Background: an optimization exercise with open tools, aiming at small area. Do not read the settings as production practice.
RTL that was checked went through simulation tests only; none was proved equivalent to the original.
Some runs may be left out. An edit can pass the tests and still lose a function that they never use.
The RTL of runs 16 and 17 was laid out without a check of its function.
Power is estimated from default activity; no workload was simulated.

--- design.v ---
module top_mac_bfusion (clk, rst, accu_rst, a, w, config_aw, z);
	input               clk, rst, accu_rst;
	input        [31:0] a;
	input        [31:0] w;
	input         [2:0] config_aw;
	output reg   [19:0] z;
	wire [15:0] p;
	bf_prod prod (.a(a), .w(w), .cfg(config_aw), .p(p));
	reg [15:0] m1, m2;
	reg        rst_d, clr;
	wire [19:0] addend = {{4{m2[15]}}, m2};
	wire [20:0] cy;
	wire [19:0] sum;
	assign cy[0] = 1'b0;
	genvar i;
	generate for (i = 0; i < 20; i = i + 1) begin : acc
		assign sum[i]  = z[i] ^ addend[i] ^ cy[i];
		assign cy[i+1] = (z[i] & addend[i]) | (cy[i] & (z[i] ^ addend[i]));
	end endgenerate
	always @(posedge clk) begin
		m1    <= p;
		m2    <= m1;
		rst_d <= rst;
		clr   <= rst | accu_rst | rst_d;
		z     <= clr ? 20'd0 : sum;
	end
endmodule
module bf_prod (input [31:0] a, input [31:0] w, input [2:0] cfg, output [15:0] p);
	wire m000 = ~cfg[1];
	wire m010 = (cfg[1] & ~cfg[2] & ~cfg[0]);
	wire m011 = (cfg[1] & ~cfg[2] & cfg[0]);
	wire m110 = (cfg[1] & cfg[2] & ~cfg[0]);
	wire m111 = (cfg[1] & cfg[2] & cfg[0]);
	wire as0 = a[0];
	wire ws1 = (((m000 | m010 | m110 | m111) & w[0]));
	wire pp2 = as0 & ws1;
	wire as3 = (((m000 | m010 | m011) & a[4]) | ((m110) & a[8]) | ((m111) & a[16]));
	wire ws4 = (((m010 | m110 | m111) & w[4]));
	wire pp5 = as3 & ws4;
	wire as6 = (((m010) & a[12]) | ((m111) & a[24]));
	wire ws7 = (((m000 | m010 | m011 | m110) & w[12]) | ((m111) & w[6]));
	wire pp8 = as6 & ws7;
	wire as9 = a[8];
	wire ws10 = (((m010) & w[8]) | ((m111) & w[2]));
	wire pp11 = as9 & ws10;
	wire as12 = a[1];
	wire pp13 = as12 & ws1;
	wire as14 = (((m000 | m010 | m011) & a[5]) | ((m110) & a[9]) | ((m111) & a[17]));
	wire pp15 = as14 & ws4;
	wire as16 = (((m010) & a[13]) | ((m111) & a[25]));
	wire pp17 = as16 & ws7;
	wire as18 = a[9];
	wire pp19 = as18 & ws10;
	wire ws20 = (((m000 | m010 | m110 | m111) & w[1]));
	wire pp21 = (as0 & ws20) ^ (m111);
	wire as22 = (((m010 | m111) & a[8]));
	wire ws23 = (((m000 | m010 | m011 | m110) & w[9]) | ((m111) & w[3]));
	wire pp24 = (as22 & ws23) ^ (m111);
	wire ws25 = (((m010 | m110 | m111) & w[5]));
	wire pp26 = (as3 & ws25) ^ (m111);
	wire ws27 = (((m000 | m010 | m011 | m110) & w[13]) | ((m111) & w[7]));
	wire pp28 = (as6 & ws27) ^ (m111);
	wire as29 = (((m000 | m010 | m110) & a[13]) | ((m011) & a[28]) | ((m111) & a[25]));
	wire ws30 = (((m010) & w[13]) | ((m011) & w[28]) | ((m111) & w[7]));
	wire pp31 = (as29 & ws30) ^ (m111);
	wire as32 = (((m000 | m010 | m110 | m111) & a[9]) | ((m011) & a[30]));
	wire ws33 = (((m010) & w[9]) | ((m011) & w[30]) | ((m111) & w[3]));
	wire pp34 = (as32 & ws33) ^ (m111);
	wire as35 = a[12];
	wire ws36 = (((m010) & w[14]) | ((m011) & w[12]));
	wire pp37 = as35 & ws36;
	wire as38 = (((m000 | m010 | m110 | m111) & a[1]) | ((m011) & a[18]));
	wire ws39 = (((m000 | m010 | m110 | m111) & w[1]) | ((m011) & w[18]));
	wire pp40 = (as38 & ws39) ^ (m111);
	wire as41 = a[6];
	wire ws42 = (((m010) & w[4]) | ((m011) & w[6]));
	wire pp43 = as41 & ws42;
	wire as44 = (((m000 | m010) & a[5]) | ((m011) & a[24]) | ((m110) & a[9]) | ((m111) & a[17]));
	wire ws45 = (((m010 | m110 | m111) & w[5]) | ((m011) & w[24]));
	wire pp46 = (as44 & ws45) ^ (m111);
	wire as47 = (((m000 | m010 | m110 | m111) & a[8]) | ((m011) & a[16]));
	wire ws48 = (((m010) & w[10]) | ((m011) & w[16]));
	wire pp49 = as47 & ws48;
	wire as50 = a[26];
	wire ws51 = (((m011) & w[26]) | ((m111) & w[6]));
	wire pp52 = as50 & ws51;
	wire as53 = a[14];
	wire ws54 = (((m010) & w[12]) | ((m011) & w[14]));
	wire pp55 = as53 & ws54;
	wire as56 = (((m011) & a[4]) | ((m111) & a[18]));
	wire ws57 = w[4];
	wire pp58 = as56 & ws57;
	wire as59 = a[10];
	wire ws60 = (((m011) & w[10]) | ((m110) & w[4]));
	wire pp61 = as59 & ws60;
	wire as62 = (((m000 | m010 | m110) & a[0]) | ((m011) & a[22]) | ((m111) & a[10]));
	wire ws63 = (((m000 | m010 | m110 | m111) & w[2]) | ((m011) & w[22]));
	wire pp64 = as62 & ws63;
	wire as65 = (((m011) & a[2]));
	wire ws66 = w[2];
	wire pp67 = as65 & ws66;
	wire as68 = (((m000 | m010 | m110 | m111) & a[4]) | ((m011) & a[20]));
	wire ws69 = (((m010) & w[6]) | ((m011) & w[20]));
	wire pp70 = as68 & ws69;
	wire as71 = (((m000 | m011 | m110 | m111) & a[8]) | ((m010) & a[10]));
	wire ws72 = (((cfg[1] & ~cfg[2]) & w[8]) | ((m110) & w[6]));
	wire pp73 = as71 & ws72;
	wire as74 = (((m000 | m010 | m110 | m111) & a[2]) | ((m011) & a[0]));
	wire ws75 = w[0];
	wire pp76 = as74 & ws75;
	wire as77 = (((m000 | m010 | m110) & a[1]) | ((m011) & a[23]) | ((m111) & a[11]));
	wire pp78 = as77 & ws63;
	wire as79 = a[7];
	wire pp80 = as79 & ws42;
	wire ws81 = (((m011) & w[27]) | ((m111) & w[7]));
	wire pp82 = ~(as50 & ws81);
	wire as83 = (((m011) & a[30]));
	wire ws84 = w[31];
	wire pp85 = ~(as83 & ws84);
	wire as86 = (((m000 | m010 | m110 | m111) & a[5]) | ((m011) & a[21]));
	wire pp87 = as86 & ws69;
	wire as88 = (((m000 | m010 | m110 | m111) & a[3]) | ((m011) & a[1]));
	wire pp89 = as88 & ws75;
	wire as90 = (((m000 | m010 | m110 | m111) & a[4]) | ((m011) & a[24]));
	wire ws91 = (((m010) & w[7]) | ((m011) & w[25]));
	wire pp92 = ~(as90 & ws91);
	wire ws93 = w[3];
	wire pp94 = ~(as65 & ws93);
	wire as95 = a[11];
	wire pp96 = as95 & ws60;
	wire as97 = (((m000 | m010 | m110 | m111) & a[9]) | ((m011) & a[17]));
	wire pp98 = as97 & ws48;
	wire as99 = a[13];
	wire pp100 = as99 & ws36;
	wire ws101 = (((m000 | m010 | m110 | m111) & w[3]) | ((m011) & w[23]));
	wire pp102 = (as62 & ws101) ^ cfg[1];
	wire ws103 = w[1];
	wire pp104 = (as74 & ws103) ^ (cfg[1] & cfg[0]);
	wire as105 = (((m011) & a[25]));
	wire ws106 = w[24];
	wire pp107 = as105 & ws106;
	wire as108 = (((m010 | m011 | m110) & a[8]));
	wire ws109 = (((m000 | m010 | m111) & w[11]) | ((m011) & w[9]) | ((m110) & w[7]));
	wire pp110 = ~(as108 & ws109);
	wire as111 = (((m010) & a[6]) | ((m011) & a[29]));
	wire ws112 = (((m000 | m010 | m110 | m111) & w[5]) | ((m011) & w[28]));
	wire pp113 = as111 & ws112;
	wire as114 = a[27];
	wire pp115 = as114 & ws51;
	wire ws116 = (((m010) & w[15]) | ((m011) & w[13]));
	wire pp117 = ~(as35 & ws116);
	wire as118 = a[20];
	wire ws119 = (((m011) & w[21]));
	wire pp120 = ~(as118 & ws119);
	wire as121 = (((m011) & a[28]));
	wire ws122 = w[29];
	wire pp123 = ~(as121 & ws122);
	wire as124 = (((m011) & a[6]));
	wire ws125 = w[7];
	wire pp126 = ~(as124 & ws125);
	wire as127 = a[19];
	wire ws128 = (((m011) & w[18]));
	wire pp129 = as127 & ws128;
	wire as130 = (((m011) & a[16]));
	wire ws131 = w[17];
	wire pp132 = ~(as130 & ws131);
	wire as133 = a[31];
	wire ws134 = (((m011) & w[30]));
	wire pp135 = as133 & ws134;
	wire as136 = (((m011) & a[5]) | ((m111) & a[19]));
	wire pp137 = as136 & ws57;
	wire as138 = a[15];
	wire pp139 = as138 & ws54;
	wire as140 = a[18];
	wire ws141 = (((m011) & w[19]));
	wire pp142 = ~(as140 & ws141);
	wire as143 = (((m000 | m011 | m110 | m111) & a[9]) | ((m010) & a[11]));
	wire pp144 = as143 & ws72;
	wire ws145 = w[5];
	wire pp146 = ~(as56 & ws145);
	wire as147 = (((m010 | m011 | m110) & a[10]));
	wire ws148 = (((m000 | m010 | m111) & w[9]) | ((m011) & w[11]) | ((m110) & w[5]));
	wire pp149 = (as147 & ws148) ^ (m011);
	wire as150 = (((m011) & a[14]));
	wire ws151 = w[15];
	wire pp152 = ~(as150 & ws151);
	wire as153 = (((m010) & a[14]) | ((m011) & a[3]));
	wire ws154 = (((m000 | m010 | m110 | m111) & w[13]) | ((m011) & w[2]));
	wire pp155 = as153 & ws154;
	wire ws156 = (((m000 | m010 | m110 | m111) & w[14]) | ((m011) & w[3]));
	wire pp157 = (as153 & ws156) ^ (m011);
	wire pp158 = (as88 & ws103) ^ (cfg[1] & cfg[0]);
	wire as159 = (((m000 | m110 | m111) & a[4]) | ((cfg[1] & ~cfg[2]) & a[7]));
	wire ws160 = (((m000 | m110 | m111) & w[0]) | ((m010) & w[5]) | ((m011) & w[7]));
	wire pp161 = (as159 & ws160) ^ (m011);
	wire as162 = (((m010 | m011 | m110) & a[9]));
	wire pp163 = ~(as162 & ws109);
	wire pp164 = ~(as136 & ws145);
	wire as165 = a[21];
	wire pp166 = ~(as165 & ws119);
	wire pp167 = ~(as99 & ws116);
	wire ws168 = (((m000 | m010 | m110 | m111) & w[6]) | ((m011) & w[29]));
	wire pp169 = (as111 & ws168) ^ (m011);
	wire as170 = (((m000) & a[0]) | ((cfg[1] & ~cfg[2]) & a[15]) | ((m110) & a[12]) | ((m111) & a[20]));
	wire ws171 = (((m000 | m110 | m111) & w[4]) | ((m010) & w[13]) | ((m011) & w[15]));
	wire pp172 = (as170 & ws171) ^ (m011);
	wire pp173 = ~(as127 & ws141);
	wire as174 = (((m000 | m010 | m110) & a[2]) | ((m011) & a[17]) | ((m111) & a[12]));
	wire ws175 = (((m000 | m010 | m110 | m111) & w[2]) | ((m011) & w[17]));
	wire pp176 = (as174 & ws175) ^ (m011);
	wire as177 = (((m010 | m011 | m110) & a[11]));
	wire pp178 = (as177 & ws148) ^ (m011);
	wire pp179 = ~(as114 & ws81);
	wire pp180 = (as77 & ws101) ^ cfg[1];
	wire as181 = (((m000 | m010 | m110 | m111) & a[5]) | ((m011) & a[25]));
	wire pp182 = ~(as181 & ws91);
	wire as183 = (((m000 | m010 | m110) & a[10]) | ((m011) & a[31]) | ((m111) & a[28]));
	wire ws184 = (((m010) & w[10]) | ((m011) & w[31]) | ((cfg[1] & cfg[2]) & w[6]));
	wire pp185 = (as183 & ws184) ^ (m011);
	wire as186 = (((m000 | m011) & a[0]) | ((m010) & a[14]) | ((m110) & a[12]) | ((m111) & a[20]));
	wire ws187 = (((m000 | m110 | m111) & w[5]) | ((m010) & w[15]));
	wire pp188 = (as186 & ws187) ^ (m010 | m111);
	wire as189 = (((m000 | m110 | m111) & a[4]) | ((m010) & a[6]));
	wire ws190 = (((m000 | m011 | m110 | m111) & w[1]) | ((m010) & w[7]));
	wire pp191 = (as189 & ws190) ^ (m010 | m111);
	wire as192 = (((cfg[1] & ~cfg[0]) & a[11]) | ((m111) & a[29]));
	wire ws193 = (((m000 | m011 | m110 | m111) & w[6]) | ((m010) & w[10]));
	wire pp194 = as192 & ws193;
	wire as195 = (((m000 | m010 | m110) & a[3]) | ((m111) & a[13]));
	wire ws196 = w[2];
	wire pp197 = as195 & ws196;
	wire as198 = (((m000 | m010 | m110) & a[2]) | ((m111) & a[12]));
	wire ws199 = w[3];
	wire pp200 = (as198 & ws199) ^ (m010 | m110 | m111);
	wire as201 = (((m000 | m011) & a[1]) | ((m010) & a[15]) | ((m110) & a[13]) | ((m111) & a[21]));
	wire ws202 = (((m000 | m110 | m111) & w[4]) | ((m010) & w[14]));
	wire pp203 = as201 & ws202;
	wire as204 = (((cfg[1] & ~cfg[0]) & a[10]) | ((m111) & a[28]));
	wire ws205 = (((m000 | m011 | m110 | m111) & w[7]) | ((m010) & w[11]));
	wire pp206 = ~(as204 & ws205);
	wire as207 = (((m000 | m110 | m111) & a[5]) | ((m010) & a[7]));
	wire ws208 = (((m000 | m011 | m110 | m111) & w[0]) | ((m010) & w[6]));
	wire pp209 = as207 & ws208;
	wire as210 = (((m000 | m110 | m111) & a[6]));
	wire ws211 = w[0];
	wire pp212 = as210 & ws211;
	wire pp213 = ~(as192 & ws205);
	wire pp214 = (as201 & ws187) ^ (m010 | m111);
	wire as215 = (((m000 | m010 | m011) & a[0]) | ((m110) & a[12]) | ((m111) & a[30]));
	wire ws216 = (((m000 | m110 | m111) & w[6]));
	wire pp217 = as215 & ws216;
	wire as218 = (((m000 | m010 | m011) & a[2]) | ((m110) & a[14]) | ((m111) & a[22]));
	wire ws219 = (((m000 | m110 | m111) & w[4]));
	wire pp220 = as218 & ws219;
	wire as221 = (((m000 | m110) & a[4]) | ((m111) & a[14]));
	wire ws222 = w[2];
	wire pp223 = as221 & ws222;
	wire pp224 = (as195 & ws199) ^ (m010 | m110 | m111);
	wire pp225 = (as207 & ws190) ^ (m010 | m111);
	wire ws226 = (((m000 | m110 | m111) & w[5]));
	wire pp227 = (as218 & ws226) ^ (m111);
	wire as228 = (((m000 | m010 | m011) & a[1]) | ((m110) & a[13]) | ((m111) & a[31]));
	wire pp229 = as228 & ws216;
	wire ws230 = (((m000 | m110 | m111) & w[7]));
	wire pp231 = ~(as215 & ws230);
	wire as232 = (((m000 | m110) & a[5]) | ((m111) & a[15]));
	wire pp233 = as232 & ws222;
	wire ws234 = w[3];
	wire pp235 = (as221 & ws234) ^ (cfg[1] & cfg[2]);
	wire ws236 = w[1];
	wire pp237 = (as210 & ws236) ^ (m111);
	wire as238 = (((m000 | m110 | m111) & a[7]));
	wire pp239 = as238 & ws211;
	wire as240 = (((m000 | m010 | m011) & a[3]) | ((m110) & a[15]) | ((m111) & a[23]));
	wire pp241 = as240 & ws219;
	wire pp242 = (as238 & ws236) ^ (m111);
	wire pp243 = (as232 & ws234) ^ (cfg[1] & cfg[2]);
	wire as244 = (((m000 | m010 | m011 | m111) & a[2]) | ((m110) & a[14]));
	wire ws245 = (((m000 | m110) & w[6]));
	wire pp246 = as244 & ws245;
	wire pp247 = (as240 & ws226) ^ (m111);
	wire as248 = (((m000 | m110) & a[6]));
	wire ws249 = w[2];
	wire pp250 = as248 & ws249;
	wire pp251 = ~(as228 & ws230);
	wire as252 = (((m000) & a[4]));
	wire ws253 = w[4];
	wire pp254 = as252 & ws253;
	wire ws255 = (((m000 | m110) & w[7]));
	wire pp256 = ~(as244 & ws255);
	wire ws257 = w[3];
	wire pp258 = (as248 & ws257) ^ (m110);
	wire as259 = (((m000) & a[5]));
	wire pp260 = as259 & ws253;
	wire as261 = (((m000 | m010 | m011 | m111) & a[3]) | ((m110) & a[15]));
	wire pp262 = as261 & ws245;
	wire ws263 = w[5];
	wire pp264 = as252 & ws263;
	wire as265 = (((m000 | m110) & a[7]));
	wire pp266 = as265 & ws249;
	wire pp267 = as259 & ws263;
	wire as268 = (((m000) & a[6]));
	wire pp269 = as268 & ws253;
	wire pp270 = (as265 & ws257) ^ (m110);
	wire ws271 = w[6];
	wire pp272 = as252 & ws271;
	wire pp273 = ~(as261 & ws255);
	wire as274 = (((m000) & a[7]));
	wire pp275 = as274 & ws253;
	wire ws276 = w[7];
	wire pp277 = ~(as252 & ws276);
	wire pp278 = as268 & ws263;
	wire pp279 = as259 & ws271;
	wire pp280 = ~(as259 & ws276);
	wire pp281 = as268 & ws271;
	wire pp282 = as274 & ws263;
	wire pp283 = as274 & ws271;
	wire pp284 = ~(as268 & ws276);
	wire pp285 = ~(as274 & ws276);
	wire k286 = (m000);
	wire k287 = (cfg[1] & ~cfg[0]);
	wire k288 = (cfg[1] & cfg[0]);
	wire k289 = (m000 | m110 | m111);
	wire k290 = (m011);
	wire k291 = (m000 | m110 | m111);
	wire k292 = (m000 | m010 | m011 | m110);
	wire k293 = (m000 | m010 | m011 | m110);
	wire k294 = (m000 | m010 | m011 | m111);
	wire s295 = pp2 ^ pp5 ^ pp8;
	wire c296 = (pp2 & pp5) | (pp2 & pp8) | (pp5 & pp8);
	wire s297 = pp11 ^ s295;
	wire c298 = pp11 & s295;
	wire s299 = pp13 ^ pp15 ^ pp17;
	wire c300 = (pp13 & pp15) | (pp13 & pp17) | (pp15 & pp17);
	wire s301 = pp19 ^ pp21 ^ pp24;
	wire c302 = (pp19 & pp21) | (pp19 & pp24) | (pp21 & pp24);
	wire s303 = pp26 ^ pp28 ^ c296;
	wire c304 = (pp26 & pp28) | (pp26 & c296) | (pp28 & c296);
	wire s305 = s299 ^ s301 ^ c298;
	wire c306 = (s299 & s301) | (s299 & c298) | (s301 & c298);
	wire s307 = s303 ^ s305;
	wire c308 = s303 & s305;
	wire s309 = pp31 ^ pp34 ^ pp37;
	wire c310 = (pp31 & pp34) | (pp31 & pp37) | (pp34 & pp37);
	wire s311 = pp40 ^ pp43 ^ pp46;
	wire c312 = (pp40 & pp43) | (pp40 & pp46) | (pp43 & pp46);
	wire s313 = pp49 ^ pp52 ^ pp55;
	wire c314 = (pp49 & pp52) | (pp49 & pp55) | (pp52 & pp55);
	wire s315 = pp58 ^ pp61 ^ pp64;
	wire c316 = (pp58 & pp61) | (pp58 & pp64) | (pp61 & pp64);
	wire s317 = pp67 ^ pp70 ^ pp73;
	wire c318 = (pp67 & pp70) | (pp67 & pp73) | (pp70 & pp73);
	wire s319 = pp76 ^ c300 ^ c302;
	wire c320 = (pp76 & c300) | (pp76 & c302) | (c300 & c302);
	wire s321 = s309 ^ s311 ^ s313;
	wire c322 = (s309 & s311) | (s309 & s313) | (s311 & s313);
	wire s323 = s315 ^ s317 ^ c304;
	wire c324 = (s315 & s317) | (s315 & c304) | (s317 & c304);
	wire s325 = s319 ^ s321 ^ c306;
	wire c326 = (s319 & s321) | (s319 & c306) | (s321 & c306);
	wire s327 = s323 ^ c308 ^ s325;
	wire c328 = (s323 & c308) | (s323 & s325) | (c308 & s325);
	wire s329 = k286 ^ pp78 ^ pp80;
	wire c330 = (k286 & pp78) | (k286 & pp80) | (pp78 & pp80);
	wire s331 = pp82 ^ pp85 ^ pp87;
	wire c332 = (pp82 & pp85) | (pp82 & pp87) | (pp85 & pp87);
	wire s333 = pp89 ^ pp92 ^ pp94;
	wire c334 = (pp89 & pp92) | (pp89 & pp94) | (pp92 & pp94);
	wire s335 = pp96 ^ pp98 ^ pp100;
	wire c336 = (pp96 & pp98) | (pp96 & pp100) | (pp98 & pp100);
	wire s337 = pp102 ^ pp104 ^ pp107;
	wire c338 = (pp102 & pp104) | (pp102 & pp107) | (pp104 & pp107);
	wire s339 = pp110 ^ pp113 ^ pp115;
	wire c340 = (pp110 & pp113) | (pp110 & pp115) | (pp113 & pp115);
	wire s341 = pp117 ^ pp120 ^ pp123;
	wire c342 = (pp117 & pp120) | (pp117 & pp123) | (pp120 & pp123);
	wire s343 = pp126 ^ pp129 ^ pp132;
	wire c344 = (pp126 & pp129) | (pp126 & pp132) | (pp129 & pp132);
	wire s345 = pp135 ^ pp137 ^ pp139;
	wire c346 = (pp135 & pp137) | (pp135 & pp139) | (pp137 & pp139);
	wire s347 = pp142 ^ pp144 ^ pp146;
	wire c348 = (pp142 & pp144) | (pp142 & pp146) | (pp144 & pp146);
	wire s349 = pp149 ^ pp152 ^ pp155;
	wire c350 = (pp149 & pp152) | (pp149 & pp155) | (pp152 & pp155);
	wire s351 = c310 ^ c312 ^ c314;
	wire c352 = (c310 & c312) | (c310 & c314) | (c312 & c314);
	wire s353 = c316 ^ c318 ^ s329;
	wire c354 = (c316 & c318) | (c316 & s329) | (c318 & s329);
	wire s355 = s331 ^ s333 ^ s335;
	wire c356 = (s331 & s333) | (s331 & s335) | (s333 & s335);
	wire s357 = s337 ^ s339 ^ s341;
	wire c358 = (s337 & s339) | (s337 & s341) | (s339 & s341);
	wire s359 = s343 ^ s345 ^ s347;
	wire c360 = (s343 & s345) | (s343 & s347) | (s345 & s347);
	wire s361 = s349 ^ c320 ^ c322;
	wire c362 = (s349 & c320) | (s349 & c322) | (c320 & c322);
	wire s363 = s351 ^ s353 ^ s355;
	wire c364 = (s351 & s353) | (s351 & s355) | (s353 & s355);
	wire s365 = s357 ^ s359 ^ c324;
	wire c366 = (s357 & s359) | (s357 & c324) | (s359 & c324);
	wire s367 = s361 ^ c326 ^ s363;
	wire c368 = (s361 & c326) | (s361 & s363) | (c326 & s363);
	wire s369 = s365 ^ c328 ^ s367;
	wire c370 = (s365 & c328) | (s365 & s367) | (c328 & s367);
	wire s371 = k287 ^ pp157 ^ pp158;
	wire c372 = (k287 & pp157) | (k287 & pp158) | (pp157 & pp158);
	wire s373 = pp161 ^ pp163 ^ pp164;
	wire c374 = (pp161 & pp163) | (pp161 & pp164) | (pp163 & pp164);
	wire s375 = pp166 ^ pp167 ^ pp169;
	wire c376 = (pp166 & pp167) | (pp166 & pp169) | (pp167 & pp169);
	wire s377 = pp172 ^ pp173 ^ pp176;
	wire c378 = (pp172 & pp173) | (pp172 & pp176) | (pp173 & pp176);
	wire s379 = pp178 ^ pp179 ^ pp180;
	wire c380 = (pp178 & pp179) | (pp178 & pp180) | (pp179 & pp180);
	wire s381 = pp182 ^ pp185 ^ c330;
	wire c382 = (pp182 & pp185) | (pp182 & c330) | (pp185 & c330);
	wire s383 = c332 ^ c334 ^ c336;
	wire c384 = (c332 & c334) | (c332 & c336) | (c334 & c336);
	wire s385 = c338 ^ c340 ^ c342;
	wire c386 = (c338 & c340) | (c338 & c342) | (c340 & c342);
	wire s387 = c344 ^ c346 ^ c348;
	wire c388 = (c344 & c346) | (c344 & c348) | (c346 & c348);
	wire s389 = c350 ^ s371 ^ s373;
	wire c390 = (c350 & s371) | (c350 & s373) | (s371 & s373);
	wire s391 = s375 ^ s377 ^ s379;
	wire c392 = (s375 & s377) | (s375 & s379) | (s377 & s379);
	wire s393 = c352 ^ c354 ^ c356;
	wire c394 = (c352 & c354) | (c352 & c356) | (c354 & c356);
	wire s395 = c358 ^ c360 ^ s381;
	wire c396 = (c358 & c360) | (c358 & s381) | (c360 & s381);
	wire s397 = s383 ^ s385 ^ s387;
	wire c398 = (s383 & s385) | (s383 & s387) | (s385 & s387);
	wire s399 = s389 ^ s391 ^ c362;
	wire c400 = (s389 & s391) | (s389 & c362) | (s391 & c362);
	wire s401 = c364 ^ s393 ^ s395;
	wire c402 = (c364 & s393) | (c364 & s395) | (s393 & s395);
	wire s403 = s397 ^ c366 ^ s399;
	wire c404 = (s397 & c366) | (s397 & s399) | (c366 & s399);
	wire s405 = c368 ^ s401 ^ s403;
	wire c406 = (c368 & s401) | (c368 & s403) | (s401 & s403);
	wire s407 = c370 ^ s405;
	wire c408 = c370 & s405;
	wire s409 = k288 ^ pp188 ^ pp191;
	wire c410 = (k288 & pp188) | (k288 & pp191) | (pp188 & pp191);
	wire s411 = pp194 ^ pp197 ^ pp200;
	wire c412 = (pp194 & pp197) | (pp194 & pp200) | (pp197 & pp200);
	wire s413 = pp203 ^ pp206 ^ pp209;
	wire c414 = (pp203 & pp206) | (pp203 & pp209) | (pp206 & pp209);
	wire s415 = c372 ^ c374 ^ c376;
	wire c416 = (c372 & c374) | (c372 & c376) | (c374 & c376);
	wire s417 = c378 ^ c380 ^ s409;
	wire c418 = (c378 & c380) | (c378 & s409) | (c380 & s409);
	wire s419 = s411 ^ s413 ^ c382;
	wire c420 = (s411 & s413) | (s411 & c382) | (s413 & c382);
	wire s421 = c384 ^ c386 ^ c388;
	wire c422 = (c384 & c386) | (c384 & c388) | (c386 & c388);
	wire s423 = c390 ^ c392 ^ s415;
	wire c424 = (c390 & c392) | (c390 & s415) | (c392 & s415);
	wire s425 = s417 ^ c394 ^ c396;
	wire c426 = (s417 & c394) | (s417 & c396) | (c394 & c396);
	wire s427 = c398 ^ s419 ^ s421;
	wire c428 = (c398 & s419) | (c398 & s421) | (s419 & s421);
	wire s429 = s423 ^ c400 ^ c402;
	wire c430 = (s423 & c400) | (s423 & c402) | (c400 & c402);
	wire s431 = s425 ^ s427 ^ c404;
	wire c432 = (s425 & s427) | (s425 & c404) | (s427 & c404);
	wire s433 = s429 ^ c406 ^ s431;
	wire c434 = (s429 & c406) | (s429 & s431) | (c406 & s431);
	wire s435 = c408 ^ s433;
	wire c436 = c408 & s433;
	wire s437 = k289 ^ pp212 ^ pp213;
	wire c438 = (k289 & pp212) | (k289 & pp213) | (pp212 & pp213);
	wire s439 = pp214 ^ pp217 ^ pp220;
	wire c440 = (pp214 & pp217) | (pp214 & pp220) | (pp217 & pp220);
	wire s441 = pp223 ^ pp224 ^ pp225;
	wire c442 = (pp223 & pp224) | (pp223 & pp225) | (pp224 & pp225);
	wire s443 = c410 ^ c412 ^ c414;
	wire c444 = (c410 & c412) | (c410 & c414) | (c412 & c414);
	wire s445 = s437 ^ s439 ^ s441;
	wire c446 = (s437 & s439) | (s437 & s441) | (s439 & s441);
	wire s447 = c416 ^ c418 ^ s443;
	wire c448 = (c416 & c418) | (c416 & s443) | (c418 & s443);
	wire s449 = s445 ^ c420 ^ c422;
	wire c450 = (s445 & c420) | (s445 & c422) | (c420 & c422);
	wire s451 = c424 ^ s447 ^ c426;
	wire c452 = (c424 & s447) | (c424 & c426) | (s447 & c426);
	wire s453 = c428 ^ s449 ^ c430;
	wire c454 = (c428 & s449) | (c428 & c430) | (s449 & c430);
	wire s455 = s451 ^ c432 ^ s453;
	wire c456 = (s451 & c432) | (s451 & s453) | (c432 & s453);
	wire s457 = c434 ^ s455 ^ c436;
	wire c458 = (c434 & s455) | (c434 & c436) | (s455 & c436);
	wire s459 = k290 ^ pp227 ^ pp229;
	wire c460 = (k290 & pp227) | (k290 & pp229) | (pp227 & pp229);
	wire s461 = pp231 ^ pp233 ^ pp235;
	wire c462 = (pp231 & pp233) | (pp231 & pp235) | (pp233 & pp235);
	wire s463 = pp237 ^ pp239 ^ pp241;
	wire c464 = (pp237 & pp239) | (pp237 & pp241) | (pp239 & pp241);
	wire s465 = c438 ^ c440 ^ c442;
	wire c466 = (c438 & c440) | (c438 & c442) | (c440 & c442);
	wire s467 = s459 ^ s461 ^ s463;
	wire c468 = (s459 & s461) | (s459 & s463) | (s461 & s463);
	wire s469 = c444 ^ c446 ^ s465;
	wire c470 = (c444 & c446) | (c444 & s465) | (c446 & s465);
	wire s471 = s467 ^ c448 ^ s469;
	wire c472 = (s467 & c448) | (s467 & s469) | (c448 & s469);
	wire s473 = c450 ^ s471 ^ c452;
	wire c474 = (c450 & s471) | (c450 & c452) | (s471 & c452);
	wire s475 = c454 ^ s473 ^ c456;
	wire c476 = (c454 & s473) | (c454 & c456) | (s473 & c456);
	wire s477 = s475 ^ c458;
	wire c478 = s475 & c458;
	wire s479 = k291 ^ pp242 ^ pp243;
	wire c480 = (k291 & pp242) | (k291 & pp243) | (pp242 & pp243);
	wire s481 = pp246 ^ pp247 ^ pp250;
	wire c482 = (pp246 & pp247) | (pp246 & pp250) | (pp247 & pp250);
	wire s483 = pp251 ^ pp254 ^ c460;
	wire c484 = (pp251 & pp254) | (pp251 & c460) | (pp254 & c460);
	wire s485 = c462 ^ c464 ^ s479;
	wire c486 = (c462 & c464) | (c462 & s479) | (c464 & s479);
	wire s487 = s481 ^ c466 ^ c468;
	wire c488 = (s481 & c466) | (s481 & c468) | (c466 & c468);
	wire s489 = s483 ^ s485 ^ c470;
	wire c490 = (s483 & s485) | (s483 & c470) | (s485 & c470);
	wire s491 = s487 ^ c472 ^ s489;
	wire c492 = (s487 & c472) | (s487 & s489) | (c472 & s489);
	wire s493 = s491 ^ c474 ^ c476;
	wire c494 = (s491 & c474) | (s491 & c476) | (c474 & c476);
	wire s495 = s493 ^ c478;
	wire c496 = s493 & c478;
	wire s497 = k292 ^ pp256 ^ pp258;
	wire c498 = (k292 & pp256) | (k292 & pp258) | (pp256 & pp258);
	wire s499 = pp260 ^ pp262 ^ pp264;
	wire c500 = (pp260 & pp262) | (pp260 & pp264) | (pp262 & pp264);
	wire s501 = pp266 ^ c480 ^ c482;
	wire c502 = (pp266 & c480) | (pp266 & c482) | (c480 & c482);
	wire s503 = s497 ^ s499 ^ c484;
	wire c504 = (s497 & s499) | (s497 & c484) | (s499 & c484);
	wire s505 = c486 ^ s501 ^ c488;
	wire c506 = (c486 & s501) | (c486 & c488) | (s501 & c488);
	wire s507 = s503 ^ c490 ^ s505;
	wire c508 = (s503 & c490) | (s503 & s505) | (c490 & s505);
	wire s509 = c492 ^ s507 ^ c494;
	wire c510 = (c492 & s507) | (c492 & c494) | (s507 & c494);
	wire s511 = c496 ^ s509;
	wire c512 = c496 & s509;
	wire s513 = k293 ^ pp267 ^ pp269;
	wire c514 = (k293 & pp267) | (k293 & pp269) | (pp267 & pp269);
	wire s515 = pp270 ^ pp272 ^ pp273;
	wire c516 = (pp270 & pp272) | (pp270 & pp273) | (pp272 & pp273);
	wire s517 = c498 ^ c500 ^ s513;
	wire c518 = (c498 & c500) | (c498 & s513) | (c500 & s513);
	wire s519 = s515 ^ c502 ^ s517;
	wire c520 = (s515 & c502) | (s515 & s517) | (c502 & s517);
	wire s521 = c504 ^ s519 ^ c506;
	wire c522 = (c504 & s519) | (c504 & c506) | (s519 & c506);
	wire s523 = c508 ^ s521 ^ c510;
	wire c524 = (c508 & s521) | (c508 & c510) | (s521 & c510);
	wire s525 = c512 ^ s523;
	wire c526 = c512 & s523;
	wire s527 = k294 ^ pp275 ^ pp277;
	wire c528 = (k294 & pp275) | (k294 & pp277) | (pp275 & pp277);
	wire s529 = pp278 ^ pp279 ^ c514;
	wire c530 = (pp278 & pp279) | (pp278 & c514) | (pp279 & c514);
	wire s531 = c516 ^ s527 ^ c518;
	wire c532 = (c516 & s527) | (c516 & c518) | (s527 & c518);
	wire s533 = s529 ^ c520 ^ s531;
	wire c534 = (s529 & c520) | (s529 & s531) | (c520 & s531);
	wire s535 = s533 ^ c522 ^ c524;
	wire c536 = (s533 & c522) | (s533 & c524) | (c522 & c524);
	wire s537 = c526 ^ s535;
	wire c538 = c526 & s535;
	wire s539 = 1'b1 ^ pp280 ^ pp281;
	wire c540 = (1'b1 & pp280) | (1'b1 & pp281) | (pp280 & pp281);
	wire s541 = pp282 ^ c528 ^ s539;
	wire c542 = (pp282 & c528) | (pp282 & s539) | (c528 & s539);
	wire s543 = c530 ^ s541 ^ c532;
	wire c544 = (c530 & s541) | (c530 & c532) | (s541 & c532);
	wire s545 = c534 ^ s543 ^ c536;
	wire c546 = (c534 & s543) | (c534 & c536) | (s543 & c536);
	wire s547 = c538 ^ s545;
	wire c548 = c538 & s545;
	wire s549 = 1'b1 ^ pp283 ^ pp284;
	wire c550 = (1'b1 & pp283) | (1'b1 & pp284) | (pp283 & pp284);
	wire s551 = c540 ^ s549 ^ c542;
	wire c552 = (c540 & s549) | (c540 & c542) | (s549 & c542);
	wire s553 = s551 ^ c544 ^ c546;
	wire c554 = (s551 & c544) | (s551 & c546) | (c544 & c546);
	wire s555 = c548 ^ s553;
	wire c556 = c548 & s553;
	wire s557 = 1'b1 ^ pp285 ^ c550;
	wire c558 = (1'b1 & pp285) | (1'b1 & c550) | (pp285 & c550);
	wire s559 = s557 ^ c552 ^ c554;
	wire c560 = (s557 & c552) | (s557 & c554) | (c552 & c554);
	wire s561 = c556 ^ s559;
	wire c562 = c556 & s559;
	wire s563 = c558 ^ c560 ^ c562;
	wire c564 = (c558 & c560) | (c558 & c562) | (c560 & c562);
	wire [17:0] s = {1'b0, c564, s563, s561, s555, s547, s537, s525, s511, s495, s477, s457, s435, s407, s369, s327, s307, s297};
	assign p = m011 ? s[17:2] : s[15:0];
endmodule
--- run.sh ---
#!/bin/bash
# synth_recipe.tcl (not shown) runs the flow's synth.tcl, then flattens the netlist and writes it again
# the make line also repeats each setting of config.mk as NAME=value (left out here)
make -C /OpenROAD-flow-scripts/flow DESIGN_CONFIG=/design/flow/config.mk WORK_HOME=/design/flow/orfs CLKGATE_MAP_FILE= SYNTH_SCRIPT=/design/flow/synth_recipe.tcl finish
--- config.mk ---
export PLATFORM = sky130hd
export DESIGN_NAME = top_mac_bfusion
export DESIGN_NICKNAME = top_mac_bfusion
export VERILOG_FILES = /design/flow/design.v
export SDC_FILE = /design/flow/constraint.sdc
export NUM_CORES = 4
export LEC_CHECK = 0
export CAP_MARGIN = 20
export CORE_MARGIN = 2
export CORE_UTILIZATION = 40
export SLEW_MARGIN = 20
--- constraint.sdc ---
create_clock -name core_clock -period 10.0 [get_ports {clk}]
set_input_delay 2.0000 -clock core_clock [delete_from_list [all_inputs] [get_ports {clk}]]
set_output_delay 2.0000 -clock core_clock [all_outputs]
set_load 0.01 [all_outputs]
==> run_1/layer_met1.png <==
Supply wires on this layer in gray.
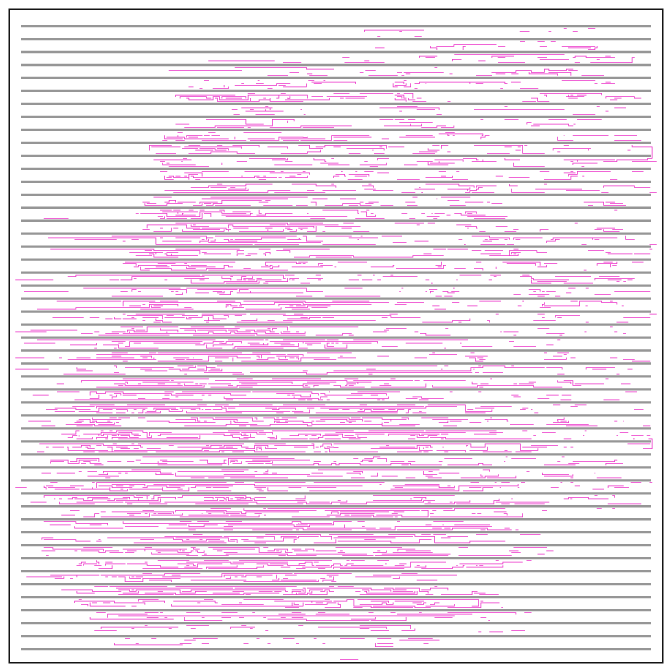
main direction	horizontal
share of all routed wire	45%
nets with wire on the layer	1087
wire length on this layer	9780 um
Routed WL: 22000 um
met1 Resource Use GR: 34.7%

==> run_1/layer_met2.png <==
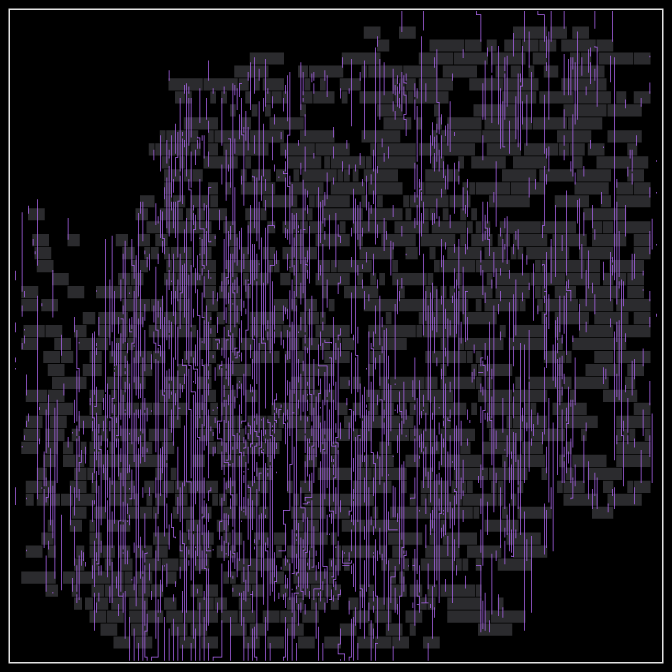
main direction	vertical
longest straight run	53.7 um
wire length on this layer	9790 um
nets with wire on the layer	993
share of all routed wire	45%

==> run_1/layer_met3.png <==
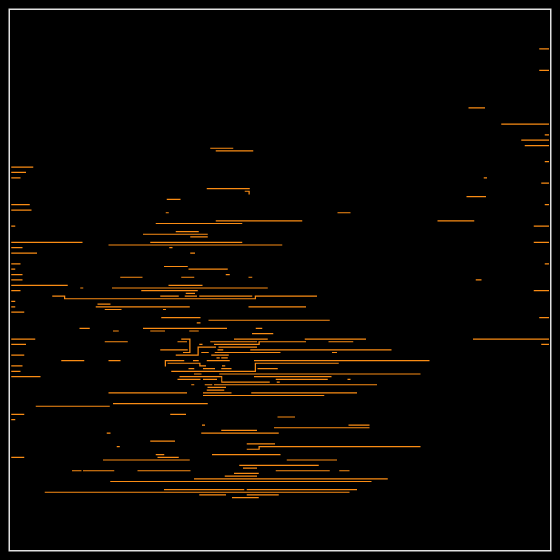
nets with wire on the layer	135
longest straight run	76.8 um
Vias: 6091
GR Util met3: 4.52%

==> results.cfg, run 1 <==
[run_status]
status = no timing/DRC/antenna violations

[clocking]
htree_levels = 2
clk_latency_ns = 0.29
clockRootBuffer = clkbuf_16
clockBufferDepth = 2
cts_sinks = 54
cts_tree = done

[min_path]
hold_start = m1[13]
hold_class = reg2reg
whs_path_depth = 0

[critical_path]
end_kind = register
max_stage_delay_ns = 0.56
reg2reg_from = z[0]
cp_slowest_cell = fa_1
r2r-end = z[19]
rr_worst_depth = 23
cp-startpoint = a[22]
cp_common_cell = fa_1
crit_path_end = m1[15]
worstSetupStartpointType = input port
cp_max_fo = 2

[detailed_routing]
via_per_inst = 5.11
ant_nets = 0

[cells_and_area]
drive_gt1_share_pct = 20.7
syn_to_final_growth_pct = 32.7
nNonClkInverters = 119
multiInputGateArea_mm2 = 0.00536
multi_input_gates = 554
multi_input_area_share_pct = 57.4
seq_cell_count = 54
clock_area_share_pct = 1.65
buffers_excl_clock = 232
fillers = 1638
n_antenna_cell = 0

[floorplanning]
tapCellCount = 225
io_pins = 90
core-area_mm2 = 0.0172
dieArea_mm2 = 0.0187
rows = 48
die_w_um = 137
die_h_um = 137
start_util_pct = 40.8

[global_route]
grt_start_max_net_pins = 25
grt_overflow = 0
grt_pass1_wl_um = 34700
grt_pass1_vias = 6316

[yosys]
synth_edf_count = 0
ys.flop_type = dfxtp_1
yosysTopAreaCell = fa_1
synth_mux_area_share_pct = 4.46
synth_adder_area_share_pct = 42.1
synth.most_common_cell = fa_1
avgSynthCellArea_um2 = 9.16
synth-async-reset-ratio_pct = 0
synthSimpleGateAreaFrac_pct = 17.6
synth_fp_nets = 992
synth_top_family_by_area = adder cells
ys_seq_area_share_pct = 15.4
postSynthCellCount = 768
synth_seq_cells = 54
netlist.area_leader.share_pct = 39.3

[sta]
worst_pin_slew_ns = 0.675
rsz0062_at_grt = false
fin_tns_setup_ns = 0
skew_ns = 0.00611
hold_viol = 0
min_period_over_period_pct = 97.0
max_freq_mhz = 103

[placement]
place.port_buffers = 89

[run]
cap_viol_max_count = 0

[pwr]
p_leak_uw = 0.00431
==> run 1: metrics by stage <==
stage | utilization [%] | total power (uW) | hold WS (ns) | setup WS [ns]
2_1_floorplan | - | 1420 | 0.310 | 0.249
3_3_place_gp | 52.6 | 1770 | 0.310 | -0.422
3_5_place_dp | 52.6 | 1800 | 0.312 | -0.542
4_1_cts | 53.7 | 2010 | 0.330 | 0.0389
5_1_grt | 54.2 | 2310 | 0.335 | 0.0514
6_report | 54.2 | 1980 | 0.328 | 0.303
==> run 1: cell families after synthesis <==
kind of cell | Yosys count
fa+ha+maj | 154
compound gates | 106
xor+xnor | 11
flops | 54
buf+inv | 160
simple gates | 253
mux | 30
==> run 1: cells in the final DEF (no fill, tap or decap), types with 20 or more instances in the layout <==
| cell type | n |
|---|---|
| a21oi_1 | 35 |
| and2_1 | 20 |
| buf_4 | 138 |
| clkdlybuf4s50_1 | 86 |
| dfxtp_1 | 54 |
| fa_1 | 129 |
| inv_1 | 115 |
| nand2_1 | 103 |
| nand3_1 | 41 |
| nor2_1 | 24 |
| nor2b_1 | 28 |
| o21ai_0 | 25 |
==> run 1: sequential cells by signal, summed over array words and instances, names as in the netlist <==
name and count:
z 20, clr 1, m1 16, rst_d 1, m2 16
==> run 1: per-layer routing <==
layer | wire (um) | share of wire (%) | up-vias | GRT usage (%)
li1 | - | - | 2821 | -
met1 | 9780 | 45 | 2936 | 34.7
met2 | 9790 | 45 | 271 | 39.8
met3 | 1770 | 8.1 | 63 | 4.52
met4 | 607 | 2.8 | 0 | 6.25
met5 | 0 | 0 | - | 0
==> run 1: where the power goes <==
group	total (uW)	internal (uW)	switching (uW)
Combinational	1450	690	761
Clock	174	95.8	77.7
Sequential	357	320	37.1
==> run 1: timing repair <==
| action | 4_1_cts | 5_1_grt |
|---|---|---|
| endpoints found under the setup margin | 3 | 3 |
| hold endpoints to repair | 0 | 0 |
| resized for setup | 11 | 20 |
| hold buffers | 0 | 0 |
| setup buffers | 0 | 2 |
| pin swaps | 0 | 4 |
==> run 1: critical path, delay by kind of cell <==
kind	cells	cell delay [ns]
xor gates and xnor gates	1	0.22
buffers and inverters	7	0.89
muxes	2	0.54
adders and majority gates	17	5.99
and+or+nand+nor	2	0.24
==> inputs of run 2 (changes only) <==
--- a/config.mk
+++ b/config.mk
@@ -8,4 +8,5 @@
 export CAP_MARGIN = 20
 export CORE_MARGIN = 2
 export CORE_UTILIZATION = 40
+export GPL_TIMING_DRIVEN = 0
 export SLEW_MARGIN = 20
==> run_2/layer_met4.png <==
Supply wires on this layer in gray.
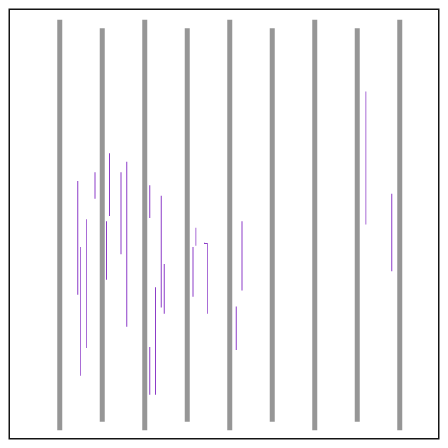
wire length on this layer	499 um
longest straight run	52.4 um

==> run_2/layer_met1.png <==
Supply wires on this layer in gray.
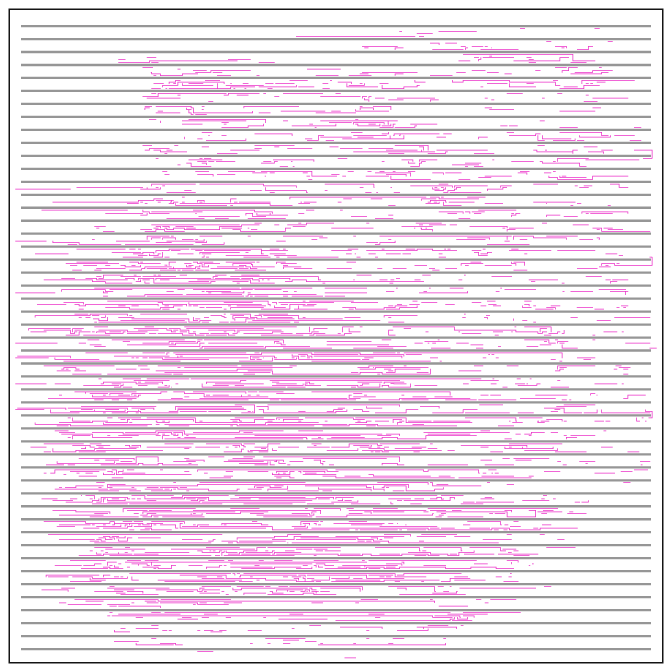
longest straight run	67.2 um
main direction	horizontal
nets with wire on the layer	995

==> results.cfg, run 2 <==
[placement]
dp_hpwl_um = 19300
place.port_buffers = 85

[cells_and_area]
regMostFlops = z
largest_reg_flops = 20
n_antenna_cell = 0
final_common_cell = fa_1
num-nets-final = 1092
drive_gt1_share_pct = 12.7
postLayoutCoreUtil_pct = 50.1
syn_to_final_growth_pct = 22.8
layout_common_cells = fa_1 (130), inv_1 (113), nand2_1 (103)
fillers = 1704

[detailed_routing]
ant_nets = 0
dr_total_vias = 5872
m1WireLength_um = 9860
wirelength_um = 23100
post_drt_wl_per_cell_um = 21.1
wl_met3_um = 2180
top_layer_used = met4
via_per_inst = 5.37
wl_met2_um = 10600

[yosys]
synthTopCellsByCount = fa_1 (138), inv_1 (115), nand2_1 (103)
ys_seq_area_share_pct = 15.4
synth.most_common_cell = fa_1
synth-async-reset-ratio_pct = 0
synth_fp_nets = 992
synth_cell_types = 54
synth_edf_count = 0
synth_seq_cells = 54
synth_area_leaders = fa_1 (39%), dfxtp_1 (15%), inv_1 (6.1%)
yosysWarnings = 1
postSynthCellCount = 768
netlist.area_leader.share_pct = 39.3
yosysTopAreaCell = fa_1
avgSynthCellArea_um2 = 9.16
ys.flop_type = dfxtp_1

[global_route]
grt_pass1_vias = 6113
grt_pass1_wl_um = 35500
antenna_found_initial = 0
grt_start_max_net_pins = 20
grt_overflow = 0

[clocking]
cts_sinks = 54
clockRootBuffer = clkbuf_16
htree_levels = 2
cts_tree = done
hold_buffers = 0
clockBufferDepth = 2
cts.clk_slew.worst_paths_ns = 0.07
clk_latency_ns = 0.29

[pwr]
power_density_mw_per_mm2 = 229
ir_drop_mv = 0.225
p_leak_uw = 0.00396
report.power.total_uw = 1980

[floorplanning]
die_h_um = 137
start_util_pct = 40.8
dieArea_mm2 = 0.0187
rows = 48
core-area_mm2 = 0.0172
io_pins = 90
die_w_um = 137

[min_path]
whs_path_depth = 0
hold_class = reg2reg

[critical_path]
end_kind = register
cp_slowest_cell = fa_1
rr_worst_depth = 23
worstSetupPathType = in2reg
critPathRequiredTime_ns = 10.19
max_stage_delay_ns = 0.53
worstSetupStartpointType = input port
crit_arrival_ns = 9.91
cp_common_cell = fa_1
cp_max_fo = 10

[sta]
maxSlewHeadroom_pct = 44.3
final_max_slew_viol_count = 0
max_freq_mhz = 103
hold_viol = 0
worst_pin_slew_ns = 0.835
min_period_ns = 9.72
min_period_over_period_pct = 97.2
skew_ns = 0.0111
rsz0062_at_grt = false

[run_status]
status = no timing/DRC/antenna violations

[run]
cap_viol_max_count = 0
## run 2: cell type report
cell class,count,area (um2),area share (%)
tap,225,282,3.26
sequential,54,1080,12.5
inverter,119,460,5.33
multi-input combinational,554,5390,62.3
clock inverter,3,28.8,0.333
clock buffer,5,125,1.45
buffer,40,318,3.68
timing repair buffer,94,961,11.1
## run 2: what timing repair did
action	CTS	global route
pin swaps	1	8
resized for setup	41	68
setup buffers	0	8
endpoints found under the hold margin	0	0
gates cloned	0	1
endpoints found under the setup margin	4	3
## run 2: power by group
group          leakage (uW)  switching, uW  internal, uW
Combinational       0.00344            787           669
Clock             0.0000759           77.5          95.4
Sequential         0.000449           34.7           320
## run 2: path summary, 6_finish.rpt
check        start     end  slack (ns)
min reg2reg  m1[4]   m2[4]        0.33
max reg2reg   z[0]   z[19]        2.25
max           w[6]  m1[15]        0.28
min          m1[4]   m2[4]        0.33
## run 2: metal layers
layer,vias up,track usage (%)
met4,0,5.61
met2,319,41.9
met3,45,5.19
li1,2633,-
met1,2875,35.8
met5,-,0
## run 2: logic make-up after synthesis
kind of cell | after synthesis | share of synthesized area (%)
and+or+nand+nor | 253 | 17.6
buffers and inverters | 160 | 9.72
AOI/OAI and AO/OA | 106 | 9.39
adders and majority gates | 154 | 42.1
DFF | 54 | 15.4
xor gates and xnor gates | 11 | 1.37
muxes | 30 | 4.46
## run 2: stage by stage
| step | setup WS, ns | setup TNS [ns] | hold slack (ns) | area [um2] | instances |
|---|---|---|---|---|---|
| final | 0.280 | 0 | 0.327 | 8640 | 1094 |
| after global placement | -0.961 | -3.46 | 0.310 | 8170 | 1078 |
| after detailed placement | -0.930 | -3.25 | 0.312 | 8170 | 1078 |
| after floorplan | 0.249 | 0 | 0.310 | 7040 | 768 |
| after global routing | 0.0193 | 0 | 0.333 | 8640 | 1094 |
| after CTS | 0.00237 | 0 | 0.329 | 8420 | 1085 |
## run 2: worst max-delay path, delay by kind of cell
kind | cells | cell delay, ns
compound gates | 1 | 0.18
fa+ha+maj | 17 | 6.33
simple gates | 3 | 0.36
buf+inv | 7 | 1.03
==> inputs of run 3 (changes only) <==
==> flow/run.sh (new file) <==
#!/bin/bash
# Standard ORFS layout with two changes: the full adders of the synthesised
# netlist are re-polarised to drop inverters (fixpol.py, logic unchanged),
# and ports are buffered with the smallest buffer.
set -euo pipefail
W=$PWD
R=$W/orfs/results/${FLOW_PLATFORM}/top_mac_bfusion/base
export BUFFER_PORTS_ARGS="-buffer_cell sky130_fd_sc_hd__buf_1"
bash standard.sh "$R/1_2_yosys.v" > synth.log 2>&1
cp "$R/1_2_yosys.v" "$W/1_2_yosys.std.v"
python3 flow/fixpol.py "$R/1_2_yosys.v" > fixpol.log 2>&1
bash standard.sh > layout.log 2>&1
==> flow/fixpol.py (new file) <==
"""Re-polarise full adders in a mapped sky130 netlist to remove inverters.

A full adder is self-dual: FA(~a,~b,~c) = (~sum, ~cout). For each fa cell we
choose whether it works on the complements of its signals, so that as few
inverters as possible are needed between cells. The logic function of every
net that leaves the adders (flip-flop inputs, ports, other gates) is kept.
usage: fixpol.py netlist.v  (rewrites the file in place)
"""
import re, sys, random

path = sys.argv[1]
src = open(path).read()
inst_re = re.compile(r'^(\s*)(sky130_fd_sc_hd__\w+)\s+(\S+)\s*\((.*?)\);\n', re.S | re.M)
pin_re = re.compile(r'\.(\w+)\(\s*([^()]*?)\s*\)')
OUTS = {'X', 'Y', 'SUM', 'COUT', 'Q', 'Q_N', 'HI', 'LO'}

cells = []
for m in inst_re.finditer(src):
    pins = [(p, n.strip()) for p, n in pin_re.findall(m.group(4))]
    cells.append(dict(span=m.span(), ind=m.group(1), type=m.group(2), name=m.group(3), pins=pins))

drv = {}
for i, c in enumerate(cells):
    for p, n in c['pins']:
        if p in OUTS and n: drv[n] = (i, p)

def is_inv(c):
    return re.match(r'sky130_fd_sc_hd__(inv|clkinv)_\d+$', c['type']) is not None
def is_fa(c):
    return re.match(r'sky130_fd_sc_hd__fa_\d+$', c['type']) is not None

def pin(c, p):
    for q, n in c['pins']:
        if q == p: return n
    return None

# literal of a net: (base net, polarity) following inverters
def lit(n):
    pol = 0
    seen = 0
    while n in drv and is_inv(cells[drv[n][0]]) and seen < 50:
        n = pin(cells[drv[n][0]], 'A'); pol ^= 1; seen += 1
    return (n, pol)

fas = [i for i, c in enumerate(cells) if is_fa(c)]
fa_out = {}  # base net -> fa index (nets driven by fa outputs)
for i in fas:
    for p in ('SUM', 'COUT'):
        n = pin(cells[i], p)
        if n: fa_out[n] = i

# consumers: list of (kind, cellidx or None, pin, wanted literal)
# kind 'fa' -> wanted polarity toggles with flip of that fa; else fixed.
cons = []
port_outs = set()
for i, c in enumerate(cells):
    if is_inv(c): continue
    for p, n in c['pins']:
        if p in OUTS or not n: continue
        if n.startswith("1'b") or re.match(r"^\d+'", n): 
            continue
        cons.append(('fa' if is_fa(c) else 'fix', i, p, lit(n)))
# inverter outputs that feed ports/other non-cell sinks: keep inverters whose output
# is a module output port net (not consumed by cells). Find port names.
hdr = src[:cells[0]['span'][0]] if cells else src
outports = set()
for m in re.finditer(r'^\s*output\s+(\[(\d+):(\d+)\]\s*)?(\S+);', hdr, re.M):
    if m.group(1):
        for k in range(int(m.group(3)), int(m.group(2)) + 1): outports.add(f'{m.group(4)}[{k}]')
    else: outports.add(m.group(4))
for i, c in enumerate(cells):
    if is_inv(c):
        y = pin(c, 'Y')
        if y in outports: cons.append(('fix', None, None, lit(y)))
for n in outports:
    if n in drv and not is_inv(cells[drv[n][0]]):
        pass

flip = {i: 0 for i in fas}

def prod_pol(base):
    i = fa_out.get(base)
    return flip[i] if i is not None else 0

def need_set():
    s = set()
    for kind, i, p, (b, q) in cons:
        if kind == 'fa': q ^= flip[i]
        if b in fa_out or True:
            if q != prod_pol(b): s.add((b, q))
    return s

def cost():
    return len(need_set())

# local search
by_base = {}
for k, (kind, i, p, (b, q)) in enumerate(cons):
    by_base.setdefault(b, []).append(k)
def inv_needed_for(b):
    pp = prod_pol(b)
    qs = set()
    for k in by_base.get(b, []):
        kind, i, p, (bb, q) = cons[k]
        if kind == 'fa': q ^= flip[i]
        qs.add(q)
    return 1 if (pp ^ 1) in qs else 0
def touched(i):
    c = cells[i]
    bs = set()
    for p in ('SUM', 'COUT'):
        n = pin(c, p)
        if n: bs.add(n)
    for p in ('A', 'B', 'CIN'):
        bs.add(lit(pin(c, p))[0])
    return bs
T = {i: touched(i) for i in fas}
start = cost()
rnd = random.Random(1)
import math
cur = sum(inv_needed_for(b) for b in by_base)
best = cur; bestflip = dict(flip)
N = max(1, len(fas))
iters = 4000 * N
for it in range(iters):
    T0 = 2.0 * (0.02/2.0) ** (it/iters)
    i = fas[rnd.randrange(N)]
    before = sum(inv_needed_for(b) for b in T[i])
    flip[i] ^= 1
    d = sum(inv_needed_for(b) for b in T[i]) - before
    if d <= 0 or rnd.random() < math.exp(-d/T0):
        cur += d
        if cur < best: best = cur; bestflip = dict(flip)
    else:
        flip[i] ^= 1
flip.update(bestflip)
end = cost()

# rewrite
names = set(re.findall(r'^\s*wire\s+(?:\[[^\]]*\]\s*)?(\S+);', src, re.M))
cnt = [0]
def newnet():
    while True:
        cnt[0] += 1
        n = f'_pol{cnt[0]}_'
        if n not in names: names.add(n); return n
phys = {}     # base -> physical net carrying produced polarity
for i in fas:
    if flip[i]:
        for p in ('SUM', 'COUT'):
            n = pin(cells[i], p)
            if n: phys[n] = newnet()
lits = {}     # (base, pol) -> net carrying that literal
new_invs = []
def get(b, q):
    if (b, q) in lits: return lits[(b, q)]
    pp = prod_pol(b)
    pn = phys.get(b, b)
    if q == pp: lits[(b, q)] = pn; return pn
    # need an inverter from pn
    if pp == 1 and q == 0: out = b            # restore original net name
    else: out = newnet()
    new_invs.append((pn, out))
    lits[(b, q)] = out
    return out

edits = {}
for idx, c in enumerate(cells):
    if is_inv(c): continue
    newpins = []
    for p, n in c['pins']:
        if p in OUTS:
            if is_fa(c) and flip[idx] and n: n = phys[n]
            newpins.append((p, n)); continue
        if not n or n.startswith("1'b") or re.match(r"^\d+'", n):
            newpins.append((p, n)); continue
        b, q = lit(n)
        if is_fa(c): q ^= flip[idx]
        newpins.append((p, get(b, q)))
    edits[idx] = newpins
for n in outports:
    if n in drv and is_inv(cells[drv[n][0]]):
        b, q = lit(n)
        got = get(b, q)
        if got != n: new_invs.append((got, n)); 
# make sure flipped fa outputs that are original nets with consumers wanting pol 0 exist
for b in phys:
    pass

def fmt(n):
    return n + ' ' if n.startswith('\\') else n
out = []
pos = 0
first = cells[0]['span'][0]
decl = ''.join(f'  wire {n};\n' for n in sorted(names - set(re.findall(r'^\s*wire\s+(?:\[[^\]]*\]\s*)?(\S+);', src, re.M))))
out.append(src[:first]); out.append(decl)
pos = first
k = 0
for idx, c in enumerate(cells):
    s, e = c['span']
    out.append(src[pos:s]); pos = e
    if is_inv(c): continue
    body = ',\n'.join(f'    .{p}({fmt(n)})' for p, n in edits[idx])
    out.append(f"{c['ind']}{c['type']} {c['name']} (\n{body}\n  );\n")
for a, y in new_invs:
    k += 1
    out.append(f'  sky130_fd_sc_hd__inv_1 _polinv{k}_ (\n    .A({fmt(a)}),\n    .Y({fmt(y)})\n  );\n')
out.append(src[pos:])
open(path, 'w').write(''.join(out))
ninv_old = sum(1 for c in cells if is_inv(c))
print(f'fixpol: {len(fas)} full adders, {sum(flip.values())} flipped; inverters {ninv_old} -> {len(new_invs)} (needed literals {start} -> {end})')
==> standard.sh (new file) <==
#!/bin/bash
# synth_recipe.tcl (not shown) runs the flow's synth.tcl, then flattens the netlist and writes it again
# the make line also repeats each setting of config.mk as NAME=value (left out here)
make -C /OpenROAD-flow-scripts/flow DESIGN_CONFIG=/design/flow/config.mk WORK_HOME=/design/flow/orfs CLKGATE_MAP_FILE= SYNTH_SCRIPT=/design/flow/synth_recipe.tcl "${@:-finish}"
removed: run.sh
==> run_3/layer_met3.png <==
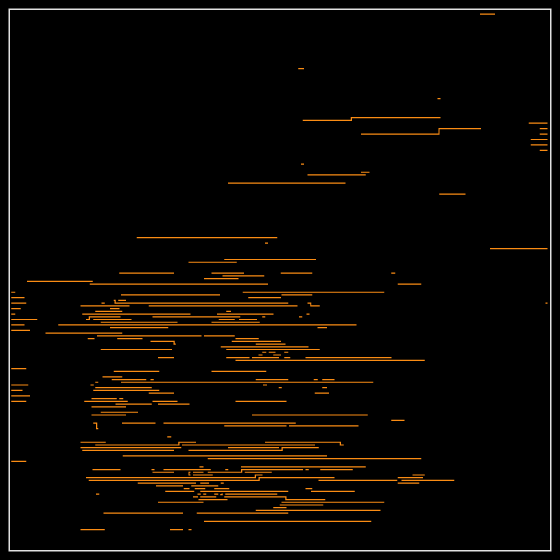
Vias: 5708
GR Util met3: 5.37%
Routed WL: 22800 um

==> run_3/layer_met4.png <==
Supply wires on this layer in gray.
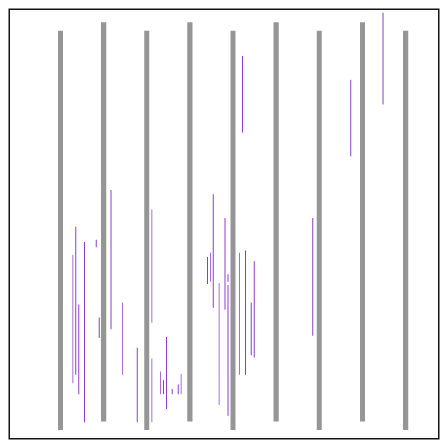
longest straight run	56.4 um
nets with wire on the layer	28
main direction	vertical
wire length on this layer	764 um
share of all routed wire	3.4%

==> results.cfg, run 3 <==
[detailed_routing]
post_drt_wl_per_cell_um = 22.0
drc = 0
firstDrtPassIters = 5
first_iter_violations = 509
via_per_inst = 5.50
ant_nets = 0

[clocking]
clockBufferDepth = 2
cts_tree = done
htree_levels = 2
cts.clk_slew.worst_paths_ns = 0.07
cts_buffers = 5
clk_latency_ns = 0.29
cts_sinks = 54
clockRootBuffer = clkbuf_16

[floorplanning]
die_w_um = 135
start_util_pct = 41.0
die_h_um = 135
io_pins = 90
rows = 47
core-area_mm2 = 0.0166
dieArea_mm2 = 0.0181

[sta]
whs_ns = 0.320
worst_pin_slew_ns = 0.687
fin_tns_setup_ns = 0
fin_ws_ns = 0.242
final_max_slew_viol_count = 0
hold_viol = 0
min_period_ns = 9.76
max_freq_mhz = 102
min_period_over_period_pct = 97.6
maxSlewHeadroom_pct = 53.8
rsz0062_at_grt = false
skew_ns = 0.00921

[cells_and_area]
fin_area_mm2 = 0.00797
final_common_cell = fa_1
postLayoutCoreUtil_pct = 47.9
regMostFlops = z
syn_to_final_growth_pct = 16.8
largest_reg_flops = 20
num-nets-final = 1040
n_antenna_cell = 0
instances_no_fill = 1037
drive_gt1_share_pct = 14.7
layout_common_cells = fa_1 (126), nand2_1 (103), buf_1 (81)

[global_route]
grt_pass1_vias = 5940
grt_usage_pct = 26.2
grt_pass1_wl_um = 35300
grt_start_max_net_pins = 18
antenna_found_initial = 0
grt_overflow = 0

[pwr]
p_leak_uw = 0.00342
report.power.total_uw = 1970
ir_drop_mv = 0.287
power_density_mw_per_mm2 = 247

[placement]
place_ws_ns = -0.749
placed_area_mm2 = 0.00742
gp_congestion = 1.01
place.port_buffers = 85
dp.cells = 1017
dp_hpwl_um = 18800

[yosys]
postSynthCellCount = 712
yosysWarnings = 1
synth_area_mm2 = 0.00683
avgSynthCellArea_um2 = 9.59
synth_fp_nets = 936

[critical_path]
worstSetupPathType = in2reg
critPathRequiredTime_ns = 10.18
regToRegSetupSlack_ns = 2.07
cp_max_fo = 10
worstSetupStartpointType = input port
end_kind = register
crit_arrival_ns = 9.94

[run]
cap_viol_max_count = 0

[run_status]
status = no timing/DRC/antenna violations

[min_path]
hold_class = reg2reg
## run 3: cell count changes in the layout (fill, tap and decap cells not counted), moves of 3 or more
cell / delta
buf_8: +3
clkbuf_2: +5
dlymetal6s2s_1: -20
clkdlybuf4s50_1: -60
buf_2: -3
inv_1: -54
fa_2: +4
buf_1: +81
buf_4: +3
fa_1: -4
mux2i_2: -3
## run 3: routing by layer
metal / part of all wire (%) / global-route usage, % / wire (um) / up-vias
met5: 0 / 0 / 0 / -
met4: 3.3 / 9.01 / 764 / 0
met3: 9.6 / 5.37 / 2190 / 69
met2: 45 / 40.1 / 10300 / 323
met1: 42 / 37.1 / 9590 / 2790
li1: - / - / - / 2526
## run 3: final timing paths
| check | endpoint | cells after the start | startpoint |
|---|---|---|---|
| setup reg to reg | z[19] | 21 | z[0] |
| setup / recovery | m1[15] | 24 | config_aw[2] |
| hold / removal | m2[4] | 0 | m1[4] |
| hold reg to reg | m2[4] | 0 | m1[4] |
## run 3: cell type report
| type | count | area, um2 |
|---|---|---|
| buffer | 41 | 330 |
| sequential | 54 | 1080 |
| clock inverter | 3 | 43.8 |
| multi-input combinational | 554 | 5450 |
| clock buffer | 5 | 125 |
| timing repair buffer | 97 | 417 |
| tap | 220 | 275 |
| fill | 1635 | 8670 |
| inverter | 63 | 250 |
## run 3: report_power, final
part,switching [uW],internal [uW],total [uW]
Clock,73.4,118,192
Combinational,760,660,1420
Sequential,36.0,320,356
Total,870,1100,1970
## run 3: repair_timing
action / in CTS / in global routing
endpoints found under the setup margin: 4 / 3
pin swaps: 8 / 7
hold buffers: 0 / 0
resized for setup: 53 / 36
buffers inserted: 5 / 7
## run 3: critical path, cell delays in order
cell and delay [ns]:
clkbuf_4 0.15, and3b_1 0.25, buf_8 0.18, buf_8 0.18, mux2i_1 0.23, nor2_1 0.09
fa_1 0.48, fa_1 0.40, fa_1 0.50, fa_2 0.39, fa_2 0.35, fa_1 0.49
fa_1 0.39, fa_2 0.35, fa_2 0.35, fa_1 0.38, fa_1 0.39, fa_2 0.35
fa_2 0.34, fa_1 0.38, fa_1 0.46, ha_2 0.19, fa_1 0.50, and2_1 0.15
--- run 4 (changed files replaced; the others as in run 3) ---
==> design.v <==
module top_mac_bfusion (clk, rst, accu_rst, a, w, config_aw, z);
	input               clk, rst, accu_rst;
	input        [31:0] a;
	input        [31:0] w;
	input         [2:0] config_aw;
	output reg   [19:0] z;
	wire [15:0] p;
	bf_prod prod (.a(a), .w(w), .cfg(config_aw), .p(p));
	reg [15:0] m1, m2;
	reg        rst_d, clr;
	wire [19:0] addend = {{4{m2[15]}}, m2};
	wire [20:0] cy;
	wire [19:0] sum;
	assign cy[0] = 1'b0;
	genvar i;
	generate for (i = 0; i < 20; i = i + 1) begin : acc
		assign sum[i]  = z[i] ^ addend[i] ^ cy[i];
		assign cy[i+1] = (z[i] & addend[i]) | (cy[i] & (z[i] ^ addend[i]));
	end endgenerate
	always @(posedge clk) begin
		m1    <= p;
		m2    <= m1;
		rst_d <= rst;
		clr   <= rst | accu_rst | rst_d;
		z     <= clr ? 20'd0 : sum;
	end
endmodule
module bf_prod (input [31:0] a, input [31:0] w, input [2:0] cfg, output [15:0] p);
	wire m000 = ~cfg[1];
	wire m010 = (cfg[1] & ~cfg[2] & ~cfg[0]);
	wire m011 = (~cfg[2] & cfg[0]);
	wire m110 = (cfg[2] & ~cfg[0]);
	wire m111 = (cfg[2] & cfg[0]);
	wire as0 = (((~cfg[0] | ~cfg[2]) & a[12]) | (m111 & a[24]));
	wire ws1 = ((m010 & w[12]) | (m111 & w[6]));
	wire pp2 = as0 & ws1;
	wire as3 = (((~cfg[0] | cfg[2]) & a[0]));
	wire ws4 = w[0];
	wire pp5 = as3 & ws4;
	wire as6 = ((~cfg[2] & a[4]) | (m110 & a[8]) | (m111 & a[16]));
	wire ws7 = (((m010 | m110 | m111) & w[4]));
	wire pp8 = as6 & ws7;
	wire as9 = a[8];
	wire ws10 = ((m010 & w[8]) | (m111 & w[2]));
	wire pp11 = as9 & ws10;
	wire ws12 = (((m010 | m110 | m111) & w[5]));
	wire pp13 = (as6 & ws12) ^ m111;
	wire as14 = (((~cfg[0] | cfg[2]) & a[1]));
	wire pp15 = as14 & ws4;
	wire as16 = a[9];
	wire pp17 = as16 & ws10;
	wire ws18 = ((m010 & w[13]) | (m111 & w[7]));
	wire pp19 = (as0 & ws18) ^ m111;
	wire ws20 = w[1];
	wire pp21 = (as3 & ws20) ^ m111;
	wire as22 = ((~cfg[2] & a[5]) | (m110 & a[9]) | (m111 & a[17]));
	wire pp23 = as22 & ws7;
	wire as24 = (((~cfg[0] | ~cfg[2]) & a[13]) | (m111 & a[25]));
	wire pp25 = as24 & ws1;
	wire ws26 = ((m010 & w[9]) | (m111 & w[3]));
	wire pp27 = (as9 & ws26) ^ m111;
	wire as28 = ((m010 & a[5]) | (m011 & a[30]) | (cfg[2] & a[9]));
	wire ws29 = ((~cfg[0] & w[5]) | (m011 & w[30]) | (m111 & w[3]));
	wire pp30 = (as28 & ws29) ^ m111;
	wire as31 = a[8];
	wire ws32 = ((m011 & w[8]) | (m110 & w[6]));
	wire pp33 = as31 & ws32;
	wire as34 = (((~cfg[0] | cfg[2]) & a[12]) | (m011 & a[14]));
	wire ws35 = (((cfg[1] & ~cfg[2]) & w[14]));
	wire pp36 = as34 & ws35;
	wire as37 = (((~cfg[0] & ~cfg[2]) & a[6]) | (m011 & a[4]) | (m110 & a[10]) | (m111 & a[25]));
	wire ws38 = (((m010 | m011 | m110) & w[4]) | (m111 & w[7]));
	wire pp39 = (as37 & ws38) ^ m111;
	wire as40 = (((~cfg[0] | cfg[2]) & a[2]) | (m011 & a[0]));
	wire ws41 = w[0];
	wire pp42 = as40 & ws41;
	wire as43 = (((~cfg[0] | cfg[2]) & a[10]) | (m011 & a[16]));
	wire ws44 = ((m010 & w[8]) | (m011 & w[16]));
	wire pp45 = as43 & ws44;
	wire as46 = ((cfg[0] & a[26]));
	wire ws47 = (((~cfg[0] | ~cfg[2]) & w[26]) | (m111 & w[6]));
	wire pp48 = as46 & ws47;
	wire as49 = ((m010 & a[4]) | (m011 & a[6]));
	wire ws50 = w[6];
	wire pp51 = as49 & ws50;
	wire as52 = (((~cfg[0] | cfg[2]) & a[8]) | (m011 & a[10]));
	wire ws53 = (((cfg[1] & ~cfg[2]) & w[10]));
	wire pp54 = as52 & ws53;
	wire as55 = ((m011 & a[2]));
	wire ws56 = w[2];
	wire pp57 = as55 & ws56;
	wire as58 = ((m010 & a[13]) | (m011 & a[24]) | (m111 & a[17]));
	wire ws59 = ((~cfg[0] & w[13]) | (m011 & w[24]) | (m111 & w[5]));
	wire pp60 = (as58 & ws59) ^ m111;
	wire as61 = (((~cfg[0] | cfg[2]) & a[14]) | (m011 & a[12]));
	wire ws62 = (((cfg[1] & ~cfg[2]) & w[12]));
	wire pp63 = as61 & ws62;
	wire as64 = (((~cfg[0] | cfg[2]) & a[1]) | (m011 & a[28]));
	wire ws65 = (((~cfg[0] | cfg[2]) & w[1]) | (m011 & w[28]));
	wire pp66 = (as64 & ws65) ^ m111;
	wire as67 = ((~cfg[0] & a[0]) | (m011 & a[20]) | (m111 & a[10]));
	wire ws68 = (((~cfg[0] | cfg[2]) & w[2]) | (m011 & w[20]));
	wire pp69 = as67 & ws68;
	wire as70 = ((cfg[0] & a[18]));
	wire ws71 = (((~cfg[0] | ~cfg[2]) & w[18]) | (m111 & w[4]));
	wire pp72 = as70 & ws71;
	wire as73 = (((~cfg[0] | cfg[2]) & a[9]) | (m011 & a[22]));
	wire ws74 = ((m010 & w[9]) | (m011 & w[22]));
	wire pp75 = as73 & ws74;
	wire ws76 = (((cfg[1] & ~cfg[2]) & w[11]));
	wire pp77 = ~(as52 & ws76);
	wire as78 = ((m011 & a[21]));
	wire ws79 = w[20];
	wire pp80 = (as78 & ws79) ^ (m010 | m110 | m111);
	wire as81 = a[12];
	wire ws82 = ((m011 & w[13]));
	wire pp83 = ~(as81 & ws82);
	wire as84 = ((m010 & a[14]) | (m011 & a[25]));
	wire ws85 = (((~cfg[0] | cfg[2]) & w[13]) | (m011 & w[24]));
	wire pp86 = as84 & ws85;
	wire as87 = ((m010 & a[5]) | (m011 & a[7]));
	wire pp88 = as87 & ws50;
	wire ws89 = (((~cfg[0] | ~cfg[2]) & w[19]) | (m111 & w[5]));
	wire pp90 = ~(as70 & ws89);
	wire as91 = a[9];
	wire pp92 = as91 & ws32;
	wire as93 = (((~cfg[0] | cfg[2]) & a[10]) | (m011 & a[23]));
	wire pp94 = as93 & ws74;
	wire ws95 = (((~cfg[0] | cfg[2]) & w[3]) | (m011 & w[21]));
	wire pp96 = (as67 & ws95) ^ cfg[1];
	wire as97 = ((m011 & a[28]));
	wire ws98 = w[29];
	wire pp99 = ~(as97 & ws98);
	wire as100 = ((m011 & a[19]));
	wire ws101 = w[18];
	wire pp102 = as100 & ws101;
	wire ws103 = w[7];
	wire pp104 = ~(as49 & ws103);
	wire as105 = (((~cfg[0] | cfg[2]) & a[3]) | (m011 & a[1]));
	wire pp106 = as105 & ws41;
	wire as107 = (((~cfg[0] | cfg[2]) & a[13]) | (m011 & a[15]));
	wire pp108 = as107 & ws35;
	wire as109 = ((m010 & a[7]) | (m011 & a[5]) | (m110 & a[11]) | (m111 & a[19]));
	wire ws110 = w[4];
	wire pp111 = as109 & ws110;
	wire as112 = a[24];
	wire ws113 = ((m011 & w[25]));
	wire pp114 = ~(as112 & ws113);
	wire ws115 = w[1];
	wire pp116 = (as40 & ws115) ^ cfg[0];
	wire as117 = a[16];
	wire ws118 = ((m011 & w[17]));
	wire pp119 = ~(as117 & ws118);
	wire ws120 = (((cfg[1] & ~cfg[2]) & w[15]));
	wire pp121 = ~(as34 & ws120);
	wire as122 = (((~cfg[0] | cfg[2]) & a[11]) | (m011 & a[17]));
	wire pp123 = as122 & ws44;
	wire as124 = ((m011 & a[22]));
	wire ws125 = w[23];
	wire pp126 = ~(as124 & ws125);
	wire as127 = ((cfg[0] & a[27]));
	wire pp128 = as127 & ws47;
	wire as129 = ((m011 & a[30]));
	wire ws130 = w[31];
	wire pp131 = ~(as129 & ws130);
	wire as132 = ((~cfg[0] & a[1]) | (m011 & a[29]) | (m111 & a[11]));
	wire ws133 = (((~cfg[0] | cfg[2]) & w[2]) | (m011 & w[28]));
	wire pp134 = as132 & ws133;
	wire as135 = (((~cfg[0] | cfg[2]) & a[15]) | (m011 & a[13]));
	wire pp136 = as135 & ws62;
	wire as137 = ((m011 & a[4]));
	wire ws138 = w[5];
	wire pp139 = ~(as137 & ws138);
	wire ws140 = w[3];
	wire pp141 = ~(as55 & ws140);
	wire ws142 = (((~cfg[0] | ~cfg[2]) & w[27]) | (m111 & w[7]));
	wire pp143 = ~(as46 & ws142);
	wire as144 = (((~cfg[0] | cfg[2]) & a[9]) | (m011 & a[11]));
	wire pp145 = as144 & ws53;
	wire as146 = ((m011 & a[31]));
	wire ws147 = w[30];
	wire pp148 = as146 & ws147;
	wire ws149 = ((m011 & w[9]) | (m110 & w[7]));
	wire pp150 = ~(as31 & ws149);
	wire as151 = ((m010 & a[6]) | (m011 & a[3]) | (m110 & a[10]));
	wire ws152 = (((~cfg[0] | cfg[2]) & w[5]) | (m011 & w[2]));
	wire pp153 = as151 & ws152;
	wire ws154 = w[21];
	wire pp155 = ~(as78 & ws154);
	wire pp156 = (as127 & ws142) ^ cfg[1];
	wire pp157 = (as91 & ws149) ^ cfg[1];
	wire ws158 = w[5];
	wire pp159 = (as109 & ws158) ^ cfg[0];
	wire as160 = ((m000 & a[0]) | (m010 & a[11]) | (m011 & a[23]) | (m110 & a[12]) | (m111 & a[20]));
	wire ws161 = (((~cfg[1] | cfg[2]) & w[4]) | (m010 & w[9]) | (m011 & w[23]));
	wire pp162 = (as160 & ws161) ^ m011;
	wire pp163 = (as87 & ws103) ^ cfg[1];
	wire ws164 = w[19];
	wire pp165 = (as100 & ws164) ^ cfg[1];
	wire ws166 = (((~cfg[0] | cfg[2]) & w[3]) | (m011 & w[29]));
	wire pp167 = (as132 & ws166) ^ cfg[1];
	wire as168 = (((~cfg[1] | cfg[2]) & a[4]) | (m010 & a[10]) | (m011 & a[17]));
	wire ws169 = (((~cfg[1] | cfg[2]) & w[0]) | (m010 & w[10]) | (m011 & w[17]));
	wire pp170 = (as168 & ws169) ^ m011;
	wire ws171 = (((~cfg[0] | cfg[2]) & w[14]) | (m011 & w[25]));
	wire pp172 = (as84 & ws171) ^ m011;
	wire ws173 = (((~cfg[0] | cfg[2]) & w[6]) | (m011 & w[3]));
	wire pp174 = (as151 & ws173) ^ m011;
	wire as175 = ((m010 & a[15]) | (m011 & a[13]) | (m111 & a[28]));
	wire ws176 = (((~cfg[0] | ~cfg[2]) & w[13]) | (m111 & w[6]));
	wire pp177 = (as175 & ws176) ^ m011;
	wire pp178 = (as107 & ws120) ^ cfg[1];
	wire as179 = ((~cfg[0] & a[2]) | (m011 & a[31]) | (m111 & a[12]));
	wire ws180 = (((~cfg[0] | cfg[2]) & w[2]) | (m011 & w[31]));
	wire pp181 = (as179 & ws180) ^ m011;
	wire pp182 = (as144 & ws76) ^ cfg[1];
	wire pp183 = (as105 & ws115) ^ cfg[0];
	wire as184 = (((~cfg[1] | cfg[2]) & a[4]) | (m010 & a[14]));
	wire ws185 = (((m000 | m011 | m110 | m111) & w[1]) | (m010 & w[15]));
	wire pp186 = (as184 & ws185) ^ (m010 | m111);
	wire as187 = ((~cfg[0] & a[3]) | (m111 & a[13]));
	wire ws188 = w[2];
	wire pp189 = as187 & ws188;
	wire as190 = (((m000 | m011) & a[1]) | (m010 & a[11]) | (m110 & a[13]) | (m111 & a[21]));
	wire ws191 = (((~cfg[1] | cfg[2]) & w[4]) | (m010 & w[10]));
	wire pp192 = as190 & ws191;
	wire as193 = ((~cfg[2] & a[7]) | (m110 & a[11]) | (m111 & a[29]));
	wire ws194 = (((m010 | m110 | m111) & w[6]));
	wire pp195 = as193 & ws194;
	wire as196 = ((~cfg[0] & a[2]) | (m111 & a[12]));
	wire ws197 = w[3];
	wire pp198 = (as196 & ws197) ^ (m010 | m110 | m111);
	wire as199 = (((m000 | m011) & a[0]) | (m010 & a[10]) | (m110 & a[12]) | (m111 & a[20]));
	wire ws200 = (((~cfg[1] | cfg[2]) & w[5]) | (m010 & w[11]));
	wire pp201 = (as199 & ws200) ^ (m010 | m111);
	wire as202 = ((~cfg[2] & a[6]) | (m110 & a[10]) | (m111 & a[28]));
	wire ws203 = (((m010 | m110 | m111) & w[7]));
	wire pp204 = (as202 & ws203) ^ (m010 | m110 | m111);
	wire as205 = (((~cfg[1] | cfg[2]) & a[5]) | (m010 & a[15]));
	wire ws206 = (((m000 | m011 | m110 | m111) & w[0]) | (m010 & w[14]));
	wire pp207 = as205 & ws206;
	wire pp208 = (as190 & ws200) ^ (m010 | m111);
	wire pp209 = (as187 & ws197) ^ (m010 | m110 | m111);
	wire as210 = (((~cfg[0] | ~cfg[2]) & a[4]) | (m111 & a[14]));
	wire ws211 = (((~cfg[1] | cfg[2]) & w[2]));
	wire pp212 = as210 & ws211;
	wire as213 = ((m000 & a[0]) | (m110 & a[12]) | (m111 & a[30]));
	wire ws214 = w[6];
	wire pp215 = as213 & ws214;
	wire pp216 = (as205 & ws185) ^ (m010 | m111);
	wire pp217 = (as193 & ws203) ^ (m010 | m110 | m111);
	wire as218 = ((m000 & a[2]) | (m110 & a[14]) | (m111 & a[22]));
	wire ws219 = w[4];
	wire pp220 = as218 & ws219;
	wire as221 = a[6];
	wire ws222 = (((~cfg[1] | cfg[2]) & w[0]));
	wire pp223 = as221 & ws222;
	wire as224 = ((m000 & a[1]) | (m110 & a[13]) | (m111 & a[31]));
	wire pp225 = as224 & ws214;
	wire ws226 = (((~cfg[1] | cfg[2]) & w[1]));
	wire pp227 = (as221 & ws226) ^ m111;
	wire as228 = a[7];
	wire pp229 = as228 & ws222;
	wire ws230 = (((~cfg[1] | cfg[2]) & w[3]));
	wire pp231 = (as210 & ws230) ^ cfg[2];
	wire as232 = ((m000 & a[3]) | (m110 & a[15]) | (m111 & a[23]));
	wire pp233 = as232 & ws219;
	wire as234 = (((~cfg[0] | ~cfg[2]) & a[5]) | (m111 & a[15]));
	wire pp235 = as234 & ws211;
	wire ws236 = w[7];
	wire pp237 = ~(as213 & ws236);
	wire ws238 = w[5];
	wire pp239 = (as218 & ws238) ^ m111;
	wire pp240 = (as228 & ws226) ^ m111;
	wire as241 = ((m000 & a[2]) | (m110 & a[14]));
	wire ws242 = w[6];
	wire pp243 = (as241 & ws242) ^ m111;
	wire pp244 = (as224 & ws236) ^ (~cfg[0] | cfg[2]);
	wire as245 = a[4];
	wire ws246 = ((m000 & w[4]));
	wire pp247 = (as245 & ws246) ^ m110;
	wire as248 = (((m000 | m110) & a[6]));
	wire ws249 = w[2];
	wire pp250 = as248 & ws249;
	wire pp251 = (as232 & ws238) ^ m111;
	wire pp252 = (as234 & ws230) ^ cfg[2];
	wire as253 = a[5];
	wire pp254 = (as253 & ws246) ^ m110;
	wire ws255 = ((m000 & w[5]));
	wire pp256 = as245 & ws255;
	wire ws257 = w[3];
	wire pp258 = (as248 & ws257) ^ m110;
	wire ws259 = w[7];
	wire pp260 = (as241 & ws259) ^ (m000 | m011 | m110 | m111);
	wire as261 = (((m000 | m110) & a[7]));
	wire pp262 = as261 & ws249;
	wire as263 = ((m000 & a[3]) | (m110 & a[15]));
	wire pp264 = as263 & ws242;
	wire pp265 = ~(as263 & ws259);
	wire pp266 = (as261 & ws257) ^ m110;
	wire pp267 = (as253 & ws255) ^ m110;
	wire as268 = a[6];
	wire pp269 = as268 & ws246;
	wire ws270 = ((m000 & w[6]));
	wire pp271 = as245 & ws270;
	wire as272 = a[7];
	wire pp273 = as272 & ws246;
	wire pp274 = as253 & ws270;
	wire ws275 = ((m000 & w[7]));
	wire pp276 = (as245 & ws275) ^ (~cfg[0] | ~cfg[2]);
	wire pp277 = as268 & ws255;
	wire pp278 = as268 & ws270;
	wire pp279 = as272 & ws255;
	wire pp280 = (as253 & ws275) ^ (cfg[0] | ~cfg[2]);
	wire pp281 = as272 & ws270;
	wire pp282 = ~(as268 & ws275);
	wire pp283 = ~(as272 & ws275);
	wire k284 = cfg[2];
	wire s285 = pp2 ^ pp5 ^ pp8;
	wire c286 = (pp2 & pp5) | (pp8 & (pp2 ^ pp5));
	wire s287 = pp11 ^ s285;
	wire c288 = pp11 & s285;
	wire s289 = pp13 ^ pp15 ^ pp17;
	wire c290 = (pp13 & pp15) | (pp17 & (pp13 ^ pp15));
	wire s291 = pp19 ^ pp21 ^ pp23;
	wire c292 = (pp19 & pp21) | (pp23 & (pp19 ^ pp21));
	wire s293 = pp25 ^ pp27 ^ c286;
	wire c294 = (pp25 & pp27) | (c286 & (pp25 ^ pp27));
	wire s295 = s289 ^ s291 ^ c288;
	wire c296 = (s289 & s291) | (c288 & (s289 ^ s291));
	wire s297 = s293 ^ s295;
	wire c298 = s293 & s295;
	wire s299 = pp30 ^ pp33 ^ pp36;
	wire c300 = (pp30 & pp33) | (pp36 & (pp30 ^ pp33));
	wire s301 = pp39 ^ pp42 ^ pp45;
	wire c302 = (pp39 & pp42) | (pp45 & (pp39 ^ pp42));
	wire s303 = pp48 ^ pp51 ^ pp54;
	wire c304 = (pp48 & pp51) | (pp54 & (pp48 ^ pp51));
	wire s305 = pp57 ^ pp60 ^ pp63;
	wire c306 = (pp57 & pp60) | (pp63 & (pp57 ^ pp60));
	wire s307 = pp66 ^ pp69 ^ pp72;
	wire c308 = (pp66 & pp69) | (pp72 & (pp66 ^ pp69));
	wire s309 = pp75 ^ c290 ^ c292;
	wire c310 = (pp75 & c290) | (c292 & (pp75 ^ c290));
	wire s311 = s299 ^ s301 ^ s303;
	wire c312 = (s299 & s301) | (s303 & (s299 ^ s301));
	wire s313 = s305 ^ s307 ^ c294;
	wire c314 = (s305 & s307) | (c294 & (s305 ^ s307));
	wire s315 = s309 ^ s311 ^ c296;
	wire c316 = (s309 & s311) | (c296 & (s309 ^ s311));
	wire s317 = s313 ^ c298 ^ s315;
	wire c318 = (s313 & c298) | (s315 & (s313 ^ c298));
	wire s319 = pp77 ^ pp80 ^ pp83;
	wire c320 = (pp77 & pp80) | (pp83 & (pp77 ^ pp80));
	wire s321 = pp86 ^ pp88 ^ pp90;
	wire c322 = (pp86 & pp88) | (pp90 & (pp86 ^ pp88));
	wire s323 = pp92 ^ pp94 ^ pp96;
	wire c324 = (pp92 & pp94) | (pp96 & (pp92 ^ pp94));
	wire s325 = pp99 ^ pp102 ^ pp104;
	wire c326 = (pp99 & pp102) | (pp104 & (pp99 ^ pp102));
	wire s327 = pp106 ^ pp108 ^ pp111;
	wire c328 = (pp106 & pp108) | (pp111 & (pp106 ^ pp108));
	wire s329 = pp114 ^ pp116 ^ pp119;
	wire c330 = (pp114 & pp116) | (pp119 & (pp114 ^ pp116));
	wire s331 = pp121 ^ pp123 ^ pp126;
	wire c332 = (pp121 & pp123) | (pp126 & (pp121 ^ pp123));
	wire s333 = pp128 ^ pp131 ^ pp134;
	wire c334 = (pp128 & pp131) | (pp134 & (pp128 ^ pp131));
	wire s335 = pp136 ^ pp139 ^ pp141;
	wire c336 = (pp136 & pp139) | (pp141 & (pp136 ^ pp139));
	wire s337 = pp143 ^ pp145 ^ pp148;
	wire c338 = (pp143 & pp145) | (pp148 & (pp143 ^ pp145));
	wire s339 = pp150 ^ pp153 ^ c300;
	wire c340 = (pp150 & pp153) | (c300 & (pp150 ^ pp153));
	wire s341 = c302 ^ c304 ^ c306;
	wire c342 = (c302 & c304) | (c306 & (c302 ^ c304));
	wire s343 = c308 ^ s319 ^ s321;
	wire c344 = (c308 & s319) | (s321 & (c308 ^ s319));
	wire s345 = s323 ^ s325 ^ s327;
	wire c346 = (s323 & s325) | (s327 & (s323 ^ s325));
	wire s347 = s329 ^ s331 ^ s333;
	wire c348 = (s329 & s331) | (s333 & (s329 ^ s331));
	wire s349 = s335 ^ s337 ^ s339;
	wire c350 = (s335 & s337) | (s339 & (s335 ^ s337));
	wire s351 = c310 ^ c312 ^ s341;
	wire c352 = (c310 & c312) | (s341 & (c310 ^ c312));
	wire s353 = s343 ^ s345 ^ s347;
	wire c354 = (s343 & s345) | (s347 & (s343 ^ s345));
	wire s355 = c314 ^ s349 ^ c316;
	wire c356 = (c314 & s349) | (c316 & (c314 ^ s349));
	wire s357 = s351 ^ s353 ^ s355;
	wire c358 = (s351 & s353) | (s355 & (s351 ^ s353));
	wire s359 = c318 ^ s357;
	wire c360 = c318 & s357;
	wire s361 = pp155 ^ pp156 ^ pp157;
	wire c362 = (pp155 & pp156) | (pp157 & (pp155 ^ pp156));
	wire s363 = pp159 ^ pp162 ^ pp163;
	wire c364 = (pp159 & pp162) | (pp163 & (pp159 ^ pp162));
	wire s365 = pp165 ^ pp167 ^ pp170;
	wire c366 = (pp165 & pp167) | (pp170 & (pp165 ^ pp167));
	wire s367 = pp172 ^ pp174 ^ pp177;
	wire c368 = (pp172 & pp174) | (pp177 & (pp172 ^ pp174));
	wire s369 = pp178 ^ pp181 ^ pp182;
	wire c370 = (pp178 & pp181) | (pp182 & (pp178 ^ pp181));
	wire s371 = pp183 ^ c320 ^ c322;
	wire c372 = (pp183 & c320) | (c322 & (pp183 ^ c320));
	wire s373 = c324 ^ c326 ^ c328;
	wire c374 = (c324 & c326) | (c328 & (c324 ^ c326));
	wire s375 = c330 ^ c332 ^ c334;
	wire c376 = (c330 & c332) | (c334 & (c330 ^ c332));
	wire s377 = c336 ^ c338 ^ s361;
	wire c378 = (c336 & c338) | (s361 & (c336 ^ c338));
	wire s379 = s363 ^ s365 ^ s367;
	wire c380 = (s363 & s365) | (s367 & (s363 ^ s365));
	wire s381 = s369 ^ c340 ^ c342;
	wire c382 = (s369 & c340) | (c342 & (s369 ^ c340));
	wire s383 = c344 ^ c346 ^ c348;
	wire c384 = (c344 & c346) | (c348 & (c344 ^ c346));
	wire s385 = s371 ^ s373 ^ s375;
	wire c386 = (s371 & s373) | (s375 & (s371 ^ s373));
	wire s387 = s377 ^ s379 ^ c350;
	wire c388 = (s377 & s379) | (c350 & (s377 ^ s379));
	wire s389 = s381 ^ c352 ^ c354;
	wire c390 = (s381 & c352) | (c354 & (s381 ^ c352));
	wire s391 = s383 ^ s385 ^ s387;
	wire c392 = (s383 & s385) | (s387 & (s383 ^ s385));
	wire s393 = c356 ^ s389 ^ s391;
	wire c394 = (c356 & s389) | (s391 & (c356 ^ s389));
	wire s395 = c358 ^ s393 ^ c360;
	wire c396 = (c358 & s393) | (c360 & (c358 ^ s393));
	wire s397 = pp186 ^ pp189 ^ pp192;
	wire c398 = (pp186 & pp189) | (pp192 & (pp186 ^ pp189));
	wire s399 = pp195 ^ pp198 ^ pp201;
	wire c400 = (pp195 & pp198) | (pp201 & (pp195 ^ pp198));
	wire s401 = pp204 ^ pp207 ^ c362;
	wire c402 = (pp204 & pp207) | (c362 & (pp204 ^ pp207));
	wire s403 = c364 ^ c366 ^ c368;
	wire c404 = (c364 & c366) | (c368 & (c364 ^ c366));
	wire s405 = c370 ^ s397 ^ s399;
	wire c406 = (c370 & s397) | (s399 & (c370 ^ s397));
	wire s407 = s401 ^ c372 ^ c374;
	wire c408 = (s401 & c372) | (c374 & (s401 ^ c372));
	wire s409 = c376 ^ c378 ^ c380;
	wire c410 = (c376 & c378) | (c380 & (c376 ^ c378));
	wire s411 = s403 ^ s405 ^ c382;
	wire c412 = (s403 & s405) | (c382 & (s403 ^ s405));
	wire s413 = c384 ^ c386 ^ s407;
	wire c414 = (c384 & c386) | (s407 & (c384 ^ c386));
	wire s415 = s409 ^ c388 ^ s411;
	wire c416 = (s409 & c388) | (s411 & (s409 ^ c388));
	wire s417 = c390 ^ s413 ^ c392;
	wire c418 = (c390 & s413) | (c392 & (c390 ^ s413));
	wire s419 = s415 ^ c394 ^ s417;
	wire c420 = (s415 & c394) | (s417 & (s415 ^ c394));
	wire s421 = c396 ^ s419;
	wire c422 = c396 & s419;
	wire s423 = k284 ^ pp208 ^ pp209;
	wire c424 = (k284 & pp208) | (pp209 & (k284 ^ pp208));
	wire s425 = pp212 ^ pp215 ^ pp216;
	wire c426 = (pp212 & pp215) | (pp216 & (pp212 ^ pp215));
	wire s427 = pp217 ^ pp220 ^ pp223;
	wire c428 = (pp217 & pp220) | (pp223 & (pp217 ^ pp220));
	wire s429 = c398 ^ c400 ^ s423;
	wire c430 = (c398 & c400) | (s423 & (c398 ^ c400));
	wire s431 = s425 ^ s427 ^ c402;
	wire c432 = (s425 & s427) | (c402 & (s425 ^ s427));
	wire s433 = c404 ^ c406 ^ s429;
	wire c434 = (c404 & c406) | (s429 & (c404 ^ c406));
	wire s435 = s431 ^ c408 ^ c410;
	wire c436 = (s431 & c408) | (c410 & (s431 ^ c408));
	wire s437 = s433 ^ c412 ^ c414;
	wire c438 = (s433 & c412) | (c414 & (s433 ^ c412));
	wire s439 = s435 ^ c416 ^ s437;
	wire c440 = (s435 & c416) | (s437 & (s435 ^ c416));
	wire s441 = c418 ^ s439 ^ c420;
	wire c442 = (c418 & s439) | (c420 & (c418 ^ s439));
	wire s443 = c422 ^ s441;
	wire c444 = c422 & s441;
	wire s445 = pp225 ^ pp227 ^ pp229;
	wire c446 = (pp225 & pp227) | (pp229 & (pp225 ^ pp227));
	wire s447 = pp231 ^ pp233 ^ pp235;
	wire c448 = (pp231 & pp233) | (pp235 & (pp231 ^ pp233));
	wire s449 = pp237 ^ pp239 ^ c424;
	wire c450 = (pp237 & pp239) | (c424 & (pp237 ^ pp239));
	wire s451 = c426 ^ c428 ^ s445;
	wire c452 = (c426 & c428) | (s445 & (c426 ^ c428));
	wire s453 = s447 ^ s449 ^ c430;
	wire c454 = (s447 & s449) | (c430 & (s447 ^ s449));
	wire s455 = s451 ^ c432 ^ s453;
	wire c456 = (s451 & c432) | (s453 & (s451 ^ c432));
	wire s457 = c434 ^ s455 ^ c436;
	wire c458 = (c434 & s455) | (c436 & (c434 ^ s455));
	wire s459 = c438 ^ s457 ^ c440;
	wire c460 = (c438 & s457) | (c440 & (c438 ^ s457));
	wire s461 = s459 ^ c442 ^ c444;
	wire c462 = (s459 & c442) | (c444 & (s459 ^ c442));
	wire s463 = pp240 ^ pp243 ^ pp244;
	wire c464 = (pp240 & pp243) | (pp244 & (pp240 ^ pp243));
	wire s465 = pp247 ^ pp250 ^ pp251;
	wire c466 = (pp247 & pp250) | (pp251 & (pp247 ^ pp250));
	wire s467 = pp252 ^ c446 ^ c448;
	wire c468 = (pp252 & c446) | (c448 & (pp252 ^ c446));
	wire s469 = s463 ^ s465 ^ c450;
	wire c470 = (s463 & s465) | (c450 & (s463 ^ s465));
	wire s471 = c452 ^ s467 ^ s469;
	wire c472 = (c452 & s467) | (s469 & (c452 ^ s467));
	wire s473 = c454 ^ s471 ^ c456;
	wire c474 = (c454 & s471) | (c456 & (c454 ^ s471));
	wire s475 = s473 ^ c458 ^ c460;
	wire c476 = (s473 & c458) | (c460 & (s473 ^ c458));
	wire s477 = s475 ^ c462;
	wire c478 = s475 & c462;
	wire s479 = pp254 ^ pp256 ^ pp258;
	wire c480 = (pp254 & pp256) | (pp258 & (pp254 ^ pp256));
	wire s481 = pp260 ^ pp262 ^ pp264;
	wire c482 = (pp260 & pp262) | (pp264 & (pp260 ^ pp262));
	wire s483 = c464 ^ c466 ^ s479;
	wire c484 = (c464 & c466) | (s479 & (c464 ^ c466));
	wire s485 = s481 ^ c468 ^ s483;
	wire c486 = (s481 & c468) | (s483 & (s481 ^ c468));
	wire s487 = c470 ^ s485 ^ c472;
	wire c488 = (c470 & s485) | (c472 & (c470 ^ s485));
	wire s489 = s487 ^ c474 ^ c476;
	wire c490 = (s487 & c474) | (c476 & (s487 ^ c474));
	wire s491 = s489 ^ c478;
	wire c492 = s489 & c478;
	wire s493 = pp265 ^ pp266 ^ pp267;
	wire c494 = (pp265 & pp266) | (pp267 & (pp265 ^ pp266));
	wire s495 = pp269 ^ pp271 ^ c480;
	wire c496 = (pp269 & pp271) | (c480 & (pp269 ^ pp271));
	wire s497 = c482 ^ s493 ^ s495;
	wire c498 = (c482 & s493) | (s495 & (c482 ^ s493));
	wire s499 = c484 ^ s497 ^ c486;
	wire c500 = (c484 & s497) | (c486 & (c484 ^ s497));
	wire s501 = s499 ^ c488 ^ c490;
	wire c502 = (s499 & c488) | (c490 & (s499 ^ c488));
	wire s503 = s501 ^ c492;
	wire c504 = s501 & c492;
	wire s505 = pp273 ^ pp274 ^ pp276;
	wire c506 = (pp273 & pp274) | (pp276 & (pp273 ^ pp274));
	wire s507 = pp277 ^ c494 ^ s505;
	wire c508 = (pp277 & c494) | (s505 & (pp277 ^ c494));
	wire s509 = c496 ^ s507 ^ c498;
	wire c510 = (c496 & s507) | (c498 & (c496 ^ s507));
	wire s511 = s509 ^ c500 ^ c502;
	wire c512 = (s509 & c500) | (c502 & (s509 ^ c500));
	wire s513 = c504 ^ s511;
	wire c514 = c504 & s511;
	wire s515 = pp278 ^ pp279 ^ pp280;
	wire c516 = (pp278 & pp279) | (pp280 & (pp278 ^ pp279));
	wire s517 = c506 ^ s515 ^ c508;
	wire c518 = (c506 & s515) | (c508 & (c506 ^ s515));
	wire s519 = s517 ^ c510 ^ c512;
	wire c520 = (s517 & c510) | (c512 & (s517 ^ c510));
	wire s521 = c514 ^ s519;
	wire c522 = c514 & s519;
	wire s523 = pp281 ^ pp282 ^ c516;
	wire c524 = (pp281 & pp282) | (c516 & (pp281 ^ pp282));
	wire s525 = s523 ^ c518 ^ c520;
	wire c526 = (s523 & c518) | (c520 & (s523 ^ c518));
	wire s527 = c522 ^ s525;
	wire c528 = c522 & s525;
	wire s529 = pp283 ^ c524 ^ c526;
	wire c530 = (pp283 & c524) | (c526 & (pp283 ^ c524));
	wire s531 = c528 ^ s529;
	wire c532 = c528 & s529;
	wire s533 = 1'b1 ^ c530 ^ c532;
	wire c534 = (1'b1 & c530) | (c532 & (1'b1 ^ c530));
	wire [17:0] s = {1'b0, c534, s533, s531, s527, s521, s513, s503, s491, s477, s461, s443, s421, s395, s359, s317, s297, s287};
	assign p = m011 ? s[17:2] : s[15:0];
endmodule
==> flow/run.sh <==
#!/bin/bash
# Standard ORFS layout with three changes, none of which touches the registers:
#  1. after the standard synthesis the full adders are re-polarised to drop
#     inverters between them (fixpol.py);
#  2. the remaining plain logic is mapped again by ABC for area (reabc.py);
#  3. ports are buffered with the smallest buffer.
set -euo pipefail
W=$PWD
R=$W/orfs/results/${FLOW_PLATFORM}/top_mac_bfusion/base
LIB=$FLOW_HOME/platforms/${FLOW_PLATFORM}/lib/sky130_fd_sc_hd__tt_025C_1v80.lib
YOSYS=$FLOW_HOME/../tools/install/yosys/bin/yosys
[ -x "$YOSYS" ] || YOSYS=yosys
export BUFFER_PORTS_ARGS="-buffer_cell sky130_fd_sc_hd__buf_1"
bash standard.sh "$R/1_2_yosys.v" > synth.log 2>&1
cp "$R/1_2_yosys.v" "$W/1_2_yosys.std.v"
python3 flow/fixpol.py "$R/1_2_yosys.v" > fixpol.log 2>&1
mkdir -p "$W/reabc"
python3 flow/reabc.py "$LIB" "$R/1_2_yosys.v" "$W/reabc/mid.v" > reabc_py.log 2>&1
printf 'strash\n&get -n\n&st\n&dch -f\n&nf -R 1000\n&put\ntopo\n' > "$W/reabc/area.script"
cat > "$W/reabc/r.ys" <<EOT
read_liberty -lib $LIB
read_verilog $W/reabc/mid.v
hierarchy -top $FLOW_TOP
proc; opt -fast; techmap; opt -fast
abc -liberty $LIB -script $W/reabc/area.script -dont_use *probe* -dont_use *lpflow* -dont_use *clkdly* -dont_use *dlygate* -dont_use *dlymetal*
opt_clean -purge
hilomap -singleton -hicell sky130_fd_sc_hd__conb_1 HI -locell sky130_fd_sc_hd__conb_1 LO
setundef -zero
splitnets
opt_clean -purge
write_verilog -noattr -noexpr -nohex -nodec $W/reabc/out.v
EOT
"$YOSYS" -l reabc_yosys.log -q "$W/reabc/r.ys" > /dev/null 2>&1
cp "$W/reabc/out.v" "$R/1_2_yosys.v"
python3 flow/fixpol.py "$R/1_2_yosys.v" > fixpol2.log 2>&1
bash standard.sh > layout.log 2>&1
==> flow/reabc.py <==
"""Turn every plain logic cell of a mapped sky130 netlist back into a Boolean
assign (from the liberty functions), keeping flip-flops, full and half adders
and tie cells as instances, so ABC can map that logic again.
usage: reabc.py lib in.v out.v"""
import re, sys
lib, src, dst = sys.argv[1:4]
L = open(lib).read()
func = {}
parts = re.split(r'\n\s*cell\s*\(\s*"?(sky130_fd_sc_hd__\w+)"?\s*\)', L)
for i in range(1, len(parts), 2):
    body = parts[i + 1]
    outs = {}
    for m in re.finditer(r'pin\s*\(\s*"?(\w+)"?\s*\)\s*\{', body):
        seg = body[m.end():m.end() + 4000]
        d = re.search(r'direction\s*:\s*"?(\w+)"?', seg)
        f = re.search(r'function\s*:\s*"([^"]*)"', seg.split('pin (')[0] if 'pin (' in seg else seg)
        if d and d.group(1) == 'output' and f:
            outs[m.group(1)] = f.group(1)
    func[parts[i]] = outs
KEEP = re.compile(r'sky130_fd_sc_hd__(fa|ha|df|conb|sdf|edf|dl)')
def conv(f, pins):
    f = f.replace('!', '~').replace('+', '|').replace('*', '&')
    toks = re.findall(r"[A-Za-z_][A-Za-z0-9_]*|[~&|^()]|'", f)
    out = []
    prev = None
    for t in toks:
        operand_start = re.match(r'[A-Za-z_]', t) or t in ('(', '~')
        if prev is not None and operand_start and (re.match(r'[A-Za-z_]', prev) or prev == ')' or prev == "'"):
            out.append('&')
        if t == "'":
            # postfix complement: wrap previous operand
            out[-1] = '~' + out[-1]; prev = "'"; continue
        out.append(f'({pins[t]})' if re.match(r'[A-Za-z_]', t) else t)
        prev = t
    return ' '.join(out)
v = open(src).read()
inst_re = re.compile(r'^(\s*)(sky130_fd_sc_hd__\w+)\s+(\S+)\s*\((.*?)\);\n', re.S | re.M)
pin_re = re.compile(r'\.(\w+)\(\s*([^()]*?)\s*\)')
def fmt(n): return n + ' ' if n.startswith('\\') else n
def repl(m):
    t = m.group(2)
    if KEEP.match(t) or t not in func or not func[t]:
        return m.group(0)
    pins = {p: fmt(n.strip()) for p, n in pin_re.findall(m.group(4))}
    s = ''
    for o, f in func[t].items():
        if o in pins and pins[o].strip():
            s += f'  assign {pins[o]} = {conv(f, pins)};\n'
    return s
open(dst, 'w').write(inst_re.sub(repl, v))
==> config.mk <==
export PLATFORM = sky130hd
export DESIGN_NAME = top_mac_bfusion
export DESIGN_NICKNAME = top_mac_bfusion
export VERILOG_FILES = /design/flow/design.v
export SDC_FILE = /design/flow/constraint.sdc
export NUM_CORES = 4
export LEC_CHECK = 0
export CAP_MARGIN = 20
export CORE_MARGIN = 2
export CORE_UTILIZATION = 60
export CTS_BUF_LIST = sky130_fd_sc_hd__clkbuf_8
export GPL_TIMING_DRIVEN = 0
export SLEW_MARGIN = 20
==> run_4/layer_met1.png <==
Supply wires on this layer in gray.
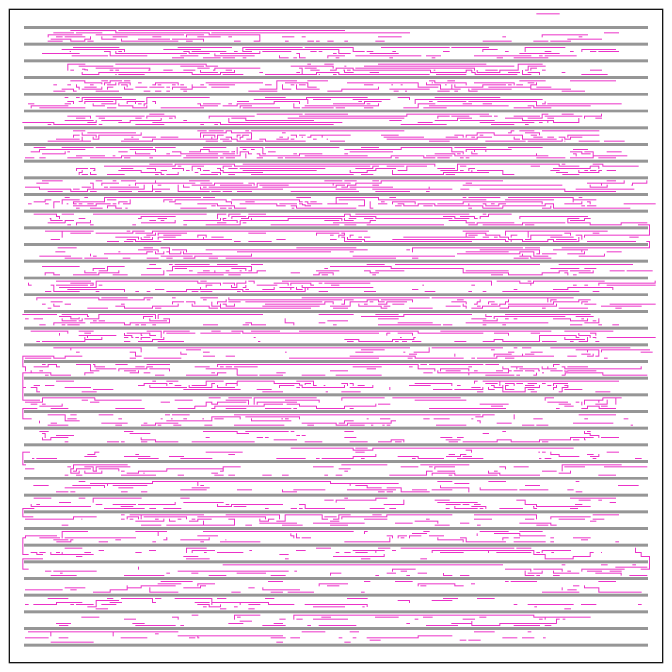
nets with wire on the layer	873
wire length on this layer	7620 um

==> run_4/layer_met3.png <==
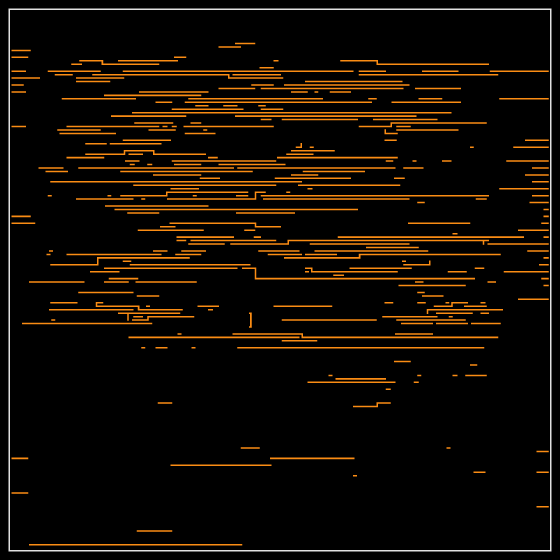
longest straight run	62.6 um
wire length on this layer	2580 um

==> results.cfg, run 4 <==
[placement]
place_ws_ns = -1.41
dp_hpwl_um = 16000
dp.cells = 874
placed_area_mm2 = 0.00682
place.port_buffers = 89
gp_congestion = 1.03

[global_route]
grt_pass1_vias = 5971
grt_start_max_net_pins = 42
grt_overflow = 0
antenna_found_initial = 0
grt_usage_pct = 39.4
grt_pass1_wl_um = 32700

[detailed_routing]
m1WireLength_um = 7620
wl_met3_um = 2580
wirelength_um = 21500
wl_met2_um = 9850
top_layer_used = met4
ant_nets = 0
post_drt_wl_per_cell_um = 23.8
via_per_inst = 6.41
firstDrtPassIters = 5
drc = 0
first_iter_violations = 669
dr_total_vias = 5780

[cells_and_area]
n_antenna_cell = 0
regMostFlops = z
syn_to_final_growth_pct = 15.2
final_common_cell = fa_1
fillers = 800
largest_reg_flops = 20
fin_area_mm2 = 0.00722
drive_gt1_share_pct = 6.01
instances_no_fill = 902
num-nets-final = 979
layout_common_cells = fa_1 (129), buf_1 (86), nor2_1 (77)
postLayoutCoreUtil_pct = 70.6

[critical_path]
critPathRequiredTime_ns = 10.25
max_stage_delay_ns = 0.62
rr_worst_depth = 21
cp_max_fo = 37
worstSetupPathType = in2reg
cp_slowest_cell = or4_1
reg2reg_from = z[0]
cpLargestDelayFamily = adder cells
worstSetupStartpointType = input port
regToRegSetupSlack_ns = 2.06
end_kind = register
crit_arrival_ns = 9.96
crit_buf_inv = 4
path_cells = buf_12 -> clkinvlp_4 -> buf_4 -> nand2_4 -> or4_1 -> fa_1 -> fa_1 -> fa_1 -> fa_1 -> fa_1 -> fa_1 -> fa_1 -> fa_1 -> fa_1 -> fa_1 -> fa_1 -> fa_1 -> fa_1 -> fa_1 -> ha_1 -> inv_1 -> ha_1 -> a21oi_1
r2r-end = z[19]
cp_common_cell = fa_1

[clocking]
htree_levels = 2
cts.clk_slew.worst_paths_ns = 0.09
clk_latency_ns = 0.31
clockBufferDepth = 2
clockRootBuffer = clkbuf_8
cts_tree = done
hold_buffers = 0
cts_sinks = 54
cts_buffers = 5

[floorplanning]
dieArea_mm2 = 0.0113
start_util_pct = 61.3
core-area_mm2 = 0.0102
die_h_um = 106
io_pins = 90
rows = 37
die_w_um = 106

[sta]
rsz0062_at_grt = false
min_period_over_period_pct = 97.1
max_freq_mhz = 103
skew_ns = 0.00577
hold_viol = 0
maxSlewHeadroom_pct = 23.3
setup_viol = 0
final_max_slew_viol_count = 0
min_period_ns = 9.71
worst_pin_slew_ns = 1.15
fin_ws_ns = 0.288

[yosys]
synth_area_mm2 = 0.00627
yosysWarnings = 1
postSynthCellCount = 647
avgSynthCellArea_um2 = 9.69
synth_fp_nets = 861

[min_path]
whs_path_depth = 0
whs_endpoint = m2[7]
hold_start = m1[7]
hold_class = reg2reg

[pwr]
p_leak_uw = 0.00305
report.power.total_uw = 2380
power_density_mw_per_mm2 = 329
ir_drop_mv = 0.423

[run]
cap_viol_max_count = 0

[run_status]
status = no timing/DRC/antenna violations
[run 4: cell count changes in the layout (fill, tap and decap cells not counted), moves of 9 or more]
cell     previous run  this run
nor2_1             24        77
nand2_1           103        66
and2_1             20         0
inv_1              59        39
nand3_1            41        25
a31oi_1             8        23
and2_0              0        15
fa_2               12         1
mux2_2             11         0
mux2i_1            14         5
[run 4: where the power goes]
| group | total [uW] | internal [uW] | switching [uW] |
|---|---|---|---|
| sequential | 365 | 325 | 39.9 |
| clock | 177 | 107 | 70.4 |
| combinational | 1840 | 838 | 999 |
| total | 2380 | 1270 | 1110 |
[run 4: what timing repair did]
item                                    CTS  global route
cloned                                    1             1
setup buffers                             5            13
endpoints found under the setup margin    6             4
pin swaps                                 1             5
gates resized for setup                  16            11
[run 4: worst max path at each step]
stage | start | to | slack [ns] | depth (start not counted)
CTS | config_aw[2] | m1[13] | 0.08 | 23
global route | config_aw[0] | m1[13] | 0.02 | 24
global placement | config_aw[0] | m1[13] | -2.80 | 23
finish | config_aw[2] | m1[13] | 0.29 | 23
detailed placement | config_aw[0] | m1[13] | -1.41 | 24
floorplan | config_aw[0] | m1[13] | 0.15 | 22
[run 4: routing by layer]
metal  up-vias  track usage (%)
met3       113             9.87
met4         0             20.2
met2       417             61.3
met1      2796             51.4
met5         -                0
li1       2454                -
[run 4: layout make-up]
class | instances | area [um2] | share of cell area [%]
clock buffers | 6 | 82.6 | 1.14
repair buffers | 109 | 544 | 7.54
multi-input cells | 554 | 5120 | 70.9
well taps | 136 | 170 | 2.36
inverters | 41 | 161 | 2.23
flip-flops and latches | 54 | 1080 | 15.0
clock inverters | 2 | 60.1 | 0.832
[run 4: metrics by stage]
stage                     hold WS (ns)  TNS [ns]
after global placement           0.314    -21.49
after CTS                        0.336         0
after floorplan                  0.310         0
final                            0.334         0
after global routing             0.339         0
after detailed placement         0.312     -7.06
[run 4: worst reg2reg max path, delay by kind of cell, from the launching register on]
family | cells | cell delay, ns
DFF | 1 | 0.32
adders and majority gates | 19 | 7.26
xor gates and xnor gates | 1 | 0.16
and+or+nand+nor | 1 | 0.05
==> inputs of run 5 (changes only) <==
--- a/config.mk
+++ b/config.mk
@@ -7,7 +7,6 @@
 export LEC_CHECK = 0
 export CAP_MARGIN = 20
 export CORE_MARGIN = 2
-export CORE_UTILIZATION = 60
-export CTS_BUF_LIST = sky130_fd_sc_hd__clkbuf_8
+export CORE_UTILIZATION = 40
 export GPL_TIMING_DRIVEN = 0
 export SLEW_MARGIN = 20
==> run_5/layer_met1.png <==
Supply wires on this layer in gray.
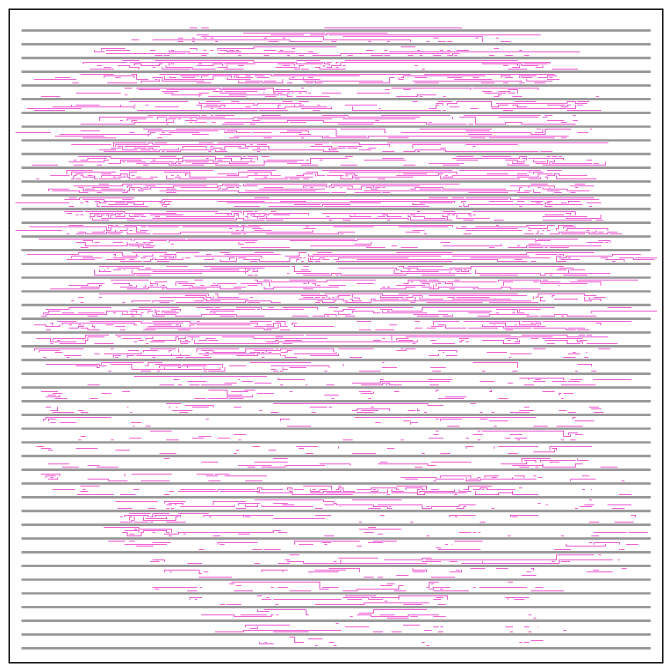
wire length on this layer	9100 um
nets with wire on the layer	897

==> run_5/layer_met3.png <==
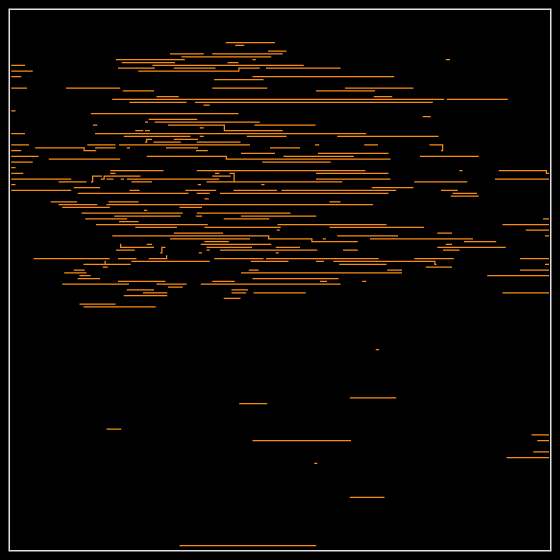
nets with wire on the layer	132
share of all routed wire	11%
Vias: 5812
Routed WL: 22400 um
GR Util met3: 4.58%

==> results.cfg, run 5 <==
[run_status]
status = no timing/DRC/antenna violations

[global_route]
grt_pass1_wl_um = 32400
grt_usage_pct = 26.2
grt_overflow = 0
antenna_found_initial = 0
grt_pass1_vias = 5523
grt_start_max_net_pins = 41

[sta]
maxSlewHeadroom_pct = 27.0
min_period_ns = 9.77
setup_viol = 0
fin_tns_setup_ns = 0
hold_viol = 0
skew_ns = 0.00453
min_period_over_period_pct = 97.7
max_freq_mhz = 102
worst_pin_slew_ns = 1.09
final_max_slew_viol_count = 0

[critical_path]
cp_common_cell = fa_1
crit_arrival_ns = 9.99
regToRegSetupSlack_ns = 2.11
rr_worst_depth = 21
r2r-end = z[19]
cpLargestDelayFamily = adder cells
cp_max_fo = 15
critPathRequiredTime_ns = 10.22
end_kind = register
worstSetupStartpointType = input port
worstSetupPathType = in2reg
crit_buf_inv = 6
cp_slowest_cell = fa_1
reg2reg_from = z[0]

[min_path]
whs_endpoint = m2[0]
hold_start = m1[0]
whs_path_depth = 0
hold_class = reg2reg

[clocking]
clk_latency_ns = 0.29
cts.clk_slew.worst_paths_ns = 0.07
cts_sinks = 54
clockRootBuffer = clkbuf_16
htree_levels = 2
clockBufferDepth = 2
cts_buffers = 5
cts_tree = done

[detailed_routing]
post_drt_wl_per_cell_um = 22.6
ant_nets = 0
firstDrtPassIters = 6
drc = 0

[cells_and_area]
final_common_cell = fa_1
drive_gt1_share_pct = 8.30
largest_reg_flops = 20
n_antenna_cell = 0
fillers = 1486
num-nets-final = 996
multiInputGateArea_mm2 = 0.00514
regArea_mm2 = 0.00108
regMostFlops = z
syn_to_final_growth_pct = 20.4
layout_common_cells = fa_1 (129), buf_1 (85), nor2_1 (77)

[yosys]
avgSynthCellArea_um2 = 9.69
postSynthCellCount = 647
synth_area_mm2 = 0.00627
synth_fp_nets = 861
yosysWarnings = 1

[floorplanning]
start_util_pct = 41.1
rows = 45
core-area_mm2 = 0.0153
die_w_um = 129
io_pins = 90

[pwr]
power_density_mw_per_mm2 = 297
p_leak_uw = 0.00317

[run]
cap_viol_max_count = 0

[placement]
gp_congestion = 1.00
place.port_buffers = 89
run 5: metal layers:
metal | track usage [%] | share of wire, % | routed length (um) | vias up
met5 | 0 | 0 | 0 | -
met4 | 5.88 | 2.9 | 657 | 0
met3 | 4.58 | 11 | 2490 | 63
met2 | 40.6 | 45 | 10200 | 400
met1 | 38.7 | 41 | 9100 | 2862
li1 | - | - | - | 2487
run 5: cell type report:
cell class | instances | share of cell area [%]
multi-input cells | 554 | 68.0
flip-flops and latches | 54 | 14.3
repair buffers | 126 | 9.76
well taps | 211 | 3.50
inverters | 41 | 2.14
clock buffers | 5 | 1.66
clock inverters | 3 | 0.597
run 5: worst max-delay path by stage:
stage | start | slack (ns) | end | cells past startpoint
2_1_floorplan | config_aw[0] | 0.15 | m1[13] | 22
3_3_place_gp | config_aw[0] | -3.40 | m1[13] | 23
3_5_place_dp | config_aw[2] | -1.01 | m1[13] | 26
4_1_cts | config_aw[0] | 0.03 | m1[13] | 25
5_1_grt | config_aw[1] | -0.03 | m1[13] | 23
6_report | config_aw[0] | 0.23 | m1[13] | 27
run 5: per-stage QoR:
step                      hold slack, ns  cells  power (uW)  instance area (um2)  setup slack (ns)
after floorplan                    0.310    647        1670                 6280             0.154
after global placement             0.314    947        2040                 6870             -3.40
after detailed placement           0.312    951        2060                 6960             -1.01
after CTS                          0.328    968        2280                 7250            0.0297
after global routing               0.334    994        2590                 7550           -0.0321
final                              0.328    994        2240                 7550             0.225
run 5: worst reg2reg max path, delay by kind of cell (launching register included):
family | cells | cell delay, ns
xor gates and xnor gates | 1 | 0.17
adders and majority gates | 19 | 7.23
DFF | 1 | 0.31
and+or+nand+nor | 1 | 0.05
run 5: what timing repair did:
| action | in CTS | in global routing |
|---|---|---|
| hold buffers | 0 | 0 |
| cloned | 2 | 4 |
| gates resized for setup | 13 | 10 |
| pin swaps | 2 | 6 |
| setup buffers | 7 | 22 |
| setup endpoints to repair | 5 | 4 |
run 5: power breakdown:
part           switching (uW)  internal [uW]  leakage, uW
registers                37.7            326     0.000449
clock network            75.1            118    0.0000760
logic                     886            801      0.00264
total                     999           1240      0.00317
==> inputs of run 6 (changes only) <==
--- a/design.v
+++ b/design.v
@@ -8,7 +8,8 @@
 	bf_prod prod (.a(a), .w(w), .cfg(config_aw), .p(p));
 	reg [15:0] m1, m2;
 	reg        rst_d, clr;
-	wire [19:0] addend = {{4{m2[15]}}, m2};
+	wire        m011   = ~config_aw[2] & config_aw[0];
+	wire [19:0] addend = {{4{m2[15]}}, m2[15:12], m011 ? m2[13:2] : m2[11:0]};
 	wire [20:0] cy;
 	wire [19:0] sum;
 	assign cy[0] = 1'b0;
@@ -566,6 +567,6 @@
 	wire c532 = c528 & s529;
 	wire s533 = 1'b1 ^ c530 ^ c532;
 	wire c534 = (1'b1 & c530) | (c532 & (1'b1 ^ c530));
-	wire [17:0] s = {1'b0, c534, s533, s531, s527, s521, s513, s503, s491, s477, s461, s443, s421, s395, s359, s317, s297, s287};
-	assign p = m011 ? s[17:2] : s[15:0];
+	wire [15:0] s = {s533, s531, s527, s521, s513, s503, s491, s477, s461, s443, s421, s395, s359, s317, s297, s287};
+	assign p = s[15:0];
 endmodule
--- a/flow/run.sh
+++ b/flow/run.sh
@@ -3,7 +3,8 @@
 #  1. after the standard synthesis the full adders are re-polarised to drop
 #     inverters between them (fixpol.py);
 #  2. the remaining plain logic is mapped again by ABC for area (reabc.py);
-#  3. ports are buffered with the smallest buffer.
+#  3. ports are buffered with the smallest buffer, and the clock tree is
+#     built without dummy loads.
 set -euo pipefail
 W=$PWD
 R=$W/orfs/results/${FLOW_PLATFORM}/top_mac_bfusion/base
@@ -11,6 +12,7 @@
 YOSYS=$FLOW_HOME/../tools/install/yosys/bin/yosys
 [ -x "$YOSYS" ] || YOSYS=yosys
 export BUFFER_PORTS_ARGS="-buffer_cell sky130_fd_sc_hd__buf_1"
+export CTS_ARGS="-sink_clustering_enable -repair_clock_nets -buf_list sky130_fd_sc_hd__clkbuf_8 -dont_use_dummy_load"
 bash standard.sh "$R/1_2_yosys.v" > synth.log 2>&1
 cp "$R/1_2_yosys.v" "$W/1_2_yosys.std.v"
 python3 flow/fixpol.py "$R/1_2_yosys.v" > fixpol.log 2>&1
--- a/config.mk
+++ b/config.mk
@@ -7,6 +7,7 @@
 export LEC_CHECK = 0
 export CAP_MARGIN = 20
 export CORE_MARGIN = 2
-export CORE_UTILIZATION = 40
+export CORE_UTILIZATION = 60
+export CTS_BUF_LIST = sky130_fd_sc_hd__clkbuf_8
 export GPL_TIMING_DRIVEN = 0
 export SLEW_MARGIN = 20
==> run_6/layer_met4.png <==
Supply wires on this layer in gray.
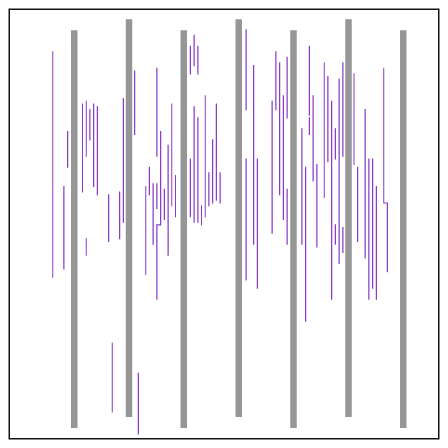
wire length on this layer	1450 um
nets with wire on the layer	57
longest straight run	55.8 um
main direction	vertical
share of all routed wire	6.7%
Vias: 5915
Routed WL: 21700 um

==> run_6/layer_met2.png <==
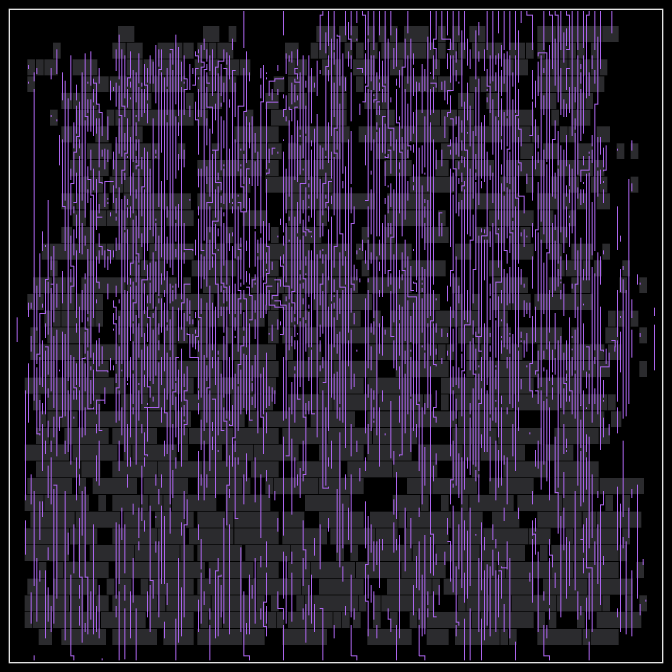
main direction	vertical
share of all routed wire	46%
wire length on this layer	9970 um
nets with wire on the layer	875

==> results.cfg, run 6 <==
[floorplanning]
start_util_pct = 61.2
rows = 37
io_pins = 90
core-area_mm2 = 0.0102
dieArea_mm2 = 0.0112
die_h_um = 106

[cells_and_area]
final_common_cell = fa_1
regArea_mm2 = 0.00108
layout_common_cells = fa_1 (130), buf_1 (86), nand2_1 (82)
multiInputGateArea_mm2 = 0.00503
n_antenna_cell = 0
syn_to_final_growth_pct = 14.8
postLayoutCoreUtil_pct = 70.2
num-nets-final = 973
fillers = 813
largest_reg_flops = 20
drive_gt1_share_pct = 6.07
regMostFlops = z

[critical_path]
critPathRequiredTime_ns = 10.20
end_kind = register
cp_common_cell = fa_1
crit_arrival_ns = 9.99
worstSetupStartpointType = input port
path_cells = clkbuf_4 -> buf_12 -> nand2_1 -> o21ai_0 -> a211oi_1 -> fa_1 -> fa_1 -> fa_1 -> fa_1 -> fa_1 -> fa_1 -> fa_1 -> fa_1 -> fa_1 -> fa_1 -> fa_1 -> fa_1 -> fa_1 -> inv_1 -> ha_1 -> xor2_1
cp_slowest_cell = nand2_1
max_stage_delay_ns = 0.67
worstSetupPathType = in2reg
cp_max_fo = 33
crit_buf_inv = 3

[sta]
setup_viol = 0
rsz0062_at_grt = false
worst_pin_slew_ns = 1.10
skew_ns = 0.0318
hold_viol = 0
min_period_over_period_pct = 97.9
final_max_slew_viol_count = 0
min_period_ns = 9.79
max_freq_mhz = 102
maxSlewHeadroom_pct = 26.8
fin_ws_ns = 0.213

[pwr]
p_sw_share_pct = 45.8
power_density_mw_per_mm2 = 247
seqPwrFrac_pct = 21.0
p_switching_uw = 810
comb_power_share_pct = 72.9
ir_drop_mv = 0.249
power_frac_clock_pct = 6.2
p_leak_uw = 0.00286
p_int_uw = 959

[run]
cap_viol_max_count = 0

[global_route]
grt_start_max_net_pins = 39
grt_overflow = 0
grt_pass1_wl_um = 32200
antenna_found_initial = 0
grt_usage_pct = 38.7
grt_pass1_vias = 5887

[yosys]
synth_fp_nets = 850
yosysWarnings = 1
avgSynthCellArea_um2 = 9.78
synth_area_mm2 = 0.00623

[clocking]
clockRootBuffer = clkbuf_8
cts.clk_slew.worst_paths_ns = 0.11
cts_tree = done
cts_buffers = 5
clk_latency_ns = 0.31
clockBufferDepth = 2
cts_sinks = 54

[detailed_routing]
drc = 0
ant_nets = 0
firstDrtPassIters = 9
via_per_inst = 6.62
first_iter_violations = 741

[run_status]
status = no timing/DRC/antenna violations

[placement]
place.port_buffers = 89
dp_hpwl_um = 16000
gp_congestion = 1.04
-- run 6: changes by cell type in the layout (fill, tap and decap cells not counted), moves of 4 or more --
| cell | previous run | this run |
|---|---|---|
| nor2_1 | 77 | 51 |
| nand2_1 | 66 | 82 |
| and2_0 | 15 | 4 |
| inv_1 | 39 | 48 |
| mux2i_1 | 5 | 14 |
| and3_1 | 10 | 18 |
| clkbuf_16 | 9 | 1 |
| buf_4 | 30 | 23 |
| a22o_1 | 1 | 7 |
| a31oi_1 | 23 | 17 |
| nand3_1 | 25 | 19 |
| a21o_1 | 6 | 1 |
| clkbuf_8 | 0 | 5 |
| a22oi_1 | 4 | 8 |
-- run 6: repair_timing --
item                                   CTS  global route
cloned                                   0             2
endpoints found under the hold margin    0             0
setup endpoints to repair                4             2
pin swaps                                0             4
hold buffers                             0             0
resized for setup                       13             8
buffers inserted                         5            17
-- run 6: final timing paths --
path / from / to / slack (ns) / cells past startpoint
worst min register to register: m1[1] / m2[1] / 0.30 / 0
worst min-delay path: m1[1] / m2[1] / 0.30 / 0
worst max register to register: m2[2] / z[18] / 3.02 / 24
worst max-delay path: config_aw[2] / m1[15] / 0.21 / 21
-- run 6: power groups by stage --
stage	registers [uW]	clock network (uW)	logic [uW]
2_1_floorplan	370	0	920
3_3_place_gp	372	0	1170
3_5_place_dp	377	0	1270
4_1_cts	372	111	1310
5_1_grt	380	119	1540
6_report	371	109	1290
-- run 6: per-stage QoR --
step	TNS [ns]	hold slack (ns)	power, uW	instance area, um2	cells
5_1_grt	0	0.298	2040	7150	894
3_5_place_dp	-3.29	0.312	1650	6810	865
3_3_place_gp	-32.46	0.313	1540	6740	862
2_1_floorplan	0	0.310	1290	6230	637
4_1_cts	0	0.299	1800	6970	875
6_report	0	0.302	1770	7150	894
-- run 6: per-layer routing --
layer | GRT usage (%) | vias to the layer above | wire length [um]
li1 | - | 2432 | -
met2 | 60.7 | 523 | 9970
met5 | 0 | - | 0
met4 | 17.8 | 0 | 1450
met1 | 48.7 | 2812 | 7140
met3 | 12.9 | 148 | 3100
-- run 6: area by class of cell --
cell class                      count  share of cell area [%]
Timing Repair Buffer              115                    8.38
Sequential cell                    54                    15.1
Inverter                           51                    2.83
Tap cell                          136                    2.38
Clock buffer                        5                   0.962
Multi-Input combinational cell    533                    70.3
==> inputs of run 7 (changes only) <==
--- a/flow/run.sh
+++ b/flow/run.sh
@@ -15,7 +15,7 @@
 export CTS_ARGS="-sink_clustering_enable -repair_clock_nets -buf_list sky130_fd_sc_hd__clkbuf_8 -dont_use_dummy_load"
 bash standard.sh "$R/1_2_yosys.v" > synth.log 2>&1
 cp "$R/1_2_yosys.v" "$W/1_2_yosys.std.v"
-python3 flow/fixpol.py "$R/1_2_yosys.v" > fixpol.log 2>&1
+python3 flow/fixpol.py "$R/1_2_yosys.v" --free-logic > fixpol.log 2>&1
 mkdir -p "$W/reabc"
 python3 flow/reabc.py "$LIB" "$R/1_2_yosys.v" "$W/reabc/mid.v" > reabc_py.log 2>&1
 printf 'strash\n&get -n\n&st\n&dch -f\n&nf -R 1000\n&put\ntopo\n' > "$W/reabc/area.script"
--- a/flow/fixpol.py
+++ b/flow/fixpol.py
@@ -9,6 +9,7 @@
 import re, sys, random
 
 path = sys.argv[1]
+FREE = '--free-logic' in sys.argv[2:]
 src = open(path).read()
 inst_re = re.compile(r'^(\s*)(sky130_fd_sc_hd__\w+)\s+(\S+)\s*\((.*?)\);\n', re.S | re.M)
 pin_re = re.compile(r'\.(\w+)\(\s*([^()]*?)\s*\)')
@@ -28,6 +29,9 @@
     return re.match(r'sky130_fd_sc_hd__(inv|clkinv)_\d+$', c['type']) is not None
 def is_fa(c):
     return re.match(r'sky130_fd_sc_hd__fa_\d+$', c['type']) is not None
+
+def is_logic(c):
+    return not re.match(r'sky130_fd_sc_hd__(fa|ha|df|sdf|edf|dl|conb|inv|clkinv)', c['type'])
 
 def pin(c, p):
     for q, n in c['pins']:
@@ -59,7 +63,8 @@
         if p in OUTS or not n: continue
         if n.startswith("1'b") or re.match(r"^\d+'", n): 
             continue
-        cons.append(('fa' if is_fa(c) else 'fix', i, p, lit(n)))
+        kind = 'fa' if is_fa(c) else ('free' if FREE and is_logic(c) else 'fix')
+        cons.append((kind, i, p, lit(n)))
 # inverter outputs that feed ports/other non-cell sinks: keep inverters whose output
 # is a module output port net (not consumed by cells). Find port names.
 hdr = src[:cells[0]['span'][0]] if cells else src
@@ -98,10 +103,12 @@
 for k, (kind, i, p, (b, q)) in enumerate(cons):
     by_base.setdefault(b, []).append(k)
 def inv_needed_for(b):
+    if FREE and b in drv and is_logic(cells[drv[b][0]]): return 0
     pp = prod_pol(b)
     qs = set()
     for k in by_base.get(b, []):
         kind, i, p, (bb, q) = cons[k]
+        if kind == 'free': continue
         if kind == 'fa': q ^= flip[i]
         qs.add(q)
     return 1 if (pp ^ 1) in qs else 0
==> run_7/layer_met4.png <==
Supply wires on this layer in gray.
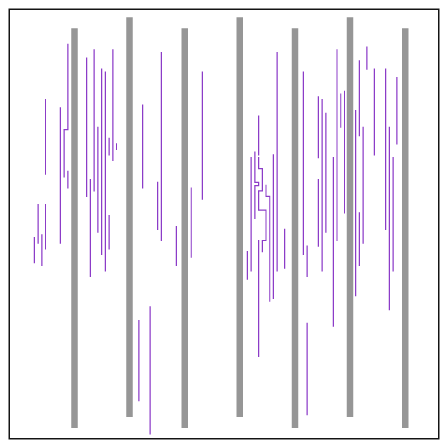
Vias: 5892
Routed WL: 21800 um

==> run_7/ir_drop.png <==
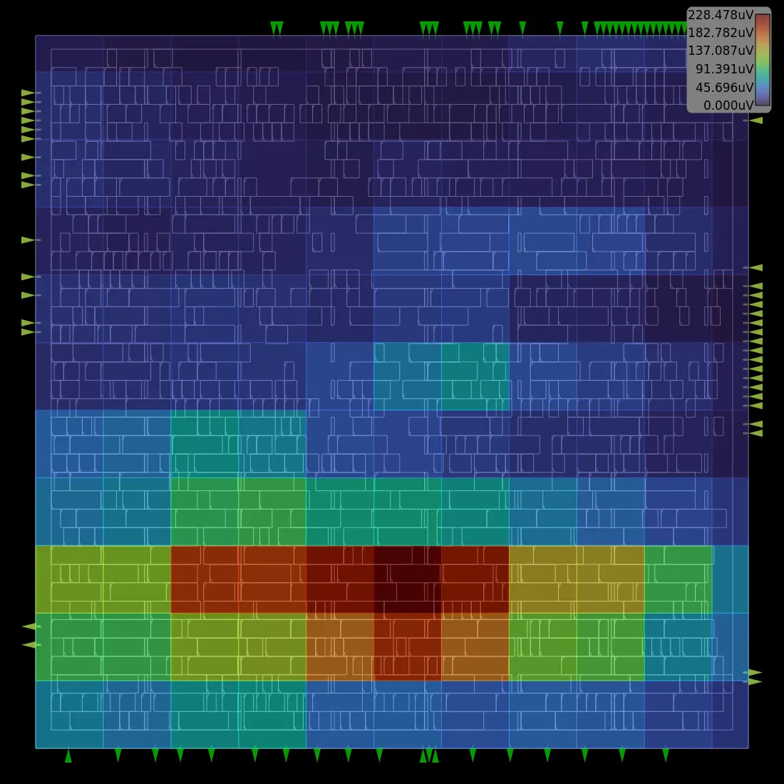
Power Internal: 971 uW
power per cell area: 246 mW/mm2
switching power: 781 uW
Power Total: 1750 uW

==> results.cfg, run 7 <==
[run_status]
status = no timing/DRC/antenna violations

[detailed_routing]
ant_nets = 0
first_iter_violations = 764
post_drt_wl_per_cell_um = 24.5
firstDrtPassIters = 8
drc = 0
via_per_inst = 6.61

[floorplanning]
start_util_pct = 60.8
io_pins = 90
rows = 37
die_w_um = 105
die_h_um = 105
dieArea_mm2 = 0.0111
core-area_mm2 = 0.0101

[critical_path]
end_kind = register
cp_max_fo = 16
crit_arrival_ns = 10.05
worstSetupPathType = in2reg
critPathRequiredTime_ns = 10.20
worstSetupStartpointType = input port

[pwr]
ir_drop_mv = 0.251
power_frac_clock_pct = 6.2
p_leak_uw = 0.00291
comb_power_share_pct = 72.6
seqPwrFrac_pct = 21.2
p_sw_share_pct = 44.6

[cells_and_area]
syn_to_final_growth_pct = 15.6
n_antenna_cell = 0
fin_area_mm2 = 0.00712
drive_gt1_share_pct = 6.75
num-nets-final = 970
postLayoutCoreUtil_pct = 70.3
layout_common_cells = fa_1 (123), nand2_1 (120), buf_1 (85)
regMostFlops = z
instances_no_fill = 891
final_common_cell = fa_1
largest_reg_flops = 20

[clocking]
hold_buffers = 0
cts_tree = done
cts_buffers = 5
clockBufferDepth = 2
htree_levels = 2
cts_sinks = 54
cts.clk_slew.worst_paths_ns = 0.09
clk_latency_ns = 0.31
clockRootBuffer = clkbuf_8

[global_route]
antenna_found_initial = 0
met2_usage_pct = 60.7
grt_pass1_wl_um = 32800
grt_start_max_net_pins = 49
grt_usage_pct = 39.9
grt_overflow = 0
grt_pass1_vias = 5904
busiest_layer = met2
grt_use_met1_pct = 51.9
met3_usage_pct = 13.2

[sta]
max_freq_mhz = 102
min_period_ns = 9.85
hold_viol = 0
min_period_over_period_pct = 98.5
worst_pin_slew_ns = 1.10
skew_ns = 0.0115
maxSlewHeadroom_pct = 26.5
final_max_slew_viol_count = 0
setup_viol = 0

[run]
cap_viol_max_count = 0

[yosys]
synth_area_mm2 = 0.00616
avgSynthCellArea_um2 = 9.71
yosysWarnings = 1
synth_fp_nets = 848
postSynthCellCount = 635

[placement]
gp_congestion = 1.01
dp_hpwl_um = 16000
placed_area_mm2 = 0.00675
place.port_buffers = 89
dp.cells = 863

[min_path]
hold_class = reg2reg
==> run 7: repair_timing <==
item / CTS / global route
resized for setup: 11 / 14
cloned: 3 / 2
setup endpoints to repair: 7 / 4
endpoints found under the hold margin: 0 / 0
setup buffers: 6 / 12
pin swaps: 2 / 3
==> run 7: final cells by class <==
cell class | count | area (um2)
Fill cell | 810 | 3010
Inverter | 9 | 41.3
Timing Repair Buffer | 111 | 609
Tap cell | 136 | 170
Clock buffer | 5 | 68.8
Multi-Input combinational cell | 576 | 5150
Sequential cell | 54 | 1080
==> run 7: critical path, stage by stage <==
cell and delay (ns):
clkdlybuf4s15_1 0.70, inv_1 0.34, nor2_2 0.45, o21ai_0 0.17, a31oi_1 0.42, fa_1 0.51, fa_1 0.49, fa_1 0.53
fa_1 0.46, fa_1 0.42, fa_1 0.40, fa_1 0.40, fa_1 0.40, fa_1 0.39, fa_1 0.39, fa_1 0.40
fa_1 0.39, fa_1 0.45, ha_1 0.22, xnor2_1 0.12
==> run 7: final timing paths <==
check,endpoint,from,cells past startpoint,slack (ns)
max,m1[15],w[5],20,0.15
min,m2[1],m1[1],0,0.33
max reg2reg,z[19],m2[2],23,2.23
min reg2reg,m2[1],m1[1],0,0.33
==> run 7: stage by stage <==
stage	worst slack, ns	hold WS (ns)	setup TNS [ns]
after floorplan	0.0105	0.310	0
after global placement	-2.55	0.313	-24.17
after detailed placement	-1.25	0.312	-7.02
after CTS	0.0130	0.333	0
after global routing	-0.0349	0.335	-0.0349
final	0.148	0.333	0
==> run 7: metal layers <==
metal  vias up  part of all wire (%)
met3       128                    15
met5         -                     0
met4         0                   6.3
met1      2828                    34
met2       499                    45
li1       2437                     -
==> run 7: power by group through the flow <==
stage / Clock, uW / Combinational (uW) / Sequential (uW)
after floorplan: 0 / 866 / 370
after global placement: 0 / 1130 / 371
after detailed placement: 0 / 1230 / 375
after CTS: 110 / 1280 / 371
after global routing: 116 / 1500 / 379
final: 108 / 1270 / 371
==> inputs of run 8 (changes only) <==
--- a/config.mk
+++ b/config.mk
@@ -5,9 +5,9 @@
 export SDC_FILE = /design/flow/constraint.sdc
 export NUM_CORES = 4
 export LEC_CHECK = 0
-export CAP_MARGIN = 20
+export CAP_MARGIN = 5
 export CORE_MARGIN = 2
 export CORE_UTILIZATION = 60
 export CTS_BUF_LIST = sky130_fd_sc_hd__clkbuf_8
 export GPL_TIMING_DRIVEN = 0
-export SLEW_MARGIN = 20
+export SLEW_MARGIN = 5
==> run_8/layer_met3.png <==
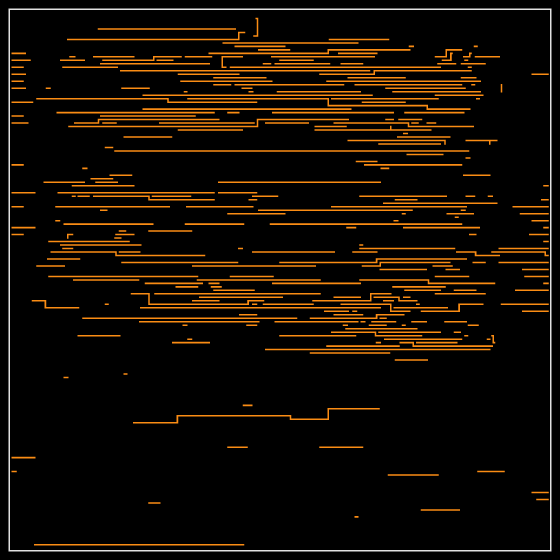
Routed WL: 21200 um
Vias: 5770
GR Util met3: 11.6%

==> run_8/ir_drop.png <==
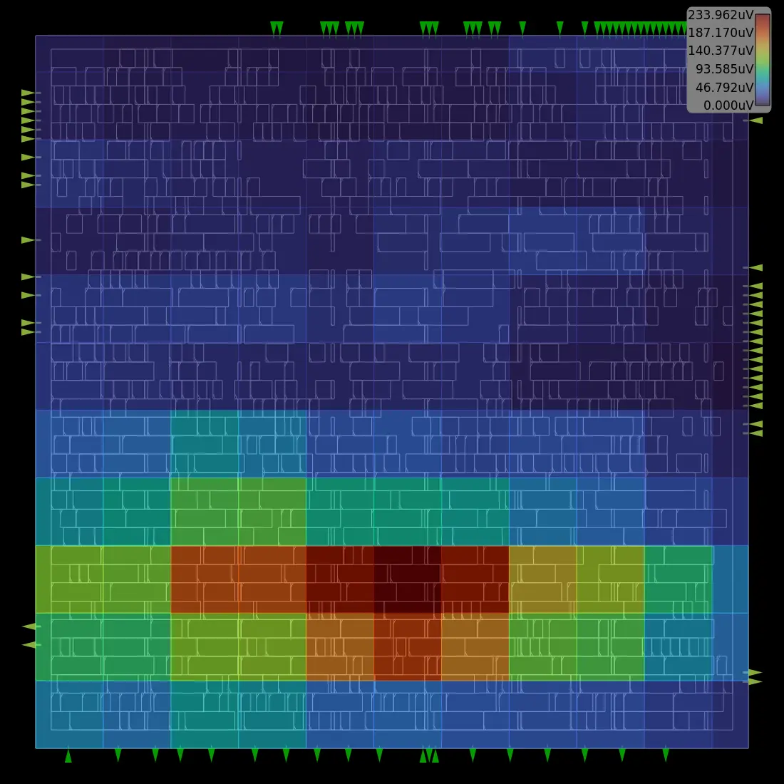
switching power: 750 uW
Power Internal: 954 uW

==> results.cfg, run 8 <==
[run_status]
status = no timing/DRC/antenna violations

[yosys]
synth_fp_nets = 848
postSynthCellCount = 635
synth_area_mm2 = 0.00616
avgSynthCellArea_um2 = 9.71
yosysWarnings = 1

[critical_path]
cp_max_fo = 48
end_kind = register
max_stage_delay_ns = 0.39
worstSetupPathType = in2reg
worstSetupStartpointType = input port
crit_arrival_ns = 9.95
critPathRequiredTime_ns = 10.16
cp_common_cell = fa_1
cp_slowest_cell = fa_1

[run]
cap_viol_max_count = 0

[cells_and_area]
layout_common_cells = fa_1 (124), nand2_1 (120), buf_1 (85)
postLayoutCoreUtil_pct = 69.4
final_common_cell = fa_1
drive_gt1_share_pct = 5.50
syn_to_final_growth_pct = 14.1
largest_reg_flops = 20
num-nets-final = 961
fillers = 805
n_antenna_cell = 0
fin_area_mm2 = 0.00704
regMostFlops = z

[detailed_routing]
drc = 0
first_iter_violations = 697
firstDrtPassIters = 6
wl_met3_um = 2930
ant_nets = 0
wl_met2_um = 9600
via_per_inst = 6.54
m1WireLength_um = 7520
top_layer_used = met4
post_drt_wl_per_cell_um = 24.1

[sta]
hold_viol = 0
final_max_slew_viol_count = 0
skew_ns = 0.0176
setup_viol = 0
max_freq_mhz = 102
min_period_ns = 9.79
maxSlewHeadroom_pct = 27.4
whs_ns = 0.334
fin_ws_ns = 0.208
worst_pin_slew_ns = 1.09
min_period_over_period_pct = 97.9

[floorplanning]
dieArea_mm2 = 0.0111
die_h_um = 105
core-area_mm2 = 0.0101
die_w_um = 105
io_pins = 90
start_util_pct = 60.8
rows = 37

[global_route]
grt_overflow = 0
grt_start_max_net_pins = 49
grt_pass1_vias = 5885
antenna_found_initial = 0
grt_usage_pct = 39.7
grt_pass1_wl_um = 32700

[pwr]
report.power.total_uw = 1700
p_leak_uw = 0.00286
ir_drop_mv = 0.259
power_density_mw_per_mm2 = 242

[placement]
place.port_buffers = 89
place_ws_ns = -1.24
dp_hpwl_um = 15900
placed_area_mm2 = 0.00675
gp_congestion = 1.01

[clocking]
clockRootBuffer = clkbuf_8
cts.clk_slew.worst_paths_ns = 0.09
hold_buffers = 0
cts_tree = done
clk_latency_ns = 0.31
clockBufferDepth = 2
cts_sinks = 54
cts_buffers = 5
htree_levels = 2

[min_path]
hold_class = reg2reg
## run 8: changes by cell type in the layout (fill, tap and decap cells not counted), sizes merged
cell | previous run | this run
buf | 108 | 100
nor2 | 44 | 43
## run 8: area by class of cell
type | count | area, um2 | share of cell area [%]
multi-input combinational | 575 | 5140 | 73.1
sequential | 54 | 1080 | 15.4
timing repair buffer | 103 | 529 | 7.52
tap | 136 | 170 | 2.42
inverter | 9 | 41.3 | 0.587
clock buffer | 5 | 68.8 | 0.978
## run 8: layer usage
| layer | up-vias | track usage (%) |
|---|---|---|
| li1 | 2417 | - |
| met1 | 2780 | 53.8 |
| met2 | 464 | 59.2 |
| met3 | 109 | 11.6 |
| met4 | 0 | 18.5 |
| met5 | - | 0 |
## run 8: per-stage QoR
step                std cells  setup TNS, ns
finish                    882              0
CTS                       878              0
floorplan                 635              0
global route              882       -0.00506
global placement          860         -24.17
detailed placement        863          -6.94
## run 8: final timing paths
path	to	cells past startpoint	slack, ns	start
min	m2[1]	0	0.33	m1[1]
min reg2reg	m2[1]	0	0.33	m1[1]
max	z[19]	26	0.21	config_aw[0]
max reg2reg	z[19]	23	2.21	m2[2]
## run 8: critical path: cells and delay by family
family,cells,cell delay (ns)
xor+xnor,1,0.15
fa+ha+maj,19,6.95
buf+inv,2,0.51
simple gates,4,0.31
## run 8: repair_timing
item                                    4_1_cts  5_1_grt
setup buffers                                 6        4
resized for setup                            12       12
pin swaps                                     2        1
cloned                                        4        0
endpoints found under the setup margin        7        4
## run 8: power breakdown
part / total, uW / internal [uW] / switching [uW]
clock: 108 / 45.3 / 62.7
sequential: 370 / 331 / 39.5
combinational: 1230 / 577 / 648
total: 1700 / 954 / 750
==> inputs of run 9 (changes only) <==
--- a/config.mk
+++ b/config.mk
@@ -7,7 +7,7 @@
 export LEC_CHECK = 0
 export CAP_MARGIN = 5
 export CORE_MARGIN = 2
-export CORE_UTILIZATION = 60
+export CORE_UTILIZATION = 65
 export CTS_BUF_LIST = sky130_fd_sc_hd__clkbuf_8
 export GPL_TIMING_DRIVEN = 0
 export SLEW_MARGIN = 5
==> run_9/layer_met3.png <==
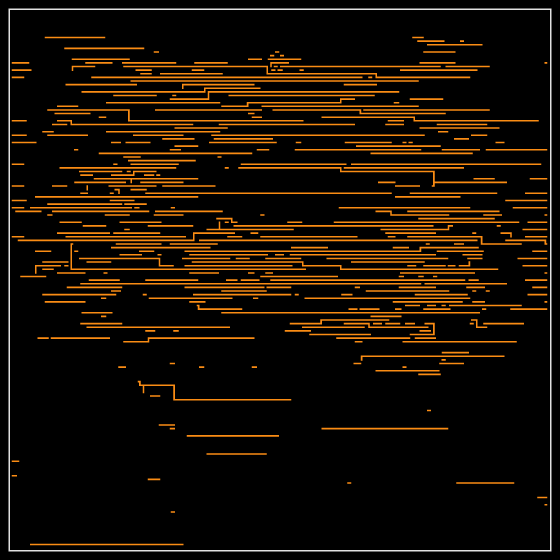
GR Util met3: 16.1%
Routed WL: 21400 um
Vias: 5914

==> run_9/layer_met2.png <==
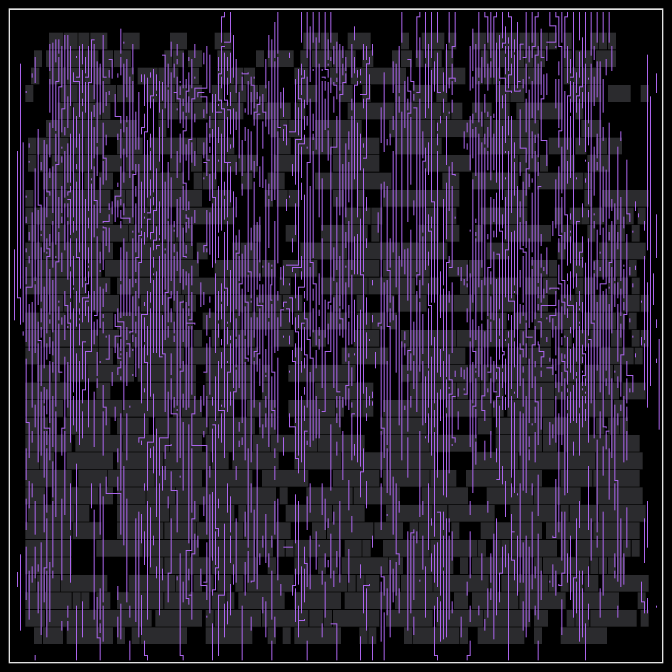
wire length on this layer	9600 um
longest straight run	44.9 um
nets with wire on the layer	851
met2 Usage GRT: 65.3%

==> results.cfg, run 9 <==
[sta]
rsz0062_at_grt = false
max_freq_mhz = 102
fin_tns_setup_ns = 0
hold_viol = 0
maxSlewHeadroom_pct = 14.4
setup_viol = 0
min_period_over_period_pct = 98.4
min_period_ns = 9.84
final_max_slew_viol_count = 0
worst_pin_slew_ns = 1.28
skew_ns = 0.0108

[clocking]
cts_tree = done
clockRootBuffer = clkbuf_8
cts.clk_slew.worst_paths_ns = 0.09
htree_levels = 2
clockBufferDepth = 2
cts_sinks = 54
cts_buffers = 5
clk_latency_ns = 0.30

[yosys]
postSynthCellCount = 635
synth_fp_nets = 848
avgSynthCellArea_um2 = 9.71
yosysWarnings = 1
synth_area_mm2 = 0.00616

[critical_path]
worstSetupPathType = in2reg
crit_arrival_ns = 10.04
cp_max_fo = 48
worstSetupStartpointType = input port
path_cells = buf_8 -> clkinvlp_4 -> buf_4 -> buf_4 -> nor2_4 -> a22o_1 -> nand2_1 -> xnor2_1 -> fa_1 -> fa_1 -> fa_1 -> fa_1 -> fa_1 -> fa_1 -> fa_1 -> fa_1 -> fa_1 -> fa_1 -> fa_1 -> fa_1 -> fa_1 -> fa_1 -> ha_1 -> xnor2_1
cp_slowest_cell = fa_1
cp_common_cell = fa_1
critPathRequiredTime_ns = 10.20
end_kind = register
max_stage_delay_ns = 0.50

[cells_and_area]
n_antenna_cell = 0
syn_to_final_growth_pct = 14.1
fillers = 644
final_common_cell = fa_1
postLayoutCoreUtil_pct = 76.2
num-nets-final = 961
regMostFlops = z
largest_reg_flops = 20
layout_common_cells = fa_1 (125), nand2_1 (120), buf_1 (85)
drive_gt1_share_pct = 5.23

[pwr]
power_frac_clock_pct = 6.3
ir_drop_mv = 0.280
p_int_uw = 963
power_density_mw_per_mm2 = 245
seqPwrFrac_pct = 21.6
p_switching_uw = 763
comb_power_share_pct = 72.1
p_sw_share_pct = 44.2
p_leak_uw = 0.00288

[floorplanning]
rows = 35
start_util_pct = 66.7
die_h_um = 101
io_pins = 90
core-area_mm2 = 0.00924
die_w_um = 101
dieArea_mm2 = 0.0103

[global_route]
grt_pass1_vias = 5925
grt_start_max_net_pins = 49
grt_overflow = 0
antenna_found_initial = 0
grt_usage_pct = 42.9
grt_pass1_wl_um = 31900

[detailed_routing]
top_layer_used = met4
ant_nets = 0
firstDrtPassIters = 7
wl_met2_um = 9600
drc = 0
first_iter_violations = 637
wl_met3_um = 3310
via_per_inst = 6.76
post_drt_wl_per_cell_um = 24.5
m1WireLength_um = 7020

[min_path]
hold_class = reg2reg

[run_status]
status = no timing/DRC/antenna violations

[placement]
place.port_buffers = 89
gp_congestion = 1.04
dp_hpwl_um = 15700

[run]
cap_viol_max_count = 0
==> run 9: power groups by stage <==
stage / Sequential (uW) / Combinational [uW] / Clock, uW
6_report: 373 / 1250 / 108
5_1_grt: 379 / 1470 / 121
4_1_cts: 372 / 1260 / 111
3_5_place_dp: 376 / 1230 / 0
3_3_place_gp: 371 / 1120 / 0
2_1_floorplan: 370 / 866 / 0
==> run 9: area by class of cell <==
type	instances	area, um2	area share, %
Multi-Input combinational cell	573	5120	72.8
Sequential cell	54	1080	15.4
Clock buffer	5	68.8	0.978
Tap cell	129	161	2.29
Timing Repair Buffer	105	564	8.02
Inverter	9	41.3	0.587
==> run 9: per-layer routing <==
metal | track usage, % | vias to the layer above
li1 | - | 2416
met4 | 20.8 | 0
met1 | 54.6 | 2753
met3 | 16.1 | 176
met5 | 0 | -
met2 | 65.3 | 569
==> run 9: worst paths after layout <==
kind	cells past startpoint	slack, ns	start	end
worst max-delay path	24	0.16	config_aw[2]	m1[15]
worst min-delay path	0	0.33	m1[5]	m2[5]
worst max register to register	23	2.22	m2[2]	z[19]
worst min register to register	0	0.33	m1[5]	m2[5]
==> run 9: critical path, delay by kind of cell <==
kind / cells / cell delay, ns
xor+xnor: 2 / 0.27
simple gates: 2 / 0.46
compound gates: 1 / 0.24
fa+ha+maj: 15 / 6.07
buf+inv: 4 / 0.97
==> run 9: what timing repair did <==
item,CTS,global route
resized for setup,13,10
setup buffers,4,7
cloned,2,1
pin swaps,0,2
setup endpoints to repair,8,4
hold buffers,0,0
==> run 9: through the flow <==
stage | cells | area [um2] | total power (uW) | hold WS [ns] | setup slack, ns
floorplan | 635 | 6170 | 1240 | 0.310 | 0.0105
global placement | 853 | 6670 | 1490 | 0.313 | -2.62
detailed placement | 856 | 6730 | 1600 | 0.315 | -1.40
CTS | 867 | 6940 | 1740 | 0.334 | 0.0391
global route | 875 | 7040 | 1970 | 0.342 | 0.0197
finish | 875 | 7040 | 1730 | 0.334 | 0.162
==> inputs of run 10 (changes only) <==
--- a/design.v
+++ b/design.v
@@ -112,7 +112,7 @@
 	wire pp77 = ~(as52 & ws76);
 	wire as78 = ((m011 & a[21]));
 	wire ws79 = w[20];
-	wire pp80 = (as78 & ws79) ^ (m010 | m110 | m111);
+	wire pp80 = (as78 & ws79) | (m010 | m110 | m111);
 	wire as81 = a[12];
 	wire ws82 = ((m011 & w[13]));
 	wire pp83 = ~(as81 & ws82);
@@ -188,16 +188,16 @@
 	wire pp153 = as151 & ws152;
 	wire ws154 = w[21];
 	wire pp155 = ~(as78 & ws154);
-	wire pp156 = (as127 & ws142) ^ cfg[1];
-	wire pp157 = (as91 & ws149) ^ cfg[1];
+	wire pp156 = (~(as127 & ws142)) & ~m000;
+	wire pp157 = (~(as91 & ws149)) & ~m000;
 	wire ws158 = w[5];
 	wire pp159 = (as109 & ws158) ^ cfg[0];
 	wire as160 = ((m000 & a[0]) | (m010 & a[11]) | (m011 & a[23]) | (m110 & a[12]) | (m111 & a[20]));
 	wire ws161 = (((~cfg[1] | cfg[2]) & w[4]) | (m010 & w[9]) | (m011 & w[23]));
 	wire pp162 = (as160 & ws161) ^ m011;
-	wire pp163 = (as87 & ws103) ^ cfg[1];
+	wire pp163 = (~(as87 & ws103)) & ~m000;
 	wire ws164 = w[19];
-	wire pp165 = (as100 & ws164) ^ cfg[1];
+	wire pp165 = (~(as100 & ws164)) & ~m000;
 	wire ws166 = (((~cfg[0] | cfg[2]) & w[3]) | (m011 & w[29]));
 	wire pp167 = (as132 & ws166) ^ cfg[1];
 	wire as168 = (((~cfg[1] | cfg[2]) & a[4]) | (m010 & a[10]) | (m011 & a[17]));
@@ -210,11 +210,11 @@
 	wire as175 = ((m010 & a[15]) | (m011 & a[13]) | (m111 & a[28]));
 	wire ws176 = (((~cfg[0] | ~cfg[2]) & w[13]) | (m111 & w[6]));
 	wire pp177 = (as175 & ws176) ^ m011;
-	wire pp178 = (as107 & ws120) ^ cfg[1];
+	wire pp178 = (~(as107 & ws120)) & ~m000;
 	wire as179 = ((~cfg[0] & a[2]) | (m011 & a[31]) | (m111 & a[12]));
 	wire ws180 = (((~cfg[0] | cfg[2]) & w[2]) | (m011 & w[31]));
 	wire pp181 = (as179 & ws180) ^ m011;
-	wire pp182 = (as144 & ws76) ^ cfg[1];
+	wire pp182 = (~(as144 & ws76)) & ~m000;
 	wire pp183 = (as105 & ws115) ^ cfg[0];
 	wire as184 = (((~cfg[1] | cfg[2]) & a[4]) | (m010 & a[14]));
 	wire ws185 = (((m000 | m011 | m110 | m111) & w[1]) | (m010 & w[15]));
@@ -236,7 +236,7 @@
 	wire pp201 = (as199 & ws200) ^ (m010 | m111);
 	wire as202 = ((~cfg[2] & a[6]) | (m110 & a[10]) | (m111 & a[28]));
 	wire ws203 = (((m010 | m110 | m111) & w[7]));
-	wire pp204 = (as202 & ws203) ^ (m010 | m110 | m111);
+	wire pp204 = (~(as202 & ws203)) & ~(m000 | m011);
 	wire as205 = (((~cfg[1] | cfg[2]) & a[5]) | (m010 & a[15]));
 	wire ws206 = (((m000 | m011 | m110 | m111) & w[0]) | (m010 & w[14]));
 	wire pp207 = as205 & ws206;
@@ -249,7 +249,7 @@
 	wire ws214 = w[6];
 	wire pp215 = as213 & ws214;
 	wire pp216 = (as205 & ws185) ^ (m010 | m111);
-	wire pp217 = (as193 & ws203) ^ (m010 | m110 | m111);
+	wire pp217 = (~(as193 & ws203)) & ~(m000 | m011);
 	wire as218 = ((m000 & a[2]) | (m110 & a[14]) | (m111 & a[22]));
 	wire ws219 = w[4];
 	wire pp220 = as218 & ws219;
@@ -275,31 +275,31 @@
 	wire pp240 = (as228 & ws226) ^ m111;
 	wire as241 = ((m000 & a[2]) | (m110 & a[14]));
 	wire ws242 = w[6];
-	wire pp243 = (as241 & ws242) ^ m111;
-	wire pp244 = (as224 & ws236) ^ (~cfg[0] | cfg[2]);
+	wire pp243 = (as241 & ws242) | m111;
+	wire pp244 = (~(as224 & ws236)) & ~m011;
 	wire as245 = a[4];
 	wire ws246 = ((m000 & w[4]));
-	wire pp247 = (as245 & ws246) ^ m110;
+	wire pp247 = (as245 & ws246) | m110;
 	wire as248 = (((m000 | m110) & a[6]));
 	wire ws249 = w[2];
 	wire pp250 = as248 & ws249;
 	wire pp251 = (as232 & ws238) ^ m111;
 	wire pp252 = (as234 & ws230) ^ cfg[2];
 	wire as253 = a[5];
-	wire pp254 = (as253 & ws246) ^ m110;
+	wire pp254 = (as253 & ws246) | m110;
 	wire ws255 = ((m000 & w[5]));
 	wire pp256 = as245 & ws255;
 	wire ws257 = w[3];
 	wire pp258 = (as248 & ws257) ^ m110;
 	wire ws259 = w[7];
-	wire pp260 = (as241 & ws259) ^ (m000 | m011 | m110 | m111);
+	wire pp260 = (~(as241 & ws259)) & ~m010;
 	wire as261 = (((m000 | m110) & a[7]));
 	wire pp262 = as261 & ws249;
 	wire as263 = ((m000 & a[3]) | (m110 & a[15]));
 	wire pp264 = as263 & ws242;
 	wire pp265 = ~(as263 & ws259);
 	wire pp266 = (as261 & ws257) ^ m110;
-	wire pp267 = (as253 & ws255) ^ m110;
+	wire pp267 = (as253 & ws255) | m110;
 	wire as268 = a[6];
 	wire pp269 = as268 & ws246;
 	wire ws270 = ((m000 & w[6]));
@@ -308,11 +308,11 @@
 	wire pp273 = as272 & ws246;
 	wire pp274 = as253 & ws270;
 	wire ws275 = ((m000 & w[7]));
-	wire pp276 = (as245 & ws275) ^ (~cfg[0] | ~cfg[2]);
+	wire pp276 = (~(as245 & ws275)) & ~m111;
 	wire pp277 = as268 & ws255;
 	wire pp278 = as268 & ws270;
 	wire pp279 = as272 & ws255;
-	wire pp280 = (as253 & ws275) ^ (cfg[0] | ~cfg[2]);
+	wire pp280 = (~(as253 & ws275)) & ~m110;
 	wire pp281 = as272 & ws270;
 	wire pp282 = ~(as268 & ws275);
 	wire pp283 = ~(as272 & ws275);
--- a/flow/run.sh
+++ b/flow/run.sh
@@ -12,7 +12,7 @@
 YOSYS=$FLOW_HOME/../tools/install/yosys/bin/yosys
 [ -x "$YOSYS" ] || YOSYS=yosys
 export BUFFER_PORTS_ARGS="-buffer_cell sky130_fd_sc_hd__buf_1"
-export CTS_ARGS="-sink_clustering_enable -repair_clock_nets -buf_list sky130_fd_sc_hd__clkbuf_8 -dont_use_dummy_load"
+export CTS_ARGS="-sink_clustering_enable -sink_clustering_size 60 -sink_clustering_max_diameter 400 -repair_clock_nets -buf_list sky130_fd_sc_hd__clkbuf_16 -dont_use_dummy_load"
 bash standard.sh "$R/1_2_yosys.v" > synth.log 2>&1
 cp "$R/1_2_yosys.v" "$W/1_2_yosys.std.v"
 python3 flow/fixpol.py "$R/1_2_yosys.v" --free-logic > fixpol.log 2>&1
--- a/config.mk
+++ b/config.mk
@@ -7,7 +7,7 @@
 export LEC_CHECK = 0
 export CAP_MARGIN = 5
 export CORE_MARGIN = 2
-export CORE_UTILIZATION = 65
+export CORE_UTILIZATION = 60
 export CTS_BUF_LIST = sky130_fd_sc_hd__clkbuf_8
 export GPL_TIMING_DRIVEN = 0
 export SLEW_MARGIN = 5
==> run_10/ir_drop.png <==
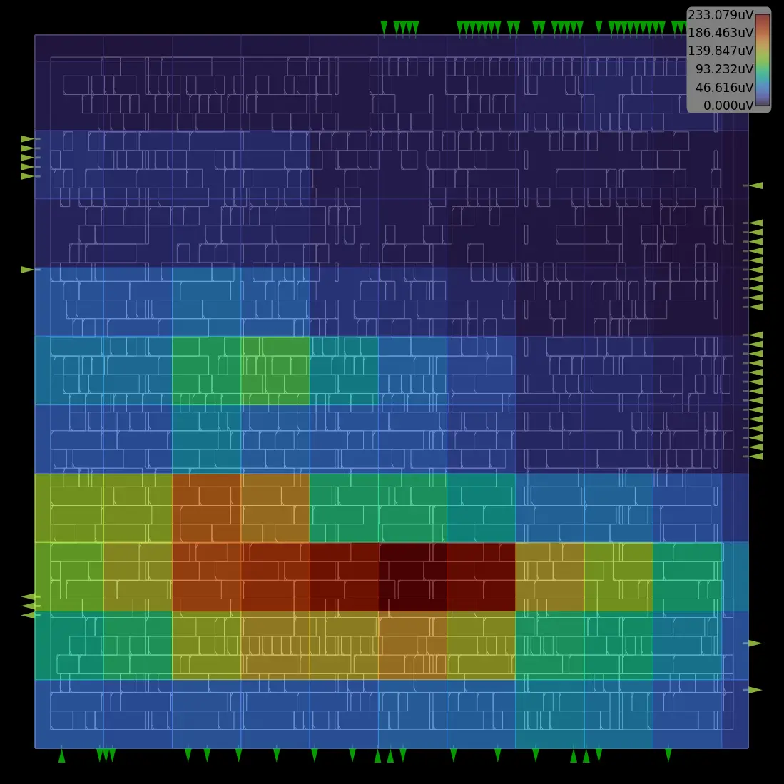
Power Internal: 1010 uW
power per cell area: 261 mW/mm2
Power Total: 1800 uW
switching power: 788 uW

==> run_10/layer_met4.png <==
Supply wires on this layer in gray.
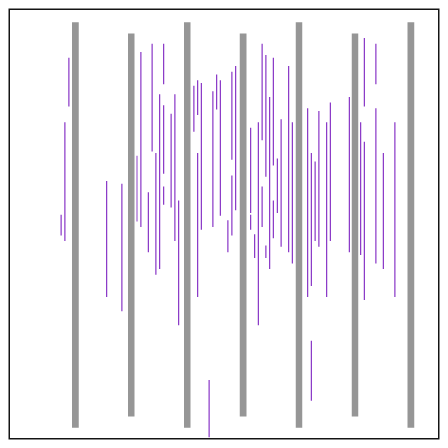
nets with wire on the layer	51
longest straight run	49.0 um
wire length on this layer	1450 um
share of all routed wire	7.2%
main direction	vertical
Routed WL: 20000 um
Vias: 5548

==> results.cfg, run 10 <==
[detailed_routing]
via_per_inst = 6.54
firstDrtPassIters = 6
drc = 0
first_iter_violations = 713
ant_nets = 0
post_drt_wl_per_cell_um = 23.6

[critical_path]
critPathRequiredTime_ns = 10.14
max_stage_delay_ns = 0.40
cpLargestDelayFamily = adder cells
worstSetupStartpointType = input port
crit_arrival_ns = 9.93
cp_max_fo = 36
cp_common_cell = fa_1
worstSetupPathType = in2reg

[global_route]
met3_usage_pct = 11.2
grt_pass1_wl_um = 30800
antenna_found_initial = 0
met2_usage_pct = 56.6
grt_use_met1_pct = 49.6
grt_usage_pct = 37.6
busiest_layer = met2
grt_pass1_vias = 5775

[pwr]
p_leak_uw = 0.00284
ir_drop_mv = 0.313

[min_path]
hold_class = reg2reg

[cells_and_area]
num-nets-final = 930
regMostFlops = z
fillers = 766
drive_gt1_share_pct = 6.01
syn_to_final_growth_pct = 15.1
n_antenna_cell = 0
largest_reg_flops = 20
layout_common_cells = fa_1 (129), nand2_1 (103), buf_1 (86)
postLayoutCoreUtil_pct = 70.8

[clocking]
clockRootBuffer = clkbuf_16
cts_buffers = 5
cts_tree = done
cts_sinks = 54
cts.clk_slew.worst_paths_ns = 0.06
hold_buffers = 0
clk_latency_ns = 0.29
clockBufferDepth = 2

[sta]
fin_ws_ns = 0.214
final_max_slew_viol_count = 0
setup_viol = 0
max_freq_mhz = 102
min_period_over_period_pct = 97.9
maxSlewHeadroom_pct = 29.0
worst_pin_slew_ns = 1.06
min_period_ns = 9.79
hold_viol = 0

[run]
cap_viol_max_count = 0

[yosys]
synth_fp_nets = 812
postSynthCellCount = 599
avgSynthCellArea_um2 = 9.99
synth_area_mm2 = 0.00598

[run_status]
status = no timing/DRC/antenna violations

[placement]
gp_congestion = 0.976
dp_hpwl_um = 14800
place.port_buffers = 89

[floorplanning]
io_pins = 90
rows = 36
die_w_um = 104
## run 10: changes by cell type in the layout (fill, tap and decap cells not counted), sizes merged, moves of 3 or more
| cell | previous run | this run |
|---|---|---|
| a21oi | 39 | 44 |
| a22oi | 9 | 1 |
| a31oi | 15 | 12 |
| a32o | 3 | 6 |
| buf | 101 | 108 |
| nand2 | 123 | 108 |
| nand2b | 8 | 5 |
| nand3 | 36 | 27 |
| nor3 | 4 | 8 |
| o21ai | 30 | 24 |
| or3 | 1 | 4 |
| xnor2 | 16 | 8 |
## run 10: worst register-to-register path, delay by kind of cell, from the launching register on
| family | cells | cell delay, ns |
|---|---|---|
| AND/OR/NAND/NOR | 3 | 0.20 |
| XOR/XNOR | 1 | 0.17 |
| flip-flops | 1 | 0.32 |
| adder cells (fa/ha/maj) | 19 | 7.11 |
## run 10: power by group
part	total (uW)	switching [uW]	internal (uW)
combinational	1270	679	592
sequential	370	40.4	330
clock	157	68.8	88.6
## run 10: repair_timing
item | 4_1_cts | 5_1_grt
pin swaps | 0 | 3
endpoints found under the setup margin | 6 | 4
buffers inserted | 7 | 11
cloned | 0 | 3
resized for setup | 17 | 8
## run 10: layout make-up
class                           instances  area, um2  area share (%)
Sequential cell                        54       1080            15.7
Inverter                                9       41.3           0.599
Multi-Input combinational cell        539       4950            71.9
Clock buffer                            5        125            1.82
Tap cell                              133        166            2.42
Timing Repair Buffer                  108        523            7.59
## run 10: final timing paths
path,endpoint,slack [ns],from,depth (start not counted)
setup / recovery,z[19],0.21,config_aw[2],26
hold / removal,m2[5],0.32,m1[5],0
setup reg to reg,z[19],2.05,m2[2],23
hold reg to reg,m2[5],0.32,m1[5],0
## run 10: metrics by stage
step | setup TNS, ns | std cells | cell area [um2]
5_1_grt | -0.00777 | 848 | 6890
2_1_floorplan | 0 | 599 | 5990
3_3_place_gp | -18.90 | 821 | 6490
3_5_place_dp | -5.60 | 822 | 6520
6_report | 0 | 848 | 6890
4_1_cts | -0.0267 | 834 | 6760
## run 10: layer usage
layer  vias to the layer above  part of all wire [%]
met5                         -                 0.080
met4                         2                   7.2
met3                       126                    13
met2                       449                    45
met1                      2656                    35
li1                       2315                     -
==> inputs of run 11 (changes only) <==
--- a/flow/run.sh
+++ b/flow/run.sh
@@ -12,7 +12,7 @@
 YOSYS=$FLOW_HOME/../tools/install/yosys/bin/yosys
 [ -x "$YOSYS" ] || YOSYS=yosys
 export BUFFER_PORTS_ARGS="-buffer_cell sky130_fd_sc_hd__buf_1"
-export CTS_ARGS="-sink_clustering_enable -sink_clustering_size 60 -sink_clustering_max_diameter 400 -repair_clock_nets -buf_list sky130_fd_sc_hd__clkbuf_16 -dont_use_dummy_load"
+export CTS_ARGS="-sink_clustering_enable -sink_clustering_size 30 -sink_clustering_max_diameter 400 -repair_clock_nets -buf_list sky130_fd_sc_hd__clkbuf_8 -dont_use_dummy_load"
 bash standard.sh "$R/1_2_yosys.v" > synth.log 2>&1
 cp "$R/1_2_yosys.v" "$W/1_2_yosys.std.v"
 python3 flow/fixpol.py "$R/1_2_yosys.v" --free-logic > fixpol.log 2>&1
==> run_11/ir_drop.png <==
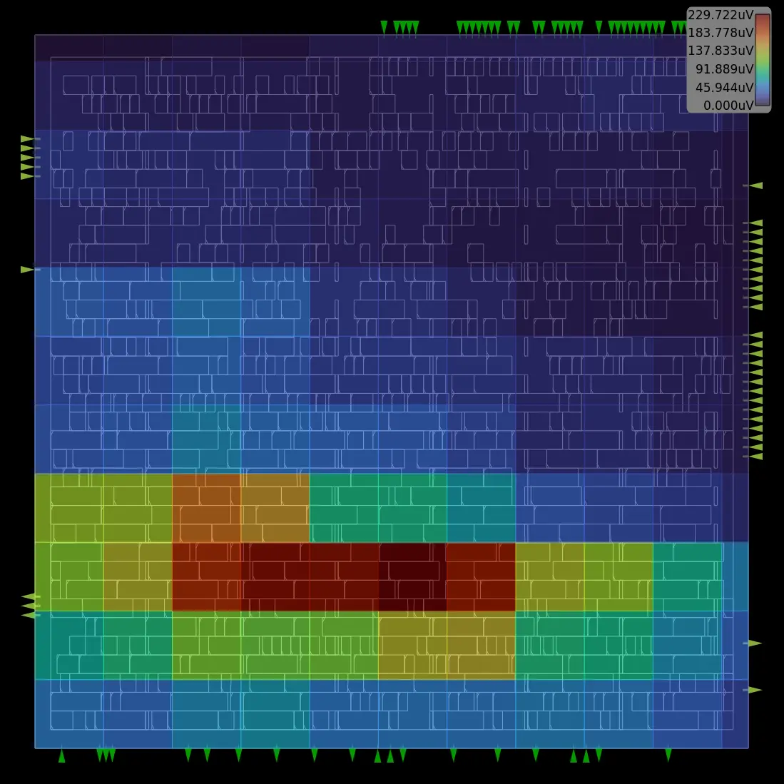
power per cell area: 243 mW/mm2
switching power: 714 uW

==> run_11/layer_met4.png <==
Supply wires on this layer in gray.
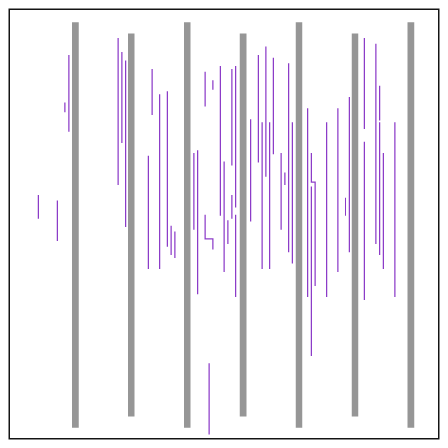
nets with wire on the layer	44
wire length on this layer	1240 um
share of all routed wire	6.4%
Routed WL: 19400 um
Vias: 5457

==> results.cfg, run 11 <==
[min_path]
hold_class = reg2reg
whs_path_depth = 0

[floorplanning]
rows = 36
dieArea_mm2 = 0.0108
start_util_pct = 61.5
die_w_um = 104
core-area_mm2 = 0.00973
die_h_um = 104
io_pins = 90

[cells_and_area]
num-nets-final = 920
n_antenna_cell = 0
largest_reg_flops = 20
layout_common_cells = fa_1 (128), nand2_1 (104), buf_1 (86)
syn_to_final_growth_pct = 12.7
final_common_cell = fa_1
drive_gt1_share_pct = 4.40
regMostFlops = z

[sta]
setup_viol = 0
min_period_ns = 9.76
whs_ns = 0.326
min_period_over_period_pct = 97.6
fin_tns_setup_ns = 0
maxSlewHeadroom_pct = 28.7
max_freq_mhz = 102
hold_viol = 0
skew_ns = 0.0184
final_max_slew_viol_count = 0
rsz0062_at_grt = false
worst_pin_slew_ns = 1.07
fin_ws_ns = 0.239

[detailed_routing]
ant_nets = 0
firstDrtPassIters = 8
via_per_inst = 6.51
first_iter_violations = 649
post_drt_wl_per_cell_um = 23.1
drc = 0

[global_route]
antenna_found_initial = 0
grt_start_max_net_pins = 44
grt_overflow = 0
grt_pass1_wl_um = 30300
grt_pass1_vias = 5711
grt_usage_pct = 36.8

[clocking]
clk_latency_ns = 0.31
clockBufferDepth = 2
cts_buffers = 5
cts_sinks = 54
cts.clk_slew.worst_paths_ns = 0.08
hold_buffers = 0
clockRootBuffer = clkbuf_8
htree_levels = 2
cts_tree = done

[pwr]
ir_drop_mv = 0.251
p_leak_uw = 0.00276

[critical_path]
end_kind = register
crit_arrival_ns = 9.92
cp_max_fo = 35
worstSetupPathType = in2reg
critPathRequiredTime_ns = 10.16
worstSetupStartpointType = input port
rr_worst_depth = 23

[placement]
place.port_buffers = 89
dp_hpwl_um = 14800
place_ws_ns = -1.13
gp_congestion = 0.976

[run]
cap_viol_max_count = 0

[yosys]
synth_area_mm2 = 0.00598
avgSynthCellArea_um2 = 9.99
postSynthCellCount = 599
yosysWarnings = 1
synth_fp_nets = 812

[run_status]
status = no timing/DRC/antenna violations
[run 11: worst max-delay path: stages]
cell        delay, ns
buf_8            0.17
clkinvlp_4       0.17
nand2_8          0.10
nor2_2           0.10
nor2_1           0.05
ha_1             0.18
fa_1             0.37
fa_1             0.39
fa_1             0.39
fa_1             0.38
fa_1             0.38
fa_1             0.39
fa_1             0.39
fa_1             0.40
fa_1             0.39
fa_1             0.40
fa_2             0.35
fa_2             0.34
fa_1             0.38
fa_1             0.40
fa_1             0.38
fa_1             0.39
fa_1             0.39
fa_1             0.39
xnor2_1          0.17
nor2_1           0.05
[run 11: stage by stage]
stage,std cells,util (%),cell area [um2],total power [uW]
after global placement,821,66.7,6490,1480
after global routing,838,69.3,6750,1880
after floorplan,599,-,5990,1210
after detailed placement,822,67.0,6520,1550
final,838,69.3,6750,1640
after CTS,832,68.6,6670,1670
[run 11: path summary, 6_finish.rpt]
kind                 from     to  slack (ns)
max reg2reg         m2[2]  z[19]        2.09
max          config_aw[2]  z[19]        0.24
min                 m1[5]  m2[5]        0.33
min reg2reg         m1[5]  m2[5]        0.33
[run 11: metal layers]
layer | track usage, % | routed length [um]
met4 | 19.0 | 1240
met5 | 0 | 0
met1 | 48.9 | 6800
met3 | 11.6 | 2620
met2 | 54.5 | 8710
[run 11: final cells by class]
type                    instances  area [um2]
multi-input cells             538        4940
fillers                       790        2980
flip-flops and latches         54        1080
repair buffers                 99         450
well taps                     133         166
clock buffers                   5        68.8
inverters                       9        41.3
[run 11: where the power goes]
part | switching [uW] | internal, uW
logic | 612 | 549
clock network | 62.2 | 45.3
registers | 39.5 | 330
[run 11: timing repair]
item | 4_1_cts | 5_1_grt
setup buffers | 5 | 4
cloned | 0 | 2
endpoints found under the setup margin | 6 | 4
gates resized for setup | 13 | 8
pin swaps | 0 | 2
==> inputs of run 12 (changes only) <==
--- a/flow/run.sh
+++ b/flow/run.sh
@@ -12,7 +12,7 @@
 YOSYS=$FLOW_HOME/../tools/install/yosys/bin/yosys
 [ -x "$YOSYS" ] || YOSYS=yosys
 export BUFFER_PORTS_ARGS="-buffer_cell sky130_fd_sc_hd__buf_1"
-export CTS_ARGS="-sink_clustering_enable -sink_clustering_size 30 -sink_clustering_max_diameter 400 -repair_clock_nets -buf_list sky130_fd_sc_hd__clkbuf_8 -dont_use_dummy_load"
+export CTS_ARGS="-sink_clustering_enable -repair_clock_nets -buf_list sky130_fd_sc_hd__clkbuf_8 -dont_use_dummy_load"
 bash standard.sh "$R/1_2_yosys.v" > synth.log 2>&1
 cp "$R/1_2_yosys.v" "$W/1_2_yosys.std.v"
 python3 flow/fixpol.py "$R/1_2_yosys.v" --free-logic > fixpol.log 2>&1
==> run_12/layer_met2.png <==
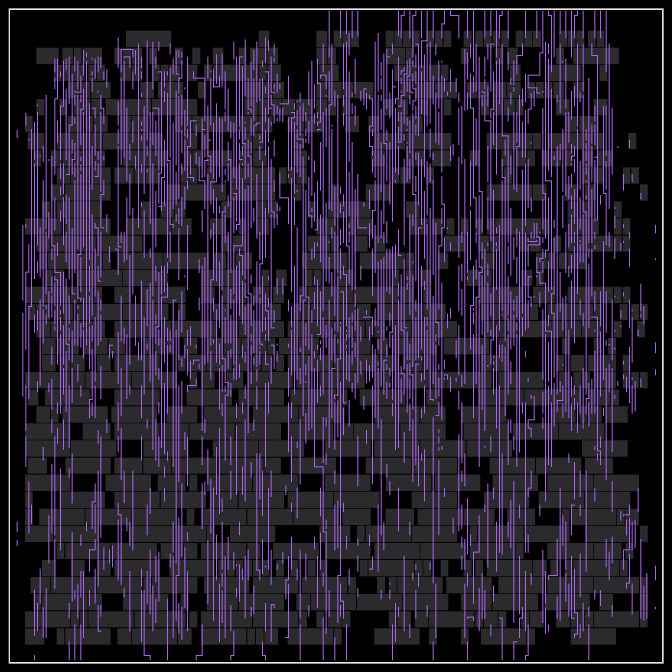
met2 Usage GRT: 54.5%

==> run_12/layer_met1.png <==
Supply wires on this layer in gray.
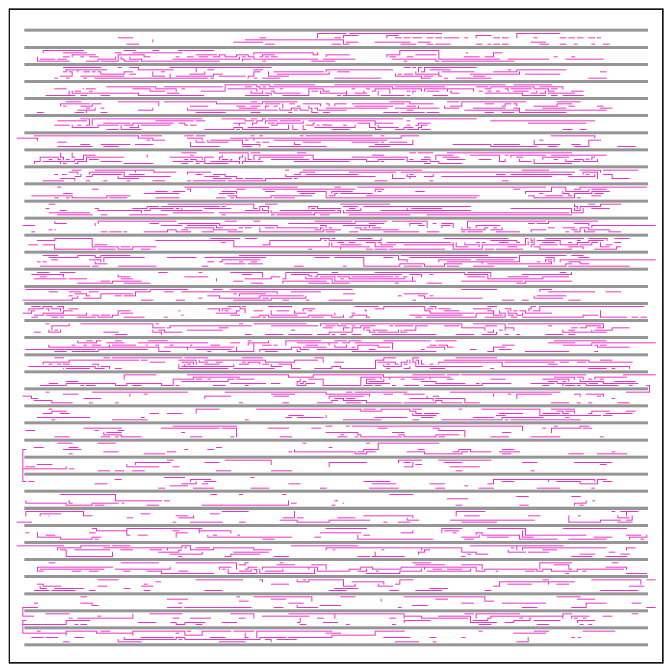
met1 Resource Use GR: 48.9%

==> results.cfg, run 12 <==
[clocking]
cts_sinks = 54
cts_tree = done
htree_levels = 2
hold_buffers = 0
cts_buffers = 5
clk_latency_ns = 0.31
cts.clk_slew.worst_paths_ns = 0.08
clockBufferDepth = 2
clockRootBuffer = clkbuf_8

[pwr]
comb_power_share_pct = 70.9
p_sw_share_pct = 43.6
seqPwrFrac_pct = 22.5
p_leak_uw = 0.00276
power_density_mw_per_mm2 = 243
ir_drop_mv = 0.251
power_frac_clock_pct = 6.6
p_int_uw = 924
p_switching_uw = 714

[global_route]
grt_start_max_net_pins = 44
antenna_found_initial = 0
grt_pass1_wl_um = 30300
grt_usage_pct = 36.8
grt_pass1_vias = 5711
grt_overflow = 0

[yosys]
postSynthCellCount = 599
yosysWarnings = 1
avgSynthCellArea_um2 = 9.99
synth_fp_nets = 812
synth_area_mm2 = 0.00598

[critical_path]
cp_common_cell = fa_1
cpLargestDelayFamily = adder cells
critPathRequiredTime_ns = 10.16
worstSetupPathType = in2reg
end_kind = register
max_stage_delay_ns = 0.40
cp_slowest_cell = fa_1
crit_arrival_ns = 9.92
crit_buf_inv = 2
worstSetupStartpointType = input port
cp_max_fo = 35

[floorplanning]
die_h_um = 104
dieArea_mm2 = 0.0108
die_w_um = 104
io_pins = 90
rows = 36
start_util_pct = 61.5
core-area_mm2 = 0.00973

[detailed_routing]
dr_total_vias = 5457
drc = 0
first_iter_violations = 649
firstDrtPassIters = 8
post_drt_wl_per_cell_um = 23.1
wirelength_um = 19400
ant_nets = 0
via_per_inst = 6.51

[sta]
rsz0062_at_grt = false
hold_viol = 0
setup_viol = 0
worst_pin_slew_ns = 1.07
final_max_slew_viol_count = 0
fin_tns_setup_ns = 0
min_period_over_period_pct = 97.6
skew_ns = 0.0184
maxSlewHeadroom_pct = 28.7
max_freq_mhz = 102
min_period_ns = 9.76

[cells_and_area]
layout_common_cells = fa_1 (128), nand2_1 (104), buf_1 (86)
regMostFlops = z
n_antenna_cell = 0
instances_no_fill = 838
syn_to_final_growth_pct = 12.7
final_common_cell = fa_1
num-nets-final = 920
drive_gt1_share_pct = 4.40
largest_reg_flops = 20
fillers = 790

[placement]
gp_congestion = 0.976
place.port_buffers = 89
dp.cells = 822
dp_hpwl_um = 14800

[run_status]
status = no timing/DRC/antenna violations

[run]
cap_viol_max_count = 0

[min_path]
hold_class = reg2reg
## run 12: cell counts in the layout (fill, tap and decap cells not counted)
No cell type changed its count.
## run 12: power groups by stage
| stage | sequential, uW | clock, uW | combinational, uW |
|---|---|---|---|
| 2_1_floorplan | 368 | 0 | 841 |
| 4_1_cts | 369 | 109 | 1190 |
| 3_3_place_gp | 371 | 0 | 1110 |
| 6_report | 369 | 108 | 1160 |
| 3_5_place_dp | 373 | 0 | 1180 |
| 5_1_grt | 378 | 118 | 1380 |
## run 12: final cells by class
| cell class | instances | area (um2) | share of cell area [%] |
|---|---|---|---|
| well taps | 133 | 166 | 2.47 |
| inverters | 9 | 41.3 | 0.612 |
| multi-input cells | 538 | 4940 | 73.2 |
| flip-flops and latches | 54 | 1080 | 16.0 |
| clock buffers | 5 | 68.8 | 1.02 |
| repair buffers | 99 | 450 | 6.68 |
## run 12: repair_timing
| action | CTS | global route |
|---|---|---|
| gates resized for setup | 13 | 8 |
| pin swaps | 0 | 2 |
| cloned | 0 | 2 |
| setup endpoints to repair | 6 | 4 |
| buffers inserted | 5 | 4 |
| endpoints found under the hold margin | 0 | 0 |
## run 12: worst paths after layout
check,from,end,slack [ns],depth (start not counted)
worst max-delay path,config_aw[2],z[19],0.24,26
worst min-delay path,m1[5],m2[5],0.33,0
worst max register to register,m2[2],z[19],2.09,23
worst min register to register,m1[5],m2[5],0.33,0
## run 12: stage by stage
stage | util [%] | cell area [um2] | hold WS [ns] | setup WS, ns | total power [uW]
after floorplan | - | 5990 | 0.310 | 0.0276 | 1210
after global placement | 66.7 | 6490 | 0.312 | -2.17 | 1480
after detailed placement | 67.0 | 6520 | 0.312 | -1.13 | 1550
after CTS | 68.6 | 6670 | 0.326 | 0.0151 | 1670
after global routing | 69.3 | 6750 | 0.328 | 0.0187 | 1880
final | 69.3 | 6750 | 0.326 | 0.239 | 1640
## run 12: per-layer routing
layer  GRT usage (%)  vias up  wire [um]
met5               0        -          0
met4            19.0        0       1240
met3            11.6      103       2620
met2            54.5      450       8710
met1            48.9     2615       6800
li1                -     2289          -
==> inputs of run 13 (changes only) <==
--- a/config.mk
+++ b/config.mk
@@ -9,5 +9,6 @@
 export CORE_MARGIN = 2
 export CORE_UTILIZATION = 60
 export CTS_BUF_LIST = sky130_fd_sc_hd__clkbuf_8
+export GPL_ROUTABILITY_DRIVEN = 0
 export GPL_TIMING_DRIVEN = 0
 export SLEW_MARGIN = 5
==> run_13/layer_met4.png <==
Supply wires on this layer in gray.
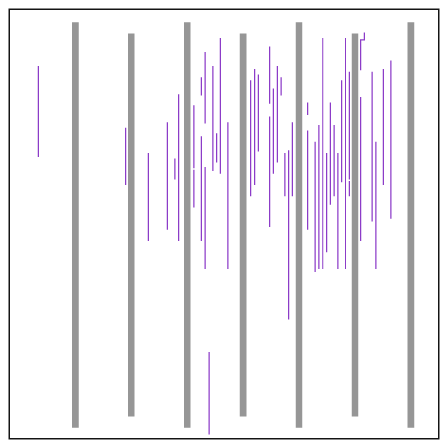
longest straight run	55.8 um
share of all routed wire	6.2%
main direction	vertical
nets with wire on the layer	46
wire length on this layer	1100 um
Routed WL: 17800 um
Vias: 5407

==> run_13/layer_met2.png <==
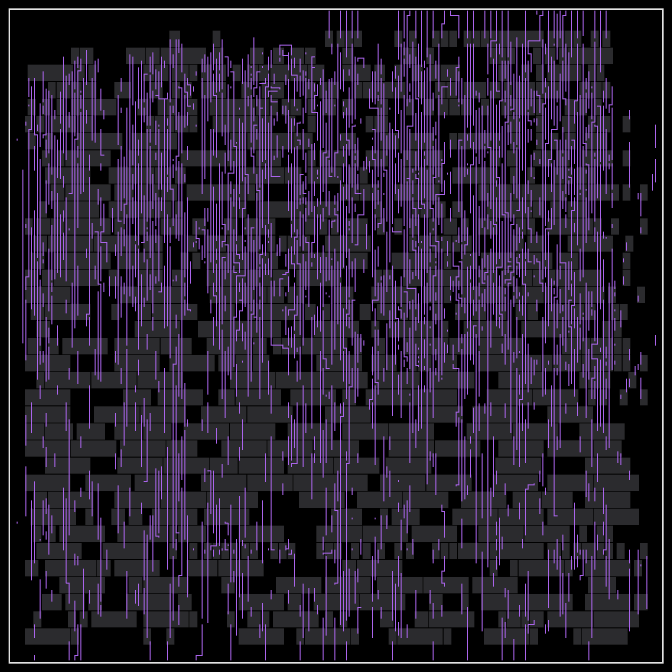
longest straight run	46.4 um
wire length on this layer	8030 um
main direction	vertical
share of all routed wire	45%

==> results.cfg, run 13 <==
[run_status]
status = no timing/DRC/antenna violations

[critical_path]
worstSetupPathType = in2reg
cp_max_fo = 35
critPathRequiredTime_ns = 10.16
cp_common_cell = fa_1
max_stage_delay_ns = 0.40
crit_buf_inv = 2
worstSetupStartpointType = input port
cp_slowest_cell = fa_1

[global_route]
grt_pass1_vias = 5428
antenna_found_initial = 0

[yosys]
avgSynthCellArea_um2 = 9.99
synth_fp_nets = 812
synth_area_mm2 = 0.00598
postSynthCellCount = 599

[floorplanning]
io_pins = 90
die_h_um = 104
start_util_pct = 61.5
core-area_mm2 = 0.00973
rows = 36
dieArea_mm2 = 0.0108

[sta]
min_period_over_period_pct = 97.5
worst_pin_slew_ns = 1.02
rsz0062_at_grt = false
whs_ns = 0.327
min_period_ns = 9.75
skew_ns = 0.0254
hold_viol = 0
maxSlewHeadroom_pct = 31.9
max_freq_mhz = 103

[clocking]
clockRootBuffer = clkbuf_8
htree_levels = 2
clk_latency_ns = 0.31
clockBufferDepth = 2
cts_sinks = 54
cts_buffers = 5
cts.clk_slew.worst_paths_ns = 0.08

[run]
cap_viol_max_count = 0

[cells_and_area]
n_antenna_cell = 0
syn_to_final_growth_pct = 12.5
regArea_mm2 = 0.00108
layout_common_cells = fa_1 (127), nand2_1 (104), buf_1 (86)
drive_gt1_share_pct = 4.27
fin_area_mm2 = 0.00674
largest_reg_flops = 20
regMostFlops = z

[min_path]
hold_class = reg2reg

[pwr]
report.power.total_uw = 1610
power_density_mw_per_mm2 = 240
p_int_uw = 917
p_switching_uw = 696
p_leak_uw = 0.00276
power_frac_clock_pct = 6.6

[detailed_routing]
post_drt_wl_per_cell_um = 21.3
drc = 0
first_iter_violations = 684
firstDrtPassIters = 6
ant_nets = 0

[placement]
placed_area_mm2 = 0.00652
place_ws_ns = -1.13
dp_hpwl_um = 13800
run 13: area by class of cell:
| type | instances | share of cell area, % |
|---|---|---|
| clock buffer | 5 | 1.02 |
| inverter | 9 | 0.613 |
| multi-input combinational | 537 | 73.3 |
| sequential | 54 | 16.1 |
| tap | 133 | 2.47 |
| timing repair buffer | 98 | 6.58 |
run 13: through the flow:
| stage | utilization (%) | instances |
|---|---|---|
| final | 69.2 | 836 |
| after CTS | 68.7 | 834 |
| after floorplan | - | 599 |
| after global routing | 69.2 | 836 |
| after global placement | 66.7 | 821 |
| after detailed placement | 67.0 | 822 |
run 13: power groups by stage:
stage | combinational (uW) | sequential (uW) | clock (uW)
after CTS | 1170 | 370 | 111
after global placement | 1110 | 372 | 0
after floorplan | 841 | 368 | 0
after global routing | 1360 | 379 | 120
after detailed placement | 1160 | 375 | 0
final | 1140 | 369 | 106
run 13: layer usage:
metal  part of all wire [%]  track usage, %  up-vias
met2                     45            51.4      423
met4                    6.1            18.0        0
li1                       -               -     2279
met1                     36            46.7     2606
met3                     13            8.58       99
met5                      0               0        -
run 13: worst paths after layout:
check | startpoint | endpoint | slack [ns] | cells past startpoint
hold reg to reg | m1[6] | m2[6] | 0.33 | 0
setup reg to reg | m2[2] | z[19] | 2.14 | 23
hold / removal | m1[6] | m2[6] | 0.33 | 0
setup / recovery | config_aw[2] | z[19] | 0.25 | 26
run 13: timing repair:
item                       4_1_cts  5_1_grt
setup endpoints to repair        6        4
gates resized for setup         12       11
gates cloned                     0        1
setup buffers                    7        1
pin swaps                        0        2
hold buffers                     0        0
==> inputs of run 14 (changes only) <==
--- a/design.v
+++ b/design.v
@@ -8,8 +8,8 @@
 	bf_prod prod (.a(a), .w(w), .cfg(config_aw), .p(p));
 	reg [15:0] m1, m2;
 	reg        rst_d, clr;
-	wire        m011   = ~config_aw[2] & config_aw[0];
-	wire [19:0] addend = {{4{m2[15]}}, m2[15:12], m011 ? m2[13:2] : m2[11:0]};
+	reg         m011_q;
+	wire [19:0] addend = {{4{m2[15]}}, m2[15:12], m011_q ? m2[13:2] : m2[11:0]};
 	wire [20:0] cy;
 	wire [19:0] sum;
 	assign cy[0] = 1'b0;
@@ -21,6 +21,7 @@
 	always @(posedge clk) begin
 		m1    <= p;
 		m2    <= m1;
+		m011_q <= ~config_aw[2] & config_aw[0];
 		rst_d <= rst;
 		clr   <= rst | accu_rst | rst_d;
 		z     <= clr ? 20'd0 : sum;
==> run_14/layer_met1.png <==
Supply wires on this layer in gray.
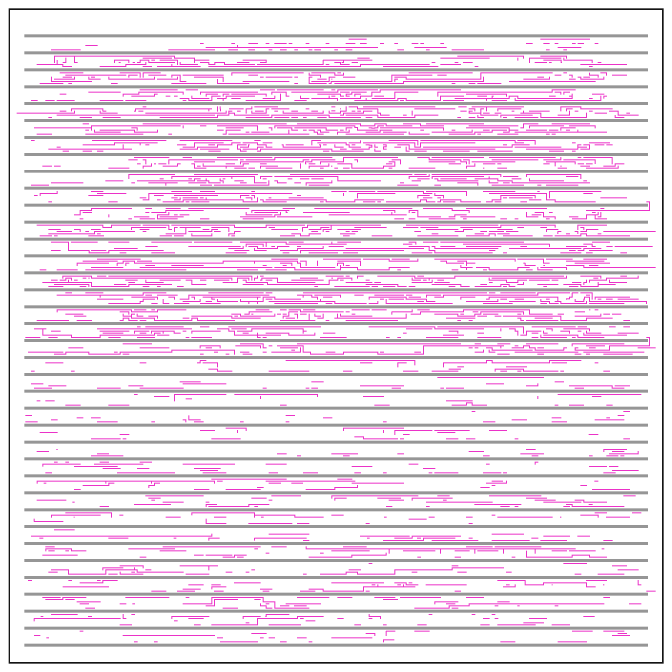
longest straight run	43.2 um
main direction	horizontal
nets with wire on the layer	773

==> run_14/layer_met4.png <==
Supply wires on this layer in gray.
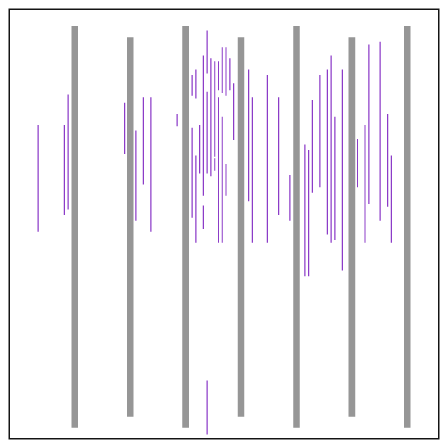
wire length on this layer	1080 um
main direction	vertical
nets with wire on the layer	44
longest straight run	49.0 um
Routed WL: 18000 um
Vias: 5374

==> results.cfg, run 14 <==
[run_status]
status = no timing/DRC/antenna violations

[placement]
dp.cells = 804
place.port_buffers = 89

[pwr]
p_int_uw = 942
seqPwrFrac_pct = 22.8
comb_power_share_pct = 70.7
p_sw_share_pct = 42.8
power_density_mw_per_mm2 = 241
report.power.total_uw = 1650

[detailed_routing]
via_per_inst = 6.57
drc = 0
first_iter_violations = 955
wl_met3_um = 2600
post_drt_wl_per_cell_um = 22.0
wl_met2_um = 7940
top_layer_used = met5

[cells_and_area]
num-nets-final = 900
final_common_cell = fa_1
layout_common_cells = fa_1 (130), buf_1 (86), nand2_1 (63)
regMostFlops = z
fillers = 850

[global_route]
grt_start_max_net_pins = 58
grt_pass1_vias = 5462
grt_pass1_wl_um = 28700
grt_overflow = 0

[yosys]
avgSynthCellArea_um2 = 10.5
postSynthCellCount = 580

[sta]
skew_ns = 0.0177
whs_ns = 0.330
rsz0062_at_grt = false
worst_pin_slew_ns = 1.11
maxSlewHeadroom_pct = 26.2

[critical_path]
regToRegSetupSlack_ns = 1.42
worstSetupPathType = in2reg
rr_worst_depth = 22
crit_arrival_ns = 9.98
reg2reg_from = m011_q

[clocking]
cts_tree = done
clockRootBuffer = clkbuf_8

[floorplanning]
die_h_um = 105
dieArea_mm2 = 0.0110
start_util_pct = 62.1
rows = 36

[min_path]
whs_endpoint = m2[3]
hold_start = m1[3]
run 14: per-layer routing:
metal  vias up  track usage [%]
met3       102             12.9
met1      2590             45.2
met4         2             15.4
met2       427             50.0
li1       2253                -
met5         -                0
run 14: what timing repair did:
item                                    CTS  global route
pin swaps                                 1             0
endpoints found under the setup margin    5             2
hold buffers                              0             0
gates resized for setup                  10             6
gates cloned                              2             0
buffers inserted                          4             3
run 14: how the worst max path moves through the flow:
stage,slack [ns],to
2_1_floorplan,0.13,m1[15]
3_3_place_gp,-2.99,m1[15]
3_5_place_dp,-1.65,m1[15]
4_1_cts,0.04,m1[15]
5_1_grt,0.03,m1[15]
6_report,0.23,m1[15]
run 14: per-stage QoR:
stage / area (um2) / worst slack [ns] / util (%)
floorplan: 6100 / 0.129 / -
global placement: 6600 / -2.99 / 67.2
detailed placement: 6640 / -1.65 / 67.6
CTS: 6780 / 0.0412 / 69.1
global route: 6830 / 0.0307 / 69.5
finish: 6830 / 0.226 / 69.5
run 14: final cells by class:
class	instances	share of cell area (%)
inverters	9	0.550
multi-input cells	516	73.3
clock buffers	5	1.01
flip-flops and latches	55	16.1
well taps	133	2.44
repair buffers	98	6.38
repair inverters	2	0.183
run 14: power groups by stage:
stage / sequential (uW) / combinational, uW / clock (uW)
floorplan: 375 / 870 / 0
global placement: 380 / 1140 / 0
detailed placement: 382 / 1180 / 0
CTS: 377 / 1200 / 110
global route: 387 / 1390 / 120
finish: 376 / 1160 / 107
run 14: worst max-delay path, stage by stage:
cell             delay [ns]
clkdlybuf4s18_2        0.55
inv_1                  0.34
nor2_2                 0.44
nand2_1                0.17
nor3_1                 0.29
fa_1                   0.47
fa_1                   0.44
fa_1                   0.44
fa_1                   0.44
fa_1                   0.45
fa_1                   0.40
fa_1                   0.41
fa_1                   0.39
fa_1                   0.39
fa_1                   0.39
fa_1                   0.39
fa_1                   0.39
fa_1                   0.39
fa_1                   0.44
ha_1                   0.20
xnor2_1                0.12
==> inputs of run 15 (changes only) <==
--- a/design.v
+++ b/design.v
@@ -8,8 +8,8 @@
 	bf_prod prod (.a(a), .w(w), .cfg(config_aw), .p(p));
 	reg [15:0] m1, m2;
 	reg        rst_d, clr;
-	reg         m011_q;
-	wire [19:0] addend = {{4{m2[15]}}, m2[15:12], m011_q ? m2[13:2] : m2[11:0]};
+	wire        m011   = ~config_aw[2] & config_aw[0];
+	wire [19:0] addend = {{4{m2[15]}}, m2[15:12], m011 ? m2[13:2] : m2[11:0]};
 	wire [20:0] cy;
 	wire [19:0] sum;
 	assign cy[0] = 1'b0;
@@ -21,7 +21,6 @@
 	always @(posedge clk) begin
 		m1    <= p;
 		m2    <= m1;
-		m011_q <= ~config_aw[2] & config_aw[0];
 		rst_d <= rst;
 		clr   <= rst | accu_rst | rst_d;
 		z     <= clr ? 20'd0 : sum;
==> run.sh (new file) <==
#!/bin/bash
# synth_recipe.tcl (not shown) runs the flow's synth.tcl, then flattens the netlist and writes it again
# the make line also repeats each setting of config.mk as NAME=value (left out here)
make -C /OpenROAD-flow-scripts/flow DESIGN_CONFIG=/design/flow/config.mk WORK_HOME=/design/flow/orfs CLKGATE_MAP_FILE= SYNTH_SCRIPT=/design/flow/synth_recipe.tcl finish
--- a/config.mk
+++ b/config.mk
@@ -9,6 +9,5 @@
 export CORE_MARGIN = 2
 export CORE_UTILIZATION = 60
 export CTS_BUF_LIST = sky130_fd_sc_hd__clkbuf_8
-export GPL_ROUTABILITY_DRIVEN = 0
 export GPL_TIMING_DRIVEN = 0
 export SLEW_MARGIN = 5
removed: flow/run.sh
removed: flow/fixpol.py
removed: flow/reabc.py
removed: standard.sh
==> run_15/layer_met2.png <==
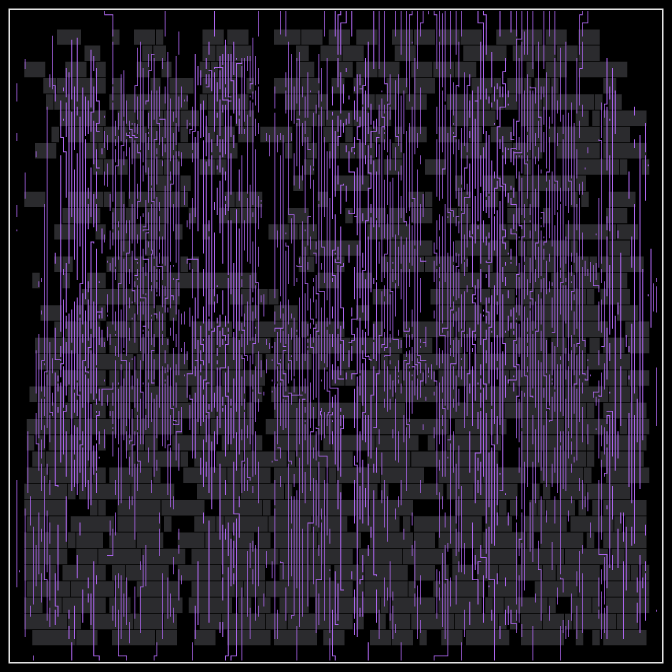
Routed WL: 23700 um
met2 Usage GRT: 62.1%
Vias: 6141

==> run_15/layer_met3.png <==
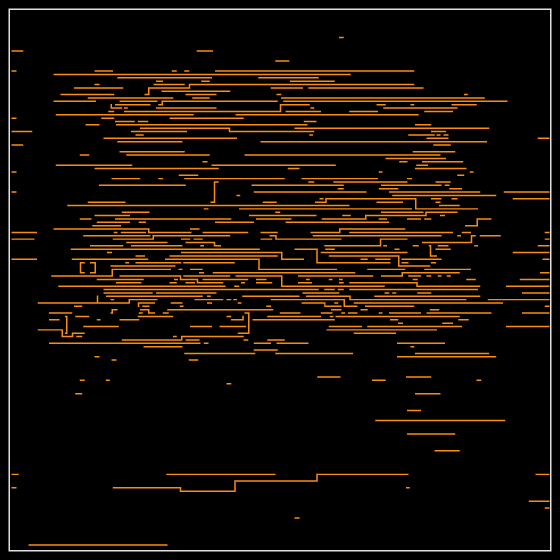
GR Util met3: 16.9%

==> results.cfg, run 15 <==
[critical_path]
crit_buf_inv = 3
cp_common_cell = fa_1
worstSetupPathType = in2reg
max_stage_delay_ns = 0.70
cpLargestDelayFamily = adder cells
critPathRequiredTime_ns = 10.20
path_cells = clkdlybuf4s50_1 -> clkbuf_1 -> mux2i_1 -> nor2_2 -> fa_1 -> fa_1 -> fa_1 -> fa_1 -> fa_1 -> fa_1 -> fa_1 -> fa_1 -> fa_1 -> fa_1 -> fa_1 -> fa_1 -> fa_1 -> fa_1 -> inv_1 -> ha_1 -> xor2_1

[cells_and_area]
layout_common_cells = fa_1 (130), clkdlybuf4s50_1 (80), inv_1 (77), nand2_1 (77), dfxtp_1 (54)
drive_gt1_share_pct = 7.62
syn_to_final_growth_pct = 17.2

[yosys]
postSynthCellCount = 696
ys.flop_type = dfxtp_1
ys_seq_area_share_pct = 16.3
yosysWarnings = 1
netlist.area_leader.share_pct = 39.1
synth_area_mm2 = 0.00665
synth_edf_count = 0
synth_fp_nets = 909

[clocking]
cts.clk_slew.worst_paths_ns = 0.09
cts_sinks = 54
clockRootBuffer = clkbuf_8

[sta]
final_max_slew_viol_count = 0
min_period_ns = 9.87
whs_ns = 0.330
max_freq_mhz = 101
fin_ws_ns = 0.130

[detailed_routing]
ant_nets = 0
firstDrtPassIters = 9
wl_met3_um = 3280
drc = 0
post_drt_wl_per_cell_um = 25.6

[placement]
placed_area_mm2 = 0.00763
place_ws_ns = -0.444
place.port_buffers = 81
dp_hpwl_um = 18500

[run_status]
status = no timing/DRC/antenna violations

[global_route]
grt_usage_pct = 41.7
grt_use_met1_pct = 52.1
grt_start_max_net_pins = 16
grt_pass1_wl_um = 35700

[floorplanning]
dieArea_mm2 = 0.0119

[run]
cap_viol_max_count = 0

[pwr]
p_leak_uw = 0.00323
-- run 15: changes by cell type in the layout (fill, tap and decap cells not counted), moves of 14 or more --
| cell | before | now |
|---|---|---|
| nand2_1 | 63 | 77 |
| nor2b_1 | 34 | 20 |
| mux2_1 | 14 | 0 |
| and2_0 | 16 | 1 |
| clkbuf_1 | 0 | 19 |
| clkdlybuf4s50_1 | 0 | 80 |
| buf_1 | 86 | 0 |
| inv_1 | 8 | 77 |
-- run 15: final cells by class --
class,count,area [um2]
diodes,1,2.50
clock inverters,2,8.76
fillers,783,3050
well taps,140,175
repair buffers,83,828
inverters,77,289
multi-input cells,517,5060
clock buffers,6,82.6
flip-flops and latches,54,1080
plain buffers,48,270
-- run 15: kinds of logic (layout without fill, tap and decap cells) --
| kind of cell | count (synthesis) | after routing | synth area share [%] |
|---|---|---|---|
| buffers and inverters | 125 | 216 | 8.13 |
| XOR/XNOR | 8 | 8 | 1.05 |
| other | 0 | 1 | 0 |
| adder cells (fa/ha/maj) | 143 | 143 | 41.6 |
| AND/OR/NAND/NOR | 201 | 201 | 14.9 |
| flip-flops | 54 | 54 | 16.3 |
| AO/OA/AOI/OAI | 136 | 136 | 13.6 |
| multiplexers | 29 | 29 | 4.50 |
-- run 15: stage by stage --
stage,utilization (%),std cells
after floorplan,-,696
after global placement,70.4,917
after detailed placement,70.4,917
after CTS,71.4,925
after global routing,71.9,927
final,71.9,928
-- run 15: how the worst max path moves through the flow --
stage | to | slack (ns) | depth (start not counted)
after global placement | m1[15] | -0.30 | 22
after global routing | m1[15] | -0.04 | 21
after CTS | m1[15] | 0.02 | 22
after floorplan | m1[15] | 0.87 | 22
final | m1[15] | 0.13 | 21
after detailed placement | m1[15] | -0.44 | 22
-- run 15: what timing repair did --
action,4_1_cts,5_1_grt
setup endpoints to repair,2,3
resized for setup,3,13
hold endpoints to repair,0,0
cloned,0,0
buffers inserted,0,2
-- run 15: where the power goes --
| part | internal, uW | switching, uW | total, uW | leakage (uW) |
|---|---|---|---|---|
| combinational | 591 | 710 | 1300 | 0.00273 |
| clock | 54.9 | 66.2 | 121 | 0.0000524 |
| sequential | 329 | 42.2 | 371 | 0.000449 |
## Run 16: files that changed since run 15, shown whole
==> design.v <==
module top_mac_bfusion (clk, rst, accu_rst, a, w, config_aw, z);
	parameter HEADROOM = 4;
	input 				clk, rst, accu_rst;
	input         [31:0] a ;            
	input         [31:0] w ;            
	input         [2:0] config_aw;             
	output        [15+HEADROOM:0] z;
	reg			  [31:0] a_reg;
	reg			  [31:0] w_reg;
	reg                      rst_reg;
	reg                      accu_rst_reg;
	mac_bfusion #(
		.HEADROOM   (HEADROOM)
	)
	mac (
		.clk        (clk),
		.rst        (rst_reg),
		.accu_rst   (accu_rst_reg),
		.a          (a_reg),
		.w          (w_reg),
		.config_aw  (config_aw),
		.z          (z)
	);
	always_ff @(posedge clk) begin
		if (rst) begin
			a_reg  <= 0;
			w_reg  <= 0;
		end
		else begin
			a_reg  <= a;
			w_reg  <= w;
		end
	end
	always_ff @(posedge clk) begin
		rst_reg       <= rst;
		accu_rst_reg  <= accu_rst;
	end
endmodule  
module mac_bfusion (clk, rst, accu_rst, a, w, config_aw, z);
	parameter HEADROOM = 4;
	input 				clk, rst, accu_rst;
	input         [31:0] a ;            
	input         [31:0] w ;            
	input         [2:0] config_aw;             
	output        [15+HEADROOM:0] z;
	logic        [3:0][3:0][1:0] a_wrap;   
	logic        [3:0][3:0][1:0] w_wrap;   
	BitFusion_top #(
		.HEADROOM   (HEADROOM)
	)
	BitFusion_top (
		.clk        (clk),
		.rst        (rst),
		.accu_rst   (accu_rst),
		.a          (a_wrap),
		.w          (w_wrap),
		.config_aw       (config_aw),
		.z          (z)
	);
	always_comb begin
		case (config_aw)
			default: begin 
						a_wrap = {{a[7:6],a[7:6],a[7:6],a[7:6]},{a[5:4],a[5:4],a[5:4],a[5:4]},
							      {a[3:2],a[3:2],a[3:2],a[3:2]},{a[1:0],a[1:0],a[1:0],a[1:0]}};
						w_wrap = {{w[1:0],w[3:2],w[5:4],w[7:6]},{w[1:0],w[3:2],w[5:4],w[7:6]},
							      {w[1:0],w[3:2],w[5:4],w[7:6]},{w[1:0],w[3:2],w[5:4],w[7:6]}};
					end
			3'b010: begin 
						a_wrap = {{a[15:14],a[15:14],a[7:6],a[7:6]},{a[13:12],a[13:12],a[5:4],a[5:4]},
							      {a[11:10],a[11:10],a[3:2],a[3:2]},{a[ 9: 8],a[ 9: 8],a[1:0],a[1:0]}};
						w_wrap = {{w[13:12],w[15:14],w[5:4],w[7:6]},{w[13:12],w[15:14],w[5:4],w[7:6]},
							      {w[ 9: 8],w[11:10],w[1:0],w[3:2]},{w[ 9: 8],w[11:10],w[1:0],w[3:2]}};
					end
			3'b011: begin 
						a_wrap = {{a[31:30],a[29:28],a[27:26],a[25:24]},{a[23:22],a[21:20],a[19:18],a[17:16]},
							      {a[15:14],a[13:12],a[11:10],a[ 9: 8]},{a[ 7: 6],a[ 5: 4],a[ 3: 2],a[ 1: 0]}};
						w_wrap = {{w[31:30],w[29:28],w[27:26],w[25:24]},{w[23:22],w[21:20],w[19:18],w[17:16]},
							      {w[15:14],w[13:12],w[11:10],w[ 9: 8]},{w[ 7: 6],w[ 5: 4],w[ 3: 2],w[ 1: 0]}};
					end
			3'b110: begin 
						a_wrap = {{a[15:14],a[15:14],a[7:6],a[7:6]},{a[13:12],a[13:12],a[5:4],a[5:4]},
							      {a[11:10],a[11:10],a[3:2],a[3:2]},{a[ 9: 8],a[ 9: 8],a[1:0],a[1:0]}};
						w_wrap = {{w[5:4],w[7:6],w[1:0],w[3:2]},{w[5:4],w[7:6],w[1:0],w[3:2]},
							      {w[5:4],w[7:6],w[1:0],w[3:2]},{w[5:4],w[7:6],w[1:0],w[3:2]}};
					end
			3'b111: begin 
						a_wrap = {{a[31:30],a[23:22],a[15:14],a[7:6]},{a[29:28],a[21:20],a[13:12],a[5:4]},
							      {a[27:26],a[19:18],a[11:10],a[3:2]},{a[25:24],a[17:16],a[ 9: 8],a[1:0]}};
						w_wrap = {{w[ 7: 6],w[ 5: 4],w[ 3: 2],w[1:0]},{w[ 7: 6],w[ 5: 4],w[ 3: 2],w[1:0]},
							      {w[ 7: 6],w[ 5: 4],w[ 3: 2],w[1:0]},{w[ 7: 6],w[ 5: 4],w[ 3: 2],w[1:0]}};
					end
		endcase
	end	
endmodule  
module BitBrick22_v2 (a_22, w_22, pick_sign, p_22);
	input         [1:0] a_22;              
	input         [1:0] w_22;              
	input               pick_sign;         
	output        [3:0] p_22;
	logic         [2:0] w;
	always_comb begin		
		w = (pick_sign) ? {w_22[1],w_22} : {1'b0,w_22};
	end	
	assign p_22 = $signed(w)*$signed({1'b0,a_22});
endmodule  
module BitBrick44_c1 (a_44_11, a_44_12, a_44_21, a_44_22,
					  w_44_11, w_44_12, w_44_21, w_44_22, 
					  config_aw, p_44);
	input         [1:0] a_44_11, a_44_12, a_44_21, a_44_22;              
	input         [1:0] w_44_11, w_44_12, w_44_21, w_44_22;              
	input         [2:0] config_aw;             
	output        [7:0] p_44;
	logic         [3:0] pp11, pp12, pp21, pp22;        
	logic         [3+2:0] ex_pp11;                     
	logic         [3+0:0] ex_pp12;                     
	logic         [3+4:0] ex_pp21;                     
	logic         [3+2:0] ex_pp22;                     
	logic         [7:0] psum;	
	BitBrick22_v2  BB11 (
		.a_22(a_44_11), .w_22(w_44_11), 
		.pick_sign(1'b1),
		.p_22(pp11)
	);
	BitBrick22_v2  BB12 (
		.a_22(a_44_12), .w_22(w_44_12), 
		.pick_sign(config_aw[0]),
		.p_22(pp12)
	);
	BitBrick22_v2  BB21 (
		.a_22(a_44_21), .w_22(w_44_21), 
		.pick_sign(1'b1),
		.p_22(pp21)
	);
	BitBrick22_v2  BB22 (
		.a_22(a_44_22), .w_22(w_44_22), 
		.pick_sign(config_aw[0]),
		.p_22(pp22)
	);
	always_comb begin
		case (config_aw)
			default: begin ex_pp11 = {pp11,2'b0};                      
						  ex_pp12 = pp12;                             
						  ex_pp21 = {pp21,4'b0};                      
						  ex_pp22 = {pp22,2'b0};                      
						  psum = $signed(ex_pp11) + $signed({1'b0,ex_pp12}) + $signed(ex_pp21) + $signed({1'b0,ex_pp22});
					end
			3'b010: begin ex_pp11 = {pp11,2'b0}; 
						  ex_pp12 = pp12;
						  ex_pp21 = {pp21,4'b0};
						  ex_pp22 = {pp22,2'b0}; 
						  psum = $signed(ex_pp11) + $signed({1'b0,ex_pp12}) + $signed(ex_pp21) + $signed({1'b0,ex_pp22});
					end
			3'b011: begin ex_pp11 = {pp11[3],pp11[3],pp11};            
						  ex_pp12 = pp12;
						  ex_pp21 = {pp21[3],pp21[3],pp21[3],pp21[3],pp21};
						  ex_pp22 = {pp22[3],pp22[3],pp22};
						  psum = $signed(ex_pp11) + $signed(ex_pp12) + $signed(ex_pp21) + $signed(ex_pp22);
					end
			3'b110: begin ex_pp11 = {pp11,2'b0}; 
						  ex_pp12 = pp12;
						  ex_pp21 = {pp21,4'b0};
						  ex_pp22 = {pp22,2'b0};
						  psum = $signed(ex_pp11) + $signed({1'b0,ex_pp12}) + $signed(ex_pp21) + $signed({1'b0,ex_pp22});
					end
			3'b111: begin ex_pp11 = {pp11[3],pp11[3],pp11}; 
						  ex_pp12 = pp12;
						  ex_pp21 = {pp21[3],pp21[3],pp21,2'b0};
						  ex_pp22 = {pp22,2'b0};
						  psum = $signed(ex_pp11) + $signed(ex_pp12) + $signed(ex_pp21) + $signed(ex_pp22);
					end
		endcase
	end	
	assign p_44 = psum;
endmodule  
module BitBrick44_c2 (a_44_11, a_44_12, a_44_21, a_44_22,
					  w_44_11, w_44_12, w_44_21, w_44_22, 
					  config_aw, p_44);
	input         [1:0] a_44_11, a_44_12, a_44_21, a_44_22;              
	input         [1:0] w_44_11, w_44_12, w_44_21, w_44_22;              
	input         [2:0] config_aw;             
	output        [7:0] p_44;
	logic         [3:0] pp11, pp12, pp21, pp22;        
	logic         [3+2:0] ex_pp11;                     
	logic         [3+0:0] ex_pp12;                     
	logic         [3+4:0] ex_pp21;                     
	logic         [3+2:0] ex_pp22;                     
	logic         [7:0] psum;	
	BitBrick22_v2  BB11 (
		.a_22(a_44_11), .w_22(w_44_11), 
		.pick_sign(config_aw[1]),
		.p_22(pp11)
	);
	BitBrick22_v2  BB12 (
		.a_22(a_44_12), .w_22(w_44_12), 
		.pick_sign(config_aw[0]),
		.p_22(pp12)
	);
	BitBrick22_v2  BB21 (
		.a_22(a_44_21), .w_22(w_44_21), 
		.pick_sign(config_aw[1]),
		.p_22(pp21)
	);
	BitBrick22_v2  BB22 (
		.a_22(a_44_22), .w_22(w_44_22), 
		.pick_sign(config_aw[0]),
		.p_22(pp22)
	);
	always_comb begin
		case (config_aw)
			default: begin ex_pp11 = {pp11,2'b0};                      
						  ex_pp12 = pp12;                             
						  ex_pp21 = {pp21,4'b0};                      
						  ex_pp22 = {pp22,2'b0};                      
						  psum = $signed({1'b0,ex_pp11}) + $signed({1'b0,ex_pp12}) + $signed({1'b0,ex_pp21}) + $signed({1'b0,ex_pp22});
					end
			3'b010: begin ex_pp11 = {pp11,2'b0}; 
						  ex_pp12 = pp12;
						  ex_pp21 = {pp21,4'b0};
						  ex_pp22 = {pp22,2'b0}; 
						  psum = $signed(ex_pp11) + $signed({1'b0,ex_pp12}) + $signed(ex_pp21) + $signed({1'b0,ex_pp22});
					end
			3'b011: begin ex_pp11 = {pp11[3],pp11[3],pp11};            
						  ex_pp12 = pp12;
						  ex_pp21 = {pp21[3],pp21[3],pp21[3],pp21[3],pp21};
						  ex_pp22 = {pp22[3],pp22[3],pp22};
						  psum = $signed(ex_pp11) + $signed(ex_pp12) + $signed(ex_pp21) + $signed(ex_pp22);
					end
			3'b110: begin ex_pp11 = {pp11,2'b0}; 
						  ex_pp12 = pp12;
						  ex_pp21 = {pp21,4'b0};
						  ex_pp22 = {pp22,2'b0};
						  psum = $signed(ex_pp11) + $signed({1'b0,ex_pp12}) + $signed(ex_pp21) + $signed({1'b0,ex_pp22});
					end
			3'b111: begin ex_pp11 = {pp11[3],pp11[3],pp11}; 
						  ex_pp12 = pp12;
						  ex_pp21 = {pp21[3],pp21[3],pp21,2'b00};
						  ex_pp22 = {pp22,2'b0};
						  psum = $signed(ex_pp11) + $signed(ex_pp12) + $signed(ex_pp21) + $signed(ex_pp22);
					end
		endcase
	end	
	assign p_44 = psum;
endmodule  
module BitBrick88 (a_88_11, a_88_12, a_88_13, a_88_14,
				   a_88_21, a_88_22, a_88_23, a_88_24,
				   a_88_31, a_88_32, a_88_33, a_88_34,
				   a_88_41, a_88_42, a_88_43, a_88_44,
				   w_88_11, w_88_12, w_88_13, w_88_14,
				   w_88_21, w_88_22, w_88_23, w_88_24,
				   w_88_31, w_88_32, w_88_33, w_88_34,
				   w_88_41, w_88_42, w_88_43, w_88_44,
				   config_aw, p_88);
	input         [1:0] a_88_11, a_88_12, a_88_13, a_88_14,
				        a_88_21, a_88_22, a_88_23, a_88_24,
				   	    a_88_31, a_88_32, a_88_33, a_88_34,
				   		a_88_41, a_88_42, a_88_43, a_88_44;            
	input         [1:0] w_88_11, w_88_12, w_88_13, w_88_14,
				   		w_88_21, w_88_22, w_88_23, w_88_24,
				   		w_88_31, w_88_32, w_88_33, w_88_34,
				   		w_88_41, w_88_42, w_88_43, w_88_44;           
	input         [2:0] config_aw;             
	output        [15:0] p_88;
	logic         [7:0] pp11, pp12, pp21, pp22;        
	logic         [7+4:0] ex_pp11;                     
	logic         [7+0:0] ex_pp12;                     
	logic         [7+8:0] ex_pp21;                     
	logic         [7+4:0] ex_pp22;                     
	logic         [15:0] psum;	
	BitBrick44_c1 BB44_11 (
    	.a_44_11(a_88_11), .a_44_12(a_88_12), .a_44_21(a_88_21), .a_44_22(a_88_22),
		.w_44_11(w_88_11), .w_44_12(w_88_12), .w_44_21(w_88_21), .w_44_22(w_88_22),
		.config_aw(config_aw),
		.p_44(pp11)
    );
	BitBrick44_c2 BB44_12 (
    	.a_44_11(a_88_13), .a_44_12(a_88_14), .a_44_21(a_88_23), .a_44_22(a_88_24),
		.w_44_11(w_88_13), .w_44_12(w_88_14), .w_44_21(w_88_23), .w_44_22(w_88_24),
		.config_aw(config_aw),
		.p_44(pp12)
    );
	BitBrick44_c1 BB44_21 (
    	.a_44_11(a_88_31), .a_44_12(a_88_32), .a_44_21(a_88_41), .a_44_22(a_88_42),
		.w_44_11(w_88_31), .w_44_12(w_88_32), .w_44_21(w_88_41), .w_44_22(w_88_42),
		.config_aw(config_aw),
		.p_44(pp21)
    );
	BitBrick44_c2 BB44_22 (
    	.a_44_11(a_88_33), .a_44_12(a_88_34), .a_44_21(a_88_43), .a_44_22(a_88_44),
		.w_44_11(w_88_33), .w_44_12(w_88_34), .w_44_21(w_88_43), .w_44_22(w_88_44),
		.config_aw(config_aw),
		.p_44(pp22)
    );
	always_comb begin
		case (config_aw)
			default: begin ex_pp11 = {pp11,4'b0};                      
						  ex_pp12 = pp12;                             
						  ex_pp21 = {pp21,8'b0};                      
						  ex_pp22 = {pp22,4'b0};                      
						  psum = $signed(ex_pp11) + $signed({1'b0,ex_pp12}) + $signed(ex_pp21) + $signed({1'b0,ex_pp22});
					end
			3'b010: begin ex_pp11 = {{4{pp11[7]}},pp11};                
						  ex_pp12 = pp12;
						  ex_pp21 = {{8{pp21[7]}},pp21};
						  ex_pp22 = {{4{pp22[7]}},pp22}; 
						  psum = $signed(ex_pp11) + $signed(ex_pp12) + $signed(ex_pp21) + $signed(ex_pp22);
					end
			3'b011: begin ex_pp11 = {{4{pp11[7]}},pp11};                
						  ex_pp12 = pp12;
						  ex_pp21 = {{8{pp21[7]}},pp21};
						  ex_pp22 = {{4{pp22[7]}},pp22}; 
						  psum = $signed(ex_pp11) + $signed(ex_pp12) + $signed(ex_pp21) + $signed(ex_pp22);
					end
			3'b110: begin ex_pp11 = {{4{pp11[7]}},pp11}; 
						  ex_pp12 = pp12;
						  ex_pp21 = {{4{pp21[7]}},pp21,4'b0};
						  ex_pp22 = {pp22,4'b0};
						  psum = $signed(ex_pp11) + $signed(ex_pp12) + $signed(ex_pp21) + $signed(ex_pp22);
					end
			3'b111: begin ex_pp11 = {{4{pp11[7]}},pp11}; 
						  ex_pp12 = pp12;
						  ex_pp21 = {{4{pp21[7]}},pp21,4'b0};
						  ex_pp22 = {pp22,4'b0};
						  psum = $signed(ex_pp11) + $signed(ex_pp12) + $signed(ex_pp21) + $signed(ex_pp22);
					end
		endcase
	end	
	assign p_88 = psum;
endmodule  
module BitFusion_top (clk, rst, accu_rst, a, w, config_aw, z);
	parameter HEADROOM = 4;
	input 		  clk, rst, accu_rst;
	input         [3:0][3:0][1:0] a ;            
	input         [3:0][3:0][1:0] w ;            
	input         [2:0] config_aw;
	output   reg  [15+HEADROOM:0] z ;
	logic         [15+HEADROOM:0] z_tmp;
	reg			  [15:0] mult;
	logic         [15:0] mult_tmp, p_88;
	logic 		  [3:0]  gating;
	logic 		  en3, en2, en1, en0;
	BitBrick88 BitBrick88 (
    .a_88_11(a[0][0]), .a_88_12(a[0][1]), .a_88_13(a[0][2]), .a_88_14(a[0][3]),
	.a_88_21(a[1][0]), .a_88_22(a[1][1]), .a_88_23(a[1][2]), .a_88_24(a[1][3]),
	.a_88_31(a[2][0]), .a_88_32(a[2][1]), .a_88_33(a[2][2]), .a_88_34(a[2][3]),
	.a_88_41(a[3][0]), .a_88_42(a[3][1]), .a_88_43(a[3][2]), .a_88_44(a[3][3]),
	.w_88_11(w[0][0]), .w_88_12(w[0][1]), .w_88_13(w[0][2]), .w_88_14(w[0][3]),
	.w_88_21(w[1][0]), .w_88_22(w[1][1]), .w_88_23(w[1][2]), .w_88_24(w[1][3]),
	.w_88_31(w[2][0]), .w_88_32(w[2][1]), .w_88_33(w[2][2]), .w_88_34(w[2][3]),
	.w_88_41(w[3][0]), .w_88_42(w[3][1]), .w_88_43(w[3][2]), .w_88_44(w[3][3]),
	.config_aw(config_aw),
	.p_88(p_88)
    );
	always_comb begin
		case (config_aw)
			default: gating = 4'b0000;
			3'b010: gating = 4'b1110;
			3'b011: gating = 4'b1111;
			3'b110: gating = 4'b1000;
			3'b111: gating = 4'b1100;
		endcase
	end
	always_comb begin
		en3  = ~gating[3];
		en2  = ~gating[2];
		en1  = ~gating[1];
		en0  = ~gating[0];
	end
	always_ff @(posedge clk) begin
		if (rst) begin
			z    [7+HEADROOM:0]  <= 0;
			mult [7         :0]  <= 0;
		end
		else begin
			z    [7+HEADROOM:0]  <= z_tmp    [7+HEADROOM:0];
			mult [7         :0]  <= mult_tmp [7         :0];
		end
	end
	always_ff @(posedge clk) begin
		if (en3) begin
			if (rst) begin
				z    [15+HEADROOM:13+HEADROOM]  <= 0;
				mult [15         :13         ]  <= 0;
			end
			else begin
				z    [15+HEADROOM:13+HEADROOM]  <= z_tmp    [15+HEADROOM:13+HEADROOM];
				mult [15         :13         ]  <= mult_tmp [15         :13         ];
			end
		end
	end
	always_ff @(posedge clk) begin
		if (en2) begin
			if (rst) begin
				z    [12+HEADROOM]  <= 0;
				mult [12         ]  <= 0;
			end
			else begin
				z    [12+HEADROOM]  <= z_tmp    [12+HEADROOM];
				mult [12         ]  <= mult_tmp [12         ];
			end
		end
	end
	always_ff @(posedge clk) begin
		if (en1) begin
			if (rst) begin
				z    [11+HEADROOM:10+HEADROOM]  <= 0;
				mult [11         :10         ]  <= 0;
			end
			else begin
				z    [11+HEADROOM:10+HEADROOM]  <= z_tmp    [11+HEADROOM:10+HEADROOM];
				mult [11         :10         ]  <= mult_tmp [11         :10         ];
			end
		end
	end
	always_ff @(posedge clk) begin
		if (en0) begin
			if (rst) begin
				z    [9+HEADROOM:8+HEADROOM]  <= 0;
				mult [9         :8         ]  <= 0;
			end
			else begin
				z    [9+HEADROOM:8+HEADROOM]  <= z_tmp    [9+HEADROOM:8+HEADROOM];
				mult [9         :8         ]  <= mult_tmp [9         :8         ];
			end
		end
	end
	always_comb begin
		case (config_aw)
			default: z_tmp    = (accu_rst) ? '0 : $signed(z) + $signed({{HEADROOM{mult[15]}},mult});
			3'b010: z_tmp    = (accu_rst) ? '0 : $signed(z[9+HEADROOM:0]) + $signed({{HEADROOM{mult[9]}},mult[9:0]});
			3'b011: z_tmp    = (accu_rst) ? '0 : $signed(z[7+HEADROOM:0]) + $signed({{HEADROOM{mult[7]}},mult[7:0]});
			3'b110: z_tmp    = (accu_rst) ? '0 : $signed(z[12+HEADROOM:0]) + $signed({{HEADROOM{mult[12]}},mult[12:0]});
			3'b111: z_tmp    = (accu_rst) ? '0 : $signed(z[11+HEADROOM:0]) + $signed({{HEADROOM{mult[11]}},mult[11:0]});
		endcase
		mult_tmp = p_88;
	end
endmodule  
==> config.mk <==
export PLATFORM = sky130hd
export DESIGN_NAME = top_mac_bfusion
export DESIGN_NICKNAME = top_mac_bfusion
export VERILOG_FILES = /design/flow/design.v
export SDC_FILE = /design/flow/constraint.sdc
export NUM_CORES = 4
export LEC_CHECK = 0
export CAP_MARGIN = 20
export CORE_MARGIN = 2
export CORE_UTILIZATION = 40
export SLEW_MARGIN = 20
==> run_16/layer_met2.png <==
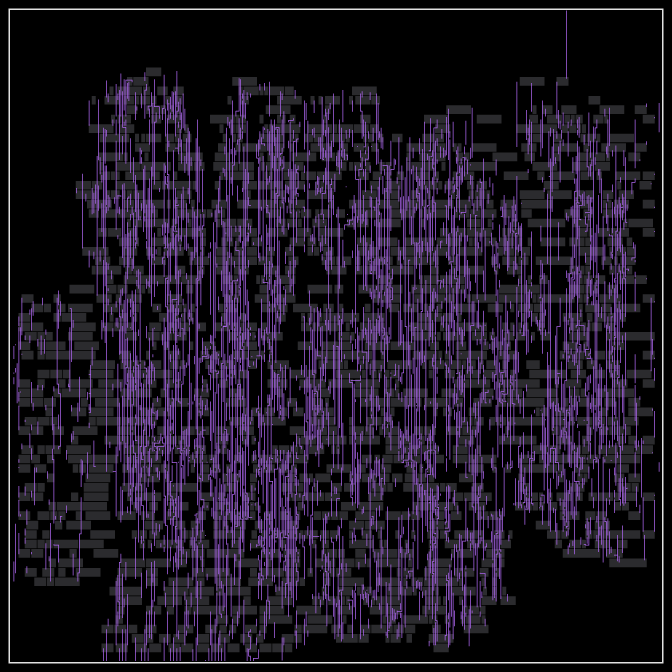
met2 Usage GRT: 38.1%
Vias: 11400
Routed WL: 37500 um

==> run_16/ir_drop.png <==
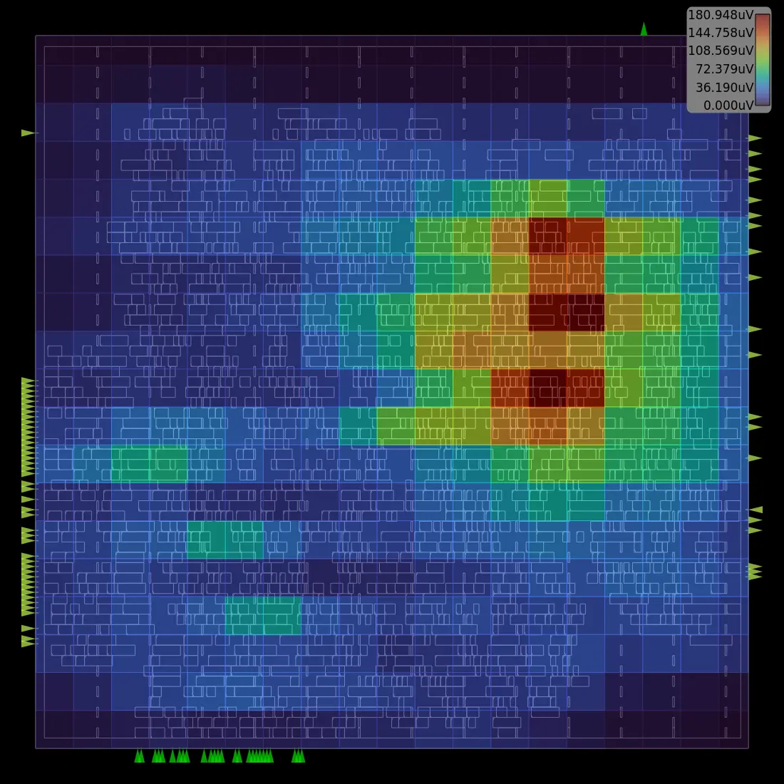
power per cell area: 257 mW/mm2
Power Total: 3980 uW
Power Internal: 2070 uW
switching power: 1900 uW

==> results.cfg, run 16 <==
[yosys]
netlist.area_leader.share_pct = 16.8
yosysTopAreaCell = ha_1
synth.most_common_cell = ha_1
synth_area_leaders = ha_1 (17%), fa_1 (14%), dfxtp_1 (13%)
synth_cell_types = 75
synth_seq_cells = 102
synth_fp_nets = 1955
synth-async-reset-ratio_pct = 0
synthTopCellsByCount = ha_1 (182), inv_1 (166), a21oi_1 (151)
ys_seq_area_share_pct = 16.3
avgSynthCellArea_um2 = 8.42
yosysWarnings = 7
synth_edf_count = 16
ys.flop_type = dfxtp_1
postSynthCellCount = 1606
synth_area_mm2 = 0.0135

[placement]
place.port_buffers = 89
gp_congestion = 0.911
dp_hpwl_um = 31300

[run]
cap_viol_max_count = 0

[cells_and_area]
drive_gt1_share_pct = 6.55
num-nets-final = 2053
postLayoutCoreUtil_pct = 46.3
syn_to_final_growth_pct = 14.6
n_antenna_cell = 0
final_common_cell = ha_1
layout_common_cells = ha_1 (182), inv_1 (166), a21oi_1 (149)

[global_route]
grt_start_max_net_pins = 66
grt_overflow = 0
grt_pass1_wl_um = 61300
antenna_found_initial = 0
grt_usage_pct = 21.9
grt_pass1_vias = 11700

[detailed_routing]
ant_nets = 0
drc = 0
firstDrtPassIters = 5
top_layer_used = met4
wl_met2_um = 17900
wl_met3_um = 1720
first_iter_violations = 603
m1WireLength_um = 17000
post_drt_wl_per_cell_um = 17.4
via_per_inst = 5.28

[sta]
maxSlewHeadroom_pct = 38.0
final_max_slew_viol_count = 0
rsz0062_at_grt = false
setup_viol = 0
min_period_over_period_pct = 94.7
skew_ns = 0.0188
min_period_ns = 9.47
hold_viol = 0
worst_pin_slew_ns = 0.921
max_freq_mhz = 106

[critical_path]
crit_arrival_ns = 9.72
cp_max_fo = 11
end_kind = register
worstSetupPathType = in2reg
cp_common_cell = nor2_1
max_stage_delay_ns = 0.54
worstSetupStartpointType = input port
cp_slowest_cell = o21ai_0
critPathRequiredTime_ns = 10.25

[clocking]
htree_levels = 3
cts.clk_slew.worst_paths_ns = 0.09
clockRootBuffer = clkbuf_16
cts_sinks = 102
cts_tree = done
cts_buffers = 9
hold_buffers = 0
clockBufferDepth = 2
clk_latency_ns = 0.38

[floorplanning]
rows = 67
die_w_um = 188
start_util_pct = 40.4
dieArea_mm2 = 0.0353
io_pins = 90
die_h_um = 188
core-area_mm2 = 0.0334

[pwr]
p_leak_uw = 0.00749
ir_drop_mv = 0.198

[min_path]
hold_class = reg2reg

[run_status]
status = no timing/DRC/antenna violations
run 16: cell types whose count changed in the layout (fill, tap and decap cells not counted), moves of 44 or more:
cell     before  now
a21o_1        9   55
a21oi_1      44  149
buf_4        11   58
ha_1         13  182
inv_1        77  166
nor2_1       31  140
nor2b_1      20   80
xnor2_1       6   94
xor2_1        2   46
run 16: kinds of logic after synthesis:
family / synth area share (%)
mux: 3.34
compound gates: 18.4
buf+inv: 6.43
simple gates: 14.5
xor+xnor: 9.78
flops: 16.3
fa+ha+maj: 31.2
run 16: power by group:
| group | internal [uW] | switching [uW] | total [uW] |
|---|---|---|---|
| logic | 1410 | 1660 | 3070 |
| clock network | 178 | 191 | 369 |
| registers | 485 | 52.2 | 537 |
| total | 2070 | 1900 | 3980 |
run 16: per-layer routing:
layer,GRT usage (%),up-vias
li1,-,5671
met3,2.94,55
met4,6.00,0
met2,38.1,288
met1,28.3,5368
met5,0,-
run 16: cell type report:
type	count	area [um2]
sequential	102	2200
clock inverter	7	72.6
fill	3265	18000
clock buffer	9	225
timing repair buffer	145	1300
inverter	169	634
tap	448	561
multi-input combinational	1277	10500
run 16: timing repair:
item                       4_1_cts  5_1_grt
hold endpoints to repair         0        0
gates resized for setup          0       12
setup buffers                    0        0
setup endpoints to repair        0        8
run 16: worst max-delay path, delay by kind of cell:
family	cells	cell delay [ns]
XOR/XNOR	5	0.85
adder cells (fa/ha/maj)	8	2.92
AO/OA/AOI/OAI	12	2.46
AND/OR/NAND/NOR	8	0.73
buffers and inverters	5	0.78
run 16: worst paths after layout:
| kind | to | from | depth (start not counted) | slack, ns |
|---|---|---|---|---|
| hold / removal | mac.BitFusion_top.z[0] | mac.BitFusion_top.mult[0] | 2 | 0.56 |
| hold reg to reg | mac.BitFusion_top.z[0] | mac.BitFusion_top.mult[0] | 2 | 0.56 |
| setup / recovery | mac.BitFusion_top.mult[14] | config_aw[0] | 38 | 0.53 |
| setup reg to reg | mac.BitFusion_top.mult[14] | a_reg[5] | 37 | 1.98 |
run 16: through the flow:
stage	setup TNS, ns	hold WS, ns	area [um2]	cells	setup WS (ns)
finish	0	0.562	15500	2157	0.526
floorplan	0	0.516	13500	1606	0.0564
detailed placement	-0.227	0.544	15100	2141	-0.0680
global placement	-0.0116	0.529	15100	2141	-0.0116
global route	0	0.587	15500	2157	0.000894
CTS	0	0.566	15400	2157	0.293
## Run 17: large edit since run 16, in outline
design.v: 436 -> 572 lines; modules unchanged: 0
  top_mac_bfusion: edited, 38 -> 28 lines
  bf_prod: new, 544 lines
  removed: mac_bfusion, BitBrick22_v2, BitBrick44_c1, BitBrick44_c2, BitBrick88, BitFusion_top
==> module top_mac_bfusion as of run 17 <==
module top_mac_bfusion (clk, rst, accu_rst, a, w, config_aw, z);
	input               clk, rst, accu_rst;
	input        [31:0] a;
	input        [31:0] w;
	input         [2:0] config_aw;
	output reg   [19:0] z;
	wire [15:0] p;
	bf_prod prod (.a(a), .w(w), .cfg(config_aw), .p(p));
	reg [15:0] m1, m2;
	reg        rst_d, clr;
	wire        m011   = ~config_aw[2] & config_aw[0];
	wire [19:0] addend = {{4{m2[15]}}, m2[15:12], m011 ? m2[13:2] : m2[11:0]};
	wire [20:0] cy;
	wire [19:0] sum;
	assign cy[0] = 1'b0;
	genvar i;
	generate for (i = 0; i < 20; i = i + 1) begin : acc
		assign sum[i]  = z[i] ^ addend[i] ^ cy[i];
		assign cy[i+1] = (z[i] & addend[i]) | (cy[i] & (z[i] ^ addend[i]));
	end endgenerate
	always @(posedge clk) begin
		m1    <= p;
		m2    <= m1;
		rst_d <= rst;
		clr   <= rst | accu_rst | rst_d;
		z     <= clr ? 20'd0 : sum;
	end
endmodule
==> flow/run.sh (new file) <==
#!/bin/bash
# Standard ORFS layout with three changes, none of which touches the registers:
#  1. after the standard synthesis the full adders are re-polarised to drop
#     inverters between them (fixpol.py);
#  2. the remaining plain logic is mapped again by ABC for area (reabc.py);
#  3. ports are buffered with the smallest buffer, and the clock tree is
#     built without dummy loads.
set -euo pipefail
W=$PWD
R=$W/orfs/results/${FLOW_PLATFORM}/top_mac_bfusion/base
LIB=$FLOW_HOME/platforms/${FLOW_PLATFORM}/lib/sky130_fd_sc_hd__tt_025C_1v80.lib
YOSYS=$FLOW_HOME/../tools/install/yosys/bin/yosys
[ -x "$YOSYS" ] || YOSYS=yosys
export BUFFER_PORTS_ARGS="-buffer_cell sky130_fd_sc_hd__buf_1"
export CTS_ARGS="-sink_clustering_enable -repair_clock_nets -buf_list sky130_fd_sc_hd__clkbuf_8 -dont_use_dummy_load"
bash standard.sh "$R/1_2_yosys.v" > synth.log 2>&1
cp "$R/1_2_yosys.v" "$W/1_2_yosys.std.v"
python3 flow/fixpol.py "$R/1_2_yosys.v" --free-logic > fixpol.log 2>&1
mkdir -p "$W/reabc"
python3 flow/reabc.py "$LIB" "$R/1_2_yosys.v" "$W/reabc/mid.v" > reabc_py.log 2>&1
printf 'strash\n&get -n\n&st\n&dch -f\n&nf -R 1000\n&put\ntopo\n' > "$W/reabc/area.script"
cat > "$W/reabc/r.ys" <<EOT
read_liberty -lib $LIB
read_verilog $W/reabc/mid.v
hierarchy -top $FLOW_TOP
proc; opt -fast; techmap; opt -fast
abc -liberty $LIB -script $W/reabc/area.script -dont_use *probe* -dont_use *lpflow* -dont_use *clkdly* -dont_use *dlygate* -dont_use *dlymetal*
opt_clean -purge
hilomap -singleton -hicell sky130_fd_sc_hd__conb_1 HI -locell sky130_fd_sc_hd__conb_1 LO
setundef -zero
splitnets
opt_clean -purge
write_verilog -noattr -noexpr -nohex -nodec $W/reabc/out.v
EOT
"$YOSYS" -l reabc_yosys.log -q "$W/reabc/r.ys" > /dev/null 2>&1
cp "$W/reabc/out.v" "$R/1_2_yosys.v"
python3 flow/fixpol.py "$R/1_2_yosys.v" > fixpol2.log 2>&1
bash standard.sh > layout.log 2>&1
==> flow/fixpol.py (new file) <==
"""Re-polarise full adders in a mapped sky130 netlist to remove inverters.

A full adder is self-dual: FA(~a,~b,~c) = (~sum, ~cout). For each fa cell we
choose whether it works on the complements of its signals, so that as few
inverters as possible are needed between cells. The logic function of every
net that leaves the adders (flip-flop inputs, ports, other gates) is kept.
usage: fixpol.py netlist.v  (rewrites the file in place)
"""
import re, sys, random

path = sys.argv[1]
FREE = '--free-logic' in sys.argv[2:]
src = open(path).read()
inst_re = re.compile(r'^(\s*)(sky130_fd_sc_hd__\w+)\s+(\S+)\s*\((.*?)\);\n', re.S | re.M)
pin_re = re.compile(r'\.(\w+)\(\s*([^()]*?)\s*\)')
OUTS = {'X', 'Y', 'SUM', 'COUT', 'Q', 'Q_N', 'HI', 'LO'}

cells = []
for m in inst_re.finditer(src):
    pins = [(p, n.strip()) for p, n in pin_re.findall(m.group(4))]
    cells.append(dict(span=m.span(), ind=m.group(1), type=m.group(2), name=m.group(3), pins=pins))

drv = {}
for i, c in enumerate(cells):
    for p, n in c['pins']:
        if p in OUTS and n: drv[n] = (i, p)

def is_inv(c):
    return re.match(r'sky130_fd_sc_hd__(inv|clkinv)_\d+$', c['type']) is not None
def is_fa(c):
    return re.match(r'sky130_fd_sc_hd__fa_\d+$', c['type']) is not None

def is_logic(c):
    return not re.match(r'sky130_fd_sc_hd__(fa|ha|df|sdf|edf|dl|conb|inv|clkinv)', c['type'])

def pin(c, p):
    for q, n in c['pins']:
        if q == p: return n
    return None

# literal of a net: (base net, polarity) following inverters
def lit(n):
    pol = 0
    seen = 0
    while n in drv and is_inv(cells[drv[n][0]]) and seen < 50:
        n = pin(cells[drv[n][0]], 'A'); pol ^= 1; seen += 1
    return (n, pol)

fas = [i for i, c in enumerate(cells) if is_fa(c)]
fa_out = {}  # base net -> fa index (nets driven by fa outputs)
for i in fas:
    for p in ('SUM', 'COUT'):
        n = pin(cells[i], p)
        if n: fa_out[n] = i

# consumers: list of (kind, cellidx or None, pin, wanted literal)
# kind 'fa' -> wanted polarity toggles with flip of that fa; else fixed.
cons = []
port_outs = set()
for i, c in enumerate(cells):
    if is_inv(c): continue
    for p, n in c['pins']:
        if p in OUTS or not n: continue
        if n.startswith("1'b") or re.match(r"^\d+'", n): 
            continue
        kind = 'fa' if is_fa(c) else ('free' if FREE and is_logic(c) else 'fix')
        cons.append((kind, i, p, lit(n)))
# inverter outputs that feed ports/other non-cell sinks: keep inverters whose output
# is a module output port net (not consumed by cells). Find port names.
hdr = src[:cells[0]['span'][0]] if cells else src
outports = set()
for m in re.finditer(r'^\s*output\s+(\[(\d+):(\d+)\]\s*)?(\S+);', hdr, re.M):
    if m.group(1):
        for k in range(int(m.group(3)), int(m.group(2)) + 1): outports.add(f'{m.group(4)}[{k}]')
    else: outports.add(m.group(4))
for i, c in enumerate(cells):
    if is_inv(c):
        y = pin(c, 'Y')
        if y in outports: cons.append(('fix', None, None, lit(y)))
for n in outports:
    if n in drv and not is_inv(cells[drv[n][0]]):
        pass

flip = {i: 0 for i in fas}

def prod_pol(base):
    i = fa_out.get(base)
    return flip[i] if i is not None else 0

def need_set():
    s = set()
    for kind, i, p, (b, q) in cons:
        if kind == 'fa': q ^= flip[i]
        if b in fa_out or True:
            if q != prod_pol(b): s.add((b, q))
    return s

def cost():
    return len(need_set())

# local search
by_base = {}
for k, (kind, i, p, (b, q)) in enumerate(cons):
    by_base.setdefault(b, []).append(k)
def inv_needed_for(b):
    if FREE and b in drv and is_logic(cells[drv[b][0]]): return 0
    pp = prod_pol(b)
    qs = set()
    for k in by_base.get(b, []):
        kind, i, p, (bb, q) = cons[k]
        if kind == 'free': continue
        if kind == 'fa': q ^= flip[i]
        qs.add(q)
    return 1 if (pp ^ 1) in qs else 0
def touched(i):
    c = cells[i]
    bs = set()
    for p in ('SUM', 'COUT'):
        n = pin(c, p)
        if n: bs.add(n)
    for p in ('A', 'B', 'CIN'):
        bs.add(lit(pin(c, p))[0])
    return bs
T = {i: touched(i) for i in fas}
start = cost()
rnd = random.Random(1)
import math
cur = sum(inv_needed_for(b) for b in by_base)
best = cur; bestflip = dict(flip)
N = max(1, len(fas))
iters = 4000 * N
for it in range(iters):
    T0 = 2.0 * (0.02/2.0) ** (it/iters)
    i = fas[rnd.randrange(N)]
    before = sum(inv_needed_for(b) for b in T[i])
    flip[i] ^= 1
    d = sum(inv_needed_for(b) for b in T[i]) - before
    if d <= 0 or rnd.random() < math.exp(-d/T0):
        cur += d
        if cur < best: best = cur; bestflip = dict(flip)
    else:
        flip[i] ^= 1
flip.update(bestflip)
end = cost()

# rewrite
names = set(re.findall(r'^\s*wire\s+(?:\[[^\]]*\]\s*)?(\S+);', src, re.M))
cnt = [0]
def newnet():
    while True:
        cnt[0] += 1
        n = f'_pol{cnt[0]}_'
        if n not in names: names.add(n); return n
phys = {}     # base -> physical net carrying produced polarity
for i in fas:
    if flip[i]:
        for p in ('SUM', 'COUT'):
            n = pin(cells[i], p)
            if n: phys[n] = newnet()
lits = {}     # (base, pol) -> net carrying that literal
new_invs = []
def get(b, q):
    if (b, q) in lits: return lits[(b, q)]
    pp = prod_pol(b)
    pn = phys.get(b, b)
    if q == pp: lits[(b, q)] = pn; return pn
    # need an inverter from pn
    if pp == 1 and q == 0: out = b            # restore original net name
    else: out = newnet()
    new_invs.append((pn, out))
    lits[(b, q)] = out
    return out

edits = {}
for idx, c in enumerate(cells):
    if is_inv(c): continue
    newpins = []
    for p, n in c['pins']:
        if p in OUTS:
            if is_fa(c) and flip[idx] and n: n = phys[n]
            newpins.append((p, n)); continue
        if not n or n.startswith("1'b") or re.match(r"^\d+'", n):
            newpins.append((p, n)); continue
        b, q = lit(n)
        if is_fa(c): q ^= flip[idx]
        newpins.append((p, get(b, q)))
    edits[idx] = newpins
for n in outports:
    if n in drv and is_inv(cells[drv[n][0]]):
        b, q = lit(n)
        got = get(b, q)
        if got != n: new_invs.append((got, n)); 
# make sure flipped fa outputs that are original nets with consumers wanting pol 0 exist
for b in phys:
    pass

def fmt(n):
    return n + ' ' if n.startswith('\\') else n
out = []
pos = 0
first = cells[0]['span'][0]
decl = ''.join(f'  wire {n};\n' for n in sorted(names - set(re.findall(r'^\s*wire\s+(?:\[[^\]]*\]\s*)?(\S+);', src, re.M))))
out.append(src[:first]); out.append(decl)
pos = first
k = 0
for idx, c in enumerate(cells):
    s, e = c['span']
    out.append(src[pos:s]); pos = e
    if is_inv(c): continue
    body = ',\n'.join(f'    .{p}({fmt(n)})' for p, n in edits[idx])
    out.append(f"{c['ind']}{c['type']} {c['name']} (\n{body}\n  );\n")
for a, y in new_invs:
    k += 1
    out.append(f'  sky130_fd_sc_hd__inv_1 _polinv{k}_ (\n    .A({fmt(a)}),\n    .Y({fmt(y)})\n  );\n')
out.append(src[pos:])
open(path, 'w').write(''.join(out))
ninv_old = sum(1 for c in cells if is_inv(c))
print(f'fixpol: {len(fas)} full adders, {sum(flip.values())} flipped; inverters {ninv_old} -> {len(new_invs)} (needed literals {start} -> {end})')
==> flow/reabc.py (new file) <==
"""Turn every plain logic cell of a mapped sky130 netlist back into a Boolean
assign (from the liberty functions), keeping flip-flops, full and half adders
and tie cells as instances, so ABC can map that logic again.
usage: reabc.py lib in.v out.v"""
import re, sys
lib, src, dst = sys.argv[1:4]
L = open(lib).read()
func = {}
parts = re.split(r'\n\s*cell\s*\(\s*"?(sky130_fd_sc_hd__\w+)"?\s*\)', L)
for i in range(1, len(parts), 2):
    body = parts[i + 1]
    outs = {}
    for m in re.finditer(r'pin\s*\(\s*"?(\w+)"?\s*\)\s*\{', body):
        seg = body[m.end():m.end() + 4000]
        d = re.search(r'direction\s*:\s*"?(\w+)"?', seg)
        f = re.search(r'function\s*:\s*"([^"]*)"', seg.split('pin (')[0] if 'pin (' in seg else seg)
        if d and d.group(1) == 'output' and f:
            outs[m.group(1)] = f.group(1)
    func[parts[i]] = outs
KEEP = re.compile(r'sky130_fd_sc_hd__(fa|ha|df|conb|sdf|edf|dl)')
def conv(f, pins):
    f = f.replace('!', '~').replace('+', '|').replace('*', '&')
    toks = re.findall(r"[A-Za-z_][A-Za-z0-9_]*|[~&|^()]|'", f)
    out = []
    prev = None
    for t in toks:
        operand_start = re.match(r'[A-Za-z_]', t) or t in ('(', '~')
        if prev is not None and operand_start and (re.match(r'[A-Za-z_]', prev) or prev == ')' or prev == "'"):
            out.append('&')
        if t == "'":
            # postfix complement: wrap previous operand
            out[-1] = '~' + out[-1]; prev = "'"; continue
        out.append(f'({pins[t]})' if re.match(r'[A-Za-z_]', t) else t)
        prev = t
    return ' '.join(out)
v = open(src).read()
inst_re = re.compile(r'^(\s*)(sky130_fd_sc_hd__\w+)\s+(\S+)\s*\((.*?)\);\n', re.S | re.M)
pin_re = re.compile(r'\.(\w+)\(\s*([^()]*?)\s*\)')
def fmt(n): return n + ' ' if n.startswith('\\') else n
def repl(m):
    t = m.group(2)
    if KEEP.match(t) or t not in func or not func[t]:
        return m.group(0)
    pins = {p: fmt(n.strip()) for p, n in pin_re.findall(m.group(4))}
    s = ''
    for o, f in func[t].items():
        if o in pins and pins[o].strip():
            s += f'  assign {pins[o]} = {conv(f, pins)};\n'
    return s
open(dst, 'w').write(inst_re.sub(repl, v))
==> standard.sh (new file) <==
#!/bin/bash
# synth_recipe.tcl (not shown) runs the flow's synth.tcl, then flattens the netlist and writes it again
# the make line also repeats each setting of config.mk as NAME=value (left out here)
make -C /OpenROAD-flow-scripts/flow DESIGN_CONFIG=/design/flow/config.mk WORK_HOME=/design/flow/orfs CLKGATE_MAP_FILE= SYNTH_SCRIPT=/design/flow/synth_recipe.tcl "${@:-finish}"
--- a/config.mk
+++ b/config.mk
@@ -6,6 +6,8 @@
 export NUM_CORES = 4
 export LEC_CHECK = 0
-export CAP_MARGIN = 20
+export CAP_MARGIN = 5
 export CORE_MARGIN = 2
-export CORE_UTILIZATION = 40
-export SLEW_MARGIN = 20
+export CORE_UTILIZATION = 60
+export CTS_BUF_LIST = sky130_fd_sc_hd__clkbuf_8
+export GPL_TIMING_DRIVEN = 0
+export SLEW_MARGIN = 5
removed: run.sh
==> run_17/layer_met4.png <==
Supply wires on this layer in gray.
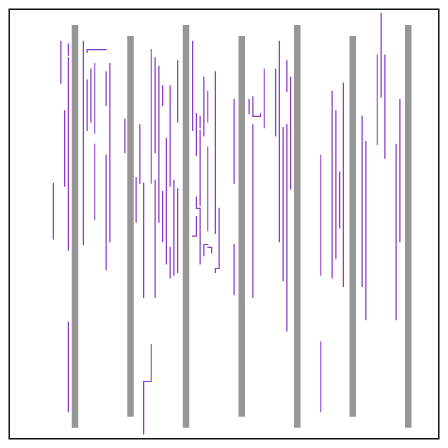
Routed WL: 22000 um
Vias: 5801

==> run_17/ir_drop.png <==
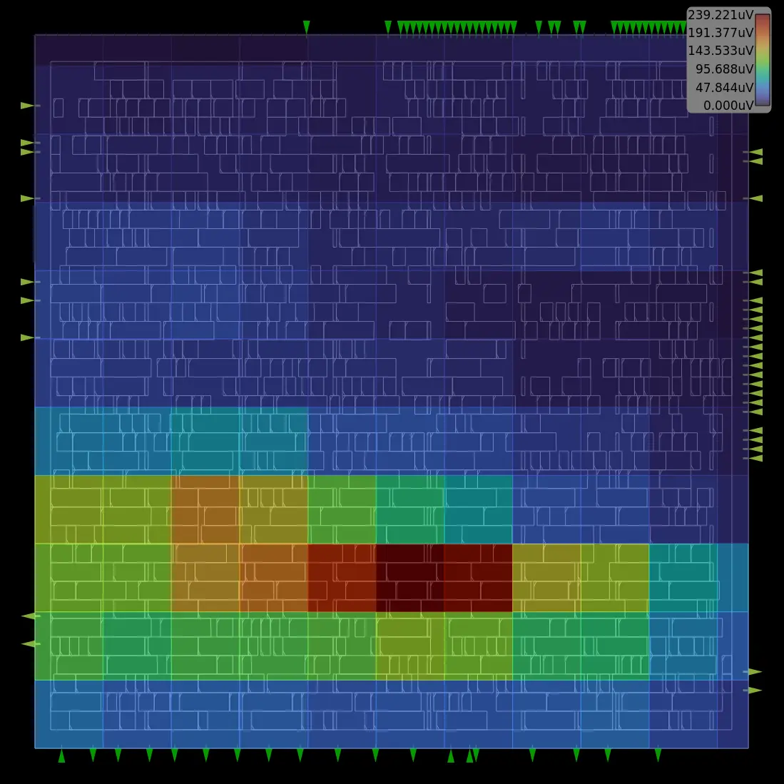
Power Internal: 901 uW
power per cell area: 232 mW/mm2

==> results.cfg, run 17 <==
[sta]
fin_ws_ns = 0.147
max_freq_mhz = 101
min_period_ns = 9.85
setup_viol = 0
final_max_slew_viol_count = 0
skew_ns = 0.0350
hold_viol = 0
maxSlewHeadroom_pct = 28.5
worst_pin_slew_ns = 1.07
min_period_over_period_pct = 98.5

[cells_and_area]
layout_common_cells = fa_1 (128), nand2_1 (112), buf_1 (86)
final_common_cell = fa_1
fillers = 793
largest_reg_flops = 20
n_antenna_cell = 0
regMostFlops = z
syn_to_final_growth_pct = 14.4

[min_path]
whs_endpoint = m2[0]
whs_path_depth = 0

[detailed_routing]
first_iter_violations = 804
via_per_inst = 6.69
ant_nets = 0
firstDrtPassIters = 8

[critical_path]
rr_worst_depth = 22
worstSetupPathType = in2reg
r2r-end = z[18]
cp-startpoint = config_aw[0]
reg2reg_from = m2[0]
critPathRequiredTime_ns = 10.18
cp_max_fo = 12
crit_arrival_ns = 10.03

[global_route]
grt_start_max_net_pins = 41
met3_usage_pct = 15.8
met2_usage_pct = 61.0
grt_use_met1_pct = 50.9
grt_overflow = 0
grt_pass1_vias = 5799
grt_pass1_wl_um = 32600
busiest_layer = met2
antenna_found_initial = 0

[floorplanning]
dieArea_mm2 = 0.0109
die_h_um = 105
start_util_pct = 62.0
die_w_um = 105
rows = 36
core-area_mm2 = 0.00977

[placement]
place.port_buffers = 89
dp_hpwl_um = 16000
gp_congestion = 1.03
place_ws_ns = -1.20

[clocking]
cts.clk_slew.worst_paths_ns = 0.10
hold_buffers = 0
clockBufferDepth = 2
cts_tree = done
clockRootBuffer = clkbuf_8

[pwr]
ir_drop_mv = 0.289
report.power.total_uw = 1610
p_leak_uw = 0.00290

[yosys]
synth_area_mm2 = 0.00606
yosysWarnings = 1
synth_fp_nets = 831
postSynthCellCount = 618

[run_status]
status = no timing/DRC/antenna violations

[run]
cap_viol_max_count = 0
## run 17: worst max-delay path by stage
stage	to
final	z[18]
after global routing	z[18]
after CTS	z[19]
after detailed placement	m1[15]
after global placement	m1[15]
after floorplan	z[19]
## run 17: report_power, final
| part | switching (uW) | total (uW) | internal [uW] | leakage (uW) |
|---|---|---|---|---|
| Clock | 61.7 | 107 | 45.2 | 0.0000359 |
| Sequential | 38.9 | 366 | 327 | 0.000449 |
| Combinational | 605 | 1130 | 529 | 0.00241 |
## run 17: cell type report
class                           instances  area (um2)  share of cell area [%]
Multi-Input combinational cell        556        5020                    72.4
Clock buffer                            5        68.8                   0.992
Tap cell                              133         166                    2.40
Timing Repair Buffer                  106         544                    7.84
Inverter                               12        52.6                   0.757
Timing Repair inverter                  1        5.00                  0.0721
Sequential cell                        54        1080                    15.6
## run 17: layer usage
layer / share of wire, % / vias to the layer above
li1: - / 2384
met3: 15 / 154
met5: 0 / -
met1: 33 / 2739
met4: 7.0 / 0
met2: 44 / 524
## run 17: worst max-delay path, stage by stage
cell and delay (ns):
buf_6 0.14, buf_12 0.17, clkinvlp_4 0.13, nor2_4 0.07, nor2_1 0.11, nor2_1 0.07
ha_1 0.20, fa_1 0.38, fa_1 0.39, fa_1 0.38, fa_1 0.38, fa_1 0.38
fa_1 0.39, fa_1 0.39, fa_1 0.39, fa_1 0.41, fa_2 0.37, fa_1 0.39
fa_1 0.38, fa_1 0.38, fa_1 0.39, fa_2 0.35, fa_1 0.38, fa_1 0.38
fa_1 0.45, nor2b_1 0.16
## run 17: through the flow
stage / cell area [um2] / setup TNS (ns) / hold WS (ns) / instances / utilization [%]
final: 6940 / 0 / 0.331 / 867 / 71.0
after floorplan: 6080 / 0 / 0.310 / 618 / -
after global routing: 6940 / -0.0709 / 0.334 / 867 / 71.0
after detailed placement: 6620 / -7.00 / 0.313 / 842 / 67.8
after global placement: 6580 / -27.75 / 0.313 / 840 / 67.4
after CTS: 6830 / 0 / 0.332 / 857 / 69.8
## run 17: timing repair
action,4_1_cts,5_1_grt
resized for setup,10,6
endpoints found under the setup margin,8,4
pin swaps,2,3
setup buffers,6,7
endpoints found under the hold margin,0,0
gates cloned,4,3
--- run 18: outline of the changes from run 17 ---
design.v: 572 -> 572 lines; modules unchanged: 1
  bf_prod: edited, 544 -> 544 lines
changed, not shown: flow/run.sh
new, not shown: flow/flopname.py
new, not shown: flow/struct.v
==> run_18/layer_met4.png <==
Supply wires on this layer in gray.
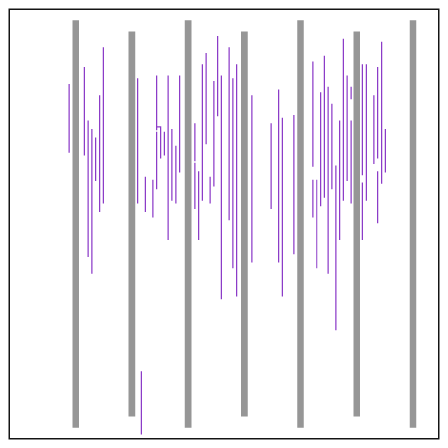
Vias: 5315
Routed WL: 19600 um

==> run_18/layer_met2.png <==
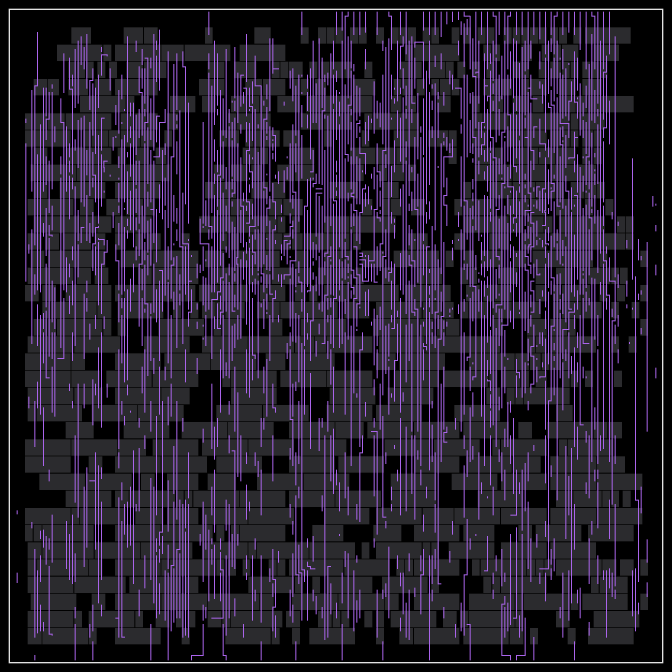
longest straight run	55.4 um
wire length on this layer	8880 um
main direction	vertical
met2 Usage GRT: 57.0%

==> results.cfg, run 18 <==
[run_status]
status = no timing/DRC/antenna violations

[cells_and_area]
num-nets-final = 919
drive_gt1_share_pct = 9.26
layout_common_cells = fa_1 (122), buf_1 (86), nand2_1 (75)
syn_to_final_growth_pct = 17.8
postLayoutCoreUtil_pct = 72.0
regMostFlops = z

[min_path]
whs_path_depth = 0
hold_start = m1[5]
whs_endpoint = m2[5]
hold_class = reg2reg

[global_route]
grt_pass1_wl_um = 29100
grt_usage_pct = 37.7
antenna_found_initial = 0
grt_pass1_vias = 5329
grt_start_max_net_pins = 24

[clocking]
hold_buffers = 0
cts.clk_slew.worst_paths_ns = 0.09
clockRootBuffer = clkbuf_8
cts_buffers = 5
clk_latency_ns = 0.30
cts_tree = done
htree_levels = 2

[pwr]
power_frac_clock_pct = 6.1
comb_power_share_pct = 72.6
p_leak_uw = 0.00280
power_density_mw_per_mm2 = 252
p_switching_uw = 770
seqPwrFrac_pct = 21.3
p_sw_share_pct = 43.9
ir_drop_mv = 0.274
p_int_uw = 985

[sta]
hold_viol = 0
skew_ns = 0.0131
final_max_slew_viol_count = 0
maxSlewHeadroom_pct = 43.4
fin_tns_setup_ns = 0
min_period_ns = 9.84
fin_ws_ns = 0.158
worst_pin_slew_ns = 0.848
min_period_over_period_pct = 98.4

[floorplanning]
rows = 36
io_pins = 90
core-area_mm2 = 0.00968
die_w_um = 103
dieArea_mm2 = 0.0107

[yosys]
synth_area_mm2 = 0.00592
avgSynthCellArea_um2 = 10.3
synth_fp_nets = 789

[detailed_routing]
first_iter_violations = 612
ant_nets = 0
firstDrtPassIters = 9
via_per_inst = 6.37
post_drt_wl_per_cell_um = 23.4
drc = 0

[critical_path]
end_kind = register
reg2reg_from = m2[2]
regToRegSetupSlack_ns = 2.10
r2r-end = z[19]
worstSetupPathType = in2reg
worstSetupStartpointType = input port
cp_max_fo = 24
rr_worst_depth = 23
crit_arrival_ns = 10.02
critPathRequiredTime_ns = 10.18

[placement]
dp_hpwl_um = 14200
place_ws_ns = -1.97
place.port_buffers = 89
gp_congestion = 1.04

[run]
cap_viol_max_count = 0
==> run 18: stage by stage <==
stage	hold slack (ns)	instances	area [um2]	total power [uW]
2_1_floorplan	0.310	574	5960	1260
3_3_place_gp	0.312	796	6460	1530
3_5_place_dp	0.312	797	6480	1640
4_1_cts	0.328	823	6840	1810
5_1_grt	0.327	835	6970	2000
6_report	0.329	835	6970	1750
==> run 18: power by group through the flow <==
stage | Sequential [uW] | Clock [uW] | Combinational, uW
final | 373 | 107 | 1270
after detailed placement | 379 | 0 | 1260
after global routing | 382 | 117 | 1500
after floorplan | 373 | 0 | 886
after global placement | 376 | 0 | 1150
after CTS | 375 | 108 | 1320
==> run 18: worst max-delay path, stage by stage <==
cell and delay (ns):
buf_12 0.19, clkinvlp_4 0.15, buf_4 0.18, buf_4 0.18, a222oi_1 0.38, buf_4 0.20, nor3_1 0.06, xnor2_1 0.19
fa_1 0.48, fa_1 0.46, fa_1 0.45, fa_1 0.44, fa_1 0.46, fa_1 0.39, fa_1 0.39, fa_1 0.38
fa_1 0.38, fa_1 0.39, fa_1 0.39, fa_1 0.40, fa_1 0.39, fa_1 0.44, ha_1 0.20, fa_1 0.44
==> run 18: timing repair <==
| action | CTS | global route |
|---|---|---|
| setup endpoints to repair | 8 | 2 |
| cloned | 6 | 1 |
| hold endpoints to repair | 0 | 0 |
| pin swaps | 3 | 3 |
| resized for setup | 25 | 12 |
| buffers inserted | 15 | 11 |
==> run 18: area by class of cell <==
cell class                 count  area, um2
timing repair buffer         118        664
inverter                       6       33.8
clock buffer                   5       68.8
fill                         737       2710
sequential                    54       1080
tap                          133        166
multi-input combinational    519       4960
==> run 18: metal layers <==
metal	share of wire (%)	wire length [um]	GRT usage [%]	vias to the layer above
met5	0	0	0	-
li1	-	-	-	2203
met4	7.1	1390	18.8	0
met1	35	6840	49.9	2535
met3	13	2450	11.8	132
met2	45	8880	57.0	445
==> run 18: worst max-delay path by stage <==
stage	startpoint	end	slack (ns)	cells past startpoint
floorplan	config_aw[0]	z[19]	0.01	25
global placement	config_aw[0]	m1[15]	-2.15	22
detailed placement	config_aw[0]	m1[15]	-1.97	22
CTS	config_aw[2]	z[19]	0.007	27
global route	config_aw[2]	m1[15]	-0.001	24
finish	config_aw[0]	m1[15]	0.16	24
==> inputs of run 19 (changes only) <==
--- a/design.v
+++ b/design.v
@@ -8,8 +8,8 @@
 	bf_prod prod (.a(a), .w(w), .cfg(config_aw), .p(p));
 	reg [15:0] m1, m2;
 	reg        rst_d, clr;
-	wire        m011   = ~config_aw[2] & config_aw[0];
-	wire [19:0] addend = {{4{m2[15]}}, m2[15:12], m011 ? m2[13:2] : m2[11:0]};
+	reg         m011_q;
+	wire [19:0] addend = {{4{m2[15]}}, m2[15:12], m011_q ? m2[13:2] : m2[11:0]};
 	wire [20:0] cy;
 	wire [19:0] sum;
 	assign cy[0] = 1'b0;
@@ -21,6 +21,7 @@
 	always @(posedge clk) begin
 		m1    <= p;
 		m2    <= m1;
+		m011_q <= ~config_aw[2] & config_aw[0];
 		rst_d <= rst;
 		clr   <= rst | accu_rst | rst_d;
 		z     <= clr ? 20'd0 : sum;
--- a/flow/struct.v
+++ b/flow/struct.v
@@ -11,15 +11,15 @@
 	reg [15:0] m1, m2;
 	reg        rst_d, clr;
 
-	wire        m011   = ~config_aw[2] & config_aw[0];
+	reg         m011_q;
 	wire [20:0] cy;
 	wire [19:0] sum;
 	genvar i;
 	generate for (i = 0; i < 20; i = i + 1) begin : acc
 		if (i == 0) begin : h
-			sky130_fd_sc_hd__ha_1 ha (.A(z[i]), .B(m011 ? m2[i+2] : m2[i]), .COUT(cy[i+1]), .SUM(sum[i]));
+			sky130_fd_sc_hd__ha_1 ha (.A(z[i]), .B(m011_q ? m2[i+2] : m2[i]), .COUT(cy[i+1]), .SUM(sum[i]));
 		end else if (i < 12) begin : f
-			sky130_fd_sc_hd__fa_1 fa (.A(z[i]), .B(m011 ? m2[i+2] : m2[i]), .CIN(cy[i]), .COUT(cy[i+1]), .SUM(sum[i]));
+			sky130_fd_sc_hd__fa_1 fa (.A(z[i]), .B(m011_q ? m2[i+2] : m2[i]), .CIN(cy[i]), .COUT(cy[i+1]), .SUM(sum[i]));
 		end else if (i < 16) begin : g
 			sky130_fd_sc_hd__fa_1 fa (.A(z[i]), .B(m2[i]), .CIN(cy[i]), .COUT(cy[i+1]), .SUM(sum[i]));
 		end else begin : s
@@ -30,6 +30,7 @@
 	always @(posedge clk) begin
 		m1    <= p;
 		m2    <= m1;
+		m011_q <= ~config_aw[2] & config_aw[0];
 		rst_d <= rst;
 		clr   <= rst | accu_rst | rst_d;
 		z     <= clr ? 20'd0 : sum;
--- a/config.mk
+++ b/config.mk
@@ -9,5 +9,6 @@
 export CORE_MARGIN = 2
 export CORE_UTILIZATION = 60
 export CTS_BUF_LIST = sky130_fd_sc_hd__clkbuf_8
+export GPL_ROUTABILITY_DRIVEN = 0
 export GPL_TIMING_DRIVEN = 0
 export SLEW_MARGIN = 5
==> run_19/layer_met1.png <==
Supply wires on this layer in gray.
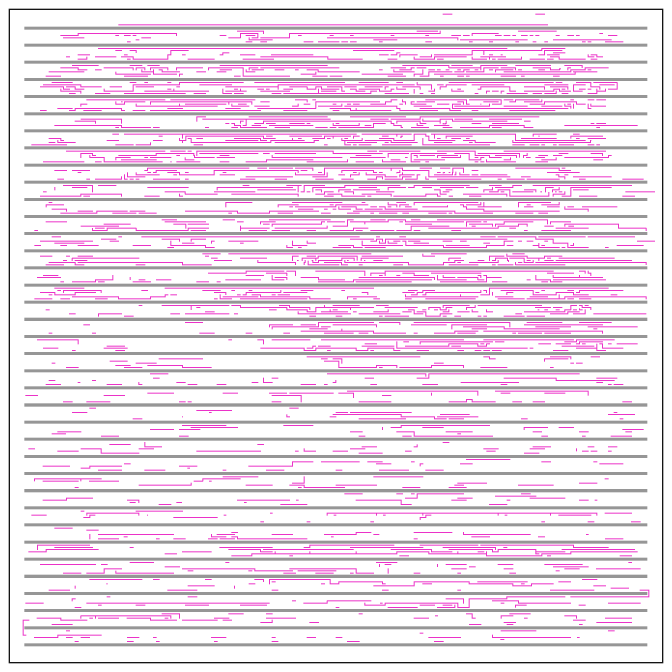
nets with wire on the layer	772
main direction	horizontal
share of all routed wire	36%
wire length on this layer	6200 um
Routed WL: 17300 um
Vias: 5074
met1 Resource Use GR: 45.1%

==> run_19/ir_drop.png <==
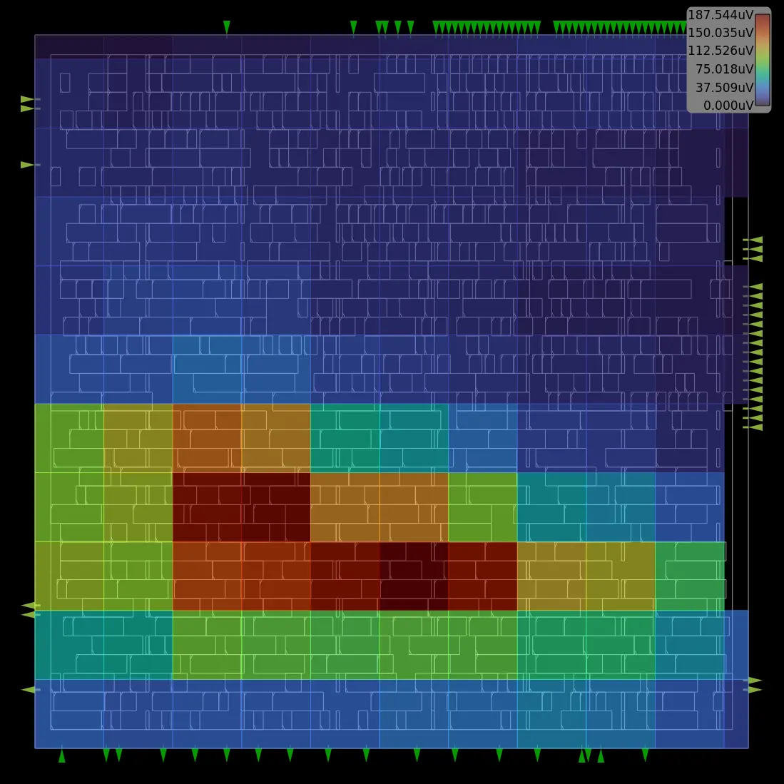
power per cell area: 244 mW/mm2
switching power: 700 uW
Power Total: 1650 uW

==> results.cfg, run 19 <==
[sta]
setup_viol = 0
max_freq_mhz = 101
min_period_ns = 9.86
min_period_over_period_pct = 98.6
final_max_slew_viol_count = 0
fin_ws_ns = 0.137
skew_ns = 0.0177
hold_viol = 0
worst_pin_slew_ns = 0.887
maxSlewHeadroom_pct = 40.8

[detailed_routing]
post_drt_wl_per_cell_um = 21.5
ant_nets = 0
firstDrtPassIters = 9
via_per_inst = 6.31
first_iter_violations = 641
drc = 0

[yosys]
avgSynthCellArea_um2 = 10.7
postSynthCellCount = 554
synth_fp_nets = 769
synth_area_mm2 = 0.00594
yosysWarnings = 1

[floorplanning]
rows = 36
dieArea_mm2 = 0.0107
die_w_um = 104
die_h_um = 104
io_pins = 90
core-area_mm2 = 0.00968
start_util_pct = 61.3

[critical_path]
critPathRequiredTime_ns = 10.19
worstSetupStartpointType = input port
cp_max_fo = 13
path_cells = clkbuf_4 -> clkinvlp_4 -> buf_4 -> nor2_4 -> nand2_1 -> a21oi_1 -> xnor2_1 -> fa_1 -> fa_1 -> fa_1 -> fa_1 -> fa_1 -> fa_2 -> fa_1 -> fa_2 -> fa_1 -> fa_1 -> fa_1 -> fa_1 -> fa_2 -> fa_1 -> ha_1 -> fa_1
cp_slowest_cell = fa_1
worstSetupPathType = in2reg
cp_common_cell = fa_1
max_stage_delay_ns = 0.49
crit_arrival_ns = 10.05
end_kind = register

[min_path]
hold_class = reg2reg

[clocking]
cts_buffers = 5
clockBufferDepth = 2
htree_levels = 2
cts.clk_slew.worst_paths_ns = 0.10
hold_buffers = 0
clockRootBuffer = clkbuf_8
cts_sinks = 55
clk_latency_ns = 0.30
cts_tree = done

[placement]
dp_hpwl_um = 13100
place_ws_ns = -1.71
place.port_buffers = 89

[cells_and_area]
drive_gt1_share_pct = 7.00
layout_common_cells = fa_1 (126), buf_1 (86), nand2_1 (80)
syn_to_final_growth_pct = 13.9
largest_reg_flops = 20
n_antenna_cell = 0
regMostFlops = z
postLayoutCoreUtil_pct = 69.9
final_common_cell = fa_1
num-nets-final = 888

[global_route]
antenna_found_initial = 0
grt_usage_pct = 33.4
grt_overflow = 0
grt_start_max_net_pins = 28
grt_pass1_vias = 5243
grt_pass1_wl_um = 27800

[pwr]
p_leak_uw = 0.00270
ir_drop_mv = 0.245

[run]
cap_viol_max_count = 0

[run_status]
status = no timing/DRC/antenna violations
run 19: changes by cell type in the layout (fill, tap and decap cells not counted), moves of 2 or more:
cell	previous run	this run
a222oi_1	7	5
a22oi_1	10	12
buf_12	4	0
buf_4	24	18
bufbuf_16	2	0
clkinvlp_4	3	5
fa_1	122	126
fa_2	10	6
mux2_1	0	12
nand2_1	75	80
nor2_1	71	34
nor2_4	7	3
nor2b_1	30	28
run 19: worst paths after layout:
path,slack [ns],cells after the start,from,end
worst min-delay path,0.32,0,m1[4],m2[4]
worst max register to register,1.00,22,m011_q,z[19]
worst max-delay path,0.14,23,config_aw[2],m1[15]
worst min register to register,0.32,0,m1[4],m2[4]
run 19: worst max-delay path: cells and delay by family:
kind / cells / cell delay, ns
AO/OA/AOI/OAI: 1 / 0.30
XOR/XNOR: 1 / 0.12
adder cells (fa/ha/maj): 16 / 6.22
buffers and inverters: 3 / 0.74
AND/OR/NAND/NOR: 2 / 0.65
run 19: final cells by class:
| type | instances | area (um2) |
|---|---|---|
| Multi-Input combinational cell | 495 | 4900 |
| Clock buffer | 5 | 68.8 |
| Timing Repair Buffer | 107 | 482 |
| Sequential cell | 55 | 1100 |
| Fill cell | 770 | 2920 |
| Tap cell | 133 | 166 |
| Timing Repair inverter | 2 | 15.0 |
| Inverter | 7 | 37.5 |
run 19: repair_timing:
item,in CTS,in global routing
gates resized for setup,13,5
setup buffers,6,11
setup endpoints to repair,4,1
cloned,4,1
pin swaps,3,5
run 19: report_power, final:
part / switching (uW) / internal [uW]
registers: 39.4 / 337
logic: 600 / 571
clock network: 60.8 / 45.3
run 19: routing by layer:
metal | track usage (%) | vias up | share of wire (%)
met5 | 0 | - | 0
met4 | 15.0 | 0 | 7.2
met3 | 11.0 | 131 | 13
met2 | 49.7 | 403 | 44
met1 | 45.1 | 2422 | 36
li1 | - | 2118 | -
run 19: stage by stage:
stage / area (um2) / setup TNS, ns / total power, uW / hold WS (ns) / instances
after detailed placement: 6500 / -4.96 / 1580 / 0.312 / 777
after global placement: 6480 / -4.88 / 1550 / 0.312 / 776
after global routing: 6770 / -0.0263 / 1930 / 0.338 / 804
after floorplan: 5980 / 0 / 1270 / 0.310 / 554
after CTS: 6660 / 0 / 1700 / 0.330 / 792
final: 6770 / 0 / 1650 / 0.325 / 804

## what the ideal ports hide
No port has a modelled driver above. Below, the same layouts with a new extraction and two added sets of constraints. Step 1 (the two cells are an assumption about what drives the block):
set clk [get_ports {clk}]
set_driving_cell -lib_cell sky130_fd_sc_hd__clkbuf_16 $clk
set_driving_cell -lib_cell sky130_fd_sc_hd__buf_2 [delete_from_list [all_inputs] $clk]
Step 2 adds t to the input delays and takes it off the output delays; t is the mean of the earliest and latest rising clock arrival at the registers after step 1. Input paths then give back, and output paths get back, about the clock's delay inside the block. Three values: ideal, step 1, step 2; two values: the first two.
run	t (ns)	setup WS [ns]	hold slack, ns	pins driven straight from the clock port
run 1	0.317	0.303 / 0.314 / -0.003	0.328 / 0.328 / 0.328	1
run 2	0.317	0.280 / 0.290 / -0.026	0.327 / 0.327 / 0.327	1
run 3	0.318	0.242 / 0.246 / -0.072	0.320 / 0.320 / 0.320	1
run 4	0.335	0.288 / 0.244 / -0.091	0.334 / 0.334 / 0.334	1
run 5	0.318	0.225 / 0.232 / -0.086	0.328 / 0.328 / 0.328	1
run 6	0.325	0.213 / 0.208 / -0.117	0.302 / 0.302 / 0.302	1
run 7	0.328	0.148 / 0.153 / -0.174	0.333 / 0.333 / 0.333	1
run 8	0.327	0.208 / 0.200 / -0.127	0.334 / 0.334 / 0.334	1
run 9	0.325	0.162 / 0.134 / -0.190	0.334 / 0.334 / 0.334	1
run 10	0.313	0.214 / 0.179 / -0.134	0.320 / 0.320 / 0.320	1
run 11	0.322	0.239 / 0.223 / -0.099	0.326 / 0.326 / 0.326	1
run 12	0.322	0.239 / 0.223 / -0.099	0.326 / 0.326 / 0.326	1
run 13	0.320	0.245 / 0.231 / -0.089	0.327 / 0.327 / 0.327	1
run 14	0.319	0.226 / 0.227 / -0.091	0.330 / 0.330 / 0.330	1
run 15	0.331	0.130 / 0.120 / -0.210	0.330 / 0.330 / 0.330	1
run 16	0.419	0.526 / 0.542 / 0.123	0.562 / 0.562 / 0.562	1
run 17	0.331	0.147 / 0.133 / -0.198	0.331 / 0.331 / 0.331	1
run 18	0.317	0.158 / 0.114 / -0.203	0.329 / 0.329 / 0.329	1
run 19	0.317	0.137 / 0.139 / -0.178	0.325 / 0.325 / 0.325	1
Met with ideal ports but missed after step 2: setup timing in 18 of these runs. The setup slack of run 16, which loses most, moves by +0.016 ns with the drivers and by -0.403 ns with both steps.
